Source: an optimization exercise on an open RTL-to-GDS flow (aim: small area). Production flows keep margins and buffers that such runs may drop.
Function was checked by simulation only, so behaviour that the tests miss may differ from the original.
The series may have gaps, and a smaller design here may also do less where the tests do not look.

### Placement by cell class, run 1

Bar = 100 um. Fill, decap, tap and diode cells in gray.
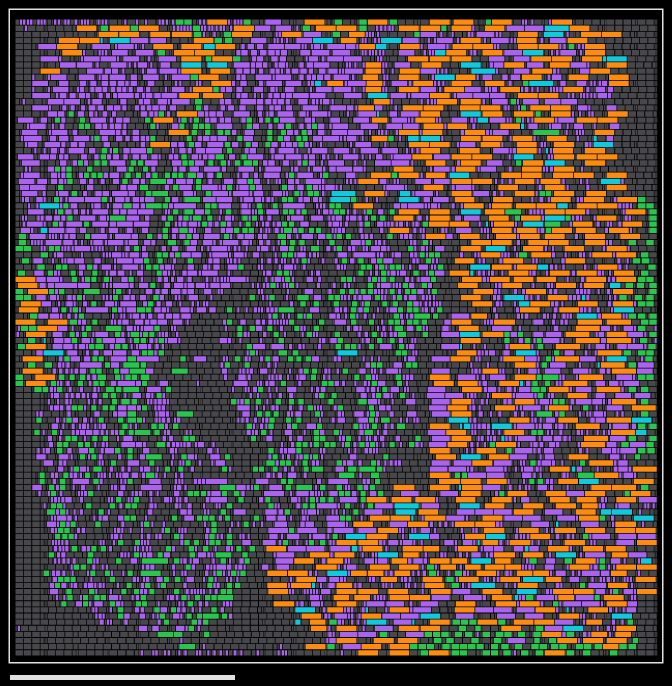
### I/O nets highlighted, run 1

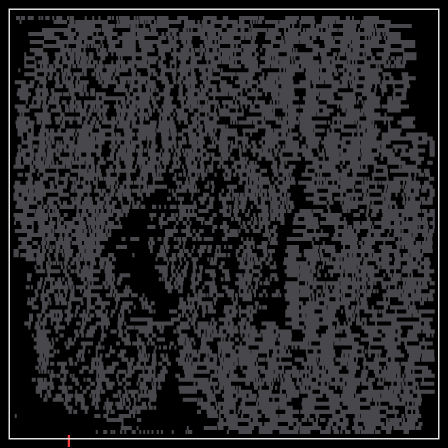
### Full-chip view from the flow's report step, run 1

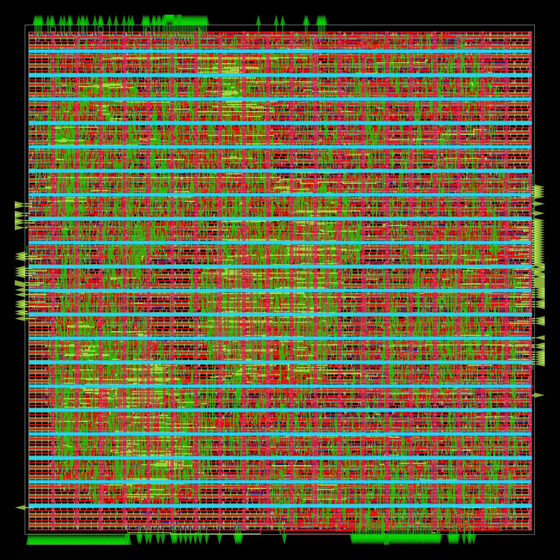
==> design/flow/design.v <==
`timescale 1ns / 1ps
module SINE_LUT_V4 (input [8:0] ADDR, output reg [12:0] DATA);
always @(*) begin
    case (ADDR)
    9'd0: DATA = 13'h0000;
    9'd1: DATA = 13'h0032;
    9'd2: DATA = 13'h0065;
    9'd3: DATA = 13'h0097;
    9'd4: DATA = 13'h00c9;
    9'd5: DATA = 13'h00fb;
    9'd6: DATA = 13'h012d;
    9'd7: DATA = 13'h0160;
    9'd8: DATA = 13'h0192;
    9'd9: DATA = 13'h01c4;
    9'd10: DATA = 13'h01f6;
    9'd11: DATA = 13'h0228;
    9'd12: DATA = 13'h025b;
    9'd13: DATA = 13'h028d;
    9'd14: DATA = 13'h02bf;
    9'd15: DATA = 13'h02f1;
    9'd16: DATA = 13'h0323;
    9'd17: DATA = 13'h0355;
    9'd18: DATA = 13'h0387;
    9'd19: DATA = 13'h03b9;
    9'd20: DATA = 13'h03eb;
    9'd21: DATA = 13'h041d;
    9'd22: DATA = 13'h044e;
    9'd23: DATA = 13'h0480;
    9'd24: DATA = 13'h04b2;
    9'd25: DATA = 13'h04e4;
    9'd26: DATA = 13'h0515;
    9'd27: DATA = 13'h0547;
    9'd28: DATA = 13'h0578;
    9'd29: DATA = 13'h05aa;
    9'd30: DATA = 13'h05db;
    9'd31: DATA = 13'h060d;
    9'd32: DATA = 13'h063e;
    9'd33: DATA = 13'h066f;
    9'd34: DATA = 13'h06a0;
    9'd35: DATA = 13'h06d2;
    9'd36: DATA = 13'h0703;
    9'd37: DATA = 13'h0734;
    9'd38: DATA = 13'h0765;
    9'd39: DATA = 13'h0795;
    9'd40: DATA = 13'h07c6;
    9'd41: DATA = 13'h07f7;
    9'd42: DATA = 13'h0828;
    9'd43: DATA = 13'h0858;
    9'd44: DATA = 13'h0889;
    9'd45: DATA = 13'h08b9;
    9'd46: DATA = 13'h08e9;
    9'd47: DATA = 13'h091a;
    9'd48: DATA = 13'h094a;
    9'd49: DATA = 13'h097a;
    9'd50: DATA = 13'h09aa;
    9'd51: DATA = 13'h09da;
    9'd52: DATA = 13'h0a09;
    9'd53: DATA = 13'h0a39;
    9'd54: DATA = 13'h0a69;
    9'd55: DATA = 13'h0a98;
    9'd56: DATA = 13'h0ac7;
    9'd57: DATA = 13'h0af7;
    9'd58: DATA = 13'h0b26;
    9'd59: DATA = 13'h0b55;
    9'd60: DATA = 13'h0b84;
    9'd61: DATA = 13'h0bb3;
    9'd62: DATA = 13'h0be1;
    9'd63: DATA = 13'h0c10;
    9'd64: DATA = 13'h0c3f;
    9'd65: DATA = 13'h0c6d;
    9'd66: DATA = 13'h0c9b;
    9'd67: DATA = 13'h0cc9;
    9'd68: DATA = 13'h0cf7;
    9'd69: DATA = 13'h0d25;
    9'd70: DATA = 13'h0d53;
    9'd71: DATA = 13'h0d81;
    9'd72: DATA = 13'h0dae;
    9'd73: DATA = 13'h0ddb;
    9'd74: DATA = 13'h0e09;
    9'd75: DATA = 13'h0e36;
    9'd76: DATA = 13'h0e63;
    9'd77: DATA = 13'h0e90;
    9'd78: DATA = 13'h0ebc;
    9'd79: DATA = 13'h0ee9;
    9'd80: DATA = 13'h0f15;
    9'd81: DATA = 13'h0f41;
    9'd82: DATA = 13'h0f6e;
    9'd83: DATA = 13'h0f9a;
    9'd84: DATA = 13'h0fc5;
    9'd85: DATA = 13'h0ff1;
    9'd86: DATA = 13'h101c;
    9'd87: DATA = 13'h1048;
    9'd88: DATA = 13'h1073;
    9'd89: DATA = 13'h109e;
    9'd90: DATA = 13'h10c9;
    9'd91: DATA = 13'h10f4;
    9'd92: DATA = 13'h111e;
    9'd93: DATA = 13'h1149;
    9'd94: DATA = 13'h1173;
    9'd95: DATA = 13'h119d;
    9'd96: DATA = 13'h11c7;
    9'd97: DATA = 13'h11f0;
    9'd98: DATA = 13'h121a;
    9'd99: DATA = 13'h1243;
    9'd100: DATA = 13'h126c;
    9'd101: DATA = 13'h1295;
    9'd102: DATA = 13'h12be;
    9'd103: DATA = 13'h12e7;
    9'd104: DATA = 13'h130f;
    9'd105: DATA = 13'h1338;
    9'd106: DATA = 13'h1360;
    9'd107: DATA = 13'h1388;
    9'd108: DATA = 13'h13af;
    9'd109: DATA = 13'h13d7;
    9'd110: DATA = 13'h13fe;
    9'd111: DATA = 13'h1425;
    9'd112: DATA = 13'h144c;
    9'd113: DATA = 13'h1473;
    9'd114: DATA = 13'h149a;
    9'd115: DATA = 13'h14c0;
    9'd116: DATA = 13'h14e6;
    9'd117: DATA = 13'h150c;
    9'd118: DATA = 13'h1532;
    9'd119: DATA = 13'h1557;
    9'd120: DATA = 13'h157d;
    9'd121: DATA = 13'h15a2;
    9'd122: DATA = 13'h15c7;
    9'd123: DATA = 13'h15ec;
    9'd124: DATA = 13'h1610;
    9'd125: DATA = 13'h1634;
    9'd126: DATA = 13'h1658;
    9'd127: DATA = 13'h167c;
    9'd128: DATA = 13'h16a0;
    9'd129: DATA = 13'h16c3;
    9'd130: DATA = 13'h16e7;
    9'd131: DATA = 13'h170a;
    9'd132: DATA = 13'h172c;
    9'd133: DATA = 13'h174f;
    9'd134: DATA = 13'h1771;
    9'd135: DATA = 13'h1793;
    9'd136: DATA = 13'h17b5;
    9'd137: DATA = 13'h17d7;
    9'd138: DATA = 13'h17f8;
    9'd139: DATA = 13'h1819;
    9'd140: DATA = 13'h183a;
    9'd141: DATA = 13'h185b;
    9'd142: DATA = 13'h187b;
    9'd143: DATA = 13'h189c;
    9'd144: DATA = 13'h18bc;
    9'd145: DATA = 13'h18db;
    9'd146: DATA = 13'h18fb;
    9'd147: DATA = 13'h191a;
    9'd148: DATA = 13'h1939;
    9'd149: DATA = 13'h1958;
    9'd150: DATA = 13'h1977;
    9'd151: DATA = 13'h1995;
    9'd152: DATA = 13'h19b3;
    9'd153: DATA = 13'h19d1;
    9'd154: DATA = 13'h19ee;
    9'd155: DATA = 13'h1a0c;
    9'd156: DATA = 13'h1a29;
    9'd157: DATA = 13'h1a46;
    9'd158: DATA = 13'h1a62;
    9'd159: DATA = 13'h1a7f;
    9'd160: DATA = 13'h1a9b;
    9'd161: DATA = 13'h1ab6;
    9'd162: DATA = 13'h1ad2;
    9'd163: DATA = 13'h1aed;
    9'd164: DATA = 13'h1b08;
    9'd165: DATA = 13'h1b23;
    9'd166: DATA = 13'h1b3d;
    9'd167: DATA = 13'h1b58;
    9'd168: DATA = 13'h1b72;
    9'd169: DATA = 13'h1b8b;
    9'd170: DATA = 13'h1ba5;
    9'd171: DATA = 13'h1bbe;
    9'd172: DATA = 13'h1bd7;
    9'd173: DATA = 13'h1bf0;
    9'd174: DATA = 13'h1c08;
    9'd175: DATA = 13'h1c20;
    9'd176: DATA = 13'h1c38;
    9'd177: DATA = 13'h1c4f;
    9'd178: DATA = 13'h1c67;
    9'd179: DATA = 13'h1c7e;
    9'd180: DATA = 13'h1c94;
    9'd181: DATA = 13'h1cab;
    9'd182: DATA = 13'h1cc1;
    9'd183: DATA = 13'h1cd7;
    9'd184: DATA = 13'h1ced;
    9'd185: DATA = 13'h1d02;
    9'd186: DATA = 13'h1d17;
    9'd187: DATA = 13'h1d2c;
    9'd188: DATA = 13'h1d40;
    9'd189: DATA = 13'h1d55;
    9'd190: DATA = 13'h1d68;
    9'd191: DATA = 13'h1d7c;
    9'd192: DATA = 13'h1d8f;
    9'd193: DATA = 13'h1da3;
    9'd194: DATA = 13'h1db5;
    9'd195: DATA = 13'h1dc8;
    9'd196: DATA = 13'h1dda;
    9'd197: DATA = 13'h1dec;
    9'd198: DATA = 13'h1dfe;
    9'd199: DATA = 13'h1e0f;
    9'd200: DATA = 13'h1e20;
    9'd201: DATA = 13'h1e31;
    9'd202: DATA = 13'h1e41;
    9'd203: DATA = 13'h1e52;
    9'd204: DATA = 13'h1e62;
    9'd205: DATA = 13'h1e71;
    9'd206: DATA = 13'h1e81;
    9'd207: DATA = 13'h1e90;
    9'd208: DATA = 13'h1e9e;
    9'd209: DATA = 13'h1ead;
    9'd210: DATA = 13'h1ebb;
    9'd211: DATA = 13'h1ec9;
    9'd212: DATA = 13'h1ed6;
    9'd213: DATA = 13'h1ee4;
    9'd214: DATA = 13'h1ef1;
    9'd215: DATA = 13'h1efd;
    9'd216: DATA = 13'h1f0a;
    9'd217: DATA = 13'h1f16;
    9'd218: DATA = 13'h1f21;
    9'd219: DATA = 13'h1f2d;
    9'd220: DATA = 13'h1f38;
    9'd221: DATA = 13'h1f43;
    9'd222: DATA = 13'h1f4d;
    9'd223: DATA = 13'h1f58;
    9'd224: DATA = 13'h1f62;
    9'd225: DATA = 13'h1f6b;
    9'd226: DATA = 13'h1f75;
    9'd227: DATA = 13'h1f7e;
    9'd228: DATA = 13'h1f86;
    9'd229: DATA = 13'h1f8f;
    9'd230: DATA = 13'h1f97;
    9'd231: DATA = 13'h1f9f;
    9'd232: DATA = 13'h1fa6;
    9'd233: DATA = 13'h1fae;
    9'd234: DATA = 13'h1fb4;
    9'd235: DATA = 13'h1fbb;
    9'd236: DATA = 13'h1fc1;
    9'd237: DATA = 13'h1fc7;
    9'd238: DATA = 13'h1fcd;
    9'd239: DATA = 13'h1fd2;
    9'd240: DATA = 13'h1fd8;
    9'd241: DATA = 13'h1fdc;
    9'd242: DATA = 13'h1fe1;
    9'd243: DATA = 13'h1fe5;
    9'd244: DATA = 13'h1fe9;
    9'd245: DATA = 13'h1fec;
    9'd246: DATA = 13'h1ff0;
    9'd247: DATA = 13'h1ff3;
    9'd248: DATA = 13'h1ff5;
    9'd249: DATA = 13'h1ff7;
    9'd250: DATA = 13'h1ff9;
    9'd251: DATA = 13'h1ffb;
    9'd252: DATA = 13'h1ffd;
    9'd253: DATA = 13'h1ffe;
    9'd254: DATA = 13'h1ffe;
    9'd255: DATA = 13'h1fff;
    9'd256: DATA = 13'h1fff;
    default: DATA = 13'h0000;
    endcase
end
endmodule
`timescale 1ns / 1ps
module NCO_V4 (
    input clk,
    input rst,
    input [31:0] FREQ_WORD,
    output [13:0] SINE_WAVE,
    output [12:0] SIN_MAG,
    output SIN_NEG,
    output [12:0] COS_MAG,
    output COS_NEG);
reg [31:0] ACCUMULATOR;
reg [13:0] SINE;
assign SINE_WAVE = SINE;
wire [1:0] q = ACCUMULATOR[31:30];
wire [7:0] r = ACCUMULATOR[29:22];
wire [8:0] r_up = {1'b0, r};
wire [8:0] r_dn;
RCA_V4 #(.W(9)) neg_r (.A({1'b0, ~r}), .B(9'd0), .CI(1'b1), .S(r_dn), .CO());    
SINE_LUT_V4 sine_lut (.ADDR(q[0] ? r_dn : r_up), .DATA(SIN_MAG));
SINE_LUT_V4 cos_lut  (.ADDR(q[0] ? r_up : r_dn), .DATA(COS_MAG));
assign SIN_NEG = q[1];
assign COS_NEG = q[1] ^ q[0];
wire [13:0] sin_val;
RCA_V4 #(.W(14)) neg_s (.A({1'b0, SIN_MAG} ^ {14{SIN_NEG}}), .B(14'd0), .CI(SIN_NEG), .S(sin_val), .CO());
wire [31:0] acc_next;
RCA_V4 #(.W(32)) add (.A(ACCUMULATOR), .B(FREQ_WORD), .CI(1'b0), .S(acc_next), .CO());
always @ (posedge clk or posedge rst) begin
    if(rst) begin
        ACCUMULATOR <= 0;
        SINE <= 0;
    end
    else begin
        ACCUMULATOR <= acc_next;
        SINE <= sin_val;
    end
end
endmodule
`timescale 1ns / 1ps
module MIXER_V4 (input signed [13:0] A, input [12:0] T, input S, output [12:0] P);
wire w1 = T[0] ^ 1'b0;
wire w2 = (T[1] & ~T[0] & ~1'b0) | (~T[1] & T[0] & 1'b0);
wire w3 = T[1] ^ S;
wire w4 = ((w1 & A[0]) | (w2 & 1'b0)) ^ w3;
wire w5 = ((w1 & A[1]) | (w2 & A[0])) ^ w3;
wire w6 = ((w1 & A[2]) | (w2 & A[1])) ^ w3;
wire w7 = ((w1 & A[3]) | (w2 & A[2])) ^ w3;
wire w8 = ((w1 & A[4]) | (w2 & A[3])) ^ w3;
wire w9 = ((w1 & A[5]) | (w2 & A[4])) ^ w3;
wire w10 = ((w1 & A[6]) | (w2 & A[5])) ^ w3;
wire w11 = ((w1 & A[7]) | (w2 & A[6])) ^ w3;
wire w12 = ((w1 & A[8]) | (w2 & A[7])) ^ w3;
wire w13 = ((w1 & A[9]) | (w2 & A[8])) ^ w3;
wire w14 = ((w1 & A[10]) | (w2 & A[9])) ^ w3;
wire w15 = ((w1 & A[11]) | (w2 & A[10])) ^ w3;
wire w16 = ((w1 & A[12]) | (w2 & A[11])) ^ w3;
wire w17 = ((w1 & A[13]) | (w2 & A[12])) ^ w3;
wire w18 = ((w1 & A[13]) | (w2 & A[13])) ^ w3;
wire w19 = ~w18;
wire w20 = T[2] ^ T[1];
wire w21 = (T[3] & ~T[2] & ~T[1]) | (~T[3] & T[2] & T[1]);
wire w22 = T[3] ^ S;
wire w23 = ((w20 & A[0]) | (w21 & 1'b0)) ^ w22;
wire w24 = ((w20 & A[1]) | (w21 & A[0])) ^ w22;
wire w25 = ((w20 & A[2]) | (w21 & A[1])) ^ w22;
wire w26 = ((w20 & A[3]) | (w21 & A[2])) ^ w22;
wire w27 = ((w20 & A[4]) | (w21 & A[3])) ^ w22;
wire w28 = ((w20 & A[5]) | (w21 & A[4])) ^ w22;
wire w29 = ((w20 & A[6]) | (w21 & A[5])) ^ w22;
wire w30 = ((w20 & A[7]) | (w21 & A[6])) ^ w22;
wire w31 = ((w20 & A[8]) | (w21 & A[7])) ^ w22;
wire w32 = ((w20 & A[9]) | (w21 & A[8])) ^ w22;
wire w33 = ((w20 & A[10]) | (w21 & A[9])) ^ w22;
wire w34 = ((w20 & A[11]) | (w21 & A[10])) ^ w22;
wire w35 = ((w20 & A[12]) | (w21 & A[11])) ^ w22;
wire w36 = ((w20 & A[13]) | (w21 & A[12])) ^ w22;
wire w37 = ((w20 & A[13]) | (w21 & A[13])) ^ w22;
wire w38 = ~w37;
wire w39 = T[4] ^ T[3];
wire w40 = (T[5] & ~T[4] & ~T[3]) | (~T[5] & T[4] & T[3]);
wire w41 = T[5] ^ S;
wire w42 = ((w39 & A[0]) | (w40 & 1'b0)) ^ w41;
wire w43 = ((w39 & A[1]) | (w40 & A[0])) ^ w41;
wire w44 = ((w39 & A[2]) | (w40 & A[1])) ^ w41;
wire w45 = ((w39 & A[3]) | (w40 & A[2])) ^ w41;
wire w46 = ((w39 & A[4]) | (w40 & A[3])) ^ w41;
wire w47 = ((w39 & A[5]) | (w40 & A[4])) ^ w41;
wire w48 = ((w39 & A[6]) | (w40 & A[5])) ^ w41;
wire w49 = ((w39 & A[7]) | (w40 & A[6])) ^ w41;
wire w50 = ((w39 & A[8]) | (w40 & A[7])) ^ w41;
wire w51 = ((w39 & A[9]) | (w40 & A[8])) ^ w41;
wire w52 = ((w39 & A[10]) | (w40 & A[9])) ^ w41;
wire w53 = ((w39 & A[11]) | (w40 & A[10])) ^ w41;
wire w54 = ((w39 & A[12]) | (w40 & A[11])) ^ w41;
wire w55 = ((w39 & A[13]) | (w40 & A[12])) ^ w41;
wire w56 = ((w39 & A[13]) | (w40 & A[13])) ^ w41;
wire w57 = ~w56;
wire w58 = T[6] ^ T[5];
wire w59 = (T[7] & ~T[6] & ~T[5]) | (~T[7] & T[6] & T[5]);
wire w60 = T[7] ^ S;
wire w61 = ((w58 & A[0]) | (w59 & 1'b0)) ^ w60;
wire w62 = ((w58 & A[1]) | (w59 & A[0])) ^ w60;
wire w63 = ((w58 & A[2]) | (w59 & A[1])) ^ w60;
wire w64 = ((w58 & A[3]) | (w59 & A[2])) ^ w60;
wire w65 = ((w58 & A[4]) | (w59 & A[3])) ^ w60;
wire w66 = ((w58 & A[5]) | (w59 & A[4])) ^ w60;
wire w67 = ((w58 & A[6]) | (w59 & A[5])) ^ w60;
wire w68 = ((w58 & A[7]) | (w59 & A[6])) ^ w60;
wire w69 = ((w58 & A[8]) | (w59 & A[7])) ^ w60;
wire w70 = ((w58 & A[9]) | (w59 & A[8])) ^ w60;
wire w71 = ((w58 & A[10]) | (w59 & A[9])) ^ w60;
wire w72 = ((w58 & A[11]) | (w59 & A[10])) ^ w60;
wire w73 = ((w58 & A[12]) | (w59 & A[11])) ^ w60;
wire w74 = ((w58 & A[13]) | (w59 & A[12])) ^ w60;
wire w75 = ((w58 & A[13]) | (w59 & A[13])) ^ w60;
wire w76 = ~w75;
wire w77 = T[8] ^ T[7];
wire w78 = (T[9] & ~T[8] & ~T[7]) | (~T[9] & T[8] & T[7]);
wire w79 = T[9] ^ S;
wire w80 = ((w77 & A[0]) | (w78 & 1'b0)) ^ w79;
wire w81 = ((w77 & A[1]) | (w78 & A[0])) ^ w79;
wire w82 = ((w77 & A[2]) | (w78 & A[1])) ^ w79;
wire w83 = ((w77 & A[3]) | (w78 & A[2])) ^ w79;
wire w84 = ((w77 & A[4]) | (w78 & A[3])) ^ w79;
wire w85 = ((w77 & A[5]) | (w78 & A[4])) ^ w79;
wire w86 = ((w77 & A[6]) | (w78 & A[5])) ^ w79;
wire w87 = ((w77 & A[7]) | (w78 & A[6])) ^ w79;
wire w88 = ((w77 & A[8]) | (w78 & A[7])) ^ w79;
wire w89 = ((w77 & A[9]) | (w78 & A[8])) ^ w79;
wire w90 = ((w77 & A[10]) | (w78 & A[9])) ^ w79;
wire w91 = ((w77 & A[11]) | (w78 & A[10])) ^ w79;
wire w92 = ((w77 & A[12]) | (w78 & A[11])) ^ w79;
wire w93 = ((w77 & A[13]) | (w78 & A[12])) ^ w79;
wire w94 = ((w77 & A[13]) | (w78 & A[13])) ^ w79;
wire w95 = ~w94;
wire w96 = T[10] ^ T[9];
wire w97 = (T[11] & ~T[10] & ~T[9]) | (~T[11] & T[10] & T[9]);
wire w98 = T[11] ^ S;
wire w99 = ((w96 & A[0]) | (w97 & 1'b0)) ^ w98;
wire w100 = ((w96 & A[1]) | (w97 & A[0])) ^ w98;
wire w101 = ((w96 & A[2]) | (w97 & A[1])) ^ w98;
wire w102 = ((w96 & A[3]) | (w97 & A[2])) ^ w98;
wire w103 = ((w96 & A[4]) | (w97 & A[3])) ^ w98;
wire w104 = ((w96 & A[5]) | (w97 & A[4])) ^ w98;
wire w105 = ((w96 & A[6]) | (w97 & A[5])) ^ w98;
wire w106 = ((w96 & A[7]) | (w97 & A[6])) ^ w98;
wire w107 = ((w96 & A[8]) | (w97 & A[7])) ^ w98;
wire w108 = ((w96 & A[9]) | (w97 & A[8])) ^ w98;
wire w109 = ((w96 & A[10]) | (w97 & A[9])) ^ w98;
wire w110 = ((w96 & A[11]) | (w97 & A[10])) ^ w98;
wire w111 = ((w96 & A[12]) | (w97 & A[11])) ^ w98;
wire w112 = ((w96 & A[13]) | (w97 & A[12])) ^ w98;
wire w113 = ((w96 & A[13]) | (w97 & A[13])) ^ w98;
wire w114 = ~w113;
wire w115 = T[12] ^ T[11];
wire w116 = (1'b0 & ~T[12] & ~T[11]) | (~1'b0 & T[12] & T[11]);
wire w117 = 1'b0 ^ S;
wire w118 = ((w115 & A[0]) | (w116 & 1'b0)) ^ w117;
wire w119 = ((w115 & A[1]) | (w116 & A[0])) ^ w117;
wire w120 = ((w115 & A[2]) | (w116 & A[1])) ^ w117;
wire w121 = ((w115 & A[3]) | (w116 & A[2])) ^ w117;
wire w122 = ((w115 & A[4]) | (w116 & A[3])) ^ w117;
wire w123 = ((w115 & A[5]) | (w116 & A[4])) ^ w117;
wire w124 = ((w115 & A[6]) | (w116 & A[5])) ^ w117;
wire w125 = ((w115 & A[7]) | (w116 & A[6])) ^ w117;
wire w126 = ((w115 & A[8]) | (w116 & A[7])) ^ w117;
wire w127 = ((w115 & A[9]) | (w116 & A[8])) ^ w117;
wire w128 = ((w115 & A[10]) | (w116 & A[9])) ^ w117;
wire w129 = ((w115 & A[11]) | (w116 & A[10])) ^ w117;
wire w130 = ((w115 & A[12]) | (w116 & A[11])) ^ w117;
wire w131 = ((w115 & A[13]) | (w116 & A[12])) ^ w117;
wire w132 = ((w115 & A[13]) | (w116 & A[13])) ^ w117;
wire w133 = ~w132;
wire w134 = w14 ^ w31;
wire w135 = w14 & w31;
wire w136 = w15 ^ w32;
wire w137 = w15 & w32;
wire w138 = w16 ^ w33 ^ w50;
wire w139 = (w16 & w33) | (w50 & (w16 ^ w33));
wire w140 = w67 ^ w84;
wire w141 = w67 & w84;
wire w142 = w17 ^ w34 ^ w51;
wire w143 = (w17 & w34) | (w51 & (w17 ^ w34));
wire w144 = w68 ^ w85;
wire w145 = w68 & w85;
wire w146 = w19 ^ w35 ^ w52;
wire w147 = (w19 & w35) | (w52 & (w19 ^ w35));
wire w148 = w69 ^ w86 ^ w103;
wire w149 = (w69 & w86) | (w103 & (w69 ^ w86));
wire w150 = w36 ^ w53 ^ w70;
wire w151 = (w36 & w53) | (w70 & (w36 ^ w53));
wire w152 = w87 ^ w104;
wire w153 = w87 & w104;
wire w154 = w38 ^ w54 ^ w71;
wire w155 = (w38 & w54) | (w71 & (w38 ^ w54));
wire w156 = w55 ^ w72;
wire w157 = w55 & w72;
wire w158 = w10 ^ w27;
wire w159 = w10 & w27;
wire w160 = w11 ^ w28;
wire w161 = w11 & w28;
wire w162 = w12 ^ w29 ^ w46;
wire w163 = (w12 & w29) | (w46 & (w12 ^ w29));
wire w164 = w63 ^ w80;
wire w165 = w63 & w80;
wire w166 = w13 ^ w30 ^ w47;
wire w167 = (w13 & w30) | (w47 & (w13 ^ w30));
wire w168 = w64 ^ w81;
wire w169 = w64 & w81;
wire w170 = w134 ^ w48 ^ w65;
wire w171 = (w134 & w48) | (w65 & (w134 ^ w48));
wire w172 = w82 ^ w99 ^ w98;
wire w173 = (w82 & w99) | (w98 & (w82 ^ w99));
wire w174 = w136 ^ w49 ^ w66;
wire w175 = (w136 & w49) | (w66 & (w136 ^ w49));
wire w176 = w83 ^ w100 ^ w135;
wire w177 = (w83 & w100) | (w135 & (w83 ^ w100));
wire w178 = w138 ^ w140 ^ w101;
wire w179 = (w138 & w140) | (w101 & (w138 ^ w140));
wire w180 = w118 ^ w117 ^ w137;
wire w181 = (w118 & w117) | (w137 & (w118 ^ w117));
wire w182 = w142 ^ w144 ^ w102;
wire w183 = (w142 & w144) | (w102 & (w142 ^ w144));
wire w184 = w119 ^ w139 ^ w141;
wire w185 = (w119 & w139) | (w141 & (w119 ^ w139));
wire w186 = w146 ^ w148 ^ w120;
wire w187 = (w146 & w148) | (w120 & (w146 ^ w148));
wire w188 = 1'b1 ^ w143 ^ w145;
wire w189 = (1'b1 & w143) | (w145 & (1'b1 ^ w143));
wire w190 = w150 ^ w152 ^ w121;
wire w191 = (w150 & w152) | (w121 & (w150 ^ w152));
wire w192 = 1'b1 ^ w147 ^ w149;
wire w193 = (1'b1 & w147) | (w149 & (1'b1 ^ w147));
wire w194 = w154 ^ w88 ^ w105;
wire w195 = (w154 & w88) | (w105 & (w154 ^ w88));
wire w196 = w122 ^ w151 ^ w153;
wire w197 = (w122 & w151) | (w153 & (w122 ^ w151));
wire w198 = w156 ^ w89 ^ w106;
wire w199 = (w156 & w89) | (w106 & (w156 ^ w89));
wire w200 = w123 ^ 1'b1 ^ w155;
wire w201 = (w123 & 1'b1) | (w155 & (w123 ^ 1'b1));
wire w202 = w57 ^ w73 ^ w90;
wire w203 = (w57 & w73) | (w90 & (w57 ^ w73));
wire w204 = w107 ^ w124 ^ w157;
wire w205 = (w107 & w124) | (w157 & (w107 ^ w124));
wire w206 = w74 ^ w91 ^ w108;
wire w207 = (w74 & w91) | (w108 & (w74 ^ w91));
wire w208 = w125 ^ 1'b1;
wire w209 = w125 & 1'b1;
wire w210 = w76 ^ w92 ^ w109;
wire w211 = (w76 & w92) | (w109 & (w76 ^ w92));
wire w212 = w93 ^ w110;
wire w213 = w93 & w110;
wire w214 = w8 ^ w25;
wire w215 = w8 & w25;
wire w216 = w9 ^ w26;
wire w217 = w9 & w26;
wire w218 = w158 ^ w44 ^ w61;
wire w219 = (w158 & w44) | (w61 & (w158 ^ w44));
wire w220 = w160 ^ w45 ^ w62;
wire w221 = (w160 & w45) | (w62 & (w160 ^ w45));
wire w222 = w162 ^ w164 ^ w79;
wire w223 = (w162 & w164) | (w79 & (w162 ^ w164));
wire w224 = w166 ^ w168 ^ w163;
wire w225 = (w166 & w168) | (w163 & (w166 ^ w168));
wire w226 = w170 ^ w172 ^ w167;
wire w227 = (w170 & w172) | (w167 & (w170 ^ w172));
wire w228 = w174 ^ w176 ^ w171;
wire w229 = (w174 & w176) | (w171 & (w174 ^ w176));
wire w230 = w178 ^ w180 ^ w175;
wire w231 = (w178 & w180) | (w175 & (w178 ^ w180));
wire w232 = w182 ^ w184 ^ w179;
wire w233 = (w182 & w184) | (w179 & (w182 ^ w184));
wire w234 = w186 ^ w188 ^ w183;
wire w235 = (w186 & w188) | (w183 & (w186 ^ w188));
wire w236 = w190 ^ w192 ^ w187;
wire w237 = (w190 & w192) | (w187 & (w190 ^ w192));
wire w238 = w194 ^ w196 ^ w191;
wire w239 = (w194 & w196) | (w191 & (w194 ^ w196));
wire w240 = w198 ^ w200 ^ w195;
wire w241 = (w198 & w200) | (w195 & (w198 ^ w200));
wire w242 = w202 ^ w204 ^ w199;
wire w243 = (w202 & w204) | (w199 & (w202 ^ w204));
wire w244 = w206 ^ w208 ^ w203;
wire w245 = (w206 & w208) | (w203 & (w206 ^ w208));
wire w246 = w210 ^ w126 ^ w207;
wire w247 = (w210 & w126) | (w207 & (w210 ^ w126));
wire w248 = w212 ^ w127 ^ 1'b1;
wire w249 = (w212 & w127) | (1'b1 & (w212 ^ w127));
wire w250 = w95 ^ w111 ^ w128;
wire w251 = (w95 & w111) | (w128 & (w95 ^ w111));
wire w252 = w112 ^ w129;
wire w253 = w112 & w129;
wire w254 = w6 ^ w23;
wire w255 = w6 & w23;
wire w256 = w7 ^ w24;
wire w257 = w7 & w24;
wire w258 = w214 ^ w42 ^ w41;
wire w259 = (w214 & w42) | (w41 & (w214 ^ w42));
wire w260 = w216 ^ w43 ^ w215;
wire w261 = (w216 & w43) | (w215 & (w216 ^ w43));
wire w262 = w218 ^ w60 ^ w217;
wire w263 = (w218 & w60) | (w217 & (w218 ^ w60));
wire w264 = w220 ^ w159 ^ w219;
wire w265 = (w220 & w159) | (w219 & (w220 ^ w159));
wire w266 = w222 ^ w161 ^ w221;
wire w267 = (w222 & w161) | (w221 & (w222 ^ w161));
wire w268 = w224 ^ w165 ^ w223;
wire w269 = (w224 & w165) | (w223 & (w224 ^ w165));
wire w270 = w226 ^ w169 ^ w225;
wire w271 = (w226 & w169) | (w225 & (w226 ^ w169));
wire w272 = w228 ^ w173 ^ w227;
wire w273 = (w228 & w173) | (w227 & (w228 ^ w173));
wire w274 = w230 ^ w177 ^ w229;
wire w275 = (w230 & w177) | (w229 & (w230 ^ w177));
wire w276 = w232 ^ w181 ^ w231;
wire w277 = (w232 & w181) | (w231 & (w232 ^ w181));
wire w278 = w234 ^ w185 ^ w233;
wire w279 = (w234 & w185) | (w233 & (w234 ^ w185));
wire w280 = w236 ^ w189 ^ w235;
wire w281 = (w236 & w189) | (w235 & (w236 ^ w189));
wire w282 = w238 ^ w193 ^ w237;
wire w283 = (w238 & w193) | (w237 & (w238 ^ w193));
wire w284 = w240 ^ w197 ^ w239;
wire w285 = (w240 & w197) | (w239 & (w240 ^ w197));
wire w286 = w242 ^ w201 ^ w241;
wire w287 = (w242 & w201) | (w241 & (w242 ^ w201));
wire w288 = w244 ^ w205 ^ w243;
wire w289 = (w244 & w205) | (w243 & (w244 ^ w205));
wire w290 = w246 ^ w209 ^ w245;
wire w291 = (w246 & w209) | (w245 & (w246 ^ w209));
wire w292 = w248 ^ w211 ^ w247;
wire w293 = (w248 & w211) | (w247 & (w248 ^ w211));
wire w294 = w250 ^ w213 ^ w249;
wire w295 = (w250 & w213) | (w249 & (w250 ^ w213));
wire w296 = w252 ^ 1'b1 ^ w251;
wire w297 = (w252 & 1'b1) | (w251 & (w252 ^ 1'b1));
wire w298 = w114 ^ w130 ^ w253;
wire w299 = (w114 & w130) | (w253 & (w114 ^ w130));
wire w300 = w131 ^ 1'b1;
wire w301 = w131 & 1'b1;
wire w302 = (w4 & w3) | (1'b0 & (w4 ^ w3));
wire w303 = (w5 & 1'b0) | (w302 & (w5 ^ 1'b0));
wire w304 = (w254 & w22) | (w303 & (w254 ^ w22));
wire w305 = (w256 & w255) | (w304 & (w256 ^ w255));
wire w306 = (w258 & w257) | (w305 & (w258 ^ w257));
wire w307 = (w260 & w259) | (w306 & (w260 ^ w259));
wire w308 = (w262 & w261) | (w307 & (w262 ^ w261));
wire w309 = (w264 & w263) | (w308 & (w264 ^ w263));
wire w310 = (w266 & w265) | (w309 & (w266 ^ w265));
wire w311 = (w268 & w267) | (w310 & (w268 ^ w267));
wire w312 = (w270 & w269) | (w311 & (w270 ^ w269));
wire w313 = (w272 & w271) | (w312 & (w272 ^ w271));
wire w314 = (w274 & w273) | (w313 & (w274 ^ w273));
wire w315 = (w276 & w275) | (w314 & (w276 ^ w275));
wire w316 = w278 ^ w277 ^ w315;
wire w317 = (w278 & w277) | (w315 & (w278 ^ w277));
wire w318 = w280 ^ w279 ^ w317;
wire w319 = (w280 & w279) | (w317 & (w280 ^ w279));
wire w320 = w282 ^ w281 ^ w319;
wire w321 = (w282 & w281) | (w319 & (w282 ^ w281));
wire w322 = w284 ^ w283 ^ w321;
wire w323 = (w284 & w283) | (w321 & (w284 ^ w283));
wire w324 = w286 ^ w285 ^ w323;
wire w325 = (w286 & w285) | (w323 & (w286 ^ w285));
wire w326 = w288 ^ w287 ^ w325;
wire w327 = (w288 & w287) | (w325 & (w288 ^ w287));
wire w328 = w290 ^ w289 ^ w327;
wire w329 = (w290 & w289) | (w327 & (w290 ^ w289));
wire w330 = w292 ^ w291 ^ w329;
wire w331 = (w292 & w291) | (w329 & (w292 ^ w291));
wire w332 = w294 ^ w293 ^ w331;
wire w333 = (w294 & w293) | (w331 & (w294 ^ w293));
wire w334 = w296 ^ w295 ^ w333;
wire w335 = (w296 & w295) | (w333 & (w296 ^ w295));
wire w336 = w298 ^ w297 ^ w335;
wire w337 = (w298 & w297) | (w335 & (w298 ^ w297));
wire w338 = w300 ^ w299 ^ w337;
wire w339 = (w300 & w299) | (w337 & (w300 ^ w299));
wire w340 = w133 ^ w301 ^ w339;
wire w341 = 1'b1 ^ 1'b0 ^ w339;
assign P = {w340, w338, w336, w334, w332, w330, w328, w326, w324, w322, w320, w318, w316};
endmodule
`timescale 1ns / 1ps
module CIC_V4 (
    input clk,
    input rst,
    input [4:0] cnt,
    input [12:0] x,
    output [10:0] outI,
    output [10:0] outQ);
reg [16:0] A1, A2;
reg [20:0] P1, P2;
reg [19:0] Q1, Q2;
reg [10:0] S1a, S1b, S2a, S2b, S3a, S3b;
reg [10:0] oI, oQ;
assign outI = oI;
assign outQ = oQ;
wire bstart = (cnt[4:1] == 4'b1101);    
wire [16:0] asum;
wire [20:0] psum;
RCA_V4 #(.W(17)) addA (.A(A2 & {17{~bstart}}), .B({{4{x[12]}}, x}), .CI(1'b0), .S(asum), .CO());
RCA_V4 #(.W(21)) addP (.A(P2 & {21{~bstart}}), .B({{4{asum[16]}}, asum}), .CI(1'b0), .S(psum), .CO());
wire [19:0] qnext;
RCA_V4 #(.W(20)) addQ (.A({A2[15:0], 4'b0}), .B(~P2[19:0]), .CI(1'b1), .S(qnext), .CO());
wire [20:0] ysum;
RCA_V4 #(.W(21)) addY (.A(P2), .B({Q2[19], Q2}), .CI(1'b0), .S(ysum), .CO());
always @ (posedge clk or posedge rst) begin
    if(rst) begin
        A1 <= 0; A2 <= 0; P1 <= 0; P2 <= 0; Q1 <= 0; Q2 <= 0;
        S1a <= 0; S1b <= 0; S2a <= 0; S2b <= 0; S3a <= 0; S3b <= 0;
        oI <= 0; oQ <= 0;
    end
    else begin
        A1 <= asum; A2 <= A1;
        P1 <= psum; P2 <= P1;
        Q2 <= Q1;
        S1b <= S1a; S2b <= S2a; S3b <= S3a;
        if(bstart) begin
            Q1 <= qnext;
            S1a <= ysum[20:10];
            S2a <= S1b;
            S3a <= S2b;
        end
        else begin
            Q1 <= Q2;
            S1a <= S1b;
            S2a <= S2b;
            S3a <= S3b;
        end
        if(cnt == 5'd0) begin
            oQ <= S3b;
            oI <= S3a;
        end
    end
end
endmodule
`timescale 1ns / 1ps
module PIG_V4 (
    input clk,
    input ce,
    input rst,
    input [4:0] cnt,
    input [31:0] PARAM,
    input [10:0] PV,
    output [31:0] action);
reg kgz;                   
reg [4:0] kg5;             
reg [8:0] dE;              
reg [8:0] dI;              
reg ksign;
wire [8:0] dE_in, dI_in;
RCA_V4 #(.W(9)) addE (.A({2'b00, PARAM[22:16]}), .B({PARAM[7], PARAM[7:0]}), .CI(1'b0), .S(dE_in), .CO());
RCA_V4 #(.W(9)) addI (.A({2'b00, PARAM[22:16]}), .B({PARAM[15], PARAM[15:8]}), .CI(1'b0), .S(dI_in), .CO());
always @ (posedge clk) begin
    if(rst) begin
        kgz <= |PARAM[22:21];
        kg5 <= PARAM[20:16];
        dE <= dE_in;
        dI <= dI_in;
        ksign <= PARAM[23];
    end
end
reg [10:0] pvReg;
reg [10:0] pend;
reg [31:0] integrator;
reg [30:0] SH;
reg carry, seen;
reg [31:0] actionReg;
assign action = actionReg;
wire [11:0] error;
RCA_V4 #(.W(12)) negE (.A(~{pvReg[10], pvReg}), .B(12'd0), .CI(1'b1), .S(error), .CO());
wire cge_c;
RCA_V4 #(.W(5)) cmpG (.A(cnt), .B(~kg5), .CI(1'b1), .S(), .CO(cge_c));      
wire cge = ~kgz & cge_c;
wire [9:0] de, di;
RCA_V4 #(.W(10)) subE (.A({5'b0, cnt}), .B(~{dE[8], dE}), .CI(1'b1), .S(de), .CO());
RCA_V4 #(.W(10)) subI (.A({5'b0, cnt}), .B(~{dI[8], dI}), .CI(1'b1), .S(di), .CO());
wire deBig = (|de[8:4]) | (de[3] & de[2]);    
wire [3:0] deIdx = deBig ? 4'd11 : de[3:0];
wire [4:0] diIdx = (|di[8:5]) ? 5'd31 : di[4:0];
wire abit = cge & ~de[9] & error[deIdx];
wire bbit = cge & ~di[9] & integrator[diIdx];
wire first = (cnt == 5'd0);
wire cin = carry & ~first;
wire sn = seen & ~first;
wire s = abit ^ bbit ^ cin;
wire obit = s ^ (ksign & sn);
always @ (posedge clk) begin
    carry <= (abit & bbit) | (cin & (abit ^ bbit));
    seen <= sn | s;
    SH <= {obit, SH[30:1]};
end
wire [31:0] integ_next;
RCA_V4 #(.W(32)) addInt (.A(integrator), .B({{20{error[11]}}, error} & {32{ce}}), .CI(1'b0), .S(integ_next), .CO());
always @ (posedge clk or posedge rst) begin
    if(rst) begin
        pvReg <= 0;
        pend <= 0;
        integrator <= 0;
        actionReg <= 0;
    end
    else begin
        integrator <= integ_next;
        if(ce) begin
            actionReg <= {obit, SH};
            if(ksign) begin
                pvReg <= pend;
                pend <= PV;
            end
            else pvReg <= PV;
        end
    end
end
endmodule
`timescale 1ns / 1ps
module RCA_V4 #(parameter W = 8) (input [W-1:0] A, input [W-1:0] B, input CI, output [W-1:0] S, output CO);
wire [W:0] c;
assign c[0] = CI;
assign CO = c[W];
genvar i;
generate
    for(i = 0; i < W; i = i + 1) begin : bit_
        assign S[i] = A[i] ^ B[i] ^ c[i];
        assign c[i+1] = (A[i] & B[i]) | (c[i] & (A[i] ^ B[i]));
    end
endgenerate
endmodule
module OLINT_V4 (input [31:0] FERROR, input clk, input ce, input rst, output [31:0] PERROR);
    reg [31:0] phaseAccum;
    wire [31:0] nextAccum;
    assign PERROR = phaseAccum;
    RCA_V4 #(.W(32)) add (.A(phaseAccum), .B(FERROR & {32{ce}}), .CI(1'b0), .S(nextAccum), .CO());
    always @ (posedge clk or posedge rst) begin
        if(rst) phaseAccum <= 0;
        else phaseAccum <= nextAccum;
    end
endmodule
`timescale 1ns / 1ps
module PHASEMETER_V4#
(
    parameter AXIS_TDATA_WIDTH = 32,
    parameter integer GUESS = 340161410
)
(
    input clk,
    input rst,
    input en,
    input [AXIS_TDATA_WIDTH-1:0]        S_AXIS_SOURCE_tdata,
    input                               S_AXIS_SOURCE_tvalid,
    input [AXIS_TDATA_WIDTH-1:0]        S_AXIS_PARAM_tdata,  
    input                               S_AXIS_PARAM_tvalid,
    input [AXIS_TDATA_WIDTH-1:0]        S_AXIS_GUESS_tdata,  
    input                               S_AXIS_GUESS_tvalid,
    output wire [AXIS_TDATA_WIDTH-1:0]  M_AXIS_REF_tdata,
    output wire                         M_AXIS_REF_tvalid,
    output wire [AXIS_TDATA_WIDTH-1:0]  M_AXIS_QUAD_tdata,
    output wire                         M_AXIS_QUAD_tvalid,
    output wire [AXIS_TDATA_WIDTH-1:0]  M_AXIS_MIX_tdata,
    output wire                         M_AXIS_MIX_tvalid,
    output wire [AXIS_TDATA_WIDTH-1:0]  M_AXIS_LPF_tdata,  
    output wire                         M_AXIS_LPF_tvalid,
    output wire [AXIS_TDATA_WIDTH-1:0]  M_AXIS_PI_tdata,  
    output wire                         M_AXIS_PI_tvalid,
    output wire [AXIS_TDATA_WIDTH-1:0]  M_AXIS_PE_tdata,  
    output wire                         M_AXIS_PE_tvalid);
    localparam [31:0] guess = GUESS;
    assign M_AXIS_REF_tvalid = 1'b1;
    assign M_AXIS_QUAD_tvalid = 1'b1;
    assign M_AXIS_MIX_tvalid = 1'b1;
    assign M_AXIS_LPF_tvalid = 1'b1;
    assign M_AXIS_PI_tvalid = 1'b1;
    assign M_AXIS_PE_tvalid = 1'b1;
    reg [4:0] cnt;
    reg first;
    always @ (posedge clk or posedge rst) begin
        if(rst) begin
            cnt <= 5'd31;
            first <= 1'b1;
        end
        else begin
            cnt <= cnt + 5'd1;
            first <= 1'b0;
        end
    end
    wire strobe = (cnt == 5'd31) & ~first;
    reg [31:0] phase_word;
    wire [13:0] NCO_sine;
    wire [12:0] sin_mag, cos_mag;
    wire sin_neg, cos_neg;
    NCO_V4 refGen (.clk(clk), .rst(rst), .FREQ_WORD(phase_word), .SINE_WAVE(NCO_sine),
        .SIN_MAG(sin_mag), .SIN_NEG(sin_neg), .COS_MAG(cos_mag), .COS_NEG(cos_neg));
    wire [13:0] src = S_AXIS_SOURCE_tdata[13:0];
    wire [12:0] prodI, prodQ;
    MIXER_V4 mixer (.A(src), .T(sin_mag), .S(sin_neg), .P(prodI));
    MIXER_V4 mixer_quad (.A(src), .T(cos_mag), .S(cos_neg), .P(prodQ));
    reg [12:0] mixA, mixB, mixOut, mixQ;
    always @ (posedge clk or posedge rst) begin
        if(rst) begin
            mixA <= 0;
            mixB <= 0;
            mixOut <= 0;
        end
        else begin
            mixA <= prodI;
            mixB <= mixA;
            mixOut <= mixB;
        end
    end
    always @ (posedge clk) mixQ <= prodQ;
    wire [10:0] lpfOut, lpfQuadOut;
    CIC_V4 LPF (.clk(clk), .rst(rst), .cnt(cnt), .x(cnt[0] ? mixB : mixQ),
        .outI(lpfOut), .outQ(lpfQuadOut));
    wire [31:0] action, perror;
    PIG_V4 controller (.clk(clk), .ce(strobe), .rst(rst), .cnt(cnt), .PARAM(S_AXIS_PARAM_tdata),
        .PV(lpfOut), .action(action));
    OLINT_V4 PHASE_SUM (.clk(clk), .ce(strobe), .rst(rst), .FERROR(action), .PERROR(perror));
    wire [31:0] pw_next;
    RCA_V4 #(.W(32)) addG (.A(guess), .B(action), .CI(1'b0), .S(pw_next), .CO());
    always @ (posedge clk or posedge rst) begin
        if(rst) phase_word <= guess;
        else if(strobe && en) phase_word <= pw_next;
    end
    assign M_AXIS_REF_tdata = {NCO_sine, 18'b0};
    assign M_AXIS_MIX_tdata = {mixOut[12], mixOut, 18'b0};
    assign M_AXIS_LPF_tdata = {{3{lpfOut[10]}}, lpfOut, 18'b0};
    assign M_AXIS_QUAD_tdata = {{3{lpfQuadOut[10]}}, lpfQuadOut, 18'b0};
    assign M_AXIS_PI_tdata = action;
    assign M_AXIS_PE_tdata = perror;
endmodule
==> design/flow/run.sh <==
#!/bin/bash
# synth_recipe.tcl (not shown) runs the flow's synth.tcl, then flattens the netlist and writes it again
# the make line also repeats each setting of config.mk as NAME=value (left out here)
make -C /OpenROAD-flow-scripts/flow DESIGN_CONFIG=/design/flow/config.mk WORK_HOME=/design/flow/orfs CLKGATE_MAP_FILE= SYNTH_SCRIPT=/design/flow/synth_recipe.tcl finish
==> design/flow/config.mk <==
export PLATFORM = sky130hd
export DESIGN_NAME = PHASEMETER_V4
export DESIGN_NICKNAME = PHASEMETER_V4
export VERILOG_FILES = /design/flow/design.v
export SDC_FILE = /design/flow/constraint.sdc
export NUM_CORES = 4
export LEC_CHECK = 0
export ABC_AREA = 1
export CAP_MARGIN = 20
export CORE_MARGIN = 2
export CORE_UTILIZATION = 45
export SLEW_MARGIN = 20
export SYNTH_MEMORY_MAX_BITS = 32768
==> design/flow/constraint.sdc <==
create_clock -name core_clock -period 10.0 [get_ports {clk}]
set_input_delay 2.0000 -clock core_clock [delete_from_list [all_inputs] [get_ports {clk}]]
set_output_delay 2.0000 -clock core_clock [all_outputs]
set_load 0.01 [all_outputs]
==> implementation parameters, run 1 <==
Parameter                              Value

Placement
  Placement Cell Area    0.04461 mm^2
  Port Buffer Count    160
  Number of cells after detailed placement    slightly below 6000
  Half-perimeter wire length after placement    86.60 mm
  Routability congestion estimate    0.9814
  Post-placement worst setup slack    -2849 ps

Floorplan
  Effective utilization at floorplan    0.4551
  Horizontal die dimension    289.6 um
  Floorplan die height    289.6 um
  Die ar.    0.08389 mm^2
  Floorplan core area    0.08068 mm^2
  I/O pin total    300

GRT
  Global routing met2 resource utilization    0.4441
  Top Usage Layer GRT    met2
  Maximum number of pins on one net before global-route repair    roughly 160
  M1 GR Usage    0.3816
  Number of antenna violations at the first check in global routing    0
  Global-route met3 utilization    0.03014
  GR Overflow Total    0
  Global-route wire length before repair    about 180 mm
  Via count of the first global-routing pass    about 32000
  Overall fraction of global-route tracks in use    0.2717

Synthesis
  Biggest area contributors in the synthesized netlist    sky130_fd_sc_hd__dfrtp_1 29%, sky130_fd_sc_hd__fa_1 17%, sky130_fd_sc_hd__nand2_1 8.2%
  Count of synthesis-stage warnings from yosys    6
  Asr flop ratio synth    0.8624
  Most common cell in the synthesized netlist    sky130_fd_sc_hd__nand2_1
  Cell type contributing the most total cell area after synthesis    sky130_fd_sc_hd__dfrtp_1
  Post-synth EDFFs    25
  Post-synthesis instance total    4064
  Top cells by instance count after synthesis    805 x sky130_fd_sc_hd__nand2_1, 550 x sky130_fd_sc_hd__inv_1, 427 x sky130_fd_sc_hd__dfrtp_1
  Ys flop type    sky130_fd_sc_hd__dfrtp_1
  Sequential area share after synthesis    0.3495
  Area of the mapped netlist    0.03671 mm^2
  Cell variety after synth    71
  Flip-flop and latch count after synthesis    approximately 520
  Top cell type's share of synthesized area    0.2910
  Average cell area after synthesis    9.034 um^2

Outcome
  Layout check failures    negative setup slack
  Result of the run    finished with violations

Clock network
  CTS resizes    ~260
  Number of buffers added by the clock tree synthesis step    57
  Worst skew pair latency    660 ps
  TritonCTS clock tree    yes
  Total setup buffers inserted after CTS    62
  Buffers from clock root to sink, at most    3
  Root buffer selected by CTS    sky130_fd_sc_hd__clkbuf_16
  Hold Buf Count CTS    0
  Num Clock Sinks    516
  CTS H-tree depth    2
  Register clock-pin slew on the reported worst setup and hold paths    60 ps

STA
  Worst hold slack across all endpoints    273.0 ps
  Setup total negative slack    -22760 ps
  Normalized max-slew margin    0.3914
  Final hold vios    0
  Ratio of final minimum period to clock period    1.217
  Worst-margin pin slew    912.9 ps
  Slew Viols, Final    0
  Time the final worst path needs with I/O delays and setup    ~12000 ps
  Max Freq    0.08220 GHz
  Final setup violating endpoints    25
  Final Worst Setup Slack    -2165 ps
  Clock Skews    between 80 and 90 ps
  Unrepaired setup endpoints after global routing    true

Drt
  Detail Route met2 WL    52.17 mm
  Number of DRC markers in iteration 0    between 2000 and 2500
  Detailed-router iteration count before antenna repair    6
  Number of vias per cell    5.116
  Routed len/inst    roughly 19 um
  Wire length on met3    6.073 mm
  Number of nets with antenna violations after detailed routing    0
  Vias    just over 30000
  Highest metal layer with signal wires    met4
  DRC Markers    0
  Wire length the detailed router placed on met1    49.27 mm

Critical path
  CP Capture Point    PHASE_SUM.phaseAccum[31]
  Buf/Inv on CP    6
  WP data arrival    12630 ps
  Family with the most delay on the worst path    adder cells
  Number of cells on the critical path    45
  R2r worst-path depth    45
  Required time reported for the critical path endpoint    10460 ps
  CP max stage delay    380 ps
  Master of the slowest instance on the critical path    sky130_fd_sc_hd__dfstp_2
  Reg-to-reg critical path startpoint    cnt[0]
  Cell occurring most often along the worst timing path    sky130_fd_sc_hd__fa_2
  Worst setup slack for register-to-register paths    -2170 ps
  Launching element of the worst setup path    cnt[0]
  Critical Path Sink Type    flip-flop
  Largest fanout on the critical path    2
  Startpoint type of the worst setup path    flip-flop
  RR Endpoint    PHASE_SUM.phaseAccum[31]
  Class of the most critical setup path    reg -> reg

Finish
  Number of diodes added for antenna fixing    0
  Cell Count, Final, Fillers Out    5993
  Layout fillers    slightly above 7000
  # nets final    5492
  Layout overhead on the synthesized area    32.03%
  Final standard cell area without fillers    0.04848 mm^2
  Post-Route Utilization    0.6009
  Share of final-layout standard cells stronger than drive strength 1    0.2729

Worst hold path
  Hold Path Depth    0
  Path type of the worst min-delay path    reg -> reg
  Worst hold endpoint    controller.SH[8]
  Hold Startpoint    controller.SH[9]

Job
  Number of max-capacitance violations reported    0
About 'Placement by cell class':
| class | color | cells | share of their area |
|---|---|---|---|
| clock drivers and dummy loads | cyan | 107 | 4.1% |
| flip-flops | orange | 516 | 27% |
| other buffers and delay cells | green | 958 | 17% |
| all other logic | purple | 3352 | 51% |

About 'I/O nets highlighted':
| port | color | bits | direction | edge | end cells | buffers |
|---|---|---|---|---|---|---|
| `S_AXIS_PARAM_tvalid` | red | 1 | input | bottom | 0 | 0 |

About 'Full-chip view from the flow's report step':
total length of routed wires: 111.4 mm
row cnt: 104

[run 1: cell usage in the layout (no fill, tap or decap), drive strengths merged, types with 187 or more instances in the layout]
master / count
dfrtp: 427
xor2: 195
inv: 581
ha: 195
nand2: 828
buf: 795
fa: 310
nor2: 201
o22ai: 187
o21ai: 265
[run 1: cells by family after synthesis]
| kind of cell | after synthesis | share of synthesized area |
|---|---|---|
| and+or+nand+nor | 1221 | 0.1357 |
| buffers and inverters | 857 | 0.1021 |
| AOI/OAI and AO/OA | 713 | 0.1154 |
| DFF | 516 | 0.3495 |
| adders and majority gates | 505 | 0.2355 |
| xor gates and xnor gates | 246 | 0.06053 |
| muxes | 4 | 0.001125 |
| other | 2 | 0.0002046 |
[run 1: cell type report]
type | count | area (um^2) | area share
Multi-Input combinational cell | 2768 | 21950 | 0.4528
Timing Repair Buffer | 958 | 8197 | 0.1691
Inverter | 584 | 2235 | 0.04610
Clock inverter | 22 | 276.5 | 0.005704
Sequential cell | 516 | 12830 | 0.2647
Tap cell | 1060 | 1326 | 0.02736
Clock buffer | 85 | 1662 | 0.03428
## Run 2: files that changed since run 1, shown whole
==> design/flow/design.v <==
`timescale 1ns / 1ps
module SINE_LUT_V4 (input [8:0] ADDR, output reg [12:0] DATA);
always @(*) begin
    case (ADDR)
    9'd0: DATA = 13'h0000;
    9'd1: DATA = 13'h0032;
    9'd2: DATA = 13'h0065;
    9'd3: DATA = 13'h0097;
    9'd4: DATA = 13'h00c9;
    9'd5: DATA = 13'h00fb;
    9'd6: DATA = 13'h012d;
    9'd7: DATA = 13'h0160;
    9'd8: DATA = 13'h0192;
    9'd9: DATA = 13'h01c4;
    9'd10: DATA = 13'h01f6;
    9'd11: DATA = 13'h0228;
    9'd12: DATA = 13'h025b;
    9'd13: DATA = 13'h028d;
    9'd14: DATA = 13'h02bf;
    9'd15: DATA = 13'h02f1;
    9'd16: DATA = 13'h0323;
    9'd17: DATA = 13'h0355;
    9'd18: DATA = 13'h0387;
    9'd19: DATA = 13'h03b9;
    9'd20: DATA = 13'h03eb;
    9'd21: DATA = 13'h041d;
    9'd22: DATA = 13'h044e;
    9'd23: DATA = 13'h0480;
    9'd24: DATA = 13'h04b2;
    9'd25: DATA = 13'h04e4;
    9'd26: DATA = 13'h0515;
    9'd27: DATA = 13'h0547;
    9'd28: DATA = 13'h0578;
    9'd29: DATA = 13'h05aa;
    9'd30: DATA = 13'h05db;
    9'd31: DATA = 13'h060d;
    9'd32: DATA = 13'h063e;
    9'd33: DATA = 13'h066f;
    9'd34: DATA = 13'h06a0;
    9'd35: DATA = 13'h06d2;
    9'd36: DATA = 13'h0703;
    9'd37: DATA = 13'h0734;
    9'd38: DATA = 13'h0765;
    9'd39: DATA = 13'h0795;
    9'd40: DATA = 13'h07c6;
    9'd41: DATA = 13'h07f7;
    9'd42: DATA = 13'h0828;
    9'd43: DATA = 13'h0858;
    9'd44: DATA = 13'h0889;
    9'd45: DATA = 13'h08b9;
    9'd46: DATA = 13'h08e9;
    9'd47: DATA = 13'h091a;
    9'd48: DATA = 13'h094a;
    9'd49: DATA = 13'h097a;
    9'd50: DATA = 13'h09aa;
    9'd51: DATA = 13'h09da;
    9'd52: DATA = 13'h0a09;
    9'd53: DATA = 13'h0a39;
    9'd54: DATA = 13'h0a69;
    9'd55: DATA = 13'h0a98;
    9'd56: DATA = 13'h0ac7;
    9'd57: DATA = 13'h0af7;
    9'd58: DATA = 13'h0b26;
    9'd59: DATA = 13'h0b55;
    9'd60: DATA = 13'h0b84;
    9'd61: DATA = 13'h0bb3;
    9'd62: DATA = 13'h0be1;
    9'd63: DATA = 13'h0c10;
    9'd64: DATA = 13'h0c3f;
    9'd65: DATA = 13'h0c6d;
    9'd66: DATA = 13'h0c9b;
    9'd67: DATA = 13'h0cc9;
    9'd68: DATA = 13'h0cf7;
    9'd69: DATA = 13'h0d25;
    9'd70: DATA = 13'h0d53;
    9'd71: DATA = 13'h0d81;
    9'd72: DATA = 13'h0dae;
    9'd73: DATA = 13'h0ddb;
    9'd74: DATA = 13'h0e09;
    9'd75: DATA = 13'h0e36;
    9'd76: DATA = 13'h0e63;
    9'd77: DATA = 13'h0e90;
    9'd78: DATA = 13'h0ebc;
    9'd79: DATA = 13'h0ee9;
    9'd80: DATA = 13'h0f15;
    9'd81: DATA = 13'h0f41;
    9'd82: DATA = 13'h0f6e;
    9'd83: DATA = 13'h0f9a;
    9'd84: DATA = 13'h0fc5;
    9'd85: DATA = 13'h0ff1;
    9'd86: DATA = 13'h101c;
    9'd87: DATA = 13'h1048;
    9'd88: DATA = 13'h1073;
    9'd89: DATA = 13'h109e;
    9'd90: DATA = 13'h10c9;
    9'd91: DATA = 13'h10f4;
    9'd92: DATA = 13'h111e;
    9'd93: DATA = 13'h1149;
    9'd94: DATA = 13'h1173;
    9'd95: DATA = 13'h119d;
    9'd96: DATA = 13'h11c7;
    9'd97: DATA = 13'h11f0;
    9'd98: DATA = 13'h121a;
    9'd99: DATA = 13'h1243;
    9'd100: DATA = 13'h126c;
    9'd101: DATA = 13'h1295;
    9'd102: DATA = 13'h12be;
    9'd103: DATA = 13'h12e7;
    9'd104: DATA = 13'h130f;
    9'd105: DATA = 13'h1338;
    9'd106: DATA = 13'h1360;
    9'd107: DATA = 13'h1388;
    9'd108: DATA = 13'h13af;
    9'd109: DATA = 13'h13d7;
    9'd110: DATA = 13'h13fe;
    9'd111: DATA = 13'h1425;
    9'd112: DATA = 13'h144c;
    9'd113: DATA = 13'h1473;
    9'd114: DATA = 13'h149a;
    9'd115: DATA = 13'h14c0;
    9'd116: DATA = 13'h14e6;
    9'd117: DATA = 13'h150c;
    9'd118: DATA = 13'h1532;
    9'd119: DATA = 13'h1557;
    9'd120: DATA = 13'h157d;
    9'd121: DATA = 13'h15a2;
    9'd122: DATA = 13'h15c7;
    9'd123: DATA = 13'h15ec;
    9'd124: DATA = 13'h1610;
    9'd125: DATA = 13'h1634;
    9'd126: DATA = 13'h1658;
    9'd127: DATA = 13'h167c;
    9'd128: DATA = 13'h16a0;
    9'd129: DATA = 13'h16c3;
    9'd130: DATA = 13'h16e7;
    9'd131: DATA = 13'h170a;
    9'd132: DATA = 13'h172c;
    9'd133: DATA = 13'h174f;
    9'd134: DATA = 13'h1771;
    9'd135: DATA = 13'h1793;
    9'd136: DATA = 13'h17b5;
    9'd137: DATA = 13'h17d7;
    9'd138: DATA = 13'h17f8;
    9'd139: DATA = 13'h1819;
    9'd140: DATA = 13'h183a;
    9'd141: DATA = 13'h185b;
    9'd142: DATA = 13'h187b;
    9'd143: DATA = 13'h189c;
    9'd144: DATA = 13'h18bc;
    9'd145: DATA = 13'h18db;
    9'd146: DATA = 13'h18fb;
    9'd147: DATA = 13'h191a;
    9'd148: DATA = 13'h1939;
    9'd149: DATA = 13'h1958;
    9'd150: DATA = 13'h1977;
    9'd151: DATA = 13'h1995;
    9'd152: DATA = 13'h19b3;
    9'd153: DATA = 13'h19d1;
    9'd154: DATA = 13'h19ee;
    9'd155: DATA = 13'h1a0c;
    9'd156: DATA = 13'h1a29;
    9'd157: DATA = 13'h1a46;
    9'd158: DATA = 13'h1a62;
    9'd159: DATA = 13'h1a7f;
    9'd160: DATA = 13'h1a9b;
    9'd161: DATA = 13'h1ab6;
    9'd162: DATA = 13'h1ad2;
    9'd163: DATA = 13'h1aed;
    9'd164: DATA = 13'h1b08;
    9'd165: DATA = 13'h1b23;
    9'd166: DATA = 13'h1b3d;
    9'd167: DATA = 13'h1b58;
    9'd168: DATA = 13'h1b72;
    9'd169: DATA = 13'h1b8b;
    9'd170: DATA = 13'h1ba5;
    9'd171: DATA = 13'h1bbe;
    9'd172: DATA = 13'h1bd7;
    9'd173: DATA = 13'h1bf0;
    9'd174: DATA = 13'h1c08;
    9'd175: DATA = 13'h1c20;
    9'd176: DATA = 13'h1c38;
    9'd177: DATA = 13'h1c4f;
    9'd178: DATA = 13'h1c67;
    9'd179: DATA = 13'h1c7e;
    9'd180: DATA = 13'h1c94;
    9'd181: DATA = 13'h1cab;
    9'd182: DATA = 13'h1cc1;
    9'd183: DATA = 13'h1cd7;
    9'd184: DATA = 13'h1ced;
    9'd185: DATA = 13'h1d02;
    9'd186: DATA = 13'h1d17;
    9'd187: DATA = 13'h1d2c;
    9'd188: DATA = 13'h1d40;
    9'd189: DATA = 13'h1d55;
    9'd190: DATA = 13'h1d68;
    9'd191: DATA = 13'h1d7c;
    9'd192: DATA = 13'h1d8f;
    9'd193: DATA = 13'h1da3;
    9'd194: DATA = 13'h1db5;
    9'd195: DATA = 13'h1dc8;
    9'd196: DATA = 13'h1dda;
    9'd197: DATA = 13'h1dec;
    9'd198: DATA = 13'h1dfe;
    9'd199: DATA = 13'h1e0f;
    9'd200: DATA = 13'h1e20;
    9'd201: DATA = 13'h1e31;
    9'd202: DATA = 13'h1e41;
    9'd203: DATA = 13'h1e52;
    9'd204: DATA = 13'h1e62;
    9'd205: DATA = 13'h1e71;
    9'd206: DATA = 13'h1e81;
    9'd207: DATA = 13'h1e90;
    9'd208: DATA = 13'h1e9e;
    9'd209: DATA = 13'h1ead;
    9'd210: DATA = 13'h1ebb;
    9'd211: DATA = 13'h1ec9;
    9'd212: DATA = 13'h1ed6;
    9'd213: DATA = 13'h1ee4;
    9'd214: DATA = 13'h1ef1;
    9'd215: DATA = 13'h1efd;
    9'd216: DATA = 13'h1f0a;
    9'd217: DATA = 13'h1f16;
    9'd218: DATA = 13'h1f21;
    9'd219: DATA = 13'h1f2d;
    9'd220: DATA = 13'h1f38;
    9'd221: DATA = 13'h1f43;
    9'd222: DATA = 13'h1f4d;
    9'd223: DATA = 13'h1f58;
    9'd224: DATA = 13'h1f62;
    9'd225: DATA = 13'h1f6b;
    9'd226: DATA = 13'h1f75;
    9'd227: DATA = 13'h1f7e;
    9'd228: DATA = 13'h1f86;
    9'd229: DATA = 13'h1f8f;
    9'd230: DATA = 13'h1f97;
    9'd231: DATA = 13'h1f9f;
    9'd232: DATA = 13'h1fa6;
    9'd233: DATA = 13'h1fae;
    9'd234: DATA = 13'h1fb4;
    9'd235: DATA = 13'h1fbb;
    9'd236: DATA = 13'h1fc1;
    9'd237: DATA = 13'h1fc7;
    9'd238: DATA = 13'h1fcd;
    9'd239: DATA = 13'h1fd2;
    9'd240: DATA = 13'h1fd8;
    9'd241: DATA = 13'h1fdc;
    9'd242: DATA = 13'h1fe1;
    9'd243: DATA = 13'h1fe5;
    9'd244: DATA = 13'h1fe9;
    9'd245: DATA = 13'h1fec;
    9'd246: DATA = 13'h1ff0;
    9'd247: DATA = 13'h1ff3;
    9'd248: DATA = 13'h1ff5;
    9'd249: DATA = 13'h1ff7;
    9'd250: DATA = 13'h1ff9;
    9'd251: DATA = 13'h1ffb;
    9'd252: DATA = 13'h1ffd;
    9'd253: DATA = 13'h1ffe;
    9'd254: DATA = 13'h1ffe;
    9'd255: DATA = 13'h1fff;
    9'd256: DATA = 13'h1fff;
    default: DATA = 13'h0000;
    endcase
end
endmodule
`timescale 1ns / 1ps
module NCO_V4 (
    input clk,
    input rst,
    input [31:0] FREQ_WORD,
    output [13:0] SINE_WAVE,
    output [12:0] SIN_MAG,
    output SIN_NEG,
    output [12:0] COS_MAG,
    output COS_NEG);
reg [15:0] ACC_LO;
reg [15:0] ACC_HI;
reg CARRY;
reg [12:0] SINE_M, COS_M;
reg SINE_S, COS_S;
assign SIN_MAG = SINE_M;
assign SIN_NEG = SINE_S;
assign COS_MAG = COS_M;
assign COS_NEG = COS_S;
RCA_V4 #(.W(14)) neg_s (.A({1'b0, SINE_M} ^ {14{SINE_S}}), .B(14'd0), .CI(SINE_S), .S(SINE_WAVE), .CO());
wire c6 = CARRY & (&ACC_HI[5:0]);
wire [9:0] phase;
RCA_V4 #(.W(10)) inc_p (.A(ACC_HI[15:6]), .B(10'd0), .CI(c6), .S(phase), .CO());
wire [1:0] q = phase[9:8];
wire [7:0] r = phase[7:0];
wire [8:0] r_up = {1'b0, r};
wire [8:0] r_dn;
RCA_V4 #(.W(9)) neg_r (.A({1'b0, ~r}), .B(9'd0), .CI(1'b1), .S(r_dn), .CO());    
wire [12:0] sin_mag, cos_mag;
SINE_LUT_V4 sine_lut (.ADDR(q[0] ? r_dn : r_up), .DATA(sin_mag));
SINE_LUT_V4 cos_lut  (.ADDR(q[0] ? r_up : r_dn), .DATA(cos_mag));
wire [15:0] lo_next, hi_next;
wire lo_carry;
RCA_V4 #(.W(16)) add_lo (.A(ACC_LO), .B(FREQ_WORD[15:0]), .CI(1'b0), .S(lo_next), .CO(lo_carry));
RCA_V4 #(.W(16)) add_hi (.A(ACC_HI), .B(FREQ_WORD[31:16]), .CI(CARRY), .S(hi_next), .CO());
always @ (posedge clk or posedge rst) begin
    if(rst) begin
        ACC_LO <= 0;
        ACC_HI <= 0;
        CARRY <= 0;
        SINE_M <= 0;
        SINE_S <= 0;
        COS_M <= 0;
        COS_S <= 0;
    end
    else begin
        ACC_LO <= lo_next;
        ACC_HI <= hi_next;
        CARRY <= lo_carry;
        SINE_M <= sin_mag;
        SINE_S <= q[1];
        COS_M <= cos_mag;
        COS_S <= q[1] ^ q[0];
    end
end
endmodule
`timescale 1ns / 1ps
module MIXER_V4 (input [13:0] A, input [12:0] T1, input S1, input [12:0] T2, input S2,
    output [12:0] P1, output [12:0] P2);
wire w1 = A[0] ^ 1'b0;
wire w2 = (A[1] & ~A[0] & ~1'b0) | (~A[1] & A[0] & 1'b0);
wire w3 = A[2] ^ A[1];
wire w4 = (A[3] & ~A[2] & ~A[1]) | (~A[3] & A[2] & A[1]);
wire w5 = A[4] ^ A[3];
wire w6 = (A[5] & ~A[4] & ~A[3]) | (~A[5] & A[4] & A[3]);
wire w7 = A[6] ^ A[5];
wire w8 = (A[7] & ~A[6] & ~A[5]) | (~A[7] & A[6] & A[5]);
wire w9 = A[8] ^ A[7];
wire w10 = (A[9] & ~A[8] & ~A[7]) | (~A[9] & A[8] & A[7]);
wire w11 = A[10] ^ A[9];
wire w12 = (A[11] & ~A[10] & ~A[9]) | (~A[11] & A[10] & A[9]);
wire w13 = A[12] ^ A[11];
wire w14 = (A[13] & ~A[12] & ~A[11]) | (~A[13] & A[12] & A[11]);
wire w15 = A[1] ^ S1;
wire w16 = ((w1 & T1[0]) | (w2 & 1'b0)) ^ w15;
wire w17 = ((w1 & T1[1]) | (w2 & T1[0])) ^ w15;
wire w18 = ((w1 & T1[2]) | (w2 & T1[1])) ^ w15;
wire w19 = ((w1 & T1[3]) | (w2 & T1[2])) ^ w15;
wire w20 = ((w1 & T1[4]) | (w2 & T1[3])) ^ w15;
wire w21 = ((w1 & T1[5]) | (w2 & T1[4])) ^ w15;
wire w22 = ((w1 & T1[6]) | (w2 & T1[5])) ^ w15;
wire w23 = ((w1 & T1[7]) | (w2 & T1[6])) ^ w15;
wire w24 = ((w1 & T1[8]) | (w2 & T1[7])) ^ w15;
wire w25 = ((w1 & T1[9]) | (w2 & T1[8])) ^ w15;
wire w26 = ((w1 & T1[10]) | (w2 & T1[9])) ^ w15;
wire w27 = ((w1 & T1[11]) | (w2 & T1[10])) ^ w15;
wire w28 = ((w1 & T1[12]) | (w2 & T1[11])) ^ w15;
wire w29 = ((w1 & 1'b0) | (w2 & T1[12])) ^ w15;
wire w30 = ~w15;
wire w31 = A[3] ^ S1;
wire w32 = ((w3 & T1[0]) | (w4 & 1'b0)) ^ w31;
wire w33 = ((w3 & T1[1]) | (w4 & T1[0])) ^ w31;
wire w34 = ((w3 & T1[2]) | (w4 & T1[1])) ^ w31;
wire w35 = ((w3 & T1[3]) | (w4 & T1[2])) ^ w31;
wire w36 = ((w3 & T1[4]) | (w4 & T1[3])) ^ w31;
wire w37 = ((w3 & T1[5]) | (w4 & T1[4])) ^ w31;
wire w38 = ((w3 & T1[6]) | (w4 & T1[5])) ^ w31;
wire w39 = ((w3 & T1[7]) | (w4 & T1[6])) ^ w31;
wire w40 = ((w3 & T1[8]) | (w4 & T1[7])) ^ w31;
wire w41 = ((w3 & T1[9]) | (w4 & T1[8])) ^ w31;
wire w42 = ((w3 & T1[10]) | (w4 & T1[9])) ^ w31;
wire w43 = ((w3 & T1[11]) | (w4 & T1[10])) ^ w31;
wire w44 = ((w3 & T1[12]) | (w4 & T1[11])) ^ w31;
wire w45 = ((w3 & 1'b0) | (w4 & T1[12])) ^ w31;
wire w46 = ~w31;
wire w47 = A[5] ^ S1;
wire w48 = ((w5 & T1[0]) | (w6 & 1'b0)) ^ w47;
wire w49 = ((w5 & T1[1]) | (w6 & T1[0])) ^ w47;
wire w50 = ((w5 & T1[2]) | (w6 & T1[1])) ^ w47;
wire w51 = ((w5 & T1[3]) | (w6 & T1[2])) ^ w47;
wire w52 = ((w5 & T1[4]) | (w6 & T1[3])) ^ w47;
wire w53 = ((w5 & T1[5]) | (w6 & T1[4])) ^ w47;
wire w54 = ((w5 & T1[6]) | (w6 & T1[5])) ^ w47;
wire w55 = ((w5 & T1[7]) | (w6 & T1[6])) ^ w47;
wire w56 = ((w5 & T1[8]) | (w6 & T1[7])) ^ w47;
wire w57 = ((w5 & T1[9]) | (w6 & T1[8])) ^ w47;
wire w58 = ((w5 & T1[10]) | (w6 & T1[9])) ^ w47;
wire w59 = ((w5 & T1[11]) | (w6 & T1[10])) ^ w47;
wire w60 = ((w5 & T1[12]) | (w6 & T1[11])) ^ w47;
wire w61 = ((w5 & 1'b0) | (w6 & T1[12])) ^ w47;
wire w62 = ~w47;
wire w63 = A[7] ^ S1;
wire w64 = ((w7 & T1[0]) | (w8 & 1'b0)) ^ w63;
wire w65 = ((w7 & T1[1]) | (w8 & T1[0])) ^ w63;
wire w66 = ((w7 & T1[2]) | (w8 & T1[1])) ^ w63;
wire w67 = ((w7 & T1[3]) | (w8 & T1[2])) ^ w63;
wire w68 = ((w7 & T1[4]) | (w8 & T1[3])) ^ w63;
wire w69 = ((w7 & T1[5]) | (w8 & T1[4])) ^ w63;
wire w70 = ((w7 & T1[6]) | (w8 & T1[5])) ^ w63;
wire w71 = ((w7 & T1[7]) | (w8 & T1[6])) ^ w63;
wire w72 = ((w7 & T1[8]) | (w8 & T1[7])) ^ w63;
wire w73 = ((w7 & T1[9]) | (w8 & T1[8])) ^ w63;
wire w74 = ((w7 & T1[10]) | (w8 & T1[9])) ^ w63;
wire w75 = ((w7 & T1[11]) | (w8 & T1[10])) ^ w63;
wire w76 = ((w7 & T1[12]) | (w8 & T1[11])) ^ w63;
wire w77 = ((w7 & 1'b0) | (w8 & T1[12])) ^ w63;
wire w78 = ~w63;
wire w79 = A[9] ^ S1;
wire w80 = ((w9 & T1[0]) | (w10 & 1'b0)) ^ w79;
wire w81 = ((w9 & T1[1]) | (w10 & T1[0])) ^ w79;
wire w82 = ((w9 & T1[2]) | (w10 & T1[1])) ^ w79;
wire w83 = ((w9 & T1[3]) | (w10 & T1[2])) ^ w79;
wire w84 = ((w9 & T1[4]) | (w10 & T1[3])) ^ w79;
wire w85 = ((w9 & T1[5]) | (w10 & T1[4])) ^ w79;
wire w86 = ((w9 & T1[6]) | (w10 & T1[5])) ^ w79;
wire w87 = ((w9 & T1[7]) | (w10 & T1[6])) ^ w79;
wire w88 = ((w9 & T1[8]) | (w10 & T1[7])) ^ w79;
wire w89 = ((w9 & T1[9]) | (w10 & T1[8])) ^ w79;
wire w90 = ((w9 & T1[10]) | (w10 & T1[9])) ^ w79;
wire w91 = ((w9 & T1[11]) | (w10 & T1[10])) ^ w79;
wire w92 = ((w9 & T1[12]) | (w10 & T1[11])) ^ w79;
wire w93 = ((w9 & 1'b0) | (w10 & T1[12])) ^ w79;
wire w94 = ~w79;
wire w95 = A[11] ^ S1;
wire w96 = ((w11 & T1[0]) | (w12 & 1'b0)) ^ w95;
wire w97 = ((w11 & T1[1]) | (w12 & T1[0])) ^ w95;
wire w98 = ((w11 & T1[2]) | (w12 & T1[1])) ^ w95;
wire w99 = ((w11 & T1[3]) | (w12 & T1[2])) ^ w95;
wire w100 = ((w11 & T1[4]) | (w12 & T1[3])) ^ w95;
wire w101 = ((w11 & T1[5]) | (w12 & T1[4])) ^ w95;
wire w102 = ((w11 & T1[6]) | (w12 & T1[5])) ^ w95;
wire w103 = ((w11 & T1[7]) | (w12 & T1[6])) ^ w95;
wire w104 = ((w11 & T1[8]) | (w12 & T1[7])) ^ w95;
wire w105 = ((w11 & T1[9]) | (w12 & T1[8])) ^ w95;
wire w106 = ((w11 & T1[10]) | (w12 & T1[9])) ^ w95;
wire w107 = ((w11 & T1[11]) | (w12 & T1[10])) ^ w95;
wire w108 = ((w11 & T1[12]) | (w12 & T1[11])) ^ w95;
wire w109 = ((w11 & 1'b0) | (w12 & T1[12])) ^ w95;
wire w110 = ~w95;
wire w111 = A[13] ^ S1;
wire w112 = ((w13 & T1[0]) | (w14 & 1'b0)) ^ w111;
wire w113 = ((w13 & T1[1]) | (w14 & T1[0])) ^ w111;
wire w114 = ((w13 & T1[2]) | (w14 & T1[1])) ^ w111;
wire w115 = ((w13 & T1[3]) | (w14 & T1[2])) ^ w111;
wire w116 = ((w13 & T1[4]) | (w14 & T1[3])) ^ w111;
wire w117 = ((w13 & T1[5]) | (w14 & T1[4])) ^ w111;
wire w118 = ((w13 & T1[6]) | (w14 & T1[5])) ^ w111;
wire w119 = ((w13 & T1[7]) | (w14 & T1[6])) ^ w111;
wire w120 = ((w13 & T1[8]) | (w14 & T1[7])) ^ w111;
wire w121 = ((w13 & T1[9]) | (w14 & T1[8])) ^ w111;
wire w122 = ((w13 & T1[10]) | (w14 & T1[9])) ^ w111;
wire w123 = ((w13 & T1[11]) | (w14 & T1[10])) ^ w111;
wire w124 = ((w13 & T1[12]) | (w14 & T1[11])) ^ w111;
wire w125 = ((w13 & 1'b0) | (w14 & T1[12])) ^ w111;
wire w126 = ~w111;
wire w127 = w26 ^ w40;
wire w128 = w26 & w40;
wire w129 = w27 ^ w41;
wire w130 = w27 & w41;
wire w131 = w28 ^ w42 ^ w56;
wire w132 = (w28 & w42) | (w56 & (w28 ^ w42));
wire w133 = w70 ^ w84;
wire w134 = w70 & w84;
wire w135 = w29 ^ w43 ^ w57;
wire w136 = (w29 & w43) | (w57 & (w29 ^ w43));
wire w137 = w71 ^ w85;
wire w138 = w71 & w85;
wire w139 = w30 ^ w44 ^ w58;
wire w140 = (w30 & w44) | (w58 & (w30 ^ w44));
wire w141 = w72 ^ w86 ^ w100;
wire w142 = (w72 & w86) | (w100 & (w72 ^ w86));
wire w143 = w45 ^ w59 ^ w73;
wire w144 = (w45 & w59) | (w73 & (w45 ^ w59));
wire w145 = w87 ^ w101;
wire w146 = w87 & w101;
wire w147 = w46 ^ w60 ^ w74;
wire w148 = (w46 & w60) | (w74 & (w46 ^ w60));
wire w149 = w61 ^ w75;
wire w150 = w61 & w75;
wire w151 = w22 ^ w36;
wire w152 = w22 & w36;
wire w153 = w23 ^ w37;
wire w154 = w23 & w37;
wire w155 = w24 ^ w38 ^ w52;
wire w156 = (w24 & w38) | (w52 & (w24 ^ w38));
wire w157 = w66 ^ w80;
wire w158 = w66 & w80;
wire w159 = w25 ^ w39 ^ w53;
wire w160 = (w25 & w39) | (w53 & (w25 ^ w39));
wire w161 = w67 ^ w81;
wire w162 = w67 & w81;
wire w163 = w127 ^ w54 ^ w68;
wire w164 = (w127 & w54) | (w68 & (w127 ^ w54));
wire w165 = w82 ^ w96 ^ w95;
wire w166 = (w82 & w96) | (w95 & (w82 ^ w96));
wire w167 = w129 ^ w55 ^ w69;
wire w168 = (w129 & w55) | (w69 & (w129 ^ w55));
wire w169 = w83 ^ w97 ^ w128;
wire w170 = (w83 & w97) | (w128 & (w83 ^ w97));
wire w171 = w131 ^ w133 ^ w98;
wire w172 = (w131 & w133) | (w98 & (w131 ^ w133));
wire w173 = w112 ^ w111 ^ w130;
wire w174 = (w112 & w111) | (w130 & (w112 ^ w111));
wire w175 = w135 ^ w137 ^ w99;
wire w176 = (w135 & w137) | (w99 & (w135 ^ w137));
wire w177 = w113 ^ w132 ^ w134;
wire w178 = (w113 & w132) | (w134 & (w113 ^ w132));
wire w179 = w139 ^ w141 ^ w114;
wire w180 = (w139 & w141) | (w114 & (w139 ^ w141));
wire w181 = 1'b1 ^ w136 ^ w138;
wire w182 = (1'b1 & w136) | (w138 & (1'b1 ^ w136));
wire w183 = w143 ^ w145 ^ w115;
wire w184 = (w143 & w145) | (w115 & (w143 ^ w145));
wire w185 = 1'b1 ^ w140 ^ w142;
wire w186 = (1'b1 & w140) | (w142 & (1'b1 ^ w140));
wire w187 = w147 ^ w88 ^ w102;
wire w188 = (w147 & w88) | (w102 & (w147 ^ w88));
wire w189 = w116 ^ w144 ^ w146;
wire w190 = (w116 & w144) | (w146 & (w116 ^ w144));
wire w191 = w149 ^ w89 ^ w103;
wire w192 = (w149 & w89) | (w103 & (w149 ^ w89));
wire w193 = w117 ^ 1'b1 ^ w148;
wire w194 = (w117 & 1'b1) | (w148 & (w117 ^ 1'b1));
wire w195 = w62 ^ w76 ^ w90;
wire w196 = (w62 & w76) | (w90 & (w62 ^ w76));
wire w197 = w104 ^ w118 ^ w150;
wire w198 = (w104 & w118) | (w150 & (w104 ^ w118));
wire w199 = w77 ^ w91 ^ w105;
wire w200 = (w77 & w91) | (w105 & (w77 ^ w91));
wire w201 = w119 ^ 1'b1;
wire w202 = w119 & 1'b1;
wire w203 = w78 ^ w92 ^ w106;
wire w204 = (w78 & w92) | (w106 & (w78 ^ w92));
wire w205 = w93 ^ w107;
wire w206 = w93 & w107;
wire w207 = w20 ^ w34;
wire w208 = w20 & w34;
wire w209 = w21 ^ w35;
wire w210 = w21 & w35;
wire w211 = w151 ^ w50 ^ w64;
wire w212 = (w151 & w50) | (w64 & (w151 ^ w50));
wire w213 = w153 ^ w51 ^ w65;
wire w214 = (w153 & w51) | (w65 & (w153 ^ w51));
wire w215 = w155 ^ w157 ^ w79;
wire w216 = (w155 & w157) | (w79 & (w155 ^ w157));
wire w217 = w159 ^ w161 ^ w156;
wire w218 = (w159 & w161) | (w156 & (w159 ^ w161));
wire w219 = w163 ^ w165 ^ w160;
wire w220 = (w163 & w165) | (w160 & (w163 ^ w165));
wire w221 = w167 ^ w169 ^ w164;
wire w222 = (w167 & w169) | (w164 & (w167 ^ w169));
wire w223 = w171 ^ w173 ^ w168;
wire w224 = (w171 & w173) | (w168 & (w171 ^ w173));
wire w225 = w175 ^ w177 ^ w172;
wire w226 = (w175 & w177) | (w172 & (w175 ^ w177));
wire w227 = w179 ^ w181 ^ w176;
wire w228 = (w179 & w181) | (w176 & (w179 ^ w181));
wire w229 = w183 ^ w185 ^ w180;
wire w230 = (w183 & w185) | (w180 & (w183 ^ w185));
wire w231 = w187 ^ w189 ^ w184;
wire w232 = (w187 & w189) | (w184 & (w187 ^ w189));
wire w233 = w191 ^ w193 ^ w188;
wire w234 = (w191 & w193) | (w188 & (w191 ^ w193));
wire w235 = w195 ^ w197 ^ w192;
wire w236 = (w195 & w197) | (w192 & (w195 ^ w197));
wire w237 = w199 ^ w201 ^ w196;
wire w238 = (w199 & w201) | (w196 & (w199 ^ w201));
wire w239 = w203 ^ w120 ^ w200;
wire w240 = (w203 & w120) | (w200 & (w203 ^ w120));
wire w241 = w205 ^ w121 ^ 1'b1;
wire w242 = (w205 & w121) | (1'b1 & (w205 ^ w121));
wire w243 = w94 ^ w108 ^ w122;
wire w244 = (w94 & w108) | (w122 & (w94 ^ w108));
wire w245 = w109 ^ w123;
wire w246 = w109 & w123;
wire w247 = w18 ^ w32;
wire w248 = w18 & w32;
wire w249 = w19 ^ w33;
wire w250 = w19 & w33;
wire w251 = w207 ^ w48 ^ w47;
wire w252 = (w207 & w48) | (w47 & (w207 ^ w48));
wire w253 = w209 ^ w49 ^ w208;
wire w254 = (w209 & w49) | (w208 & (w209 ^ w49));
wire w255 = w211 ^ w63 ^ w210;
wire w256 = (w211 & w63) | (w210 & (w211 ^ w63));
wire w257 = w213 ^ w152 ^ w212;
wire w258 = (w213 & w152) | (w212 & (w213 ^ w152));
wire w259 = w215 ^ w154 ^ w214;
wire w260 = (w215 & w154) | (w214 & (w215 ^ w154));
wire w261 = w217 ^ w158 ^ w216;
wire w262 = (w217 & w158) | (w216 & (w217 ^ w158));
wire w263 = w219 ^ w162 ^ w218;
wire w264 = (w219 & w162) | (w218 & (w219 ^ w162));
wire w265 = w221 ^ w166 ^ w220;
wire w266 = (w221 & w166) | (w220 & (w221 ^ w166));
wire w267 = w223 ^ w170 ^ w222;
wire w268 = (w223 & w170) | (w222 & (w223 ^ w170));
wire w269 = w225 ^ w174 ^ w224;
wire w270 = (w225 & w174) | (w224 & (w225 ^ w174));
wire w271 = w227 ^ w178 ^ w226;
wire w272 = (w227 & w178) | (w226 & (w227 ^ w178));
wire w273 = w229 ^ w182 ^ w228;
wire w274 = (w229 & w182) | (w228 & (w229 ^ w182));
wire w275 = w231 ^ w186 ^ w230;
wire w276 = (w231 & w186) | (w230 & (w231 ^ w186));
wire w277 = w233 ^ w190 ^ w232;
wire w278 = (w233 & w190) | (w232 & (w233 ^ w190));
wire w279 = w235 ^ w194 ^ w234;
wire w280 = (w235 & w194) | (w234 & (w235 ^ w194));
wire w281 = w237 ^ w198 ^ w236;
wire w282 = (w237 & w198) | (w236 & (w237 ^ w198));
wire w283 = w239 ^ w202 ^ w238;
wire w284 = (w239 & w202) | (w238 & (w239 ^ w202));
wire w285 = w241 ^ w204 ^ w240;
wire w286 = (w241 & w204) | (w240 & (w241 ^ w204));
wire w287 = w243 ^ w206 ^ w242;
wire w288 = (w243 & w206) | (w242 & (w243 ^ w206));
wire w289 = w245 ^ 1'b1 ^ w244;
wire w290 = (w245 & 1'b1) | (w244 & (w245 ^ 1'b1));
wire w291 = w110 ^ w124 ^ w246;
wire w292 = (w110 & w124) | (w246 & (w110 ^ w124));
wire w293 = w125 ^ 1'b1;
wire w294 = w125 & 1'b1;
wire w295 = (w16 & w15) | (1'b0 & (w16 ^ w15));
wire w296 = (w17 & 1'b0) | (w295 & (w17 ^ 1'b0));
wire w297 = (w247 & w31) | (w296 & (w247 ^ w31));
wire w298 = (w249 & w248) | (w297 & (w249 ^ w248));
wire w299 = (w251 & w250) | (w298 & (w251 ^ w250));
wire w300 = (w253 & w252) | (w299 & (w253 ^ w252));
wire w301 = (w255 & w254) | (w300 & (w255 ^ w254));
wire w302 = (w257 & w256) | (w301 & (w257 ^ w256));
wire w303 = (w259 & w258) | (w302 & (w259 ^ w258));
wire w304 = (w261 & w260) | (w303 & (w261 ^ w260));
wire w305 = (w263 & w262) | (w304 & (w263 ^ w262));
wire w306 = (w265 & w264) | (w305 & (w265 ^ w264));
wire w307 = (w267 & w266) | (w306 & (w267 ^ w266));
wire w308 = (w269 & w268) | (w307 & (w269 ^ w268));
wire w309 = w271 ^ w270 ^ w308;
wire w310 = (w271 & w270) | (w308 & (w271 ^ w270));
wire w311 = w273 ^ w272 ^ w310;
wire w312 = (w273 & w272) | (w310 & (w273 ^ w272));
wire w313 = w275 ^ w274 ^ w312;
wire w314 = (w275 & w274) | (w312 & (w275 ^ w274));
wire w315 = w277 ^ w276 ^ w314;
wire w316 = (w277 & w276) | (w314 & (w277 ^ w276));
wire w317 = w279 ^ w278 ^ w316;
wire w318 = (w279 & w278) | (w316 & (w279 ^ w278));
wire w319 = w281 ^ w280 ^ w318;
wire w320 = (w281 & w280) | (w318 & (w281 ^ w280));
wire w321 = w283 ^ w282 ^ w320;
wire w322 = (w283 & w282) | (w320 & (w283 ^ w282));
wire w323 = w285 ^ w284 ^ w322;
wire w324 = (w285 & w284) | (w322 & (w285 ^ w284));
wire w325 = w287 ^ w286 ^ w324;
wire w326 = (w287 & w286) | (w324 & (w287 ^ w286));
wire w327 = w289 ^ w288 ^ w326;
wire w328 = (w289 & w288) | (w326 & (w289 ^ w288));
wire w329 = w291 ^ w290 ^ w328;
wire w330 = (w291 & w290) | (w328 & (w291 ^ w290));
wire w331 = w293 ^ w292 ^ w330;
wire w332 = (w293 & w292) | (w330 & (w293 ^ w292));
wire w333 = w126 ^ w294 ^ w332;
wire w334 = 1'b1 ^ 1'b0 ^ w332;
assign P1 = {w333, w331, w329, w327, w325, w323, w321, w319, w317, w315, w313, w311, w309};
wire w335 = A[1] ^ S2;
wire w336 = ((w1 & T2[0]) | (w2 & 1'b0)) ^ w335;
wire w337 = ((w1 & T2[1]) | (w2 & T2[0])) ^ w335;
wire w338 = ((w1 & T2[2]) | (w2 & T2[1])) ^ w335;
wire w339 = ((w1 & T2[3]) | (w2 & T2[2])) ^ w335;
wire w340 = ((w1 & T2[4]) | (w2 & T2[3])) ^ w335;
wire w341 = ((w1 & T2[5]) | (w2 & T2[4])) ^ w335;
wire w342 = ((w1 & T2[6]) | (w2 & T2[5])) ^ w335;
wire w343 = ((w1 & T2[7]) | (w2 & T2[6])) ^ w335;
wire w344 = ((w1 & T2[8]) | (w2 & T2[7])) ^ w335;
wire w345 = ((w1 & T2[9]) | (w2 & T2[8])) ^ w335;
wire w346 = ((w1 & T2[10]) | (w2 & T2[9])) ^ w335;
wire w347 = ((w1 & T2[11]) | (w2 & T2[10])) ^ w335;
wire w348 = ((w1 & T2[12]) | (w2 & T2[11])) ^ w335;
wire w349 = ((w1 & 1'b0) | (w2 & T2[12])) ^ w335;
wire w350 = ~w335;
wire w351 = A[3] ^ S2;
wire w352 = ((w3 & T2[0]) | (w4 & 1'b0)) ^ w351;
wire w353 = ((w3 & T2[1]) | (w4 & T2[0])) ^ w351;
wire w354 = ((w3 & T2[2]) | (w4 & T2[1])) ^ w351;
wire w355 = ((w3 & T2[3]) | (w4 & T2[2])) ^ w351;
wire w356 = ((w3 & T2[4]) | (w4 & T2[3])) ^ w351;
wire w357 = ((w3 & T2[5]) | (w4 & T2[4])) ^ w351;
wire w358 = ((w3 & T2[6]) | (w4 & T2[5])) ^ w351;
wire w359 = ((w3 & T2[7]) | (w4 & T2[6])) ^ w351;
wire w360 = ((w3 & T2[8]) | (w4 & T2[7])) ^ w351;
wire w361 = ((w3 & T2[9]) | (w4 & T2[8])) ^ w351;
wire w362 = ((w3 & T2[10]) | (w4 & T2[9])) ^ w351;
wire w363 = ((w3 & T2[11]) | (w4 & T2[10])) ^ w351;
wire w364 = ((w3 & T2[12]) | (w4 & T2[11])) ^ w351;
wire w365 = ((w3 & 1'b0) | (w4 & T2[12])) ^ w351;
wire w366 = ~w351;
wire w367 = A[5] ^ S2;
wire w368 = ((w5 & T2[0]) | (w6 & 1'b0)) ^ w367;
wire w369 = ((w5 & T2[1]) | (w6 & T2[0])) ^ w367;
wire w370 = ((w5 & T2[2]) | (w6 & T2[1])) ^ w367;
wire w371 = ((w5 & T2[3]) | (w6 & T2[2])) ^ w367;
wire w372 = ((w5 & T2[4]) | (w6 & T2[3])) ^ w367;
wire w373 = ((w5 & T2[5]) | (w6 & T2[4])) ^ w367;
wire w374 = ((w5 & T2[6]) | (w6 & T2[5])) ^ w367;
wire w375 = ((w5 & T2[7]) | (w6 & T2[6])) ^ w367;
wire w376 = ((w5 & T2[8]) | (w6 & T2[7])) ^ w367;
wire w377 = ((w5 & T2[9]) | (w6 & T2[8])) ^ w367;
wire w378 = ((w5 & T2[10]) | (w6 & T2[9])) ^ w367;
wire w379 = ((w5 & T2[11]) | (w6 & T2[10])) ^ w367;
wire w380 = ((w5 & T2[12]) | (w6 & T2[11])) ^ w367;
wire w381 = ((w5 & 1'b0) | (w6 & T2[12])) ^ w367;
wire w382 = ~w367;
wire w383 = A[7] ^ S2;
wire w384 = ((w7 & T2[0]) | (w8 & 1'b0)) ^ w383;
wire w385 = ((w7 & T2[1]) | (w8 & T2[0])) ^ w383;
wire w386 = ((w7 & T2[2]) | (w8 & T2[1])) ^ w383;
wire w387 = ((w7 & T2[3]) | (w8 & T2[2])) ^ w383;
wire w388 = ((w7 & T2[4]) | (w8 & T2[3])) ^ w383;
wire w389 = ((w7 & T2[5]) | (w8 & T2[4])) ^ w383;
wire w390 = ((w7 & T2[6]) | (w8 & T2[5])) ^ w383;
wire w391 = ((w7 & T2[7]) | (w8 & T2[6])) ^ w383;
wire w392 = ((w7 & T2[8]) | (w8 & T2[7])) ^ w383;
wire w393 = ((w7 & T2[9]) | (w8 & T2[8])) ^ w383;
wire w394 = ((w7 & T2[10]) | (w8 & T2[9])) ^ w383;
wire w395 = ((w7 & T2[11]) | (w8 & T2[10])) ^ w383;
wire w396 = ((w7 & T2[12]) | (w8 & T2[11])) ^ w383;
wire w397 = ((w7 & 1'b0) | (w8 & T2[12])) ^ w383;
wire w398 = ~w383;
wire w399 = A[9] ^ S2;
wire w400 = ((w9 & T2[0]) | (w10 & 1'b0)) ^ w399;
wire w401 = ((w9 & T2[1]) | (w10 & T2[0])) ^ w399;
wire w402 = ((w9 & T2[2]) | (w10 & T2[1])) ^ w399;
wire w403 = ((w9 & T2[3]) | (w10 & T2[2])) ^ w399;
wire w404 = ((w9 & T2[4]) | (w10 & T2[3])) ^ w399;
wire w405 = ((w9 & T2[5]) | (w10 & T2[4])) ^ w399;
wire w406 = ((w9 & T2[6]) | (w10 & T2[5])) ^ w399;
wire w407 = ((w9 & T2[7]) | (w10 & T2[6])) ^ w399;
wire w408 = ((w9 & T2[8]) | (w10 & T2[7])) ^ w399;
wire w409 = ((w9 & T2[9]) | (w10 & T2[8])) ^ w399;
wire w410 = ((w9 & T2[10]) | (w10 & T2[9])) ^ w399;
wire w411 = ((w9 & T2[11]) | (w10 & T2[10])) ^ w399;
wire w412 = ((w9 & T2[12]) | (w10 & T2[11])) ^ w399;
wire w413 = ((w9 & 1'b0) | (w10 & T2[12])) ^ w399;
wire w414 = ~w399;
wire w415 = A[11] ^ S2;
wire w416 = ((w11 & T2[0]) | (w12 & 1'b0)) ^ w415;
wire w417 = ((w11 & T2[1]) | (w12 & T2[0])) ^ w415;
wire w418 = ((w11 & T2[2]) | (w12 & T2[1])) ^ w415;
wire w419 = ((w11 & T2[3]) | (w12 & T2[2])) ^ w415;
wire w420 = ((w11 & T2[4]) | (w12 & T2[3])) ^ w415;
wire w421 = ((w11 & T2[5]) | (w12 & T2[4])) ^ w415;
wire w422 = ((w11 & T2[6]) | (w12 & T2[5])) ^ w415;
wire w423 = ((w11 & T2[7]) | (w12 & T2[6])) ^ w415;
wire w424 = ((w11 & T2[8]) | (w12 & T2[7])) ^ w415;
wire w425 = ((w11 & T2[9]) | (w12 & T2[8])) ^ w415;
wire w426 = ((w11 & T2[10]) | (w12 & T2[9])) ^ w415;
wire w427 = ((w11 & T2[11]) | (w12 & T2[10])) ^ w415;
wire w428 = ((w11 & T2[12]) | (w12 & T2[11])) ^ w415;
wire w429 = ((w11 & 1'b0) | (w12 & T2[12])) ^ w415;
wire w430 = ~w415;
wire w431 = A[13] ^ S2;
wire w432 = ((w13 & T2[0]) | (w14 & 1'b0)) ^ w431;
wire w433 = ((w13 & T2[1]) | (w14 & T2[0])) ^ w431;
wire w434 = ((w13 & T2[2]) | (w14 & T2[1])) ^ w431;
wire w435 = ((w13 & T2[3]) | (w14 & T2[2])) ^ w431;
wire w436 = ((w13 & T2[4]) | (w14 & T2[3])) ^ w431;
wire w437 = ((w13 & T2[5]) | (w14 & T2[4])) ^ w431;
wire w438 = ((w13 & T2[6]) | (w14 & T2[5])) ^ w431;
wire w439 = ((w13 & T2[7]) | (w14 & T2[6])) ^ w431;
wire w440 = ((w13 & T2[8]) | (w14 & T2[7])) ^ w431;
wire w441 = ((w13 & T2[9]) | (w14 & T2[8])) ^ w431;
wire w442 = ((w13 & T2[10]) | (w14 & T2[9])) ^ w431;
wire w443 = ((w13 & T2[11]) | (w14 & T2[10])) ^ w431;
wire w444 = ((w13 & T2[12]) | (w14 & T2[11])) ^ w431;
wire w445 = ((w13 & 1'b0) | (w14 & T2[12])) ^ w431;
wire w446 = ~w431;
wire w447 = w346 ^ w360;
wire w448 = w346 & w360;
wire w449 = w347 ^ w361;
wire w450 = w347 & w361;
wire w451 = w348 ^ w362 ^ w376;
wire w452 = (w348 & w362) | (w376 & (w348 ^ w362));
wire w453 = w390 ^ w404;
wire w454 = w390 & w404;
wire w455 = w349 ^ w363 ^ w377;
wire w456 = (w349 & w363) | (w377 & (w349 ^ w363));
wire w457 = w391 ^ w405;
wire w458 = w391 & w405;
wire w459 = w350 ^ w364 ^ w378;
wire w460 = (w350 & w364) | (w378 & (w350 ^ w364));
wire w461 = w392 ^ w406 ^ w420;
wire w462 = (w392 & w406) | (w420 & (w392 ^ w406));
wire w463 = w365 ^ w379 ^ w393;
wire w464 = (w365 & w379) | (w393 & (w365 ^ w379));
wire w465 = w407 ^ w421;
wire w466 = w407 & w421;
wire w467 = w366 ^ w380 ^ w394;
wire w468 = (w366 & w380) | (w394 & (w366 ^ w380));
wire w469 = w381 ^ w395;
wire w470 = w381 & w395;
wire w471 = w342 ^ w356;
wire w472 = w342 & w356;
wire w473 = w343 ^ w357;
wire w474 = w343 & w357;
wire w475 = w344 ^ w358 ^ w372;
wire w476 = (w344 & w358) | (w372 & (w344 ^ w358));
wire w477 = w386 ^ w400;
wire w478 = w386 & w400;
wire w479 = w345 ^ w359 ^ w373;
wire w480 = (w345 & w359) | (w373 & (w345 ^ w359));
wire w481 = w387 ^ w401;
wire w482 = w387 & w401;
wire w483 = w447 ^ w374 ^ w388;
wire w484 = (w447 & w374) | (w388 & (w447 ^ w374));
wire w485 = w402 ^ w416 ^ w415;
wire w486 = (w402 & w416) | (w415 & (w402 ^ w416));
wire w487 = w449 ^ w375 ^ w389;
wire w488 = (w449 & w375) | (w389 & (w449 ^ w375));
wire w489 = w403 ^ w417 ^ w448;
wire w490 = (w403 & w417) | (w448 & (w403 ^ w417));
wire w491 = w451 ^ w453 ^ w418;
wire w492 = (w451 & w453) | (w418 & (w451 ^ w453));
wire w493 = w432 ^ w431 ^ w450;
wire w494 = (w432 & w431) | (w450 & (w432 ^ w431));
wire w495 = w455 ^ w457 ^ w419;
wire w496 = (w455 & w457) | (w419 & (w455 ^ w457));
wire w497 = w433 ^ w452 ^ w454;
wire w498 = (w433 & w452) | (w454 & (w433 ^ w452));
wire w499 = w459 ^ w461 ^ w434;
wire w500 = (w459 & w461) | (w434 & (w459 ^ w461));
wire w501 = 1'b1 ^ w456 ^ w458;
wire w502 = (1'b1 & w456) | (w458 & (1'b1 ^ w456));
wire w503 = w463 ^ w465 ^ w435;
wire w504 = (w463 & w465) | (w435 & (w463 ^ w465));
wire w505 = 1'b1 ^ w460 ^ w462;
wire w506 = (1'b1 & w460) | (w462 & (1'b1 ^ w460));
wire w507 = w467 ^ w408 ^ w422;
wire w508 = (w467 & w408) | (w422 & (w467 ^ w408));
wire w509 = w436 ^ w464 ^ w466;
wire w510 = (w436 & w464) | (w466 & (w436 ^ w464));
wire w511 = w469 ^ w409 ^ w423;
wire w512 = (w469 & w409) | (w423 & (w469 ^ w409));
wire w513 = w437 ^ 1'b1 ^ w468;
wire w514 = (w437 & 1'b1) | (w468 & (w437 ^ 1'b1));
wire w515 = w382 ^ w396 ^ w410;
wire w516 = (w382 & w396) | (w410 & (w382 ^ w396));
wire w517 = w424 ^ w438 ^ w470;
wire w518 = (w424 & w438) | (w470 & (w424 ^ w438));
wire w519 = w397 ^ w411 ^ w425;
wire w520 = (w397 & w411) | (w425 & (w397 ^ w411));
wire w521 = w439 ^ 1'b1;
wire w522 = w439 & 1'b1;
wire w523 = w398 ^ w412 ^ w426;
wire w524 = (w398 & w412) | (w426 & (w398 ^ w412));
wire w525 = w413 ^ w427;
wire w526 = w413 & w427;
wire w527 = w340 ^ w354;
wire w528 = w340 & w354;
wire w529 = w341 ^ w355;
wire w530 = w341 & w355;
wire w531 = w471 ^ w370 ^ w384;
wire w532 = (w471 & w370) | (w384 & (w471 ^ w370));
wire w533 = w473 ^ w371 ^ w385;
wire w534 = (w473 & w371) | (w385 & (w473 ^ w371));
wire w535 = w475 ^ w477 ^ w399;
wire w536 = (w475 & w477) | (w399 & (w475 ^ w477));
wire w537 = w479 ^ w481 ^ w476;
wire w538 = (w479 & w481) | (w476 & (w479 ^ w481));
wire w539 = w483 ^ w485 ^ w480;
wire w540 = (w483 & w485) | (w480 & (w483 ^ w485));
wire w541 = w487 ^ w489 ^ w484;
wire w542 = (w487 & w489) | (w484 & (w487 ^ w489));
wire w543 = w491 ^ w493 ^ w488;
wire w544 = (w491 & w493) | (w488 & (w491 ^ w493));
wire w545 = w495 ^ w497 ^ w492;
wire w546 = (w495 & w497) | (w492 & (w495 ^ w497));
wire w547 = w499 ^ w501 ^ w496;
wire w548 = (w499 & w501) | (w496 & (w499 ^ w501));
wire w549 = w503 ^ w505 ^ w500;
wire w550 = (w503 & w505) | (w500 & (w503 ^ w505));
wire w551 = w507 ^ w509 ^ w504;
wire w552 = (w507 & w509) | (w504 & (w507 ^ w509));
wire w553 = w511 ^ w513 ^ w508;
wire w554 = (w511 & w513) | (w508 & (w511 ^ w513));
wire w555 = w515 ^ w517 ^ w512;
wire w556 = (w515 & w517) | (w512 & (w515 ^ w517));
wire w557 = w519 ^ w521 ^ w516;
wire w558 = (w519 & w521) | (w516 & (w519 ^ w521));
wire w559 = w523 ^ w440 ^ w520;
wire w560 = (w523 & w440) | (w520 & (w523 ^ w440));
wire w561 = w525 ^ w441 ^ 1'b1;
wire w562 = (w525 & w441) | (1'b1 & (w525 ^ w441));
wire w563 = w414 ^ w428 ^ w442;
wire w564 = (w414 & w428) | (w442 & (w414 ^ w428));
wire w565 = w429 ^ w443;
wire w566 = w429 & w443;
wire w567 = w338 ^ w352;
wire w568 = w338 & w352;
wire w569 = w339 ^ w353;
wire w570 = w339 & w353;
wire w571 = w527 ^ w368 ^ w367;
wire w572 = (w527 & w368) | (w367 & (w527 ^ w368));
wire w573 = w529 ^ w369 ^ w528;
wire w574 = (w529 & w369) | (w528 & (w529 ^ w369));
wire w575 = w531 ^ w383 ^ w530;
wire w576 = (w531 & w383) | (w530 & (w531 ^ w383));
wire w577 = w533 ^ w472 ^ w532;
wire w578 = (w533 & w472) | (w532 & (w533 ^ w472));
wire w579 = w535 ^ w474 ^ w534;
wire w580 = (w535 & w474) | (w534 & (w535 ^ w474));
wire w581 = w537 ^ w478 ^ w536;
wire w582 = (w537 & w478) | (w536 & (w537 ^ w478));
wire w583 = w539 ^ w482 ^ w538;
wire w584 = (w539 & w482) | (w538 & (w539 ^ w482));
wire w585 = w541 ^ w486 ^ w540;
wire w586 = (w541 & w486) | (w540 & (w541 ^ w486));
wire w587 = w543 ^ w490 ^ w542;
wire w588 = (w543 & w490) | (w542 & (w543 ^ w490));
wire w589 = w545 ^ w494 ^ w544;
wire w590 = (w545 & w494) | (w544 & (w545 ^ w494));
wire w591 = w547 ^ w498 ^ w546;
wire w592 = (w547 & w498) | (w546 & (w547 ^ w498));
wire w593 = w549 ^ w502 ^ w548;
wire w594 = (w549 & w502) | (w548 & (w549 ^ w502));
wire w595 = w551 ^ w506 ^ w550;
wire w596 = (w551 & w506) | (w550 & (w551 ^ w506));
wire w597 = w553 ^ w510 ^ w552;
wire w598 = (w553 & w510) | (w552 & (w553 ^ w510));
wire w599 = w555 ^ w514 ^ w554;
wire w600 = (w555 & w514) | (w554 & (w555 ^ w514));
wire w601 = w557 ^ w518 ^ w556;
wire w602 = (w557 & w518) | (w556 & (w557 ^ w518));
wire w603 = w559 ^ w522 ^ w558;
wire w604 = (w559 & w522) | (w558 & (w559 ^ w522));
wire w605 = w561 ^ w524 ^ w560;
wire w606 = (w561 & w524) | (w560 & (w561 ^ w524));
wire w607 = w563 ^ w526 ^ w562;
wire w608 = (w563 & w526) | (w562 & (w563 ^ w526));
wire w609 = w565 ^ 1'b1 ^ w564;
wire w610 = (w565 & 1'b1) | (w564 & (w565 ^ 1'b1));
wire w611 = w430 ^ w444 ^ w566;
wire w612 = (w430 & w444) | (w566 & (w430 ^ w444));
wire w613 = w445 ^ 1'b1;
wire w614 = w445 & 1'b1;
wire w615 = (w336 & w335) | (1'b0 & (w336 ^ w335));
wire w616 = (w337 & 1'b0) | (w615 & (w337 ^ 1'b0));
wire w617 = (w567 & w351) | (w616 & (w567 ^ w351));
wire w618 = (w569 & w568) | (w617 & (w569 ^ w568));
wire w619 = (w571 & w570) | (w618 & (w571 ^ w570));
wire w620 = (w573 & w572) | (w619 & (w573 ^ w572));
wire w621 = (w575 & w574) | (w620 & (w575 ^ w574));
wire w622 = (w577 & w576) | (w621 & (w577 ^ w576));
wire w623 = (w579 & w578) | (w622 & (w579 ^ w578));
wire w624 = (w581 & w580) | (w623 & (w581 ^ w580));
wire w625 = (w583 & w582) | (w624 & (w583 ^ w582));
wire w626 = (w585 & w584) | (w625 & (w585 ^ w584));
wire w627 = (w587 & w586) | (w626 & (w587 ^ w586));
wire w628 = (w589 & w588) | (w627 & (w589 ^ w588));
wire w629 = w591 ^ w590 ^ w628;
wire w630 = (w591 & w590) | (w628 & (w591 ^ w590));
wire w631 = w593 ^ w592 ^ w630;
wire w632 = (w593 & w592) | (w630 & (w593 ^ w592));
wire w633 = w595 ^ w594 ^ w632;
wire w634 = (w595 & w594) | (w632 & (w595 ^ w594));
wire w635 = w597 ^ w596 ^ w634;
wire w636 = (w597 & w596) | (w634 & (w597 ^ w596));
wire w637 = w599 ^ w598 ^ w636;
wire w638 = (w599 & w598) | (w636 & (w599 ^ w598));
wire w639 = w601 ^ w600 ^ w638;
wire w640 = (w601 & w600) | (w638 & (w601 ^ w600));
wire w641 = w603 ^ w602 ^ w640;
wire w642 = (w603 & w602) | (w640 & (w603 ^ w602));
wire w643 = w605 ^ w604 ^ w642;
wire w644 = (w605 & w604) | (w642 & (w605 ^ w604));
wire w645 = w607 ^ w606 ^ w644;
wire w646 = (w607 & w606) | (w644 & (w607 ^ w606));
wire w647 = w609 ^ w608 ^ w646;
wire w648 = (w609 & w608) | (w646 & (w609 ^ w608));
wire w649 = w611 ^ w610 ^ w648;
wire w650 = (w611 & w610) | (w648 & (w611 ^ w610));
wire w651 = w613 ^ w612 ^ w650;
wire w652 = (w613 & w612) | (w650 & (w613 ^ w612));
wire w653 = w446 ^ w614 ^ w652;
wire w654 = 1'b1 ^ 1'b0 ^ w652;
assign P2 = {w653, w651, w649, w647, w645, w643, w641, w639, w637, w635, w633, w631, w629};
endmodule
`timescale 1ns / 1ps
module CIC_V4 (
    input clk,
    input rst,
    input [4:0] cnt,
    input [12:0] x,
    output [10:0] outI,
    output [10:0] outQ);
reg [16:0] A1, A2;
reg [20:0] P1, P2;
reg [19:0] Q1, Q2;
reg [10:0] S1a, S1b, S2a, S2b, S3a, S3b;
reg [10:0] oI, oQ;
assign outI = oI;
assign outQ = oQ;
wire bstart = (cnt == 5'd27) | (cnt == 5'd28);    
wire [16:0] asum;
wire [20:0] psum;
RCA_V4 #(.W(17)) addA (.A(A2 & {17{~bstart}}), .B({{4{x[12]}}, x}), .CI(1'b0), .S(asum), .CO());
RCA_V4 #(.W(21)) addP (.A(P2 & {21{~bstart}}), .B({{4{asum[16]}}, asum}), .CI(1'b0), .S(psum), .CO());
wire [19:0] qnext;
RCA_V4 #(.W(20)) addQ (.A({A2[15:0], 4'b0}), .B(~P2[19:0]), .CI(1'b1), .S(qnext), .CO());
wire [20:0] ysum;
RCA_V4 #(.W(21)) addY (.A(P2), .B({Q2[19], Q2}), .CI(1'b0), .S(ysum), .CO());
always @ (posedge clk or posedge rst) begin
    if(rst) begin
        A1 <= 0; A2 <= 0; P1 <= 0; P2 <= 0; Q1 <= 0; Q2 <= 0;
        S1a <= 0; S1b <= 0; S2a <= 0; S2b <= 0; S3a <= 0; S3b <= 0;
        oI <= 0; oQ <= 0;
    end
    else begin
        A1 <= asum; A2 <= A1;
        P1 <= psum; P2 <= P1;
        Q2 <= Q1;
        S1b <= S1a; S2b <= S2a; S3b <= S3a;
        if(bstart) begin
            Q1 <= qnext;
            S1a <= ysum[20:10];
            S2a <= S1b;
            S3a <= S2b;
        end
        else begin
            Q1 <= Q2;
            S1a <= S1b;
            S2a <= S2b;
            S3a <= S3b;
        end
        if(cnt == 5'd0) begin
            oI <= S3b;
            oQ <= S3a;
        end
    end
end
endmodule
`timescale 1ns / 1ps
module PIG_V4 (
    input clk,
    input ce,
    input rst,
    input [4:0] cnt,
    input [31:0] PARAM,
    input [10:0] PV,
    output [31:0] action);
reg kgz;                   
reg [4:0] kg5;             
reg [8:0] dE;              
reg [8:0] dI;              
reg ksign;
wire [8:0] dE_in, dI_in;
RCA_V4 #(.W(9)) addE (.A({2'b00, PARAM[22:16]}), .B({PARAM[7], PARAM[7:0]}), .CI(1'b0), .S(dE_in), .CO());
RCA_V4 #(.W(9)) addI (.A({2'b00, PARAM[22:16]}), .B({PARAM[15], PARAM[15:8]}), .CI(1'b0), .S(dI_in), .CO());
always @ (posedge clk) begin
    if(rst) begin
        kgz <= |PARAM[22:21];
        kg5 <= PARAM[20:16];
        dE <= dE_in;
        dI <= dI_in;
        ksign <= PARAM[23];
    end
end
reg [10:0] pvReg;
reg [10:0] pend;
reg [31:0] integrator;
reg [30:0] SH;
reg carry, seen;
reg [31:0] actionReg;
assign action = actionReg;
wire [11:0] error;
RCA_V4 #(.W(12)) negE (.A(~{pvReg[10], pvReg}), .B(12'd0), .CI(1'b1), .S(error), .CO());
wire cge_c;
RCA_V4 #(.W(5)) cmpG (.A(cnt), .B(~kg5), .CI(1'b1), .S(), .CO(cge_c));      
wire cge = ~kgz & cge_c;
wire [9:0] de, di;
RCA_V4 #(.W(10)) subE (.A({5'b0, cnt}), .B(~{dE[8], dE}), .CI(1'b1), .S(de), .CO());
RCA_V4 #(.W(10)) subI (.A({5'b0, cnt}), .B(~{dI[8], dI}), .CI(1'b1), .S(di), .CO());
wire deBig = (|de[8:4]) | (de[3] & de[2]);    
wire [3:0] deIdx = deBig ? 4'd11 : de[3:0];
wire [4:0] diIdx = (|di[8:5]) ? 5'd31 : di[4:0];
wire abit = cge & ~de[9] & error[deIdx];
wire bbit = cge & ~di[9] & integrator[diIdx];
wire first = (cnt == 5'd0);
wire cin = carry & ~first;
wire sn = seen & ~first;
wire s = abit ^ bbit ^ cin;
wire obit = s ^ (ksign & sn);
always @ (posedge clk) begin
    carry <= (abit & bbit) | (cin & (abit ^ bbit));
    seen <= sn | s;
    SH <= {obit, SH[30:1]};
end
wire [31:0] integ_next;
wire [31:0] eExt = {{20{error[11]}}, error};
wire loCarry;
reg cLo;
RCA_V4 #(.W(16)) addLo (.A(integrator[15:0]), .B(eExt[15:0]), .CI(1'b0), .S(integ_next[15:0]), .CO(loCarry));
RCA_V4 #(.W(16)) addHi (.A(integrator[31:16]), .B(eExt[31:16]), .CI(cLo), .S(integ_next[31:16]), .CO());
always @ (posedge clk) cLo <= loCarry;
always @ (posedge clk or posedge rst) begin
    if(rst) begin
        pvReg <= 0;
        pend <= 0;
        integrator <= 0;
        actionReg <= 0;
    end
    else begin
        if(ce) begin
            integrator <= integ_next;
            actionReg <= {obit, SH};
            if(ksign) begin
                pvReg <= pend;
                pend <= PV;
            end
            else pvReg <= PV;
        end
    end
end
endmodule
`timescale 1ns / 1ps
module RCA_V4 #(parameter W = 8) (input [W-1:0] A, input [W-1:0] B, input CI, output [W-1:0] S, output CO);
wire [W:0] c;
assign c[0] = CI;
assign CO = c[W];
genvar i;
generate
    for(i = 0; i < W; i = i + 1) begin : bit_
        assign S[i] = A[i] ^ B[i] ^ c[i];
        assign c[i+1] = (A[i] & B[i]) | (c[i] & (A[i] ^ B[i]));
    end
endgenerate
endmodule
module OLINT_V4 (input [31:0] FERROR, input clk, input ce, input rst, output [31:0] PERROR);
    reg [31:0] phaseAccum;
    reg cLo;
    wire loCarry;
    wire [31:0] nextAccum;
    assign PERROR = phaseAccum;
    RCA_V4 #(.W(16)) addLo (.A(phaseAccum[15:0]), .B(FERROR[15:0]), .CI(1'b0), .S(nextAccum[15:0]), .CO(loCarry));
    RCA_V4 #(.W(16)) addHi (.A(phaseAccum[31:16]), .B(FERROR[31:16]), .CI(cLo), .S(nextAccum[31:16]), .CO());
    always @ (posedge clk) cLo <= loCarry;
    always @ (posedge clk or posedge rst) begin
        if(rst) phaseAccum <= 0;
        else if(ce) phaseAccum <= nextAccum;
    end
endmodule
`timescale 1ns / 1ps
module PHASEMETER_V4#
(
    parameter AXIS_TDATA_WIDTH = 32,
    parameter integer GUESS = 340161410
)
(
    input clk,
    input rst,
    input en,
    input [AXIS_TDATA_WIDTH-1:0]        S_AXIS_SOURCE_tdata,
    input                               S_AXIS_SOURCE_tvalid,
    input [AXIS_TDATA_WIDTH-1:0]        S_AXIS_PARAM_tdata,  
    input                               S_AXIS_PARAM_tvalid,
    input [AXIS_TDATA_WIDTH-1:0]        S_AXIS_GUESS_tdata,  
    input                               S_AXIS_GUESS_tvalid,
    output wire [AXIS_TDATA_WIDTH-1:0]  M_AXIS_REF_tdata,
    output wire                         M_AXIS_REF_tvalid,
    output wire [AXIS_TDATA_WIDTH-1:0]  M_AXIS_QUAD_tdata,
    output wire                         M_AXIS_QUAD_tvalid,
    output wire [AXIS_TDATA_WIDTH-1:0]  M_AXIS_MIX_tdata,
    output wire                         M_AXIS_MIX_tvalid,
    output wire [AXIS_TDATA_WIDTH-1:0]  M_AXIS_LPF_tdata,  
    output wire                         M_AXIS_LPF_tvalid,
    output wire [AXIS_TDATA_WIDTH-1:0]  M_AXIS_PI_tdata,  
    output wire                         M_AXIS_PI_tvalid,
    output wire [AXIS_TDATA_WIDTH-1:0]  M_AXIS_PE_tdata,  
    output wire                         M_AXIS_PE_tvalid);
    localparam [31:0] guess = GUESS;
    assign M_AXIS_REF_tvalid = 1'b1;
    assign M_AXIS_QUAD_tvalid = 1'b1;
    assign M_AXIS_MIX_tvalid = 1'b1;
    assign M_AXIS_LPF_tvalid = 1'b1;
    assign M_AXIS_PI_tvalid = 1'b1;
    assign M_AXIS_PE_tvalid = 1'b1;
    reg [4:0] cnt;
    reg first;
    always @ (posedge clk or posedge rst) begin
        if(rst) begin
            cnt <= 5'd31;
            first <= 1'b1;
        end
        else begin
            cnt <= cnt + 5'd1;
            first <= 1'b0;
        end
    end
    wire strobe = (cnt == 5'd31) & ~first;
    reg [31:0] phase_word;
    wire [13:0] NCO_sine;
    wire [12:0] sin_mag, cos_mag;
    wire sin_neg, cos_neg;
    NCO_V4 refGen (.clk(clk), .rst(rst), .FREQ_WORD(phase_word), .SINE_WAVE(NCO_sine),
        .SIN_MAG(sin_mag), .SIN_NEG(sin_neg), .COS_MAG(cos_mag), .COS_NEG(cos_neg));
    reg [13:0] source;
    wire [12:0] prodI, prodQ;
    MIXER_V4 mixers (.A(source), .T1(sin_mag), .S1(sin_neg), .T2(cos_mag), .S2(cos_neg),
        .P1(prodI), .P2(prodQ));
    reg [12:0] mixI, mixOut, mixQ;
    always @ (posedge clk or posedge rst) begin
        if(rst) begin
            source <= 0;
            mixI <= 0;
            mixOut <= 0;
            mixQ <= 0;
        end
        else begin
            source <= S_AXIS_SOURCE_tdata[13:0];
            mixI <= prodI;
            mixOut <= mixI;
            mixQ <= prodQ;
        end
    end
    wire [10:0] lpfOut, lpfQuadOut;
    CIC_V4 LPF (.clk(clk), .rst(rst), .cnt(cnt), .x(cnt[0] ? mixQ : mixOut),
        .outI(lpfOut), .outQ(lpfQuadOut));
    wire [31:0] action, perror;
    PIG_V4 controller (.clk(clk), .ce(strobe), .rst(rst), .cnt(cnt), .PARAM(S_AXIS_PARAM_tdata),
        .PV(lpfOut), .action(action));
    OLINT_V4 PHASE_SUM (.clk(clk), .ce(strobe), .rst(rst), .FERROR(action), .PERROR(perror));
    wire [31:0] pw_next;
    RCA_V4 #(.W(32)) addG (.A(guess), .B(action), .CI(1'b0), .S(pw_next), .CO());
    always @ (posedge clk or posedge rst) begin
        if(rst) phase_word <= guess;
        else if(strobe && en) phase_word <= pw_next;
    end
    assign M_AXIS_REF_tdata = {NCO_sine, 18'b0};
    assign M_AXIS_MIX_tdata = {mixOut[12], mixOut, 18'b0};
    assign M_AXIS_LPF_tdata = {{3{lpfOut[10]}}, lpfOut, 18'b0};
    assign M_AXIS_QUAD_tdata = {{3{lpfQuadOut[10]}}, lpfQuadOut, 18'b0};
    assign M_AXIS_PI_tdata = action;
    assign M_AXIS_PE_tdata = perror;
endmodule
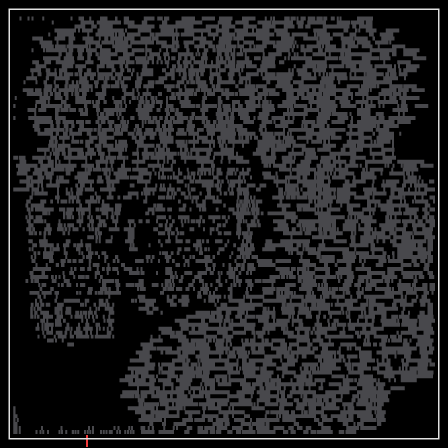
*I/O nets highlighted, run 2*
| port | color | bits | direction | edge | end cells | buffers |
|---|---|---|---|---|---|---|
| `S_AXIS_PARAM_tvalid` | red | 1 | input | bottom | 0 | 0 |

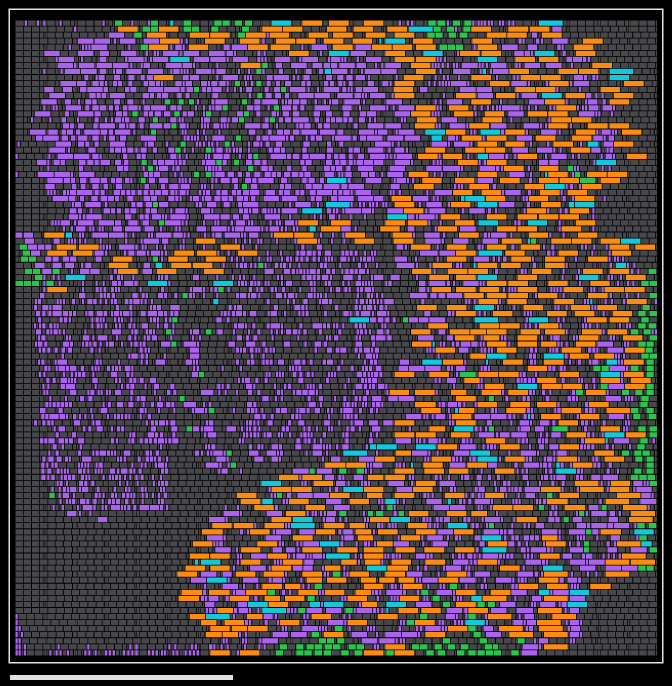
*Placement by cell class, run 2*
Bar = 100 um. Fill, decap, tap and diode cells in gray.
| class | color | cells | share of their area |
|---|---|---|---|
| flip-flops | orange | 534 | 33% |
| other buffers and delay cells | green | 238 | 5.5% |
| all other logic | purple | 3425 | 57% |
| clock drivers and dummy loads | cyan | 108 | 5.3% |

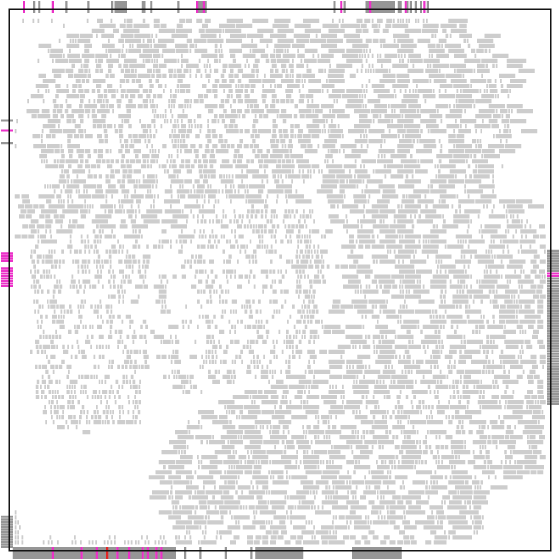
*I/O pins on the die edge, run 2*
Pins as bars across the die edge, other pins in gray.
| port | color | pins | direction | edge |
|---|---|---|---|---|
| `M_AXIS_REF_tdata` | magenta | 32 | output | 13 left, 9 bottom, 8 top, 2 right |
| `S_AXIS_PARAM_tvalid` | red | 1 | input | bottom |
all pins by edge: 157 bottom, 62 right, 53 top, 28 left
Port Buffer Count: 160
floorplan die height: 292.8 um

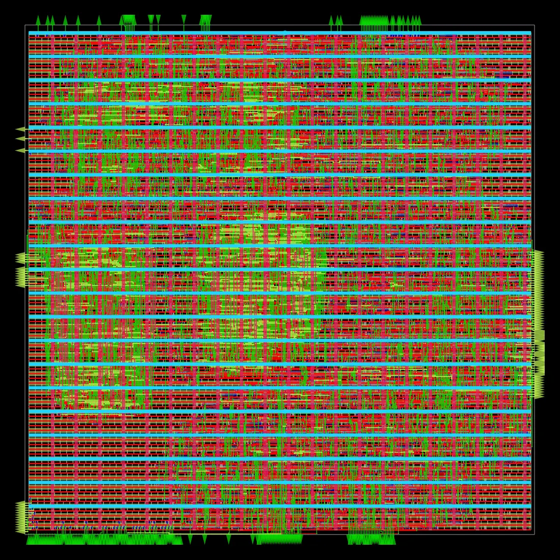
*Full-chip view from the flow's report step, run 2*
total length of routed wires: 103.2 mm
row cnt: 105

==> run 2 against run 1 <==
Effect of this change:
- the run now finishes clean
- via count shrank 5.6%
- cell count shrank 10%
- clock-buffer cell count shrank 3
- core utilization shrank 8.9 points
- critical endpoint is now LPF.P1[20]
==> implementation parameters, run 2 <==
Parameter                              Value

Finish
  Share of final-layout standard cells stronger than drive strength 1    0.06504 (was 0.2729)
  Final standard cell area without fillers    0.04213 mm^2 (was 0.04848 mm^2)
  # nets final    4877 (was 5492)
  Post-Route Utilization    0.5115 (was 0.6009)

Job
  Number of max-capacitance violations reported    0 (unchanged)

Floorplan
  Horizontal die dimension    292.8 um (was 289.6 um)
  Die ar.    0.08574 mm^2 (was 0.08389 mm^2)

Critical path
  WP data arrival    10120 ps (was 12630 ps)
  R2r worst-path depth    33 (was 45)
  Largest fanout on the critical path    4 (was 2)
  Required time reported for the critical path endpoint    10500 ps (was 10460 ps)
  Cell occurring most often along the worst timing path    sky130_fd_sc_hd__fa_1 (was sky130_fd_sc_hd__fa_2)
  Reg-to-reg critical path startpoint    cnt[0] (unchanged)
  Startpoint type of the worst setup path    flip-flop (unchanged)
  Family with the most delay on the worst path    adder cells (unchanged)
  Master of the slowest instance on the critical path    sky130_fd_sc_hd__dfstp_2 (unchanged)
  Buf/Inv on CP    6 (unchanged)
  Worst setup slack for register-to-register paths    390 ps (was -2170 ps)
  CP max stage delay    560 ps (was 380 ps)
  Critical Path Sink Type    flip-flop (unchanged)
  Class of the most critical setup path    reg -> reg (unchanged)
  Number of cells on the critical path    33 (was 45)

STA
  Worst-margin pin slew    960.3 ps (was 912.9 ps)
  Slew Viols, Final    0 (unchanged)
  Worst hold slack across all endpoints    319.3 ps (was 273.0 ps)
  Final Worst Setup Slack    387.8 ps (was -2165 ps)
  Unrepaired setup endpoints after global routing    false (was true)

Clock network
  Register clock-pin slew on the reported worst setup and hold paths    70 ps (was 60 ps)
  CTS H-tree depth    2 (unchanged)
  Num Clock Sinks    534 (was 516)
  Buffers from clock root to sink, at most    3 (unchanged)
  CTS resizes    1 (was 257)
  Total setup buffers inserted after CTS    0 (was 62)

Worst hold path
  Worst hold endpoint    controller.SH[13] (was controller.SH[8])

GRT
  Maximum number of pins on one net before global-route repair    158 (was 159)
  Overall fraction of global-route tracks in use    0.2439 (was 0.2717)
  Top Usage Layer GRT    met2 (unchanged)
  GR Overflow Total    0 (unchanged)

Placement
  Placement Cell Area    0.03996 mm^2 (was 0.04461 mm^2)
  Half-perimeter wire length after placement    75.09 mm (was 86.60 mm)
  Number of cells after detailed placement    5267 (was 5807)
  Routability congestion estimate    0.9701 (was 0.9814)

Synthesis
  Sequential area share after synthesis    0.3553 (was 0.3495)
  Cell variety after synth    68 (was 71)
  Flip-flop and latch count after synthesis    534 (was 516)
  Top cells by instance count after synthesis    832 x sky130_fd_sc_hd__nand2_1, 596 x sky130_fd_sc_hd__inv_1, 456 x sky130_fd_sc_hd__dfrtp_1 (was 805 x sky130_fd_sc_hd__nand2_1, 550 x sky130_fd_sc_hd__inv_1, 427 x sky130_fd_sc_hd__dfrtp_1)
  Post-synth EDFFs    25 (unchanged)
  Top cell type's share of synthesized area    0.3040 (was 0.2910)
  Cell type contributing the most total cell area after synthesis    sky130_fd_sc_hd__dfrtp_1 (unchanged)
  Synth Area in Adders    0.2347 (was 0.2355)
  Post-synthesis instance total    4166 (was 4064)
  Average cell area after synthesis    9.010 um^2 (was 9.034 um^2)
  Post-synthesis xor/xnor area fraction    0.05504 (was 0.06053)
  Area of the mapped netlist    0.03753 mm^2 (was 0.03671 mm^2)

Drt
  DRC Markers    0 (unchanged)
  Routed len/inst    19.20 um (was 18.59 um)
  Number of DRC markers in iteration 0    2735 (was 2088)

Outcome
  Result of the run    finished clean (was finished with violations)
==> run 2: changes by cell type after synthesis, sizes merged, moves of 13 or more <==
cell	before	now
nand3	160	76
buf	191	145
a21oi	134	149
dfrtp	427	456
o21ai	265	297
inv	581	626
clkbuf	82	139
ha	195	208
==> run 2: layout make-up <==
class | count | area (um^2)
fill | 7609 | 40240
multi-input combinational | 2791 | 20700
sequential | 534 | 13340
inverter | 634 | 2387
timing repair buffer | 238 | 2225
clock buffer | 82 | 1694
tap | 1070 | 1339
clock inverter | 26 | 454.2
==> run 2: logic make-up (layout without fill, tap and decap cells) <==
kind of cell / count (synthesis) / count (layout)
buffers and inverters: 918 / 980
adder cells (fa/ha/maj): 518 / 518
other: 2 / 79
XOR/XNOR: 235 / 235
flip-flops: 534 / 534
AO/OA/AOI/OAI: 796 / 796
multiplexers: 4 / 4
AND/OR/NAND/NOR: 1159 / 1159
==> run 2: layer usage <==
layer | vias to the layer above | share of wire
li1 | 13410 | -
met1 | 14030 | 0.45
met2 | 1230 | 0.45
met3 | 256 | 0.068
met4 | 0 | 0.037
met5 | - | 0
## Run 3: large edit since run 2, in outline
design/flow/design.v: 1238 -> 1646 lines; modules unchanged: 5
  SINE_LUT_V4: edited, 264 -> 680 lines
  NCO_V4: edited, 55 -> 53 lines
  PIG_V4: edited, 82 -> 76 lines
==> module PIG_V4 as of run 3 <==
module PIG_V4 (
    input clk,
    input ce,
    input rst,
    input [4:0] cnt,
    input [31:0] PARAM,
    input [10:0] PV,
    output [31:0] action);
reg [7:0] kp;
reg [7:0] ki;
reg [6:0] kg;
reg ksign;
always @ (posedge clk) begin
    if(rst) begin
        kp <= PARAM[7:0];
        ki <= PARAM[15:8];
        kg <= PARAM[22:16];
        ksign <= PARAM[23];
    end
end
reg [10:0] pvReg;
reg [10:0] pend;
reg [31:0] integrator;
reg [30:0] SH;
reg carry, seen;
reg [31:0] actionReg;
assign action = actionReg;
wire [11:0] error;
RCA_V4 #(.W(12)) negE (.A(~{pvReg[10], pvReg}), .B(12'd0), .CI(1'b1), .S(error), .CO());
wire [7:0] j;
RCA_V4 #(.W(8)) subG (.A({3'b0, cnt}), .B(~{1'b0, kg}), .CI(1'b1), .S(j), .CO());
wire cge = ~j[7];                     
wire [8:0] de, di;
RCA_V4 #(.W(9)) subE (.A({4'b0, j[4:0]}), .B(~{kp[7], kp}), .CI(1'b1), .S(de), .CO());
RCA_V4 #(.W(9)) subI (.A({4'b0, j[4:0]}), .B(~{ki[7], ki}), .CI(1'b1), .S(di), .CO());
wire [3:0] deIdx = ((|de[7:4]) | (de[3] & de[2])) ? 4'd11 : de[3:0];
wire [4:0] diIdx = (|di[7:5]) ? 5'd31 : di[4:0];
wire abit = cge & ~de[8] & error[deIdx];
wire bbit = cge & ~di[8] & integrator[diIdx];
wire first = (cnt == 5'd0);
wire cin = carry & ~first;
wire sn = seen & ~first;
wire s = abit ^ bbit ^ cin;
wire obit = s ^ (ksign & sn);
always @ (posedge clk) begin
    carry <= (abit & bbit) | (cin & (abit ^ bbit));
    seen <= sn | s;
    SH <= {obit, SH[30:1]};
end
wire [31:0] integ_next;
wire [31:0] eExt = {{20{error[11]}}, error};
wire loCarry;
reg cLo;
RCA_V4 #(.W(16)) addLo (.A(integrator[15:0]), .B(eExt[15:0]), .CI(1'b0), .S(integ_next[15:0]), .CO(loCarry));
RCA_V4 #(.W(16)) addHi (.A(integrator[31:16]), .B(eExt[31:16]), .CI(cLo), .S(integ_next[31:16]), .CO());
always @ (posedge clk) cLo <= loCarry;
always @ (posedge clk or posedge rst) begin
    if(rst) begin
        pvReg <= 0;
        pend <= 0;
        integrator <= 0;
        actionReg <= 0;
    end
    else begin
        if(ce) begin
            integrator <= integ_next;
            actionReg <= {obit, SH};
            if(ksign) begin
                pvReg <= pend;
                pend <= PV;
            end
            else pvReg <= PV;
        end
    end
end
endmodule
==> module NCO_V4 as of run 3 <==
module NCO_V4 (
    input clk,
    input rst,
    input [31:0] FREQ_WORD,
    output [13:0] SINE_WAVE,
    output [12:0] SIN_MAG,
    output SIN_NEG,
    output [12:0] COS_MAG,
    output COS_NEG);
reg [15:0] ACC_LO;
reg [15:0] ACC_HI;
reg CARRY;
reg [12:0] SINE_M, COS_M;
reg SINE_S, COS_S;
assign SIN_MAG = SINE_M;
assign SIN_NEG = SINE_S;
assign COS_MAG = COS_M;
assign COS_NEG = COS_S;
RCA_V4 #(.W(14)) neg_s (.A({1'b0, SINE_M} ^ {14{SINE_S}}), .B(14'd0), .CI(SINE_S), .S(SINE_WAVE), .CO());
wire c6 = CARRY & (&ACC_HI[5:0]);
wire [9:0] phase;
RCA_V4 #(.W(10)) inc_p (.A(ACC_HI[15:6]), .B(10'd0), .CI(c6), .S(phase), .CO());
wire [1:0] q = phase[9:8];
wire [7:0] r = phase[7:0];
wire [12:0] up_mag, dn_mag;
SINE_LUT_V4 tables (.ADDR(r), .UP(up_mag), .DN(dn_mag));
wire [12:0] sin_mag = q[0] ? dn_mag : up_mag;
wire [12:0] cos_mag = q[0] ? up_mag : dn_mag;
wire [15:0] lo_next, hi_next;
wire lo_carry;
RCA_V4 #(.W(16)) add_lo (.A(ACC_LO), .B(FREQ_WORD[15:0]), .CI(1'b0), .S(lo_next), .CO(lo_carry));
RCA_V4 #(.W(16)) add_hi (.A(ACC_HI), .B(FREQ_WORD[31:16]), .CI(CARRY), .S(hi_next), .CO());
always @ (posedge clk or posedge rst) begin
    if(rst) begin
        ACC_LO <= 0;
        ACC_HI <= 0;
        CARRY <= 0;
        SINE_M <= 0;
        SINE_S <= 0;
        COS_M <= 0;
        COS_S <= 0;
    end
    else begin
        ACC_LO <= lo_next;
        ACC_HI <= hi_next;
        CARRY <= lo_carry;
        SINE_M <= sin_mag;
        SINE_S <= q[1];
        COS_M <= cos_mag;
        COS_S <= q[1] ^ q[0];
    end
end
endmodule
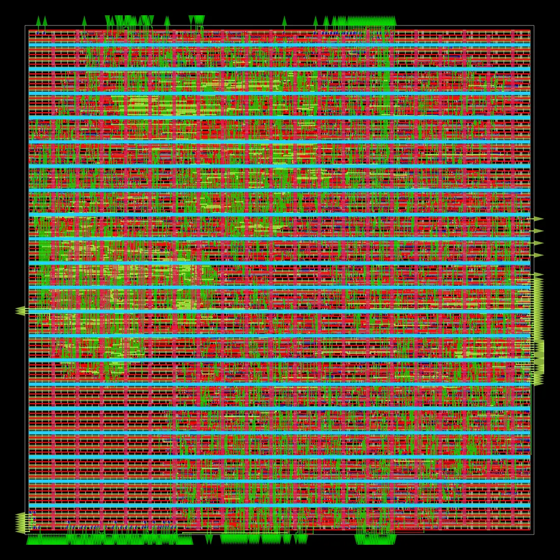
*Full-chip view from the flow's report step, run 3*
row cnt: 103
Die ar.: 0.08157 mm^2
I/O pin total: 300
horizontal die dimension: 285.6 um

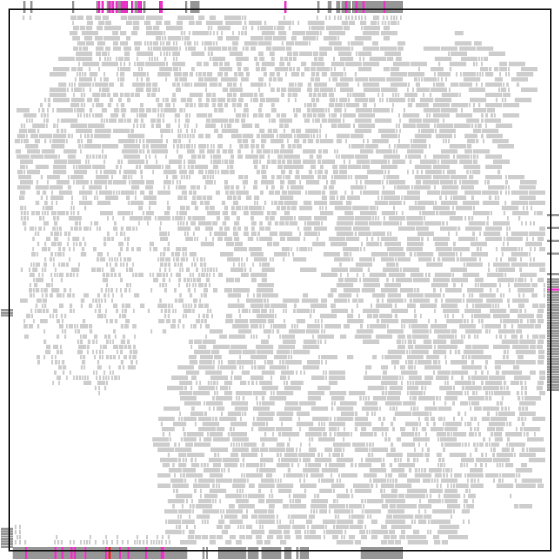
*I/O pins on the die edge, run 3*
Pins as bars across the die edge, other pins in gray.
| port | color | pins | direction | edge |
|---|---|---|---|---|
| `S_AXIS_PARAM_tvalid` | red | 1 | input | bottom |
| `M_AXIS_REF_tdata` | magenta | 32 | output | 19 top, 12 bottom, 1 right |
all pins by edge: 169 bottom, 71 top, 49 right, 11 left
floorplan die height: 285.6 um

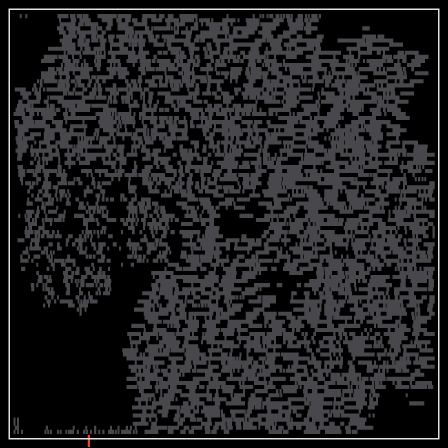
*I/O nets highlighted, run 3*
| port | color | bits | direction | edge | end cells | buffers |
|---|---|---|---|---|---|---|
| `S_AXIS_PARAM_tvalid` | red | 1 | input | bottom | 0 | 0 |

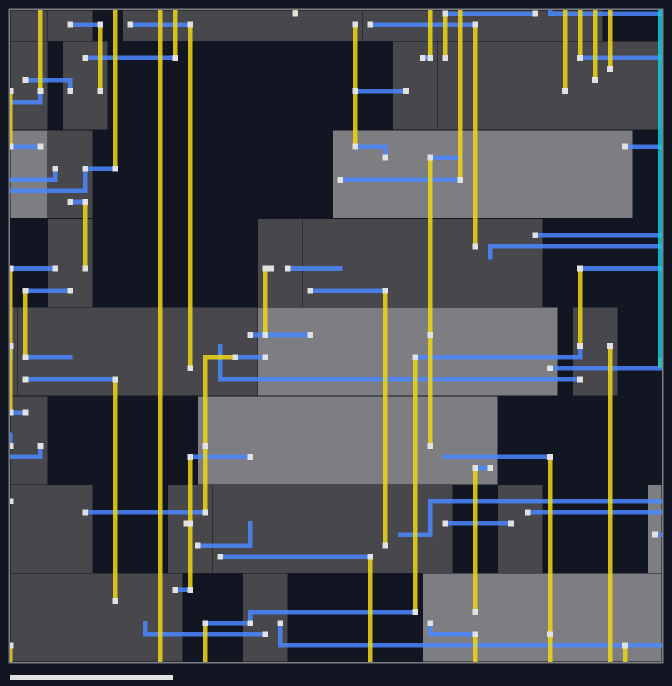
*Layout detail, run 3*
Bar = 5 um. Window x 204 to 224, y 204 to 224 um. Cells in gray, sequential cells in the stronger gray; small squares are vias.
| layer | color |
|---|---|
| met4 | cyan |
| met3 | orange |
| met2 | yellow |
| met1 | blue |
sequential cells in the window: 4
cells with their middle in the window: 20
most frequent: nand2_1 (5), fa_1 (5)
netlist names of flops here include: `LPF.A1` (3), `LPF.A2` (1)

==> run 3 against run 2 <==
Effect of this change:
- still clean on timing, DRC and antenna
- clock skew decreased by 20 ps
- design area shrank 3.9%
- routed wire length down 15%
- sequential cell count shrank 1
- global-route usage shrank 2.4 points
- via count shrank 13%
- maximum frequency down 1.4%
- area after synthesis shrank 4.9%
- die area shrank 4.9%
- non-clock buffer count up 21
- register-to-register slack got worse by 140 ps
- critical path type unchanged
- largest cell class unchanged
==> implementation parameters, run 3 <==
Parameter                              Value

Outcome
  Result of the run    finished clean (unchanged)

Clock network
  Register clock-pin slew on the reported worst setup and hold paths    60 ps (was 70 ps)
  Worst skew pair latency    610 ps (was 640 ps)
  Hold Buf Count CTS    0 (unchanged)
  TritonCTS clock tree    yes (unchanged)
  CTS resizes    1 (unchanged)
  Number of buffers added by the clock tree synthesis step    59 (was 58)
  CTS H-tree depth    2 (unchanged)
  Buffers from clock root to sink, at most    3 (unchanged)
  Root buffer selected by CTS    sky130_fd_sc_hd__clkbuf_16 (unchanged)
  Num Clock Sinks    533 (was 534)

Drt
  Detail Route met2 WL    40.67 mm (was 46.18 mm)
  Routed len/inst    17.81 um (was 19.20 um)
  Detailed-router iteration count before antenna repair    6 (unchanged)
  Highest metal layer with signal wires    met4 (unchanged)
  Number of DRC markers in iteration 0    2488 (was 2735)
  Vias    25210 (was 28930)
  Number of nets with antenna violations after detailed routing    0 (unchanged)
  Wire length the detailed router placed on met1    38.97 mm (was 46.20 mm)
  Number of vias per cell    5.097 (was 5.383)
  Wire length on met3    5.168 mm (was 7.038 mm)
  DRC Markers    0 (unchanged)

Critical path
  Reg-to-reg critical path startpoint    cnt[1] (was cnt[0])
  Required time reported for the critical path endpoint    10490 ps (was 10500 ps)
  Largest fanout on the critical path    3 (was 4)
  Cell occurring most often along the worst timing path    sky130_fd_sc_hd__fa_1 (unchanged)
  Master of the slowest instance on the critical path    sky130_fd_sc_hd__dfstp_2 (unchanged)
  Startpoint type of the worst setup path    flip-flop (unchanged)
  CP Capture Point    LPF.P1[20] (unchanged)
  Class of the most critical setup path    reg -> reg (unchanged)
  RR Endpoint    LPF.P1[20] (unchanged)
  Launching element of the worst setup path    cnt[1] (was cnt[0])
  CP max stage delay    530 ps (was 560 ps)
  Critical Path Sink Type    flip-flop (unchanged)
  WP data arrival    10250 ps (was 10120 ps)
  R2r worst-path depth    34 (was 33)

STA
  Time the final worst path needs with I/O delays and setup    9753 ps (was 9612 ps)
  Unrepaired setup endpoints after global routing    true (was false)
  Worst-margin pin slew    1005 ps (was 960.3 ps)
  Max Freq    0.1025 GHz (was 0.1040 GHz)
  Setup total negative slack    0 ps (unchanged)
  Normalized max-slew margin    0.3300 (was 0.3598)
  Final setup violating endpoints    0 (unchanged)
  Slew Viols, Final    0 (unchanged)
  Final Worst Setup Slack    246.7 ps (was 387.8 ps)
  Clock Skews    19.48 ps (was 39.28 ps)
  Final hold vios    0 (unchanged)

Finish
  Cell Count, Final, Fillers Out    4946 (was 5375)
  Leading cell types in the layout, fill and taps excluded    692 x sky130_fd_sc_hd__nand2_1, 569 x sky130_fd_sc_hd__inv_1, 456 x sky130_fd_sc_hd__dfrtp_1 (was 832 x sky130_fd_sc_hd__nand2_1, 594 x sky130_fd_sc_hd__inv_1, 456 x sky130_fd_sc_hd__dfrtp_1)
  Layout overhead on the synthesized area    13.42% (was 12.25%)
  Most frequent standard cell in the layout excluding fill and tap cells    sky130_fd_sc_hd__nand2_1 (unchanged)
  Layout fillers    7239 (was 7609)
  Number of diodes added for antenna fixing    0 (unchanged)
  Share of final-layout standard cells stronger than drive strength 1    0.06982 (was 0.06504)
  Area of all sequential standard cells    0.01331 mm^2 (was 0.01334 mm^2)
  Final standard cell area without fillers    0.04047 mm^2 (was 0.04213 mm^2)
  # nets final    4487 (was 4877)
  Post-Route Utilization    0.5140 (was 0.5115)
  Footprint of the multi-input gates    0.01918 mm^2 (was 0.02070 mm^2)

Synthesis
  Post-synthesis xor/xnor area fraction    0.06073 (was 0.05504)
  Combinational family with the most area after synthesis    adder cells (unchanged)
  Area fraction in compound gates after synthesis    0.1006 (was 0.1275)
  Sequential area share after synthesis    0.3729 (was 0.3553)
  Top cells by instance count after synthesis    692 x sky130_fd_sc_hd__nand2_1, 572 x sky130_fd_sc_hd__inv_1, 456 x sky130_fd_sc_hd__dfrtp_1 (was 832 x sky130_fd_sc_hd__nand2_1, 596 x sky130_fd_sc_hd__inv_1, 456 x sky130_fd_sc_hd__dfrtp_1)
  Area of the mapped netlist    0.03568 mm^2 (was 0.03753 mm^2)
  Synth Area in Adders    0.2635 (was 0.2347)
  Biggest area contributors in the synthesized netlist    sky130_fd_sc_hd__dfrtp_1 32%, sky130_fd_sc_hd__fa_1 20%, sky130_fd_sc_hd__nand2_1 7.3% (was sky130_fd_sc_hd__dfrtp_1 30%, sky130_fd_sc_hd__fa_1 17%, sky130_fd_sc_hd__nand2_1 8.3%)
  Post-synthesis instance total    3704 (was 4166)
  Share of cell area taken by muxes after synthesis    0.001403 (was 0.001067)
  Average cell area after synthesis    9.634 um^2 (was 9.010 um^2)
  Cell type contributing the most total cell area after synthesis    sky130_fd_sc_hd__dfrtp_1 (unchanged)
  Simple-gate share of the synthesized area    0.1008 (was 0.1229)
  Post-synth EDFFs    24 (was 25)
  Flip-flop and latch count after synthesis    533 (was 534)
  Count of synthesis-stage warnings from yosys    6 (unchanged)
  Top cell type's share of synthesized area    0.3198 (was 0.3040)
  Asr flop ratio synth    0.8893 (was 0.8876)
  Most common cell in the synthesized netlist    sky130_fd_sc_hd__nand2_1 (unchanged)
  Ys flop type    sky130_fd_sc_hd__dfrtp_1 (unchanged)
  Cell variety after synth    59 (was 68)

Placement
  Number of cells after detailed placement    4836 (was 5267)
  Half-perimeter wire length after placement    65.53 mm (was 75.09 mm)
  Routability congestion estimate    0.9849 (was 0.9701)
  Placement Cell Area    0.03844 mm^2 (was 0.03996 mm^2)
  Port Buffer Count    160 (unchanged)

GRT
  Global-route met3 utilization    0.03517 (was 0.03103)
  Global routing met2 resource utilization    0.3454 (was 0.3775)
  GR Overflow Total    0 (unchanged)
  Top Usage Layer GRT    met2 (unchanged)
  M1 GR Usage    0.3107 (was 0.3539)
  Global-route wire length before repair    143.3 mm (was 165.9 mm)
  Via count of the first global-routing pass    25700 (was 29030)
  Number of antenna violations at the first check in global routing    0 (was 3)
  Maximum number of pins on one net before global-route repair    176 (was 158)
  Overall fraction of global-route tracks in use    0.2203 (was 0.2439)

Worst hold path
  Hold Startpoint    LPF.A1[14] (was controller.SH[14])
  Hold Path Depth    0 (unchanged)
  Worst hold endpoint    LPF.A2[14] (was controller.SH[13])

Job
  Number of max-capacitance violations reported    0 (unchanged)

Floorplan
  Floorplan core area    0.07874 mm^2 (was 0.08237 mm^2)
  Effective utilization at floorplan    0.4532 (was 0.4557)
## run 3: changes by cell type after synthesis, moves of 14 or more
cell	before	now
sky130_fd_sc_hd__a21oi_1	149	85
sky130_fd_sc_hd__buf_2	39	22
sky130_fd_sc_hd__fa_1	310	356
sky130_fd_sc_hd__ha_1	208	182
sky130_fd_sc_hd__inv_1	596	572
sky130_fd_sc_hd__nand2_1	832	692
sky130_fd_sc_hd__nand3_1	76	40
sky130_fd_sc_hd__nor2_1	190	151
sky130_fd_sc_hd__o21ai_0	270	245
sky130_fd_sc_hd__o21ai_1	18	4
## run 3: worst max-delay path, delay by kind of cell, from the launching register on
kind,cells,cell delay (ps)
XOR/XNOR,2,270
adder cells (fa/ha/maj),22,8010
AO/OA/AOI/OAI,1,70
AND/OR/NAND/NOR,3,310
flip-flops,1,530
buffers and inverters,6,450
## run 3: cell type report
cell class	count	share of cell area
inverters	598	0.05558
well taps	1050	0.03246
flip-flops and latches	533	0.3287
repair buffers	259	0.05948
multi-input cells	2396	0.4739
clock inverters	20	0.004421
clock buffers	90	0.04541
==> run 4: changes to the inputs <==
--- a/design/flow/design.v
+++ b/design/flow/design.v
@@ -1410,19 +1410,21 @@
 assign outQ = oQ;
 wire bstart = (cnt == 5'd27) | (cnt == 5'd28);    
+reg pstart;                                       
 wire [16:0] asum;
 wire [20:0] psum;
 RCA_V4 #(.W(17)) addA (.A(A2 & {17{~bstart}}), .B({{4{x[12]}}, x}), .CI(1'b0), .S(asum), .CO());
-RCA_V4 #(.W(21)) addP (.A(P2 & {21{~bstart}}), .B({{4{asum[16]}}, asum}), .CI(1'b0), .S(psum), .CO());
+RCA_V4 #(.W(21)) addP (.A(P2 & {21{~pstart}}), .B({{4{A1[16]}}, A1}), .CI(1'b0), .S(psum), .CO());
 wire [19:0] qnext;
-RCA_V4 #(.W(20)) addQ (.A({A2[15:0], 4'b0}), .B(~P2[19:0]), .CI(1'b1), .S(qnext), .CO());
+RCA_V4 #(.W(20)) addQ (.A({A2[15:0], 4'b0}), .B(~P1[19:0]), .CI(1'b1), .S(qnext), .CO());
 wire [20:0] ysum;
-RCA_V4 #(.W(21)) addY (.A(P2), .B({Q2[19], Q2}), .CI(1'b0), .S(ysum), .CO());
+RCA_V4 #(.W(21)) addY (.A(P1), .B({Q2[19], Q2}), .CI(1'b0), .S(ysum), .CO());
 always @ (posedge clk or posedge rst) begin
     if(rst) begin
-        A1 <= 0; A2 <= 0; P1 <= 0; P2 <= 0; Q1 <= 0; Q2 <= 0;
+        A1 <= 0; A2 <= 0; P1 <= 0; P2 <= 0; Q1 <= 0; Q2 <= 0; pstart <= 0;
         S1a <= 0; S1b <= 0; S2a <= 0; S2b <= 0; S3a <= 0; S3b <= 0;
         oI <= 0; oQ <= 0;
     end
     else begin
+        pstart <= bstart;
         A1 <= asum; A2 <= A1;
         P1 <= psum; P2 <= P1;
@@ -1471,5 +1473,4 @@
 reg [10:0] pvReg;
 reg [10:0] pend;
-reg [31:0] integrator;
 reg [30:0] SH;
 reg carry, seen;
@@ -1483,9 +1484,8 @@
 wire [8:0] de, di;
 RCA_V4 #(.W(9)) subE (.A({4'b0, j[4:0]}), .B(~{kp[7], kp}), .CI(1'b1), .S(de), .CO());
-RCA_V4 #(.W(9)) subI (.A({4'b0, j[4:0]}), .B(~{ki[7], ki}), .CI(1'b1), .S(di), .CO());
+RCA_V4 #(.W(9)) subI (.A({j[7], j}), .B(~{ki[7], ki}), .CI(1'b1), .S(di), .CO());    
 wire [3:0] deIdx = ((|de[7:4]) | (de[3] & de[2])) ? 4'd11 : de[3:0];
-wire [4:0] diIdx = (|di[7:5]) ? 5'd31 : di[4:0];
 wire abit = cge & ~de[8] & error[deIdx];
-wire bbit = cge & ~di[8] & integrator[diIdx];
+wire bbit = cge & ~di[8] & ibit;
 wire first = (cnt == 5'd0);
 wire cin = carry & ~first;
@@ -1498,21 +1498,35 @@
     SH <= {obit, SH[30:1]};
 end
-wire [31:0] integ_next;
-wire [31:0] eExt = {{20{error[11]}}, error};
-wire loCarry;
-reg cLo;
-RCA_V4 #(.W(16)) addLo (.A(integrator[15:0]), .B(eExt[15:0]), .CI(1'b0), .S(integ_next[15:0]), .CO(loCarry));
-RCA_V4 #(.W(16)) addHi (.A(integrator[31:16]), .B(eExt[31:16]), .CI(cLo), .S(integ_next[31:16]), .CO());
-always @ (posedge clk) cLo <= loCarry;
+reg [31:0] R;
+reg icarry;
+reg isign;                                
+wire iAhead = di[8] | (~|di[7:5] & (di[4:0] <= cnt));    
+wire [4:0] k = iAhead ? di[4:0] : cnt;
+wire [3:0] keIdx = ((|k[4:4]) | (k[3] & k[2])) ? 4'd11 : k[3:0];
+wire icin = icarry & (|k);
+wire ebit = error[keIdx];
+wire nb = R[0] ^ ebit ^ icin;
+wire [4:0] pos = di[4:0] - cnt;           
+wire ibit = iAhead ? R[0] : ((|di[7:5]) ? isign : R[pos]);
+always @ (posedge clk or posedge rst) begin
+    if(rst) begin
+        R <= 0;
+        icarry <= 0;
+        isign <= 0;
+    end
+    else begin
+        R <= {nb, R[31:1]};
+        icarry <= (R[0] & ebit) | (icin & (R[0] ^ ebit));
+        if(k == 5'd31) isign <= nb;
+    end
+end
 always @ (posedge clk or posedge rst) begin
     if(rst) begin
         pvReg <= 0;
         pend <= 0;
-        integrator <= 0;
         actionReg <= 0;
     end
     else begin
         if(ce) begin
-            integrator <= integ_next;
             actionReg <= {obit, SH};
             if(ksign) begin
--- a/design/flow/config.mk
+++ b/design/flow/config.mk
@@ -9,5 +9,8 @@
 export CAP_MARGIN = 20
 export CORE_MARGIN = 2
-export CORE_UTILIZATION = 45
+export CORE_UTILIZATION = 65
+export CTS_CLUSTER_DIAMETER = 60
+export CTS_CLUSTER_SIZE = 25
+export PLACE_DENSITY = 0.75
 export SLEW_MARGIN = 20
 export SYNTH_MEMORY_MAX_BITS = 32768
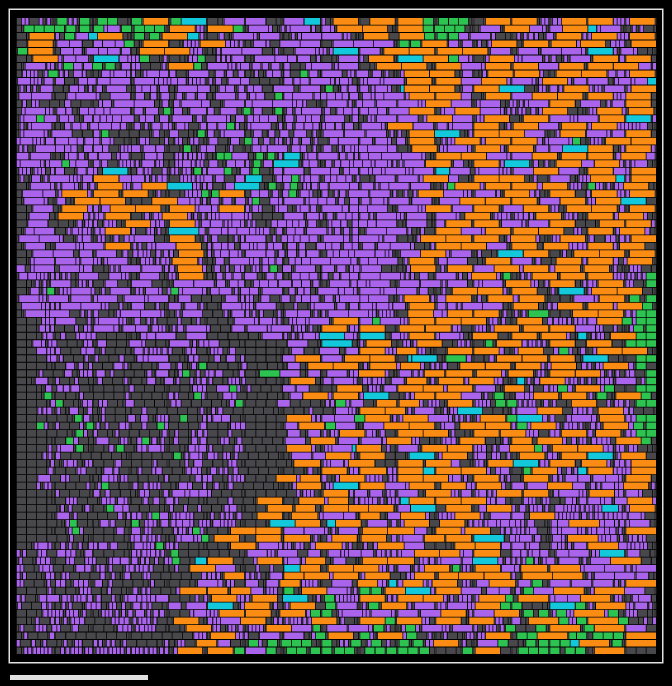
*Placement by cell class, run 4*
Bar = 50 um. Fill, decap, tap and diode cells in gray.
| class | color | cells | share of their area |
|---|---|---|---|
| other buffers and delay cells | green | 238 | 5.9% |
| all other logic | purple | 2944 | 55% |
| clock drivers and dummy loads | cyan | 62 | 3.3% |
| flip-flops | orange | 535 | 35% |
final standard cell area without fillers: 0.03853 mm^2
Post-Route Utilization: 0.7174
share of cell area taken by flip-flops and latches: 0.3467
floorplan core area: 0.05371 mm^2
row cnt: 85

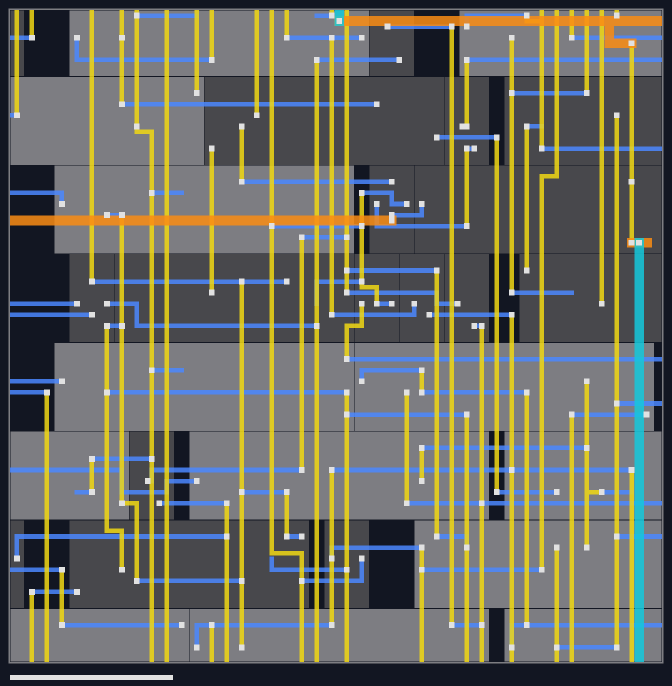
*Layout detail, run 4*
Bar = 5 um. Window x 167 to 187, y 167 to 187 um. Cells in gray, sequential cells in the stronger gray; small squares are vias.
| layer | color |
|---|---|
| met1 | blue |
| met4 | cyan |
| met3 | orange |
| met2 | yellow |
cells with their middle in the window: 27
netlist names of flops here include: `LPF.A2` (4), `LPF.P2` (4), `LPF.P1` (3)
most frequent: dfrtp_1 (12), inv_1 (5), fa_1 (5)
sequential cells in the window: 12

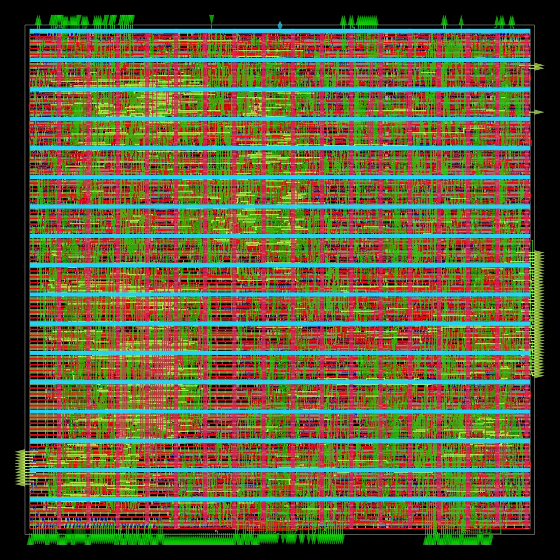
*Full-chip view from the flow's report step, run 4*
horizontal die dimension: 236.7 um
floorplan die height: 236.7 um
Cell Count, Final, Fillers Out: 4475

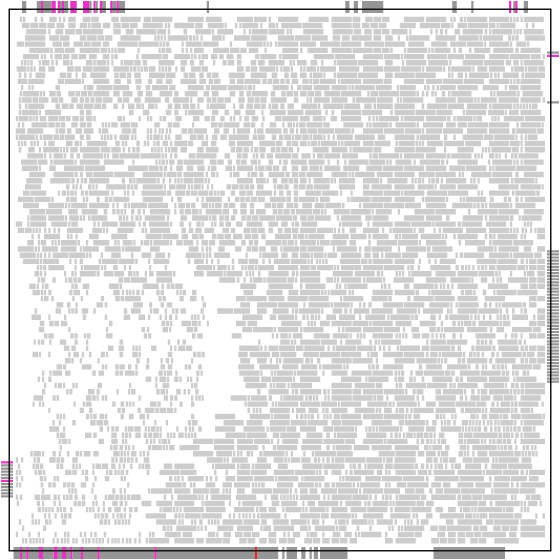
*I/O pins on the die edge, run 4*
Pins as bars across the die edge, other pins in gray.
| port | color | pins | direction | edge |
|---|---|---|---|---|
| `S_AXIS_PARAM_tvalid` | red | 1 | input | bottom |
| `M_AXIS_REF_tdata` | magenta | 32 | output | 17 top, 12 bottom, 2 left, 1 right |
all pins by edge: 184 bottom, 58 top, 46 right, 12 left

==> run 4 against run 3 <==
Effect of this change:
- critical path type unchanged
- still clean on timing, DRC and antenna
- worst setup slack improved by 200 ps
- area after synthesis fell by 1.4%
- synthesized cell count fell by 1.4%
- core utilization rose by 20 points
==> implementation parameters, run 4 <==
Parameter                              Value

Finish
  Layout overhead on the synthesized area    9.516% (was 13.42%)
  Leading cell types in the layout, fill and taps excluded    667 x sky130_fd_sc_hd__nand2_1, 564 x sky130_fd_sc_hd__inv_1, 459 x sky130_fd_sc_hd__dfrtp_1 (was 692 x sky130_fd_sc_hd__nand2_1, 569 x sky130_fd_sc_hd__inv_1, 456 x sky130_fd_sc_hd__dfrtp_1)
  # nets final    4373 (was 4487)
  Most frequent standard cell in the layout excluding fill and tap cells    sky130_fd_sc_hd__nand2_1 (unchanged)
  Share of final-layout standard cells stronger than drive strength 1    0.05160 (was 0.06982)
  Number of diodes added for antenna fixing    0 (unchanged)

Worst hold path
  Path type of the worst min-delay path    reg -> reg (unchanged)
  Hold Startpoint    mixI[1] (was LPF.A1[14])
  Hold Path Depth    0 (unchanged)
  Worst hold endpoint    mixOut[1] (was LPF.A2[14])

Synthesis
  Sequential area share after synthesis    0.3797 (was 0.3729)
  Post-synth EDFFs    24 (unchanged)
  Biggest area contributors in the synthesized netlist    sky130_fd_sc_hd__dfrtp_1 33%, sky130_fd_sc_hd__fa_1 19%, sky130_fd_sc_hd__nand2_1 7.1% (was sky130_fd_sc_hd__dfrtp_1 32%, sky130_fd_sc_hd__fa_1 20%, sky130_fd_sc_hd__nand2_1 7.3%)
  Most common cell in the synthesized netlist    sky130_fd_sc_hd__nand2_1 (unchanged)
  Top cells by instance count after synthesis    667 x sky130_fd_sc_hd__nand2_1, 565 x sky130_fd_sc_hd__inv_1, 459 x sky130_fd_sc_hd__dfrtp_1 (was 692 x sky130_fd_sc_hd__nand2_1, 572 x sky130_fd_sc_hd__inv_1, 456 x sky130_fd_sc_hd__dfrtp_1)
  Asr flop ratio synth    0.8916 (was 0.8893)
  Cell type contributing the most total cell area after synthesis    sky130_fd_sc_hd__dfrtp_1 (unchanged)
  Average cell area after synthesis    9.631 um^2 (was 9.634 um^2)
  Area of the mapped netlist    0.03518 mm^2 (was 0.03568 mm^2)
  Post-synthesis instance total    3653 (was 3704)
  Ys flop type    sky130_fd_sc_hd__dfrtp_1 (unchanged)
  Count of synthesis-stage warnings from yosys    6 (unchanged)
  Flip-flop and latch count after synthesis    535 (was 533)
  Cell variety after synth    60 (was 59)
  Top cell type's share of synthesized area    0.3265 (was 0.3198)

STA
  Setup total negative slack    0 ps (unchanged)
  Ratio of final minimum period to clock period    0.9558 (was 0.9753)
  Worst-margin pin slew    1144 ps (was 1005 ps)
  Normalized max-slew margin    0.2277 (was 0.3300)
  Unrepaired setup endpoints after global routing    false (was true)
  Worst hold slack across all endpoints    303.6 ps (was 342.9 ps)
  Slew Viols, Final    0 (unchanged)
  Clock Skews    51.30 ps (was 19.48 ps)
  Final setup violating endpoints    0 (unchanged)
  Final hold vios    0 (unchanged)
  Time the final worst path needs with I/O delays and setup    9558 ps (was 9753 ps)
  Max Freq    0.1046 GHz (was 0.1025 GHz)

Clock network
  Register clock-pin slew on the reported worst setup and hold paths    90 ps (was 60 ps)
  Buffers from clock root to sink, at most    3 (unchanged)
  Num Clock Sinks    535 (was 533)
  CTS resizes    0 (was 1)
  Total setup buffers inserted after CTS    0 (unchanged)
  Number of buffers added by the clock tree synthesis step    36 (was 59)
  Root buffer selected by CTS    sky130_fd_sc_hd__clkbuf_16 (unchanged)
  Hold Buf Count CTS    0 (unchanged)
  TritonCTS clock tree    yes (unchanged)
  CTS H-tree depth    2 (unchanged)
  Worst skew pair latency    580 ps (was 610 ps)

Critical path
  R2r worst-path depth    26 (was 34)
  Largest fanout on the critical path    11 (was 3)
  WP data arrival    10070 ps (was 10250 ps)
  Required time reported for the critical path endpoint    10520 ps (was 10490 ps)
  Reg-to-reg critical path startpoint    source[5] (was cnt[1])
  CP Capture Point    mixQ[11] (was LPF.P1[20])
  Cell occurring most often along the worst timing path    sky130_fd_sc_hd__fa_1 (unchanged)
  Master of the slowest instance on the critical path    sky130_fd_sc_hd__xnor2_1 (was sky130_fd_sc_hd__dfstp_2)
  Buf/Inv on CP    3 (was 6)
  Launching element of the worst setup path    source[5] (was cnt[1])
  Class of the most critical setup path    reg -> reg (unchanged)
  Critical Path Sink Type    flip-flop (unchanged)
  Startpoint type of the worst setup path    flip-flop (unchanged)
  Worst setup slack for register-to-register paths    440 ps (was 250 ps)
  CP max stage delay    670 ps (was 530 ps)
  Family with the most delay on the worst path    adder cells (unchanged)
  RR Endpoint    mixQ[11] (was LPF.P1[20])
  Number of cells on the critical path    26 (was 34)

Drt
  Number of DRC markers in iteration 0    2734 (was 2488)
  Vias    25810 (was 25210)
  DRC Markers    0 (unchanged)
  Number of nets with antenna violations after detailed routing    0 (unchanged)
  Total length of routed wires    89.79 mm (was 88.10 mm)
  Detailed-router iteration count before antenna repair    6 (unchanged)
  Detail Route met2 WL    43.95 mm (was 40.67 mm)
  Wire length the detailed router placed on met1    36.83 mm (was 38.97 mm)
  Number of vias per cell    5.767 (was 5.097)
  Highest metal layer with signal wires    met4 (unchanged)
  Routed len/inst    20.06 um (was 17.81 um)
  Wire length on met3    5.422 mm (was 5.168 mm)

Placement
  Placement Cell Area    0.03731 mm^2 (was 0.03844 mm^2)
  Half-perimeter wire length after placement    67.29 mm (was 65.53 mm)
  Port Buffer Count    160 (unchanged)
  Routability congestion estimate    1.022 (was 0.9849)

Job
  Number of max-capacitance violations reported    0 (unchanged)

Floorplan
  Effective utilization at floorplan    0.6551 (was 0.4532)
  I/O pin total    300 (unchanged)
  Die ar.    0.05601 mm^2 (was 0.08157 mm^2)

GRT
  Overall fraction of global-route tracks in use    0.3297 (was 0.2203)
  Global-route met3 utilization    0.03521 (was 0.03517)
  Top Usage Layer GRT    met2 (unchanged)
  Global routing met2 resource utilization    0.5499 (was 0.3454)
  M1 GR Usage    0.4540 (was 0.3107)
  GR Overflow Total    0 (unchanged)
  Number of antenna violations at the first check in global routing    1 (was 0)
  Via count of the first global-routing pass    26770 (was 25700)
  Global-route wire length before repair    145.6 mm (was 143.3 mm)
  Maximum number of pins on one net before global-route repair    148 (was 176)

Outcome
  Result of the run    finished clean (unchanged)
[run 4: cell types whose count changed after synthesis, sizes merged, moves of 13 or more]
cell	before	now
nor2	157	171
nand2	698	672
fa	356	331
o211ai	27	14
inv	589	576
[run 4: cell families (layout without fill, tap and decap cells)]
group / count (synthesis) / count (layout) / share of synthesized area
AO/OA/AOI/OAI: 601 / 601 / 0.1008
XOR/XNOR: 244 / 244 / 0.06117
adder cells (fa/ha/maj): 516 / 516 / 0.2541
buffers and inverters: 838 / 887 / 0.09957
flip-flops: 535 / 535 / 0.3797
multiplexers: 14 / 14 / 0.003983
other: 2 / 79 / 0.0002135
AND/OR/NAND/NOR: 903 / 903 / 0.1004
[run 4: per-stage QoR]
stage,cells,util,setup slack [ps]
after CTS,4475,0.7174,509.5
final,4475,0.7174,442.2
after floorplan,3730,-,653.7
after detailed placement,4413,0.6946,478.9
after global placement,4413,0.6946,674.7
after global routing,4475,0.7174,17.37
[run 4: layout make-up]
type                    instances  area (um^2)
repair buffers                238         2225
inverters                     587         2207
fillers                      3801        15180
clock buffers                  40        925.9
flip-flops and latches        535        13360
multi-input cells            2357        18640
clock inverters                22        299.0
well taps                     696        870.8
==> run 5: changes to the inputs <==
--- a/design/flow/config.mk
+++ b/design/flow/config.mk
@@ -9,8 +9,5 @@
 export CAP_MARGIN = 20
 export CORE_MARGIN = 2
-export CORE_UTILIZATION = 65
-export CTS_CLUSTER_DIAMETER = 60
-export CTS_CLUSTER_SIZE = 25
-export PLACE_DENSITY = 0.75
+export CORE_UTILIZATION = 45
 export SLEW_MARGIN = 20
 export SYNTH_MEMORY_MAX_BITS = 32768
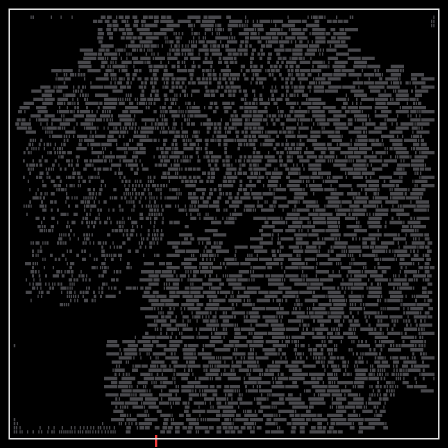
*I/O nets highlighted, run 5*
| port | color | bits | direction | edge | end cells | buffers |
|---|---|---|---|---|---|---|
| `S_AXIS_PARAM_tvalid` | red | 1 | input | bottom | 0 | 0 |

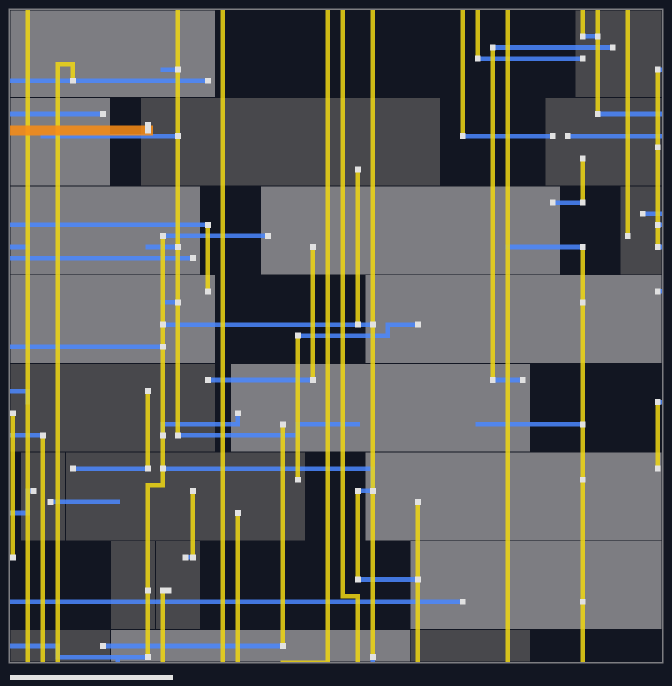
*Layout detail, run 5*
Bar = 5 um. Window x 203 to 223, y 203 to 223 um. Cells in gray, sequential cells in the stronger gray; small squares are vias.
| layer | color |
|---|---|
| met2 | yellow |
| met1 | blue |
| met3 | orange |
netlist names of flops here include: `mixQ` (5), `mixOut` (2)
most frequent: dfrtp_1 (8)
cells with their middle in the window: 16
sequential cells in the window: 8

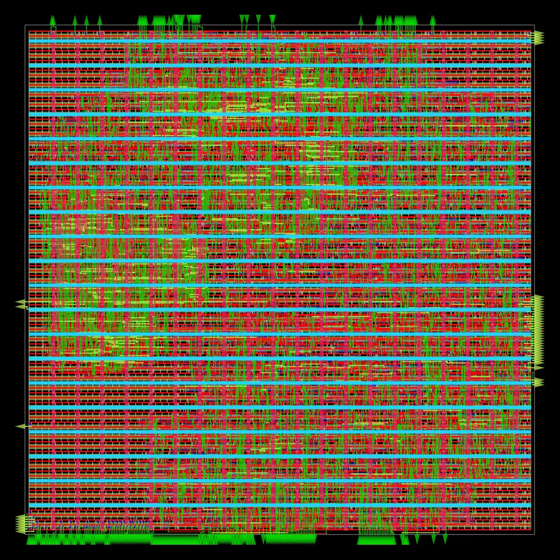
*Full-chip view from the flow's report step, run 5*
Cell Count, Final, Fillers Out: 4884
final standard cell area without fillers: 0.03992 mm^2

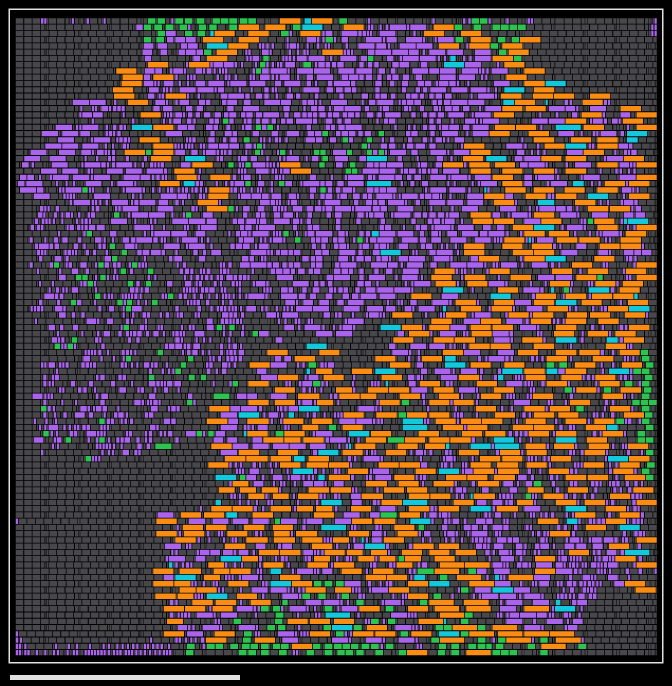
*Placement by cell class, run 5*
Bar = 100 um. Fill, decap, tap and diode cells in gray.
| class | color | cells | share of their area |
|---|---|---|---|
| clock drivers and dummy loads | cyan | 103 | 5.1% |
| other buffers and delay cells | green | 261 | 6.3% |
| all other logic | purple | 2944 | 54% |
| flip-flops | orange | 535 | 35% |
Post-Route Utilization: 0.5153
row cnt: 102
share of cell area taken by flip-flops and latches: 0.3347
floorplan core area: 0.07747 mm^2

==> run 5 against run 4 <==
Effect of this change:
- still clean
- hold slack better by 35 ps
- non-clock buffer count is 23 higher
- global-route usage shrank 11 points
- synthesized cell count unchanged
- area after synthesis stayed put
- first-iteration DRC count down 29%
- sequential cell count did not move
- core utilization shrank 20 points
- via count decreased by 4.3%
- sequential share of layout area down 1.2 points
- critical endpoint is now mixI[11]
- largest cell class unchanged
==> implementation parameters, run 5 <==
Parameter                              Value

Placement
  Post-placement worst setup slack    420.7 ps (was 478.9 ps)
  Port Buffer Count    160 (unchanged)
  Routability congestion estimate    0.9629 (was 1.022)
  Placement Cell Area    0.03793 mm^2 (was 0.03731 mm^2)
  Half-perimeter wire length after placement    66.07 mm (was 67.29 mm)
  Number of cells after detailed placement    4779 (was 4413)

Finish
  Most frequent standard cell in the layout excluding fill and tap cells    sky130_fd_sc_hd__nand2_1 (unchanged)
  Clock buffer count    77 (was 40)
  Number of diodes added for antenna fixing    1 (was 0)
  Non-clock buffers    261 (was 238)
  Footprint of the multi-input gates    0.01867 mm^2 (was 0.01864 mm^2)
  Fraction of area in multi-input gates    0.4677 (was 0.4839)
  Area of all sequential standard cells    0.01336 mm^2 (unchanged)
  Layout inverter count without the clock tree    587 (unchanged)
  Seq Cell Count    535 (unchanged)
  Area fraction of clock buffers and clock inverters    0.04905 (was 0.03179)
  # nets final    4415 (was 4373)
  Leading cell types in the layout, fill and taps excluded    667 x sky130_fd_sc_hd__nand2_1, 564 x sky130_fd_sc_hd__inv_1, 459 x sky130_fd_sc_hd__dfrtp_1 (unchanged)
  Area share of buffers outside the clock network    0.06068 (was 0.05773)
  Number of multi-input logic gates    2357 (unchanged)
  Share of final-layout standard cells stronger than drive strength 1    0.06714 (was 0.05160)
  Layout fillers    7173 (was 3801)
  Layout overhead on the synthesized area    13.47% (was 9.516%)
  Cell group occupying the most layout area    multi-input gates (unchanged)

Synthesis
  Top cell type's share of synthesized area    0.3265 (unchanged)
  Count of synthesis-stage warnings from yosys    6 (unchanged)
  Ys flop type    sky130_fd_sc_hd__dfrtp_1 (unchanged)
  Cell type contributing the most total cell area after synthesis    sky130_fd_sc_hd__dfrtp_1 (unchanged)
  Asr flop ratio synth    0.8916 (unchanged)
  Post-synth EDFFs    24 (unchanged)
  Average cell area after synthesis    9.631 um^2 (unchanged)
  Cell variety after synth    60 (unchanged)
  Post-synthesis instance total    3653 (unchanged)
  Top cells by instance count after synthesis    667 x sky130_fd_sc_hd__nand2_1, 565 x sky130_fd_sc_hd__inv_1, 459 x sky130_fd_sc_hd__dfrtp_1 (unchanged)
  Biggest area contributors in the synthesized netlist    sky130_fd_sc_hd__dfrtp_1 33%, sky130_fd_sc_hd__fa_1 19%, sky130_fd_sc_hd__nand2_1 7.1% (unchanged)
  Flip-flop and latch count after synthesis    535 (unchanged)
  Most common cell in the synthesized netlist    sky130_fd_sc_hd__nand2_1 (unchanged)
  Area of the mapped netlist    0.03518 mm^2 (unchanged)
  Sequential area share after synthesis    0.3797 (unchanged)

STA
  Worst-margin pin slew    1001 ps (was 1144 ps)
  Setup total negative slack    0 ps (unchanged)
  Ratio of final minimum period to clock period    0.9389 (was 0.9558)
  Slew Viols, Final    0 (unchanged)
  Clock Skews    31.47 ps (was 51.30 ps)
  Unrepaired setup endpoints after global routing    false (unchanged)
  Final Worst Setup Slack    610.7 ps (was 442.2 ps)
  Worst hold slack across all endpoints    338.6 ps (was 303.6 ps)
  Final setup violating endpoints    0 (unchanged)
  Final hold vios    0 (unchanged)
  Normalized max-slew margin    0.3326 (was 0.2277)
  Max Freq    0.1065 GHz (was 0.1046 GHz)
  Time the final worst path needs with I/O delays and setup    9389 ps (was 9558 ps)

Critical path
  Required time reported for the critical path endpoint    10540 ps (was 10520 ps)
  Largest fanout on the critical path    15 (was 11)
  Startpoint type of the worst setup path    flip-flop (unchanged)
  Class of the most critical setup path    reg -> reg (unchanged)
  CP max stage delay    640 ps (was 670 ps)
  Worst setup slack for register-to-register paths    610 ps (was 440 ps)
  Cell occurring most often along the worst timing path    sky130_fd_sc_hd__fa_1 (unchanged)
  Master of the slowest instance on the critical path    sky130_fd_sc_hd__dfrtp_1 (was sky130_fd_sc_hd__xnor2_1)
  WP data arrival    9930 ps (was 10070 ps)
  RR Endpoint    mixI[11] (was mixQ[11])
  R2r worst-path depth    33 (was 26)
  Reg-to-reg critical path startpoint    refGen.SINE_S (was source[5])
  Critical Path Sink Type    flip-flop (unchanged)

Floorplan
  Effective utilization at floorplan    0.4542 (was 0.6551)
  Well-Tap Cells    1040 (was 696)
  Horizontal die dimension    283.6 um (was 236.7 um)
  Floorplan die height    283.6 um (was 236.7 um)
  Die ar.    0.08044 mm^2 (was 0.05601 mm^2)
  I/O pin total    300 (unchanged)

GRT
  M1 GR Usage    0.3160 (was 0.4540)
  Global-route wire length before repair    143.3 mm (was 145.6 mm)
  Via count of the first global-routing pass    25200 (was 26770)
  Top Usage Layer GRT    met2 (unchanged)
  Global routing met2 resource utilization    0.3581 (was 0.5499)
  Global-route met3 utilization    0.02596 (was 0.03521)
  Maximum number of pins on one net before global-route repair    184 (was 148)
  Number of antenna violations at the first check in global routing    1 (unchanged)
  GR Overflow Total    0 (unchanged)
  Overall fraction of global-route tracks in use    0.2239 (was 0.3297)

Worst hold path
  Worst hold endpoint    LPF.S1b[9] (was mixOut[1])
  Hold Path Depth    0 (unchanged)
  Hold Startpoint    LPF.S1a[9] (was mixI[1])
  Path type of the worst min-delay path    reg -> reg (unchanged)

Clock network
  Num Clock Sinks    535 (unchanged)
  Worst skew pair latency    620 ps (was 580 ps)
  TritonCTS clock tree    yes (unchanged)
  CTS resizes    0 (unchanged)
  Register clock-pin slew on the reported worst setup and hold paths    70 ps (was 90 ps)
  Total setup buffers inserted after CTS    0 (unchanged)
  CTS H-tree depth    2 (unchanged)
  Buffers from clock root to sink, at most    3 (unchanged)
  Root buffer selected by CTS    sky130_fd_sc_hd__clkbuf_16 (unchanged)
  Number of buffers added by the clock tree synthesis step    55 (was 36)
  Hold Buf Count CTS    0 (unchanged)

Drt
  DRC Markers    0 (unchanged)
  Total length of routed wires    88.12 mm (was 89.79 mm)
  Number of DRC markers in iteration 0    1940 (was 2734)
  Detailed-router iteration count before antenna repair    6 (unchanged)
  Routed len/inst    18.04 um (was 20.06 um)
  Wire length the detailed router placed on met1    38.96 mm (was 36.83 mm)
  Number of vias per cell    5.059 (was 5.767)
  Number of nets with antenna violations after detailed routing    0 (unchanged)
  Highest metal layer with signal wires    met4 (unchanged)
  Vias    24710 (was 25810)
  Wire length on met3    4.637 mm (was 5.422 mm)
  Detail Route met2 WL    41.27 mm (was 43.95 mm)

Outcome
  Result of the run    finished clean (unchanged)

Job
  Number of max-capacitance violations reported    0 (unchanged)
[run 5: kinds of logic (layout without fill, tap and decap cells)]
group | count (synthesis) | count (layout) | share of synthesized area
AND/OR/NAND/NOR | 903 | 903 | 0.1004
AO/OA/AOI/OAI | 601 | 601 | 0.1008
adder cells (fa/ha/maj) | 516 | 516 | 0.2541
other | 2 | 80 | 0.0002135
XOR/XNOR | 244 | 244 | 0.06117
multiplexers | 14 | 14 | 0.003983
buffers and inverters | 838 | 951 | 0.09957
flip-flops | 535 | 535 | 0.3797
[run 5: worst max-delay path by stage]
stage,startpoint,endpoint,slack (ps)
5_1_grt,refGen.SINE_S,mixI[11],60
2_1_floorplan,LPF.pstart,LPF.P1[20],650
6_report,refGen.SINE_S,mixI[11],610
3_3_place_gp,refGen.COS_S,mixQ[11],460
4_1_cts,refGen.COS_S,mixQ[11],380
3_5_place_dp,refGen.COS_S,mixQ[11],420
[run 5: critical path: cells and delay by family (launching register included)]
family	cells	cell delay, ps
simple gates	10	930
buf+inv	5	580
xor+xnor	1	210
fa+ha+maj	17	6940
flops	1	640
==> run 6: changes to the inputs <==
--- a/design/flow/design.v
+++ b/design/flow/design.v
@@ -1461,5 +1461,6 @@
 reg [7:0] kp;
 reg [7:0] ki;
-reg [6:0] kg;
+reg [4:0] kg;               
+reg kgz;                    
 reg ksign;
 always @ (posedge clk) begin
@@ -1467,5 +1468,6 @@
         kp <= PARAM[7:0];
         ki <= PARAM[15:8];
-        kg <= PARAM[22:16];
+        kg <= PARAM[20:16];
+        kgz <= |PARAM[22:21];
         ksign <= PARAM[23];
     end
@@ -1480,6 +1482,6 @@
 RCA_V4 #(.W(12)) negE (.A(~{pvReg[10], pvReg}), .B(12'd0), .CI(1'b1), .S(error), .CO());
 wire [7:0] j;
-RCA_V4 #(.W(8)) subG (.A({3'b0, cnt}), .B(~{1'b0, kg}), .CI(1'b1), .S(j), .CO());
-wire cge = ~j[7];                     
+RCA_V4 #(.W(8)) subG (.A({3'b0, cnt}), .B(~{3'b0, kg}), .CI(1'b1), .S(j), .CO());
+wire cge = ~j[7] & ~kgz;              
 wire [8:0] de, di;
 RCA_V4 #(.W(9)) subE (.A({4'b0, j[4:0]}), .B(~{kp[7], kp}), .CI(1'b1), .S(de), .CO());
@@ -1625,7 +1627,7 @@
         .P1(prodI), .P2(prodQ));
     reg [12:0] mixI, mixOut, mixQ;
+    always @ (posedge clk) source <= S_AXIS_SOURCE_tdata[13:0];
     always @ (posedge clk or posedge rst) begin
         if(rst) begin
-            source <= 0;
             mixI <= 0;
             mixOut <= 0;
@@ -1633,5 +1635,4 @@
         end
         else begin
-            source <= S_AXIS_SOURCE_tdata[13:0];
             mixI <= prodI;
             mixOut <= mixI;
--- a/design/flow/config.mk
+++ b/design/flow/config.mk
@@ -9,5 +9,8 @@
 export CAP_MARGIN = 20
 export CORE_MARGIN = 2
-export CORE_UTILIZATION = 45
+export CORE_UTILIZATION = 65
+export CTS_CLUSTER_DIAMETER = 60
+export CTS_CLUSTER_SIZE = 25
+export PLACE_DENSITY = 0.75
 export SLEW_MARGIN = 20
 export SYNTH_MEMORY_MAX_BITS = 32768
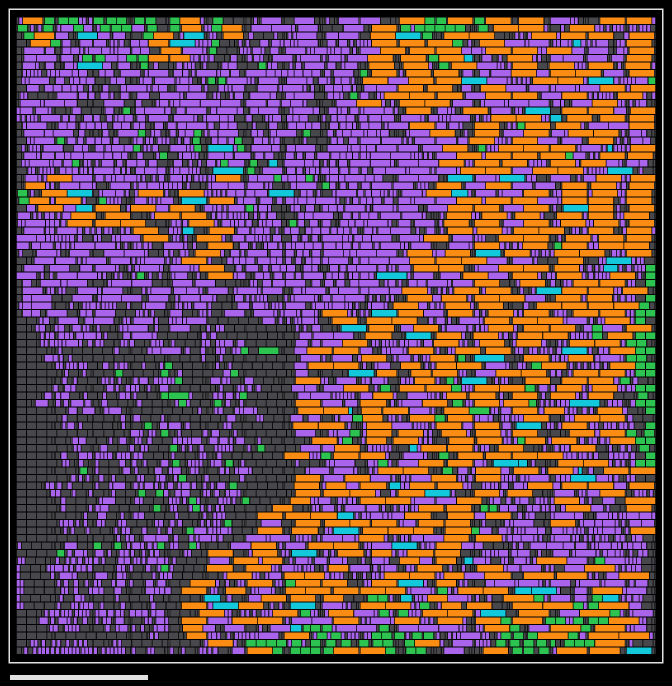
*Placement by cell class, run 6*
Bar = 50 um. Fill, decap, tap and diode cells in gray.
| class | color | cells | share of their area |
|---|---|---|---|
| clock drivers and dummy loads | cyan | 63 | 3.4% |
| all other logic | purple | 2929 | 55% |
| other buffers and delay cells | green | 239 | 5.9% |
| flip-flops | orange | 534 | 35% |

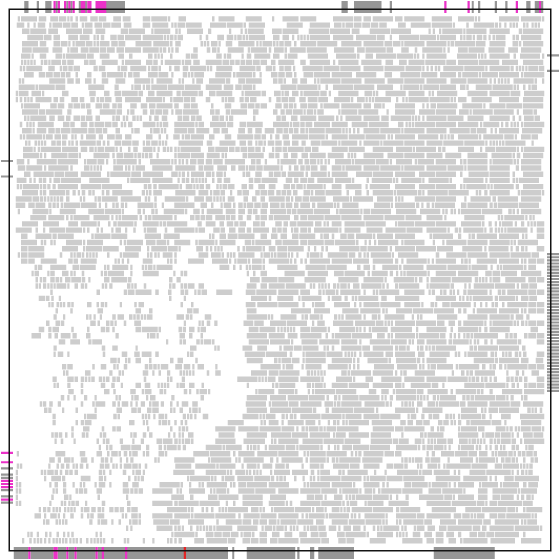
*I/O pins on the die edge, run 6*
Pins as bars across the die edge, other pins in gray.
| port | color | pins | direction | edge |
|---|---|---|---|---|
| `S_AXIS_PARAM_tvalid` | red | 1 | input | bottom |
| `M_AXIS_REF_tdata` | magenta | 32 | output | 18 top, 8 bottom, 6 left |

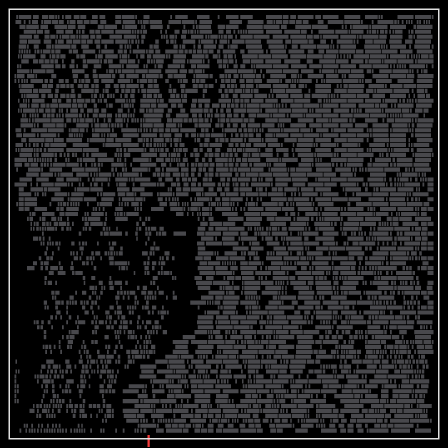
*I/O nets highlighted, run 6*
| port | color | bits | direction | edge | end cells | buffers |
|---|---|---|---|---|---|---|
| `S_AXIS_PARAM_tvalid` | red | 1 | input | bottom | 0 | 0 |

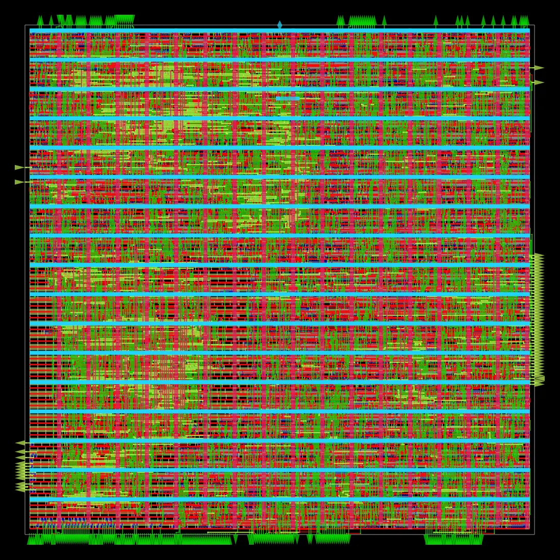
*Full-chip view from the flow's report step, run 6*
final standard cell area without fillers: 0.03856 mm^2
horizontal die dimension: 236.5 um
total length of routed wires: 92.02 mm
Post-Route Utilization: 0.7194
Die ar.: 0.05591 mm^2

==> run 6 against run 5 <==
Effect of this change:
- highest routed layer is now met5
- cell count down 8.6%
- sequential share of layout area up 0.92 points
- hold slack worse by 1.1 ps
- routed wire length up 4.4%
- core utilization up 20 points
- first-iteration DRC count up 31%
- die area down 30%
==> implementation parameters, run 6 <==
Parameter                              Value

Outcome
  Result of the run    finished clean (unchanged)

Finish
  Area fraction of clock buffers and clock inverters    0.03349 (was 0.04905)
  Layout overhead on the synthesized area    9.786% (was 13.47%)
  Layout inverter count without the clock tree    580 (was 587)
  Non-clock buffers    239 (was 261)
  Share of final-layout standard cells stronger than drive strength 1    0.05817 (was 0.06714)
  Share of cell area taken by flip-flops and latches    0.3439 (was 0.3347)
  Number of diodes added for antenna fixing    1 (unchanged)
  Area share of buffers outside the clock network    0.05776 (was 0.06068)
  Number of multi-input logic gates    2349 (was 2357)
  Area of all sequential standard cells    0.01326 mm^2 (was 0.01336 mm^2)
  Cell Count, Final, Fillers Out    4462 (was 4884)
  Leading cell types in the layout, fill and taps excluded    656 x sky130_fd_sc_hd__nand2_1, 554 x sky130_fd_sc_hd__inv_1, 445 x sky130_fd_sc_hd__dfrtp_1 (was 667 x sky130_fd_sc_hd__nand2_1, 564 x sky130_fd_sc_hd__inv_1, 459 x sky130_fd_sc_hd__dfrtp_1)
  # nets final    4356 (was 4415)
  Clock buffer count    39 (was 77)

STA
  Unrepaired setup endpoints after global routing    false (unchanged)
  Max Freq    0.1041 GHz (was 0.1065 GHz)
  Clock Skews    38.74 ps (was 31.47 ps)
  Final setup violating endpoints    0 (unchanged)
  Final hold vios    0 (unchanged)
  Ratio of final minimum period to clock period    0.9603 (was 0.9389)
  Worst-margin pin slew    964.0 ps (was 1001 ps)
  Setup total negative slack    0 ps (unchanged)
  Slew Viols, Final    0 (unchanged)

Synthesis
  Top cell type's share of synthesized area    0.3171 (was 0.3265)
  Post-synthesis instance total    3639 (was 3653)
  Area of the mapped netlist    0.03512 mm^2 (was 0.03518 mm^2)
  Flip-flop and latch count after synthesis    534 (was 535)
  Share of cell area taken by muxes after synthesis    0.003705 (was 0.003983)
  Post-synth EDFFs    23 (was 24)
  Average cell area after synthesis    9.651 um^2 (was 9.631 um^2)
  Sequential area share after synthesis    0.3776 (was 0.3797)
  Top cells by instance count after synthesis    656 x sky130_fd_sc_hd__nand2_1, 555 x sky130_fd_sc_hd__inv_1, 445 x sky130_fd_sc_hd__dfrtp_1 (was 667 x sky130_fd_sc_hd__nand2_1, 565 x sky130_fd_sc_hd__inv_1, 459 x sky130_fd_sc_hd__dfrtp_1)
  Synth Area in Adders    0.2539 (was 0.2541)
  Cell type contributing the most total cell area after synthesis    sky130_fd_sc_hd__dfrtp_1 (unchanged)
  Ys flop type    sky130_fd_sc_hd__dfrtp_1 (unchanged)
  Area fraction in compound gates after synthesis    0.1006 (was 0.1008)
  Most common cell in the synthesized netlist    sky130_fd_sc_hd__nand2_1 (unchanged)
  Simple-gate share of the synthesized area    0.1030 (was 0.1004)
  Biggest area contributors in the synthesized netlist    sky130_fd_sc_hd__dfrtp_1 32%, sky130_fd_sc_hd__fa_1 19%, sky130_fd_sc_hd__nand2_1 7.0% (was sky130_fd_sc_hd__dfrtp_1 33%, sky130_fd_sc_hd__fa_1 19%, sky130_fd_sc_hd__nand2_1 7.1%)
  Post-synthesis xor/xnor area fraction    0.06174 (was 0.06117)
  Combinational family with the most area after synthesis    adder cells (unchanged)
  Cell variety after synth    62 (was 60)

Critical path
  Launching element of the worst setup path    source[5] (was refGen.SINE_S)
  WP data arrival    10150 ps (was 9930 ps)
  Required time reported for the critical path endpoint    10540 ps (about the same)
  CP max stage delay    640 ps (about the same)
  Reg-to-reg critical path startpoint    source[5] (was refGen.SINE_S)
  Largest fanout on the critical path    19 (was 15)
  RR Endpoint    mixI[11] (unchanged)
  Cell occurring most often along the worst timing path    sky130_fd_sc_hd__fa_1 (unchanged)
  Startpoint type of the worst setup path    flip-flop (unchanged)
  Class of the most critical setup path    reg -> reg (unchanged)

Worst hold path
  Worst hold endpoint    controller.SH[24] (was LPF.S1b[9])
  Hold Startpoint    controller.SH[25] (was LPF.S1a[9])
  Path type of the worst min-delay path    reg -> reg (unchanged)

Clock network
  Total setup buffers inserted after CTS    0 (unchanged)
  TritonCTS clock tree    yes (unchanged)
  Hold Buf Count CTS    0 (unchanged)
  Worst skew pair latency    590 ps (was 620 ps)
  CTS H-tree depth    2 (unchanged)
  Register clock-pin slew on the reported worst setup and hold paths    90 ps (was 70 ps)
  Buffers from clock root to sink, at most    3 (unchanged)

GRT
  Number of antenna violations at the first check in global routing    2 (was 1)
  Overall fraction of global-route tracks in use    0.3345 (was 0.2239)
  M1 GR Usage    0.4574 (was 0.3160)
  Top Usage Layer GRT    met2 (unchanged)
  Via count of the first global-routing pass    26860 (was 25200)

Placement
  Routability congestion estimate    1.008 (was 0.9629)
  Number of cells after detailed placement    4398 (was 4779)
  Port Buffer Count    160 (unchanged)
  Half-perimeter wire length after placement    67.82 mm (was 66.07 mm)

Drt
  Number of nets with antenna violations after detailed routing    0 (unchanged)
  Number of vias per cell    5.827 (was 5.059)
  Vias    26000 (was 24710)
  Detailed-router iteration count before antenna repair    6 (unchanged)
  DRC Markers    0 (unchanged)
  Number of DRC markers in iteration 0    2540 (was 1940)
  Routed len/inst    20.62 um (was 18.04 um)

Floorplan
  Well-Tap Cells    696 (was 1040)
  Floorplan core area    0.05360 mm^2 (was 0.07747 mm^2)

Job
  Number of max-capacitance violations reported    0 (unchanged)
## run 6: per-stage QoR
stage | util | instance area [um^2] | setup slack, ps | hold WS (ps)
3_5_place_dp | 0.6949 | 37250 | 386.3 | 334.7
5_1_grt | 0.7193 | 38560 | 35.68 | 350.0
6_report | 0.7194 | 38560 | 397.3 | 337.5
3_3_place_gp | 0.6949 | 37250 | 443.0 | 332.2
2_1_floorplan | - | 35410 | 653.5 | 331.1
4_1_cts | 0.7190 | 38540 | 273.0 | 336.1
## run 6: timing repair
action,CTS,global route
setup endpoints to repair,0,3
gates resized for setup,0,3
endpoints found under the hold margin,0,0
## run 6: routing by layer
layer,vias up,wire [um],part of all wire
met3,240,6703,0.073
met4,2,3947,0.043
met1,12940,36670,0.40
met2,1300,44690,0.49
li1,11520,-,-
met5,-,9,0.000098
## run 6: critical path, delay by kind of cell, from the launching register on
kind | cells | cell delay (ps)
XOR/XNOR | 1 | 100
AND/OR/NAND/NOR | 6 | 760
buffers and inverters | 3 | 620
AO/OA/AOI/OAI | 1 | 340
adder cells (fa/ha/maj) | 17 | 7070
flip-flops | 1 | 640
==> run 7: changes to the inputs <==
==> design/flow/flow/run.sh (new file) <==
#!/bin/bash
# Standard layout (standard.sh, the standard flow's own ORFS run) with two settings given
# to ORFS through its environment:
# - port buffers are the smallest buffer, sky130_fd_sc_hd__buf_1 (every input
#   and output port still gets one);
# - clock tree synthesis clusters up to 25 sinks per leaf buffer within 60 um
#   and inserts no dummy loads.
set -euo pipefail
export BUFFER_PORTS_ARGS="-buffer_cell sky130_fd_sc_hd__buf_1"
export CTS_ARGS="-sink_clustering_enable -repair_clock_nets -dont_use_dummy_load -sink_clustering_size 25 -sink_clustering_max_diameter 60"
bash standard.sh > flow_make.log 2>&1
==> design/flow/standard.sh (new file) <==
#!/bin/bash
# synth_recipe.tcl (not shown) runs the flow's synth.tcl, then flattens the netlist and writes it again
# the make line also repeats each setting of config.mk as NAME=value (left out here)
make -C /OpenROAD-flow-scripts/flow DESIGN_CONFIG=/design/flow/config.mk WORK_HOME=/design/flow/orfs CLKGATE_MAP_FILE= SYNTH_SCRIPT=/design/flow/synth_recipe.tcl "${@:-finish}"
--- a/design/flow/config.mk
+++ b/design/flow/config.mk
@@ -10,6 +10,4 @@
 export CORE_MARGIN = 2
 export CORE_UTILIZATION = 65
-export CTS_CLUSTER_DIAMETER = 60
-export CTS_CLUSTER_SIZE = 25
 export PLACE_DENSITY = 0.75
 export SLEW_MARGIN = 20
removed: design/flow/run.sh
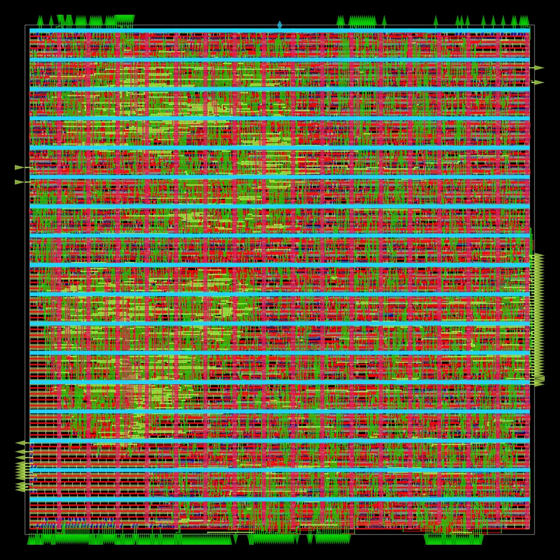
*Full-chip view from the flow's report step, run 7*
floorplan die height: 236.5 um
final standard cell area without fillers: 0.03709 mm^2

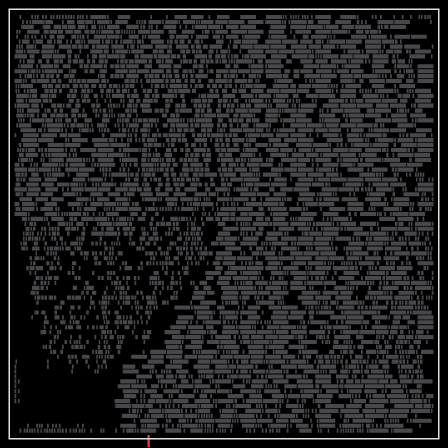
*I/O nets highlighted, run 7*
| port | color | bits | direction | edge | end cells | buffers |
|---|---|---|---|---|---|---|
| `S_AXIS_PARAM_tvalid` | red | 1 | input | bottom | 0 | 0 |

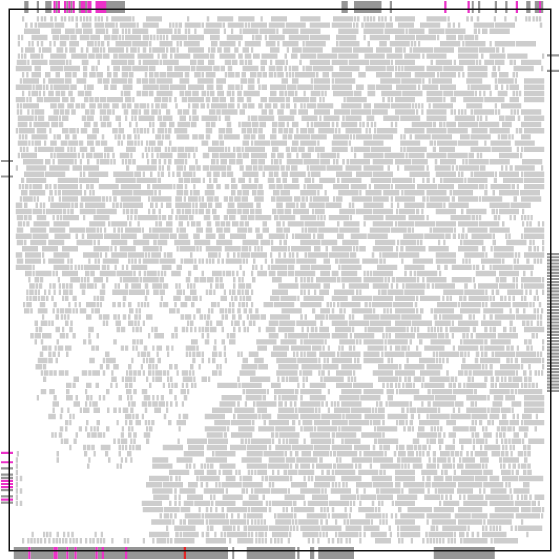
*I/O pins on the die edge, run 7*
Pins as bars across the die edge, other pins in gray.
| port | color | pins | direction | edge |
|---|---|---|---|---|
| `M_AXIS_REF_tdata` | magenta | 32 | output | 18 top, 8 bottom, 6 left |
| `S_AXIS_PARAM_tvalid` | red | 1 | input | bottom |

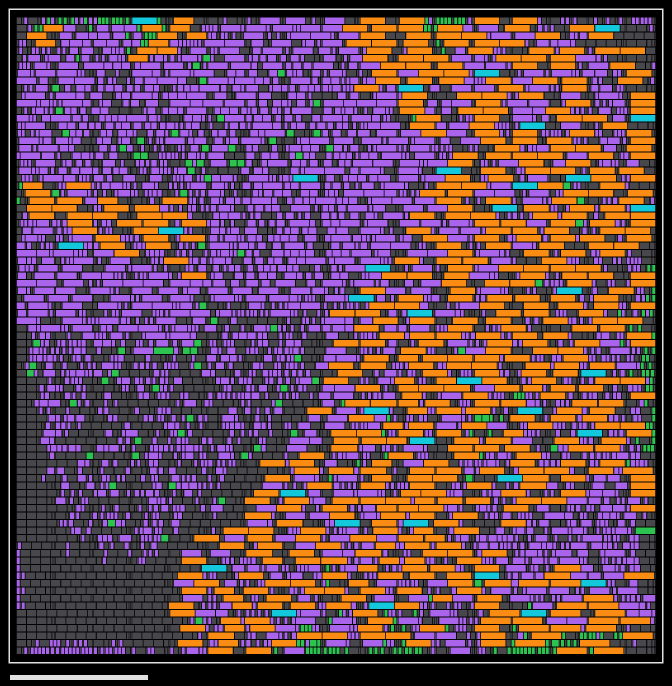
*Placement by cell class, run 7*
Bar = 50 um. Fill, decap, tap and diode cells in gray.
| class | color | cells | share of their area |
|---|---|---|---|
| flip-flops | orange | 534 | 37% |
| all other logic | purple | 2929 | 58% |
| cells driving clock nets | cyan | 34 | 2.3% |
| other buffers and delay cells | green | 238 | 3.3% |
floorplan core area: 0.05360 mm^2
Post-Route Utilization: 0.6920
share of cell area taken by flip-flops and latches: 0.3575
row cnt: 85

==> run 7 against run 6 <==
Effect of this change:
- first-iteration DRC count shrank 12%
- synthesized cell count did not move
- cell count decreased by 0.69%
- sequential share of layout area increased by 1.4 points
- worst setup slack better by 160 ps
- design area is 3.8% lower
- area after synthesis unchanged
- die area unchanged
==> implementation parameters, run 7 <==
Parameter                              Value

Clock network
  Root buffer selected by CTS    sky130_fd_sc_hd__clkbuf_16 (unchanged)
  CTS H-tree depth    2 (unchanged)
  Number of buffers added by the clock tree synthesis step    34 (was 36)
  CTS resizes    0 (unchanged)
  Worst skew pair latency    570 ps (was 590 ps)
  Hold Buf Count CTS    0 (unchanged)
  Buffers from clock root to sink, at most    3 (unchanged)
  Num Clock Sinks    534 (unchanged)

Placement
  Number of cells after detailed placement    4397 (was 4398)
  Routability congestion estimate    0.9887 (was 1.008)
  Post-placement worst setup slack    450.1 ps (was 386.3 ps)
  Port Buffer Count    160 (unchanged)
  Half-perimeter wire length after placement    61.73 mm (was 67.82 mm)

Drt
  Routed len/inst    18.41 um (was 20.62 um)
  Total length of routed wires    81.58 mm (was 92.02 mm)
  Detailed-router iteration count before antenna repair    6 (unchanged)
  Vias    25030 (was 26000)
  Number of nets with antenna violations after detailed routing    0 (unchanged)
  Number of vias per cell    5.649 (was 5.827)
  DRC Markers    0 (unchanged)
  Number of DRC markers in iteration 0    2240 (was 2540)

Critical path
  RR Endpoint    mixI[11] (unchanged)
  WP data arrival    9950 ps (was 10150 ps)
  Critical Path Sink Type    flip-flop (unchanged)
  Master of the slowest instance on the critical path    sky130_fd_sc_hd__fa_1 (was sky130_fd_sc_hd__dfxtp_1)
  R2r worst-path depth    34 (was 28)
  Startpoint type of the worst setup path    flip-flop (unchanged)
  Family with the most delay on the worst path    adder cells (unchanged)
  Launching element of the worst setup path    refGen.SINE_S (was source[5])
  Worst setup slack for register-to-register paths    550 ps (was 400 ps)
  Required time reported for the critical path endpoint    10500 ps (was 10540 ps)
  Number of cells on the critical path    34 (was 28)
  Cell occurring most often along the worst timing path    sky130_fd_sc_hd__fa_1 (unchanged)
  CP Capture Point    mixI[11] (unchanged)
  Reg-to-reg critical path startpoint    refGen.SINE_S (was source[5])
  CP max stage delay    570 ps (was 640 ps)
  Largest fanout on the critical path    21 (was 19)

Synthesis
  Cell variety after synth    62 (unchanged)
  Simple-gate share of the synthesized area    0.1030 (unchanged)
  Sequential area share after synthesis    0.3776 (unchanged)
  Most common cell in the synthesized netlist    sky130_fd_sc_hd__nand2_1 (unchanged)
  Post-synthesis instance total    3639 (unchanged)
  Asr flop ratio synth    0.8670 (unchanged)
  Top cells by instance count after synthesis    656 x sky130_fd_sc_hd__nand2_1, 555 x sky130_fd_sc_hd__inv_1, 445 x sky130_fd_sc_hd__dfrtp_1 (unchanged)
  Cell type contributing the most total cell area after synthesis    sky130_fd_sc_hd__dfrtp_1 (unchanged)
  Post-synth EDFFs    23 (unchanged)
  Area of the mapped netlist    0.03512 mm^2 (unchanged)
  Post-synthesis xor/xnor area fraction    0.06174 (unchanged)
  Top cell type's share of synthesized area    0.3171 (unchanged)
  Ys flop type    sky130_fd_sc_hd__dfrtp_1 (unchanged)
  Biggest area contributors in the synthesized netlist    sky130_fd_sc_hd__dfrtp_1 32%, sky130_fd_sc_hd__fa_1 19%, sky130_fd_sc_hd__nand2_1 7.0% (unchanged)
  Combinational family with the most area after synthesis    adder cells (unchanged)
  Count of synthesis-stage warnings from yosys    6 (unchanged)
  Share of cell area taken by muxes after synthesis    0.003705 (unchanged)
  Flip-flop and latch count after synthesis    534 (unchanged)

Finish
  Most frequent standard cell in the layout excluding fill and tap cells    sky130_fd_sc_hd__nand2_1 (unchanged)
  Number of diodes added for antenna fixing    0 (was 1)
  Share of final-layout standard cells stronger than drive strength 1    0.05114 (was 0.05817)
  Cell Count, Final, Fillers Out    4431 (was 4462)
  Leading cell types in the layout, fill and taps excluded    656 x sky130_fd_sc_hd__nand2_1, 554 x sky130_fd_sc_hd__inv_1, 445 x sky130_fd_sc_hd__dfrtp_1 (unchanged)
  Layout overhead on the synthesized area    5.618% (was 9.786%)
  # nets final    4353 (was 4356)

Floorplan
  I/O pin total    300 (unchanged)
  Die ar.    0.05591 mm^2 (unchanged)
  Horizontal die dimension    236.5 um (unchanged)
  Effective utilization at floorplan    0.6552 (unchanged)

STA
  Normalized max-slew margin    0.3278 (was 0.3573)
  Final Worst Setup Slack    552.8 ps (was 397.3 ps)
  Ratio of final minimum period to clock period    0.9447 (was 0.9603)
  Final hold vios    0 (unchanged)
  Max Freq    0.1059 GHz (was 0.1041 GHz)
  Slew Viols, Final    0 (unchanged)
  Unrepaired setup endpoints after global routing    false (unchanged)
  Time the final worst path needs with I/O delays and setup    9447 ps (was 9603 ps)
  Worst-margin pin slew    1008 ps (was 964.0 ps)
  Worst hold slack across all endpoints    271.0 ps (was 337.5 ps)

Outcome
  Result of the run    finished clean (unchanged)

GRT
  Global-route wire length before repair    134.0 mm (was 146.7 mm)
  Via count of the first global-routing pass    25070 (was 26860)
  Overall fraction of global-route tracks in use    0.3007 (was 0.3345)
  GR Overflow Total    0 (unchanged)
  Maximum number of pins on one net before global-route repair    180 (was 190)

Worst hold path
  Path type of the worst min-delay path    reg -> reg (unchanged)
  Hold Path Depth    0 (unchanged)
  Hold Startpoint    LPF.Q1[19] (was controller.SH[25])

Job
  Number of max-capacitance violations reported    0 (unchanged)
[run 7: changes by cell type in the layout (fill, tap and decap cells not counted), sizes merged]
| cell | change |
|---|---|
| clkinvlp | -2 |
| clkbuf | -5 |
| buf | +158 |
| clkinv | -9 |
| inv | -11 |
| bufinv | -2 |
| clkdlybuf4s50 | -159 |
| diode | -1 |
[run 7: per-stage QoR]
stage          area [um^2]
2_1_floorplan        35410
3_3_place_gp         36240
3_5_place_dp         36240
4_1_cts              37090
5_1_grt              37090
6_report             37090
[run 7: area by class of cell]
cell class / instances / area [um^2]
Sequential cell: 534 / 13260
Clock buffer: 34 / 850.8
Inverter: 580 / 2181
Timing Repair Buffer: 238 / 1211
Fill cell: 4121 / 16510
Multi-Input combinational cell: 2349 / 18720
Tap cell: 696 / 870.8
[run 7: layer usage]
metal  track usage  share of wire
met5             0              0
met4       0.09570          0.034
met3       0.03929          0.071
met2        0.4734           0.46
met1        0.4405           0.43
[run 7: how the worst min path moves through the flow]
stage | to
floorplan | controller.SH[0]
global route | LPF.Q2[19]
detailed placement | LPF.S1b[0]
finish | LPF.Q2[19]
global placement | LPF.S1b[0]
CTS | LPF.Q2[19]
==> run 8: changes to the inputs <==
==> design/flow/flow/run.sh (replaced) <==
#!/bin/bash
# Standard layout (standard.sh, the standard flow's own ORFS run) with these settings given
# to ORFS through its environment:
# - port buffers are the smallest buffer, sky130_fd_sc_hd__buf_1 (every input
#   and output port still gets one);
# - the buffers abc put into the synthesized netlist are removed at
#   floorplan; the placer's repair_design buffers what still needs it;
# - clock tree synthesis clusters up to 25 sinks per leaf buffer within 60 um
#   and inserts no dummy loads.
set -euo pipefail
export BUFFER_PORTS_ARGS="-buffer_cell sky130_fd_sc_hd__buf_1"
export REMOVE_ABC_BUFFERS=1
export CTS_ARGS="-sink_clustering_enable -repair_clock_nets -dont_use_dummy_load -sink_clustering_size 25 -sink_clustering_max_diameter 60"
bash standard.sh > flow_make.log 2>&1
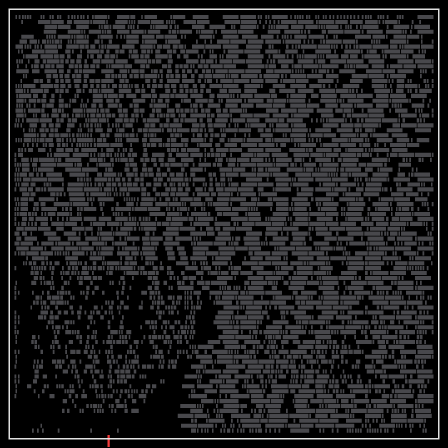
*I/O nets highlighted, run 8*
| port | color | bits | direction | edge | end cells | buffers |
|---|---|---|---|---|---|---|
| `S_AXIS_PARAM_tvalid` | red | 1 | input | bottom | 0 | 0 |

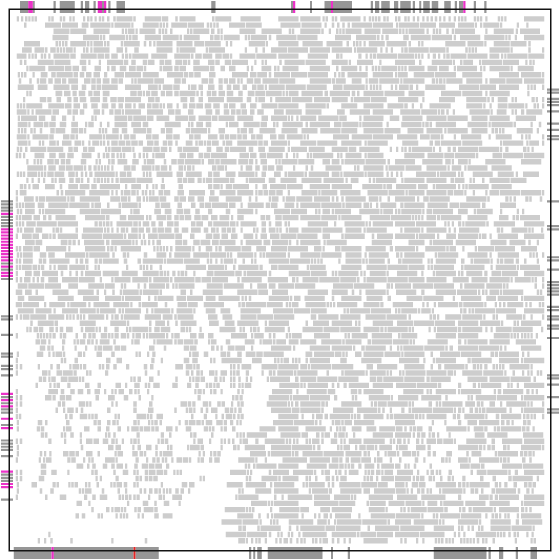
*I/O pins on the die edge, run 8*
Pins as bars across the die edge, other pins in gray.
| port | color | pins | direction | edge |
|---|---|---|---|---|
| `S_AXIS_PARAM_tvalid` | red | 1 | input | bottom |
| `M_AXIS_REF_tdata` | magenta | 32 | output | 23 left, 8 top, 1 bottom |

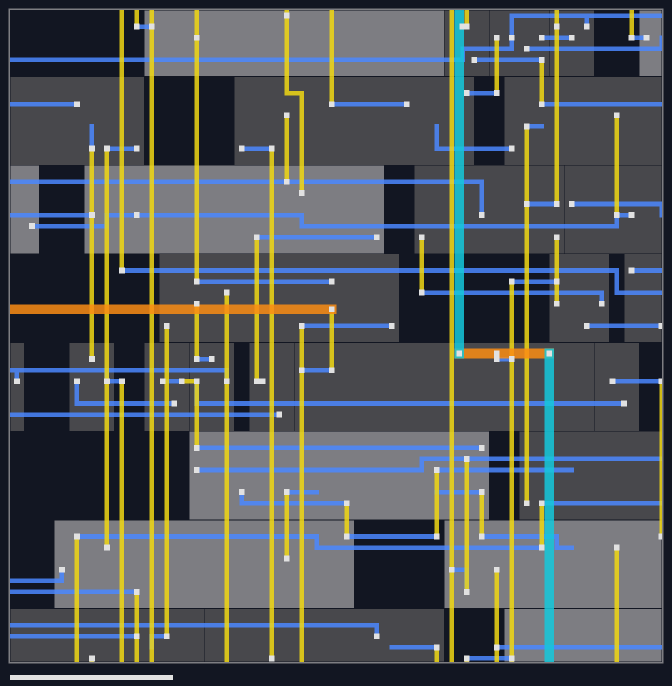
*Layout detail, run 8*
Bar = 5 um. Window x 167 to 187, y 167 to 187 um. Cells in gray, sequential cells in the stronger gray; small squares are vias.
| layer | color |
|---|---|
| met2 | yellow |
| met1 | blue |
| met4 | cyan |
| met3 | orange |
netlist names of flops here include: `LPF.P2` (3), `LPF.P1` (2)
cells with their middle in the window: 25
most frequent: fa_1 (7), dfrtp_1 (6), inv_1 (4)
sequential cells in the window: 6

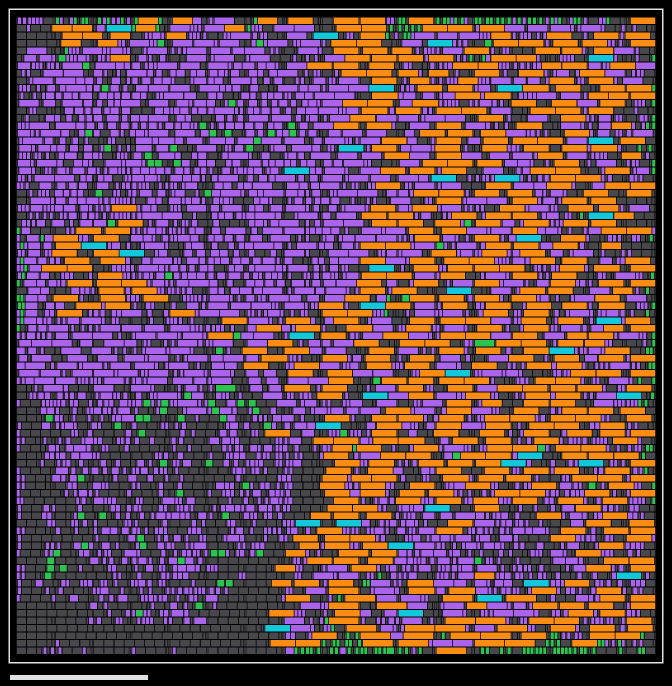
*Placement by cell class, run 8*
Bar = 50 um. Fill, decap, tap and diode cells in gray.
| class | color | cells | share of their area |
|---|---|---|---|
| flip-flops | orange | 534 | 36% |
| cells driving clock nets | cyan | 37 | 2.5% |
| other buffers and delay cells | green | 241 | 3.4% |
| all other logic | purple | 2929 | 58% |
Post-Route Utilization: 0.6943
final standard cell area without fillers: 0.03721 mm^2
share of cell area taken by flip-flops and latches: 0.3563

==> run 8 against run 7 <==
Effect of this change:
- still clean
- worst setup slack lost 140 ps
- first-iteration DRC count increased by 11%
- non-clock buffer count up 3
- critical path type unchanged
- largest cell class unchanged
==> implementation parameters, run 8 <==
Parameter                              Value

Drt
  Highest metal layer with signal wires    met4 (unchanged)
  DRC Markers    0 (unchanged)
  Vias    24970 (was 25030)
  Routed len/inst    18.78 um (was 18.41 um)
  Detailed-router iteration count before antenna repair    7 (was 6)
  Number of vias per cell    5.628 (was 5.649)
  Detail Route met2 WL    39.35 mm (was 37.88 mm)
  Total length of routed wires    83.34 mm (was 81.58 mm)

Synthesis
  Sequential area share after synthesis    0.3776 (unchanged)
  Ys flop type    sky130_fd_sc_hd__dfrtp_1 (unchanged)
  Count of synthesis-stage warnings from yosys    6 (unchanged)
  Cell variety after synth    62 (unchanged)
  Top cell type's share of synthesized area    0.3171 (unchanged)
  Asr flop ratio synth    0.8670 (unchanged)
  Post-synthesis instance total    3639 (unchanged)
  Most common cell in the synthesized netlist    sky130_fd_sc_hd__nand2_1 (unchanged)
  Cell type contributing the most total cell area after synthesis    sky130_fd_sc_hd__dfrtp_1 (unchanged)
  Biggest area contributors in the synthesized netlist    sky130_fd_sc_hd__dfrtp_1 32%, sky130_fd_sc_hd__fa_1 19%, sky130_fd_sc_hd__nand2_1 7.0% (unchanged)
  Flip-flop and latch count after synthesis    534 (unchanged)

Clock network
  Register clock-pin slew on the reported worst setup and hold paths    80 ps (was 90 ps)
  Total setup buffers inserted after CTS    0 (unchanged)
  Root buffer selected by CTS    sky130_fd_sc_hd__clkbuf_16 (unchanged)
  CTS H-tree depth    2 (unchanged)
  Num Clock Sinks    534 (unchanged)
  CTS resizes    0 (unchanged)
  TritonCTS clock tree    yes (unchanged)
  Buffers from clock root to sink, at most    3 (unchanged)

Critical path
  Cell occurring most often along the worst timing path    sky130_fd_sc_hd__fa_1 (unchanged)
  Startpoint type of the worst setup path    flip-flop (unchanged)
  R2r worst-path depth    33 (was 34)
  Required time reported for the critical path endpoint    10450 ps (was 10500 ps)
  Worst setup slack for register-to-register paths    410 ps (was 550 ps)
  Reg-to-reg critical path startpoint    source[5] (was refGen.SINE_S)
  CP max stage delay    560 ps (was 570 ps)
  Master of the slowest instance on the critical path    sky130_fd_sc_hd__fa_1 (unchanged)
  Class of the most critical setup path    reg -> reg (unchanged)
  Largest fanout on the critical path    24 (was 21)

Finish
  Footprint of the multi-input gates    0.01874 mm^2 (was 0.01872 mm^2)
  Seq Cell Count    534 (unchanged)
  Most frequent standard cell in the layout excluding fill and tap cells    sky130_fd_sc_hd__nand2_1 (unchanged)
  Cell Count, Final, Fillers Out    4437 (was 4431)
  Number of multi-input logic gates    2349 (unchanged)
  Layout inverter count without the clock tree    580 (unchanged)
  # nets final    4359 (was 4353)
  Non-clock buffers    241 (was 238)
  Share of final-layout standard cells stronger than drive strength 1    0.05346 (was 0.05114)
  Leading cell types in the layout, fill and taps excluded    656 x sky130_fd_sc_hd__nand2_1, 554 x sky130_fd_sc_hd__inv_1, 445 x sky130_fd_sc_hd__dfrtp_1 (unchanged)
  Layout fillers    4131 (was 4121)
  Fraction of area in multi-input gates    0.5035 (was 0.5047)
  Cell group occupying the most layout area    multi-input gates (unchanged)
  Area share of buffers outside the clock network    0.03315 (was 0.03265)

GRT
  Global-route met3 utilization    0.03800 (was 0.03929)
  Via count of the first global-routing pass    24940 (was 25070)
  Top Usage Layer GRT    met2 (unchanged)
  Global-route wire length before repair    135.5 mm (was 134.0 mm)
  Number of antenna violations at the first check in global routing    0 (unchanged)
  Overall fraction of global-route tracks in use    0.3070 (was 0.3007)
  Maximum number of pins on one net before global-route repair    178 (was 180)
  GR Overflow Total    0 (unchanged)
  M1 GR Usage    0.4405 (about the same)

Floorplan
  Effective utilization at floorplan    0.6552 (unchanged)
  I/O pin total    300 (unchanged)
  Well-Tap Cells    696 (unchanged)
  Floorplan core area    0.05360 mm^2 (unchanged)
  Horizontal die dimension    236.5 um (unchanged)
  Row cnt    85 (unchanged)

STA
  Worst hold slack across all endpoints    303.0 ps (was 271.0 ps)
  Final setup violating endpoints    0 (unchanged)
  Normalized max-slew margin    0.3422 (was 0.3278)
  Unrepaired setup endpoints after global routing    false (unchanged)
  Ratio of final minimum period to clock period    0.9588 (was 0.9447)
  Slew Viols, Final    0 (unchanged)
  Setup total negative slack    0 ps (unchanged)
  Worst-margin pin slew    986.8 ps (was 1008 ps)
  Final Worst Setup Slack    412.4 ps (was 552.8 ps)
  Final hold vios    0 (unchanged)

Outcome
  Result of the run    finished clean (unchanged)

Worst hold path
  Hold Path Depth    0 (unchanged)

Job
  Number of max-capacitance violations reported    0 (unchanged)

Placement
  Half-perimeter wire length after placement    61.98 mm (was 61.73 mm)
  Routability congestion estimate    1.018 (was 0.9887)
## run 8: worst max path at each step
stage                      endpoint  slack, ps  depth (start not counted)
final                      mixI[11]        410                         33
after global routing       mixI[11]         80                         35
after CTS                  mixQ[11]        300                         35
after detailed placement   mixQ[11]        310                         35
after global placement     mixQ[11]        460                         26
after floorplan           LPF.A1[0]      -4880                          1
## run 8: worst max-delay path, delay by kind of cell, from the launching register on
family / cells / cell delay, ps
AOI/OAI and AO/OA: 1 / 380
xor gates and xnor gates: 1 / 170
adders and majority gates: 16 / 6740
buffers and inverters: 5 / 750
DFF: 1 / 550
and+or+nand+nor: 10 / 910
## run 8: kinds of logic after synthesis
family	synth area share
AOI/OAI and AO/OA	0.1006
xor gates and xnor gates	0.06174
adders and majority gates	0.2539
buffers and inverters	0.09929
DFF	0.3776
muxes	0.003705
other	0.0002138
and+or+nand+nor	0.1030
==> run 9: changes to the inputs <==
--- a/design/flow/flow/run.sh
+++ b/design/flow/flow/run.sh
@@ -6,4 +6,6 @@
 # - the buffers abc put into the synthesized netlist are removed at
 #   floorplan; the placer's repair_design buffers what still needs it;
+# - after global routing, gates on the less critical half of the paths with
+#   positive slack are downsized (ORFS RECOVER_POWER);
 # - clock tree synthesis clusters up to 25 sinks per leaf buffer within 60 um
 #   and inserts no dummy loads.
@@ -11,4 +13,5 @@
 export BUFFER_PORTS_ARGS="-buffer_cell sky130_fd_sc_hd__buf_1"
 export REMOVE_ABC_BUFFERS=1
+export RECOVER_POWER=50
 export CTS_ARGS="-sink_clustering_enable -repair_clock_nets -dont_use_dummy_load -sink_clustering_size 25 -sink_clustering_max_diameter 60"
 bash standard.sh > flow_make.log 2>&1
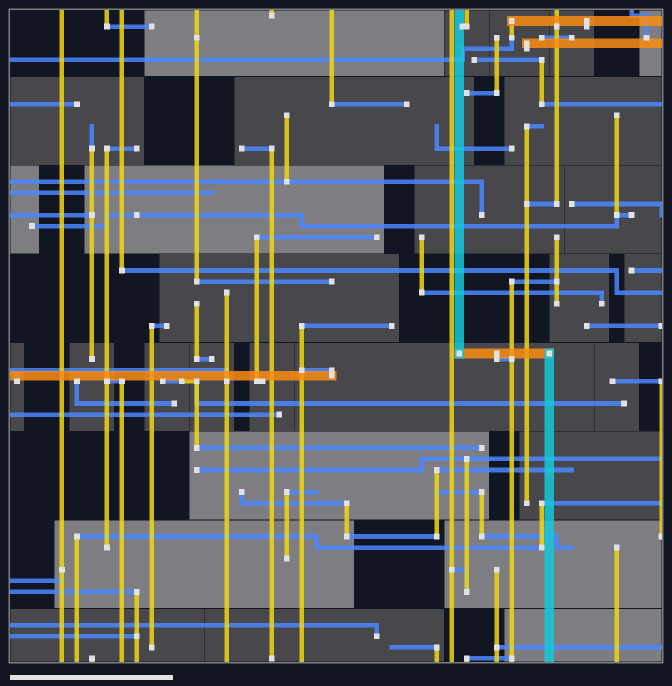
*Layout detail, run 9*
Bar = 5 um. Window x 167 to 187, y 167 to 187 um. Cells in gray, sequential cells in the stronger gray; small squares are vias.
| layer | color |
|---|---|
| met3 | orange |
| met2 | yellow |
| met1 | blue |
| met4 | cyan |
most frequent: fa_1 (7), dfrtp_1 (6), inv_1 (4)
netlist names of flops here include: `LPF.P2` (3), `LPF.P1` (2)
cells with their middle in the window: 25
sequential cells in the window: 6

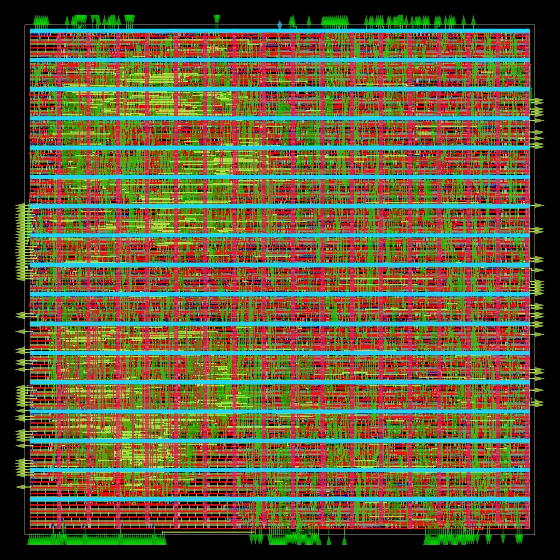
*Full-chip view from the flow's report step, run 9*
Post-Route Utilization: 0.6937
Cell Count, Final, Fillers Out: 4437
total length of routed wires: 83.42 mm

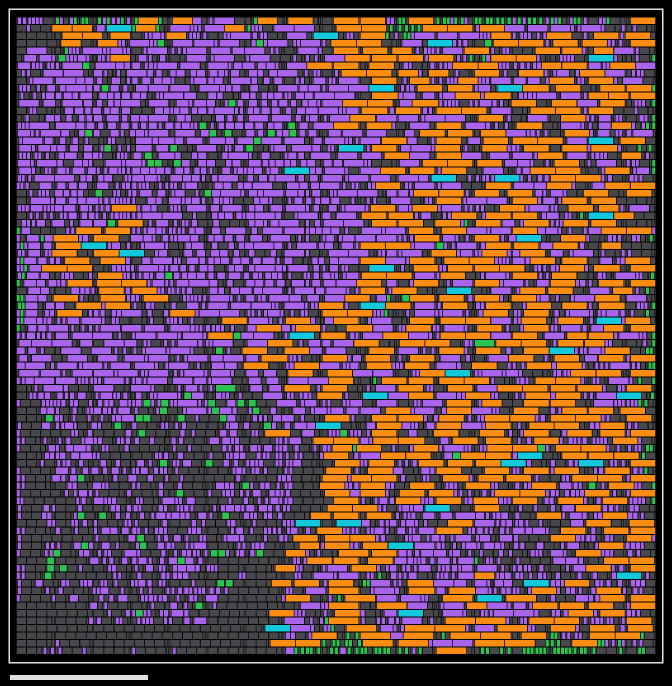
*Placement by cell class, run 9*
Bar = 50 um. Fill, decap, tap and diode cells in gray.
| class | color | cells | share of their area |
|---|---|---|---|
| cells driving clock nets | cyan | 37 | 2.5% |
| all other logic | purple | 2929 | 58% |
| flip-flops | orange | 534 | 37% |
| other buffers and delay cells | green | 241 | 3.4% |

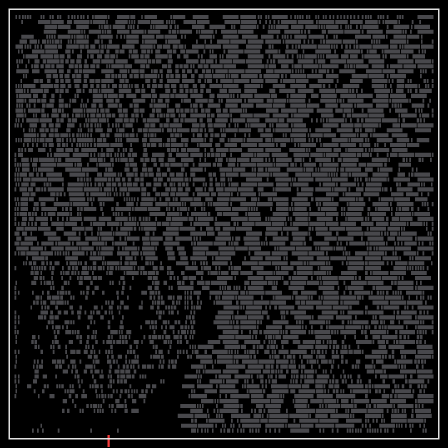
*I/O nets highlighted, run 9*
| port | color | bits | direction | edge | end cells | buffers |
|---|---|---|---|---|---|---|
| `S_AXIS_PARAM_tvalid` | red | 1 | input | bottom | 0 | 0 |

==> run 9 against run 8 <==
Effect of this change:
- the layout now fails its checks (max-capacitance violations, max-slew violations)
- synthesized cell count stayed put
- area after synthesis stayed put
- core utilization is 0.063 points lower
- critical endpoint unchanged
==> implementation parameters, run 9 <==
Parameter                              Value

Outcome
  Result of the run    finished with violations (was finished clean)
  Layout check failures    max-capacitance violations, max-slew violations

Critical path
  Largest fanout on the critical path    24 (unchanged)
  WP data arrival    10020 ps (was 10030 ps)
  Master of the slowest instance on the critical path    sky130_fd_sc_hd__fa_1 (unchanged)
  Startpoint type of the worst setup path    flip-flop (unchanged)
  R2r worst-path depth    33 (unchanged)
  Class of the most critical setup path    reg -> reg (unchanged)
  Reg-to-reg critical path startpoint    source[5] (unchanged)
  CP Capture Point    mixI[11] (unchanged)
  Cell occurring most often along the worst timing path    sky130_fd_sc_hd__fa_1 (unchanged)
  Critical Path Sink Type    flip-flop (unchanged)
  Launching element of the worst setup path    source[5] (unchanged)
  RR Endpoint    mixI[11] (unchanged)
  Required time reported for the critical path endpoint    10450 ps (about the same)
  Worst setup slack for register-to-register paths    420 ps (was 410 ps)
  CP max stage delay    560 ps (about the same)

STA
  Ratio of final minimum period to clock period    0.9576 (was 0.9588)
  Final Worst Setup Slack    423.7 ps (was 412.4 ps)
  Final setup violating endpoints    0 (unchanged)
  Clock Skews    75.44 ps (was 74.25 ps)
  Setup total negative slack    0 ps (unchanged)
  Worst hold slack across all endpoints    304.4 ps (was 303.0 ps)
  Worst-margin pin slew    5310 ps (was 986.8 ps)
  Unrepaired setup endpoints after global routing    false (unchanged)
  Time the final worst path needs with I/O delays and setup    9576 ps (was 9588 ps)
  Normalized max-slew margin    -2.559 (was 0.3422)
  Max Freq    0.1044 GHz (was 0.1043 GHz)
  Slew Viols, Final    252 (was 0)
  Final hold vios    0 (unchanged)

Finish
  Area share of buffers outside the clock network    0.03278 (was 0.03315)
  Fraction of area in multi-input gates    0.5037 (was 0.5035)
  Clock buffer count    37 (unchanged)
  Final standard cell area without fillers    0.03718 mm^2 (was 0.03721 mm^2)
  Share of final-layout standard cells stronger than drive strength 1    0.05132 (was 0.05346)
  Non-clock buffers    241 (unchanged)
  Layout fillers    4137 (was 4131)
  Layout inverter count without the clock tree    580 (unchanged)
  Area fraction of clock buffers and clock inverters    0.02490 (was 0.02488)
  Number of multi-input logic gates    2349 (unchanged)
  Most frequent standard cell in the layout excluding fill and tap cells    sky130_fd_sc_hd__nand2_1 (unchanged)
  Area of all sequential standard cells    0.01326 mm^2 (unchanged)
  Seq Cell Count    534 (unchanged)
  Cell group occupying the most layout area    multi-input gates (unchanged)
  Footprint of the multi-input gates    0.01873 mm^2 (was 0.01874 mm^2)
  # nets final    4359 (unchanged)
  Layout overhead on the synthesized area    5.864% (was 5.960%)
  Number of diodes added for antenna fixing    0 (unchanged)
  Share of cell area taken by flip-flops and latches    0.3566 (was 0.3563)
  Leading cell types in the layout, fill and taps excluded    656 x sky130_fd_sc_hd__nand2_1, 555 x sky130_fd_sc_hd__inv_1, 445 x sky130_fd_sc_hd__dfrtp_1 (was 656 x sky130_fd_sc_hd__nand2_1, 554 x sky130_fd_sc_hd__inv_1, 445 x sky130_fd_sc_hd__dfrtp_1)

Worst hold path
  Path type of the worst min-delay path    reg -> reg (unchanged)

Drt
  Number of nets with antenna violations after detailed routing    0 (unchanged)
  Detail Route met2 WL    39.58 mm (was 39.35 mm)
  Detailed-router iteration count before antenna repair    7 (unchanged)
  Number of DRC markers in iteration 0    2468 (was 2493)
  Vias    24920 (was 24970)
  Wire length the detailed router placed on met1    35.36 mm (was 35.11 mm)
  Wire length on met3    5.354 mm (was 5.714 mm)
  Highest metal layer with signal wires    met4 (unchanged)
  Number of vias per cell    5.616 (was 5.628)
  DRC Markers    0 (unchanged)
  Routed len/inst    18.80 um (was 18.78 um)

Synthesis
  Ys flop type    sky130_fd_sc_hd__dfrtp_1 (unchanged)
  Asr flop ratio synth    0.8670 (unchanged)
  Top cell type's share of synthesized area    0.3171 (unchanged)
  Area of the mapped netlist    0.03512 mm^2 (unchanged)
  Cell type contributing the most total cell area after synthesis    sky130_fd_sc_hd__dfrtp_1 (unchanged)
  Top cells by instance count after synthesis    656 x sky130_fd_sc_hd__nand2_1, 555 x sky130_fd_sc_hd__inv_1, 445 x sky130_fd_sc_hd__dfrtp_1 (unchanged)
  Count of synthesis-stage warnings from yosys    6 (unchanged)
  Flip-flop and latch count after synthesis    534 (unchanged)
  Average cell area after synthesis    9.651 um^2 (unchanged)
  Most common cell in the synthesized netlist    sky130_fd_sc_hd__nand2_1 (unchanged)
  Sequential area share after synthesis    0.3776 (unchanged)
  Cell variety after synth    62 (unchanged)
  Post-synth EDFFs    23 (unchanged)
  Post-synthesis instance total    3639 (unchanged)
  Biggest area contributors in the synthesized netlist    sky130_fd_sc_hd__dfrtp_1 32%, sky130_fd_sc_hd__fa_1 19%, sky130_fd_sc_hd__nand2_1 7.0% (unchanged)

Floorplan
  I/O pin total    300 (unchanged)
  Horizontal die dimension    236.5 um (unchanged)
  Floorplan core area    0.05360 mm^2 (unchanged)
  Die ar.    0.05591 mm^2 (unchanged)
  Row cnt    85 (unchanged)
  Effective utilization at floorplan    0.6552 (unchanged)
  Well-Tap Cells    696 (unchanged)
  Floorplan die height    236.5 um (unchanged)

GRT
  Global-route wire length before repair    135.5 mm (unchanged)
  Number of antenna violations at the first check in global routing    0 (unchanged)
  Maximum number of pins on one net before global-route repair    178 (unchanged)
  Global routing met2 resource utilization    0.4905 (unchanged)
  M1 GR Usage    0.4405 (unchanged)
  Top Usage Layer GRT    met2 (unchanged)
  GR Overflow Total    0 (unchanged)
  Via count of the first global-routing pass    24940 (unchanged)
  Overall fraction of global-route tracks in use    0.3070 (unchanged)
  Global-route met3 utilization    0.03800 (unchanged)

Clock network
  TritonCTS clock tree    yes (unchanged)
  Root buffer selected by CTS    sky130_fd_sc_hd__clkbuf_16 (unchanged)
  CTS H-tree depth    2 (unchanged)
  Buffers from clock root to sink, at most    3 (unchanged)
  Number of buffers added by the clock tree synthesis step    37 (unchanged)
  Register clock-pin slew on the reported worst setup and hold paths    70 ps (was 80 ps)
  Total setup buffers inserted after CTS    0 (unchanged)
  Worst skew pair latency    560 ps (about the same)
  Num Clock Sinks    534 (unchanged)

Placement
  Post-placement worst setup slack    312.5 ps (unchanged)
  Number of cells after detailed placement    4400 (unchanged)
  Port Buffer Count    160 (unchanged)
  Routability congestion estimate    1.018 (unchanged)
  Placement Cell Area    0.03627 mm^2 (unchanged)
  Half-perimeter wire length after placement    61.98 mm (unchanged)

Job
  Number of max-capacitance violations reported    4 (was 0)
[run 9: cell families (layout without fill, tap and decap cells)]
kind of cell	count (synthesis)	count (layout)	synth area share
AOI/OAI and AO/OA	586	586	0.1006
xor gates and xnor gates	245	245	0.06174
adders and majority gates	514	514	0.2539
buffers and inverters	833	858	0.09929
DFF	534	534	0.3776
muxes	13	13	0.003705
other	2	79	0.0002138
and+or+nand+nor	912	912	0.1030
[run 9: worst max-delay path, delay by kind of cell (launching register included)]
kind | cells | cell delay (ps)
flip-flops | 1 | 550
adder cells (fa/ha/maj) | 16 | 6740
AO/OA/AOI/OAI | 1 | 370
AND/OR/NAND/NOR | 10 | 910
buffers and inverters | 5 | 760
XOR/XNOR | 1 | 170
[run 9: timing repair]
item                                    CTS  global route
gates resized for setup                   0             3
hold endpoints to repair                  0             0
endpoints found under the setup margin    0             3
hold buffers                              0             0
[run 9: worst min path at each step]
stage	startpoint	to	cells after the start
floorplan	controller.SH[1]	controller.SH[0]	0
global placement	mixI[7]	mixOut[7]	0
detailed placement	LPF.S1a[3]	LPF.S1b[3]	0
CTS	controller.SH[24]	controller.SH[23]	0
global route	controller.SH[24]	controller.SH[23]	0
finish	mixI[9]	mixOut[9]	0
--- run 10: outline of the changes from run 9 ---
design/flow/design.v: 1661 -> 1655 lines; modules unchanged: 7
  SINE_LUT_V4: edited, 680 -> 674 lines
==> design/flow/flow/run.sh (replaced) <==
#!/bin/bash
# Standard layout (standard.sh, the standard flow's own ORFS run) with two settings given
# to ORFS through its environment:
# - port buffers are the smallest buffer, sky130_fd_sc_hd__buf_1 (every input
#   and output port still gets one);
# - clock tree synthesis clusters up to 25 sinks per leaf buffer within 60 um
#   and inserts no dummy loads.
set -euo pipefail
export BUFFER_PORTS_ARGS="-buffer_cell sky130_fd_sc_hd__buf_1"
export CTS_ARGS="-sink_clustering_enable -repair_clock_nets -dont_use_dummy_load -sink_clustering_size 25 -sink_clustering_max_diameter 60"
bash standard.sh > flow_make.log 2>&1
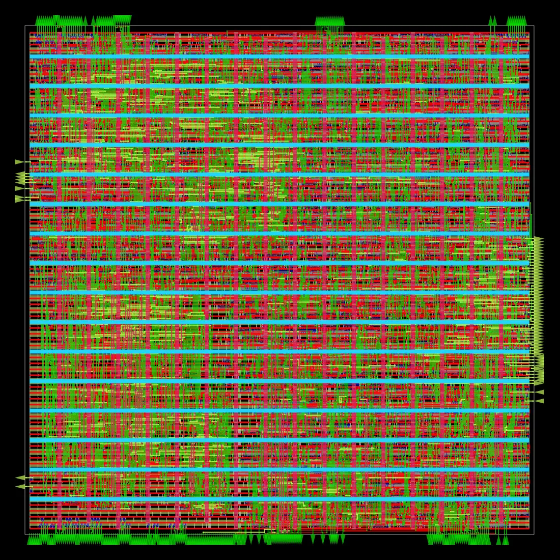
*Full-chip view from the flow's report step, run 10*
row cnt: 84
horizontal die dimension: 234.6 um
Post-Route Utilization: 0.6995

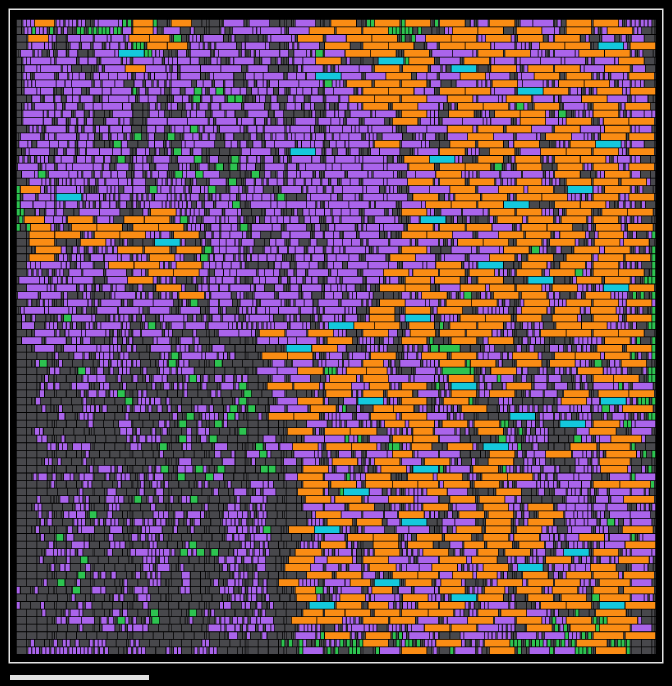
*Placement by cell class, run 10*
Bar = 50 um. Fill, decap, tap and diode cells in gray.
| class | color | cells | share of their area |
|---|---|---|---|
| other buffers and delay cells | green | 258 | 3.8% |
| all other logic | purple | 2891 | 57% |
| flip-flops | orange | 534 | 37% |
| cells driving clock nets | cyan | 36 | 2.5% |
share of cell area taken by flip-flops and latches: 0.3607
final standard cell area without fillers: 0.03676 mm^2
floorplan core area: 0.05255 mm^2

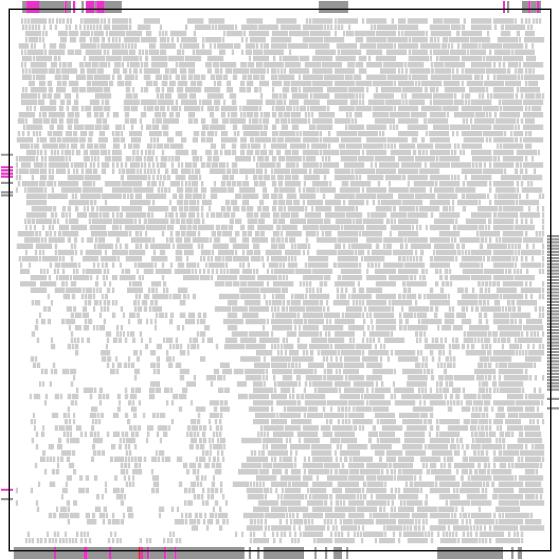
*I/O pins on the die edge, run 10*
Pins as bars across the die edge, other pins in gray.
| port | color | pins | direction | edge |
|---|---|---|---|---|
| `M_AXIS_REF_tdata` | magenta | 32 | output | 19 top, 8 bottom, 5 left |
| `S_AXIS_PARAM_tvalid` | red | 1 | input | bottom |

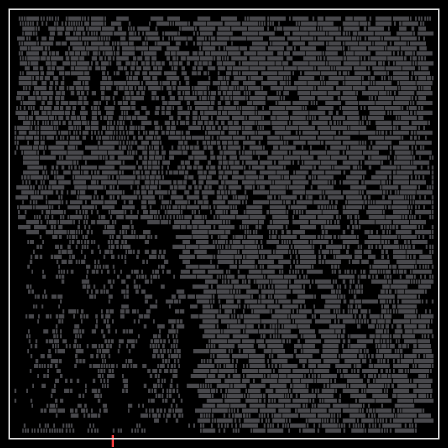
*I/O nets highlighted, run 10*
| port | color | bits | direction | edge | end cells | buffers |
|---|---|---|---|---|---|---|
| `S_AXIS_PARAM_tvalid` | red | 1 | input | bottom | 0 | 0 |

==> run 10 against run 9 <==
Effect of this change:
- the run now finishes clean
- critical endpoint unchanged
- synthesized cell count decreased by 1.3%
- critical path type unchanged
- core utilization rose by 0.58 points
- critical path depth fell by 5
==> implementation parameters, run 10 <==
Parameter                              Value

Outcome
  Result of the run    finished clean (was finished with violations)

Critical path
  Reg-to-reg critical path startpoint    source[3] (was source[5])
  CP Capture Point    mixI[11] (unchanged)
  Critical Path Sink Type    flip-flop (unchanged)
  R2r worst-path depth    28 (was 33)
  RR Endpoint    mixI[11] (unchanged)
  Master of the slowest instance on the critical path    sky130_fd_sc_hd__fa_1 (unchanged)
  Family with the most delay on the worst path    adder cells (unchanged)
  Launching element of the worst setup path    source[3] (was source[5])
  Worst setup slack for register-to-register paths    520 ps (was 420 ps)

Placement
  Port Buffer Count    160 (unchanged)
  Routability congestion estimate    1.003 (was 1.018)
  Half-perimeter wire length after placement    67.75 mm (was 61.98 mm)

Synthesis
  Ys flop type    sky130_fd_sc_hd__dfrtp_1 (unchanged)
  Area fraction in compound gates after synthesis    0.09797 (was 0.1006)
  Combinational family with the most area after synthesis    adder cells (unchanged)
  Flip-flop and latch count after synthesis    534 (unchanged)
  Share of cell area taken by muxes after synthesis    0.004345 (was 0.003705)
  Most common cell in the synthesized netlist    sky130_fd_sc_hd__nand2_1 (unchanged)
  Top cell type's share of synthesized area    0.3222 (was 0.3171)
  Simple-gate share of the synthesized area    0.1035 (was 0.1030)
  Top cells by instance count after synthesis    641 x sky130_fd_sc_hd__nand2_1, 543 x sky130_fd_sc_hd__inv_1, 445 x sky130_fd_sc_hd__dfrtp_1 (was 656 x sky130_fd_sc_hd__nand2_1, 555 x sky130_fd_sc_hd__inv_1, 445 x sky130_fd_sc_hd__dfrtp_1)
  Average cell area after synthesis    9.618 um^2 (was 9.651 um^2)
  Synth Area in Adders    0.2504 (was 0.2539)

Clock network
  Total setup buffers inserted after CTS    0 (unchanged)
  Register clock-pin slew on the reported worst setup and hold paths    90 ps (was 70 ps)
  Buffers from clock root to sink, at most    3 (unchanged)
  CTS resizes    0 (unchanged)
  Worst skew pair latency    580 ps (was 560 ps)
  CTS H-tree depth    2 (unchanged)
  TritonCTS clock tree    yes (unchanged)

Finish
  Footprint of the multi-input gates    0.01824 mm^2 (was 0.01873 mm^2)
  Layout inverter count without the clock tree    562 (was 580)
  Non-clock buffers    258 (was 241)
  Fraction of area in multi-input gates    0.4963 (was 0.5037)
  Number of diodes added for antenna fixing    0 (unchanged)
  Share of final-layout standard cells stronger than drive strength 1    0.05163 (was 0.05132)
  # nets final    4328 (was 4359)
  Area fraction of clock buffers and clock inverters    0.02451 (was 0.02490)
  Cell group occupying the most layout area    multi-input gates (unchanged)

Drt
  DRC Markers    0 (unchanged)
  Number of nets with antenna violations after detailed routing    0 (unchanged)
  Detailed-router iteration count before antenna repair    6 (was 7)
  Wire length on met3    5.904 mm (was 5.354 mm)
  Highest metal layer with signal wires    met4 (unchanged)
  Routed len/inst    20.33 um (was 18.80 um)
  Total length of routed wires    89.58 mm (was 83.42 mm)
  Number of vias per cell    5.754 (was 5.616)

Worst hold path
  Worst hold endpoint    mixOut[3] (was mixOut[9])
  Hold Startpoint    mixI[3] (was mixI[9])

STA
  Final hold vios    0 (unchanged)
  Final setup violating endpoints    0 (unchanged)
  Setup total negative slack    0 ps (unchanged)
  Unrepaired setup endpoints after global routing    false (unchanged)
  Time the final worst path needs with I/O delays and setup    9478 ps (was 9576 ps)
  Max Freq    0.1055 GHz (was 0.1044 GHz)
  Worst-margin pin slew    1084 ps (was 5310 ps)
  Clock Skews    81.37 ps (was 75.44 ps)
  Ratio of final minimum period to clock period    0.9478 (was 0.9576)

GRT
  Number of antenna violations at the first check in global routing    0 (unchanged)
  Maximum number of pins on one net before global-route repair    82 (was 178)
  Global routing met2 resource utilization    0.5473 (was 0.4905)
  Overall fraction of global-route tracks in use    0.3307 (was 0.3070)
  Global-route met3 utilization    0.03270 (was 0.03800)
  Global-route wire length before repair    141.2 mm (was 135.5 mm)

Floorplan
  Effective utilization at floorplan    0.6576 (was 0.6552)
  Die ar.    0.05503 mm^2 (was 0.05591 mm^2)
  Well-Tap Cells    688 (was 696)
==> run 10: cell count changes after synthesis, moves of 8 or more <==
cell	before	now
sky130_fd_sc_hd__inv_1	555	543
sky130_fd_sc_hd__nor2_1	166	188
sky130_fd_sc_hd__fa_1	331	311
sky130_fd_sc_hd__a21oi_1	91	81
sky130_fd_sc_hd__clkbuf_1	126	134
sky130_fd_sc_hd__inv_2	17	6
sky130_fd_sc_hd__nand2_1	656	641
sky130_fd_sc_hd__nand3_1	40	50
sky130_fd_sc_hd__buf_2	21	9
sky130_fd_sc_hd__xnor2_1	53	44
sky130_fd_sc_hd__ha_1	183	194
sky130_fd_sc_hd__o21ai_0	206	224
==> run 10: stage by stage <==
| step | worst slack, ps | std cells | util | instance area (um^2) |
|---|---|---|---|---|
| after floorplan | 653.7 | 3670 | - | 34850 |
| after global placement | 574.9 | 4369 | 0.6814 | 35810 |
| after detailed placement | 448.0 | 4369 | 0.6814 | 35810 |
| after CTS | 408.1 | 4405 | 0.6985 | 36710 |
| after global routing | 123.6 | 4407 | 0.6995 | 36760 |
| final | 521.8 | 4407 | 0.6995 | 36760 |
==> run 11: changes to the inputs <==
==> design/flow/run.sh (new file) <==
#!/bin/bash
# synth_recipe.tcl (not shown) runs the flow's synth.tcl, then flattens the netlist and writes it again
# the make line also repeats each setting of config.mk as NAME=value (left out here)
make -C /OpenROAD-flow-scripts/flow DESIGN_CONFIG=/design/flow/config.mk WORK_HOME=/design/flow/orfs CLKGATE_MAP_FILE= SYNTH_SCRIPT=/design/flow/synth_recipe.tcl finish
--- a/design/flow/config.mk
+++ b/design/flow/config.mk
@@ -10,4 +10,6 @@
 export CORE_MARGIN = 2
 export CORE_UTILIZATION = 65
+export CTS_CLUSTER_DIAMETER = 60
+export CTS_CLUSTER_SIZE = 25
 export PLACE_DENSITY = 0.75
 export SLEW_MARGIN = 20
removed: design/flow/flow/run.sh
removed: design/flow/standard.sh
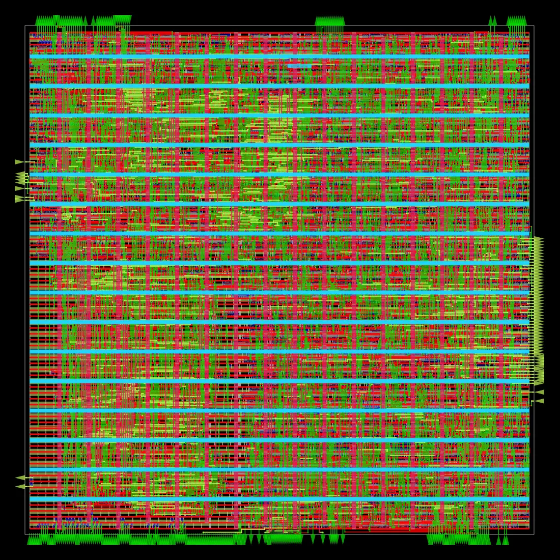
*Full-chip view from the flow's report step, run 11*
final standard cell area without fillers: 0.03824 mm^2
Post-Route Utilization: 0.7276
Cell Count, Final, Fillers Out: 4441
floorplan die height: 234.6 um

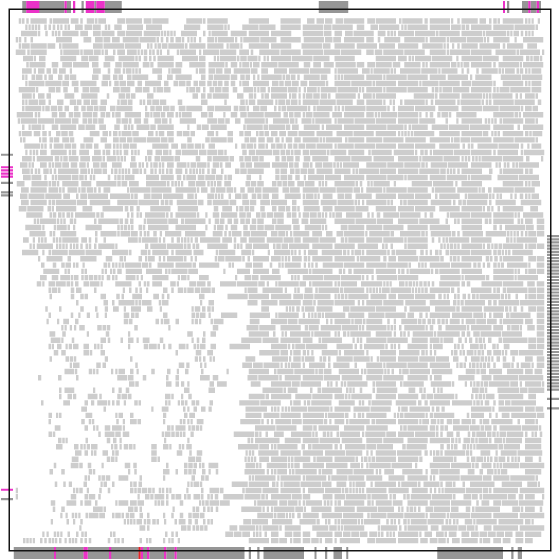
*I/O pins on the die edge, run 11*
Pins as bars across the die edge, other pins in gray.
| port | color | pins | direction | edge |
|---|---|---|---|---|
| `M_AXIS_REF_tdata` | magenta | 32 | output | 19 top, 8 bottom, 5 left |
| `S_AXIS_PARAM_tvalid` | red | 1 | input | bottom |
all pins by edge: 171 bottom, 67 top, 52 right, 10 left

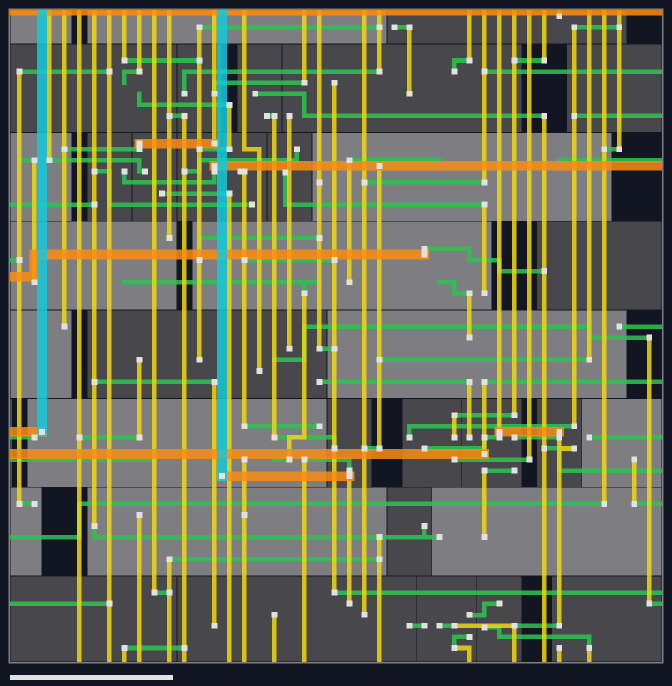
*Layout detail, run 11*
Bar = 5 um. Window x 166 to 186, y 166 to 186 um. Cells in gray, sequential cells in the stronger gray; small squares are vias.
| layer | color |
|---|---|
| met1 | green |
| met2 | yellow |
| met4 | cyan |
| met3 | orange |
netlist names of flops here include: `LPF.P2` (4), `LPF.Q1` (2)
cells with their middle in the window: 26
most frequent: dfrtp_1 (7), fa_1 (5), inv_1 (4)
sequential cells in the window: 7

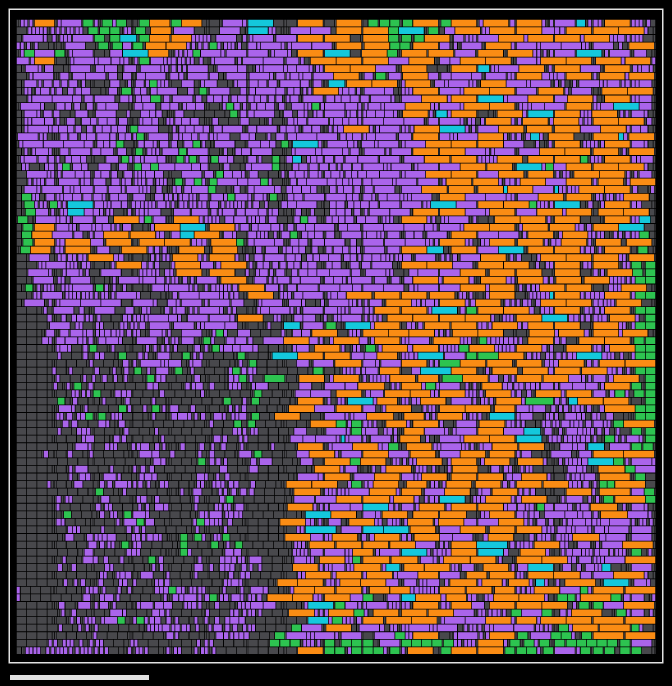
*Placement by cell class, run 11*
Bar = 50 um. Fill, decap, tap and diode cells in gray.
| class | color | cells | share of their area |
|---|---|---|---|
| all other logic | purple | 2892 | 55% |
| other buffers and delay cells | green | 261 | 6.5% |
| flip-flops | orange | 534 | 35% |
| clock drivers and dummy loads | cyan | 66 | 3.5% |

==> run 11 against run 10 <==
Effect of this change:
- clock skew is 39 ps lower
- maximum frequency decreased by 2.2%
- area after synthesis unchanged
- via count is 2.3% higher
- sequential share of layout area fell by 1.4 points
- global-route usage is 2.6 points higher
- clock-buffer cell count is 7 higher
- critical path type unchanged
==> implementation parameters, run 11 <==
Parameter                              Value

Critical path
  Critical Path Sink Type    flip-flop (unchanged)
  WP data arrival    10210 ps (was 9980 ps)
  Number of cells on the critical path    27 (was 28)
  Master of the slowest instance on the critical path    sky130_fd_sc_hd__dfrtp_1 (was sky130_fd_sc_hd__fa_1)
  Required time reported for the critical path endpoint    10520 ps (was 10500 ps)
  Launching element of the worst setup path    refGen.SINE_S (was source[3])
  Largest fanout on the critical path    16 (was 20)
  Family with the most delay on the worst path    adder cells (unchanged)
  CP max stage delay    660 ps (was 560 ps)
  R2r worst-path depth    27 (was 28)
  Cell occurring most often along the worst timing path    sky130_fd_sc_hd__fa_1 (unchanged)
  Worst setup slack for register-to-register paths    310 ps (was 520 ps)

Synthesis
  Most common cell in the synthesized netlist    sky130_fd_sc_hd__nand2_1 (unchanged)
  Count of synthesis-stage warnings from yosys    6 (unchanged)
  Biggest area contributors in the synthesized netlist    sky130_fd_sc_hd__dfrtp_1 32%, sky130_fd_sc_hd__fa_1 18%, sky130_fd_sc_hd__ha_1 7.0% (unchanged)
  Sequential area share after synthesis    0.3837 (unchanged)
  Top cells by instance count after synthesis    641 x sky130_fd_sc_hd__nand2_1, 543 x sky130_fd_sc_hd__inv_1, 445 x sky130_fd_sc_hd__dfrtp_1 (unchanged)
  Asr flop ratio synth    0.8670 (unchanged)
  Simple-gate share of the synthesized area    0.1035 (unchanged)
  Post-synthesis instance total    3593 (unchanged)
  Synth Area in Adders    0.2504 (unchanged)
  Area fraction in compound gates after synthesis    0.09797 (unchanged)
  Cell type contributing the most total cell area after synthesis    sky130_fd_sc_hd__dfrtp_1 (unchanged)

Drt
  Number of DRC markers in iteration 0    2694 (was 2476)
  Highest metal layer with signal wires    met5 (was met4)
  Wire length on met3    7.013 mm (was 5.904 mm)
  Number of vias per cell    5.843 (was 5.754)
  Detailed-router iteration count before antenna repair    6 (unchanged)
  Detail Route met2 WL    46.52 mm (was 43.32 mm)
  Wire length the detailed router placed on met1    37.09 mm (was 36.54 mm)
  Routed len/inst    21.46 um (was 20.33 um)
  DRC Markers    0 (unchanged)
  Total length of routed wires    95.30 mm (was 89.58 mm)

Clock network
  Total setup buffers inserted after CTS    0 (unchanged)
  Register clock-pin slew on the reported worst setup and hold paths    80 ps (was 90 ps)
  Num Clock Sinks    534 (unchanged)
  CTS resizes    0 (unchanged)
  Buffers from clock root to sink, at most    3 (unchanged)
  CTS H-tree depth    2 (unchanged)
  Root buffer selected by CTS    sky130_fd_sc_hd__clkbuf_16 (unchanged)
  Worst skew pair latency    590 ps (was 580 ps)
  Number of buffers added by the clock tree synthesis step    36 (unchanged)

Finish
  Most frequent standard cell in the layout excluding fill and tap cells    sky130_fd_sc_hd__nand2_1 (unchanged)
  Share of final-layout standard cells stronger than drive strength 1    0.05862 (was 0.05163)
  Number of diodes added for antenna fixing    0 (unchanged)
  Layout overhead on the synthesized area    10.64% (was 6.365%)
  # nets final    4332 (was 4328)

Outcome
  Result of the run    finished clean (unchanged)

Floorplan
  Die ar.    0.05503 mm^2 (unchanged)
  Row cnt    84 (unchanged)
  I/O pin total    300 (unchanged)
  Effective utilization at floorplan    0.6576 (unchanged)

STA
  Final setup violating endpoints    0 (unchanged)
  Slew Viols, Final    0 (unchanged)
  Normalized max-slew margin    0.2802 (was 0.2722)
  Max Freq    0.1032 GHz (was 0.1055 GHz)
  Ratio of final minimum period to clock period    0.9689 (was 0.9478)
  Final Worst Setup Slack    310.9 ps (was 521.8 ps)
  Clock Skews    42.01 ps (was 81.37 ps)
  Final hold vios    0 (unchanged)
  Worst hold slack across all endpoints    332.2 ps (was 319.6 ps)
  Setup total negative slack    0 ps (unchanged)
  Worst-margin pin slew    1072 ps (was 1084 ps)
  Unrepaired setup endpoints after global routing    true (was false)

GRT
  Number of antenna violations at the first check in global routing    1 (was 0)
  GR Overflow Total    0 (unchanged)
  Top Usage Layer GRT    met2 (unchanged)

Placement
  Port Buffer Count    160 (unchanged)
  Half-perimeter wire length after placement    69.50 mm (was 67.75 mm)
  Routability congestion estimate    1.003 (unchanged)
  Post-placement worst setup slack    354.0 ps (was 448.0 ps)
  Number of cells after detailed placement    4369 (unchanged)

Job
  Number of max-capacitance violations reported    0 (unchanged)

Worst hold path
  Path type of the worst min-delay path    reg -> reg (unchanged)
==> run 11: worst min-delay path by stage <==
| stage | to | startpoint | cells past startpoint | slack, ps |
|---|---|---|---|---|
| after global placement | LPF.S2b[10] | LPF.S2a[10] | 0 | 330 |
| after detailed placement | mixOut[10] | mixI[10] | 0 | 330 |
| after global routing | mixOut[10] | mixI[10] | 0 | 350 |
| final | mixOut[10] | mixI[10] | 0 | 330 |
| after floorplan | controller.SH[0] | controller.SH[1] | 0 | 330 |
| after CTS | mixOut[10] | mixI[10] | 0 | 330 |
==> run 11: area by class of cell <==
type | instances | area (um^2)
fillers | 3516 | 14310
clock inverters | 23 | 355.3
clock buffers | 43 | 957.2
flip-flops and latches | 534 | 13260
well taps | 688 | 860.8
repair inverters | 1 | 7.507
inverters | 562 | 2128
repair buffers | 261 | 2430
multi-input cells | 2329 | 18240

afterwards: timing with drivers on the ports:
Ports are ideal in the flow. The routed layouts listed here were re-timed in OpenROAD.
Step 1: set_driving_cell puts a clkbuf_16 on clk and a buf_2 on each other input, an assumption about the parent block.
Step 2 adds t to the input delays and takes it off the output delays; t is the mean of the earliest and latest rising clock arrival at the registers after step 1. Input paths then give back, and output paths get back, about the clock's delay inside the block.
Slacks: ideal ports / drivers / drivers and shift; pairs: ideal ports / drivers.
run	t (ns)	setup WS [ns]	hold WS [ns]
run 1	0.677	-2.165 / -2.165 / -2.165	0.273 / 0.273 / 0.273
run 2	0.678	0.388 / 0.388 / 0.388	0.319 / 0.319 / 0.319
run 3	0.661	0.247 / 0.247 / 0.247	0.343 / 0.343 / 0.343
run 4	0.605	0.442 / 0.442 / 0.442	0.304 / 0.304 / 0.304
run 5	0.668	0.611 / 0.611 / 0.611	0.339 / 0.339 / 0.339
run 6	0.621	0.397 / 0.397 / 0.397	0.337 / 0.337 / 0.337
run 7	0.590	0.553 / 0.553 / 0.553	0.271 / 0.271 / 0.271
run 8	0.588	0.412 / 0.412 / 0.412	0.303 / 0.303 / 0.303
run 9	0.589	0.424 / 0.424 / 0.424	0.304 / 0.304 / 0.304
run 10	0.584	0.522 / 0.522 / 0.522	0.320 / 0.320 / 0.320
run 11	0.625	0.311 / 0.311 / 0.311	0.332 / 0.332 / 0.332
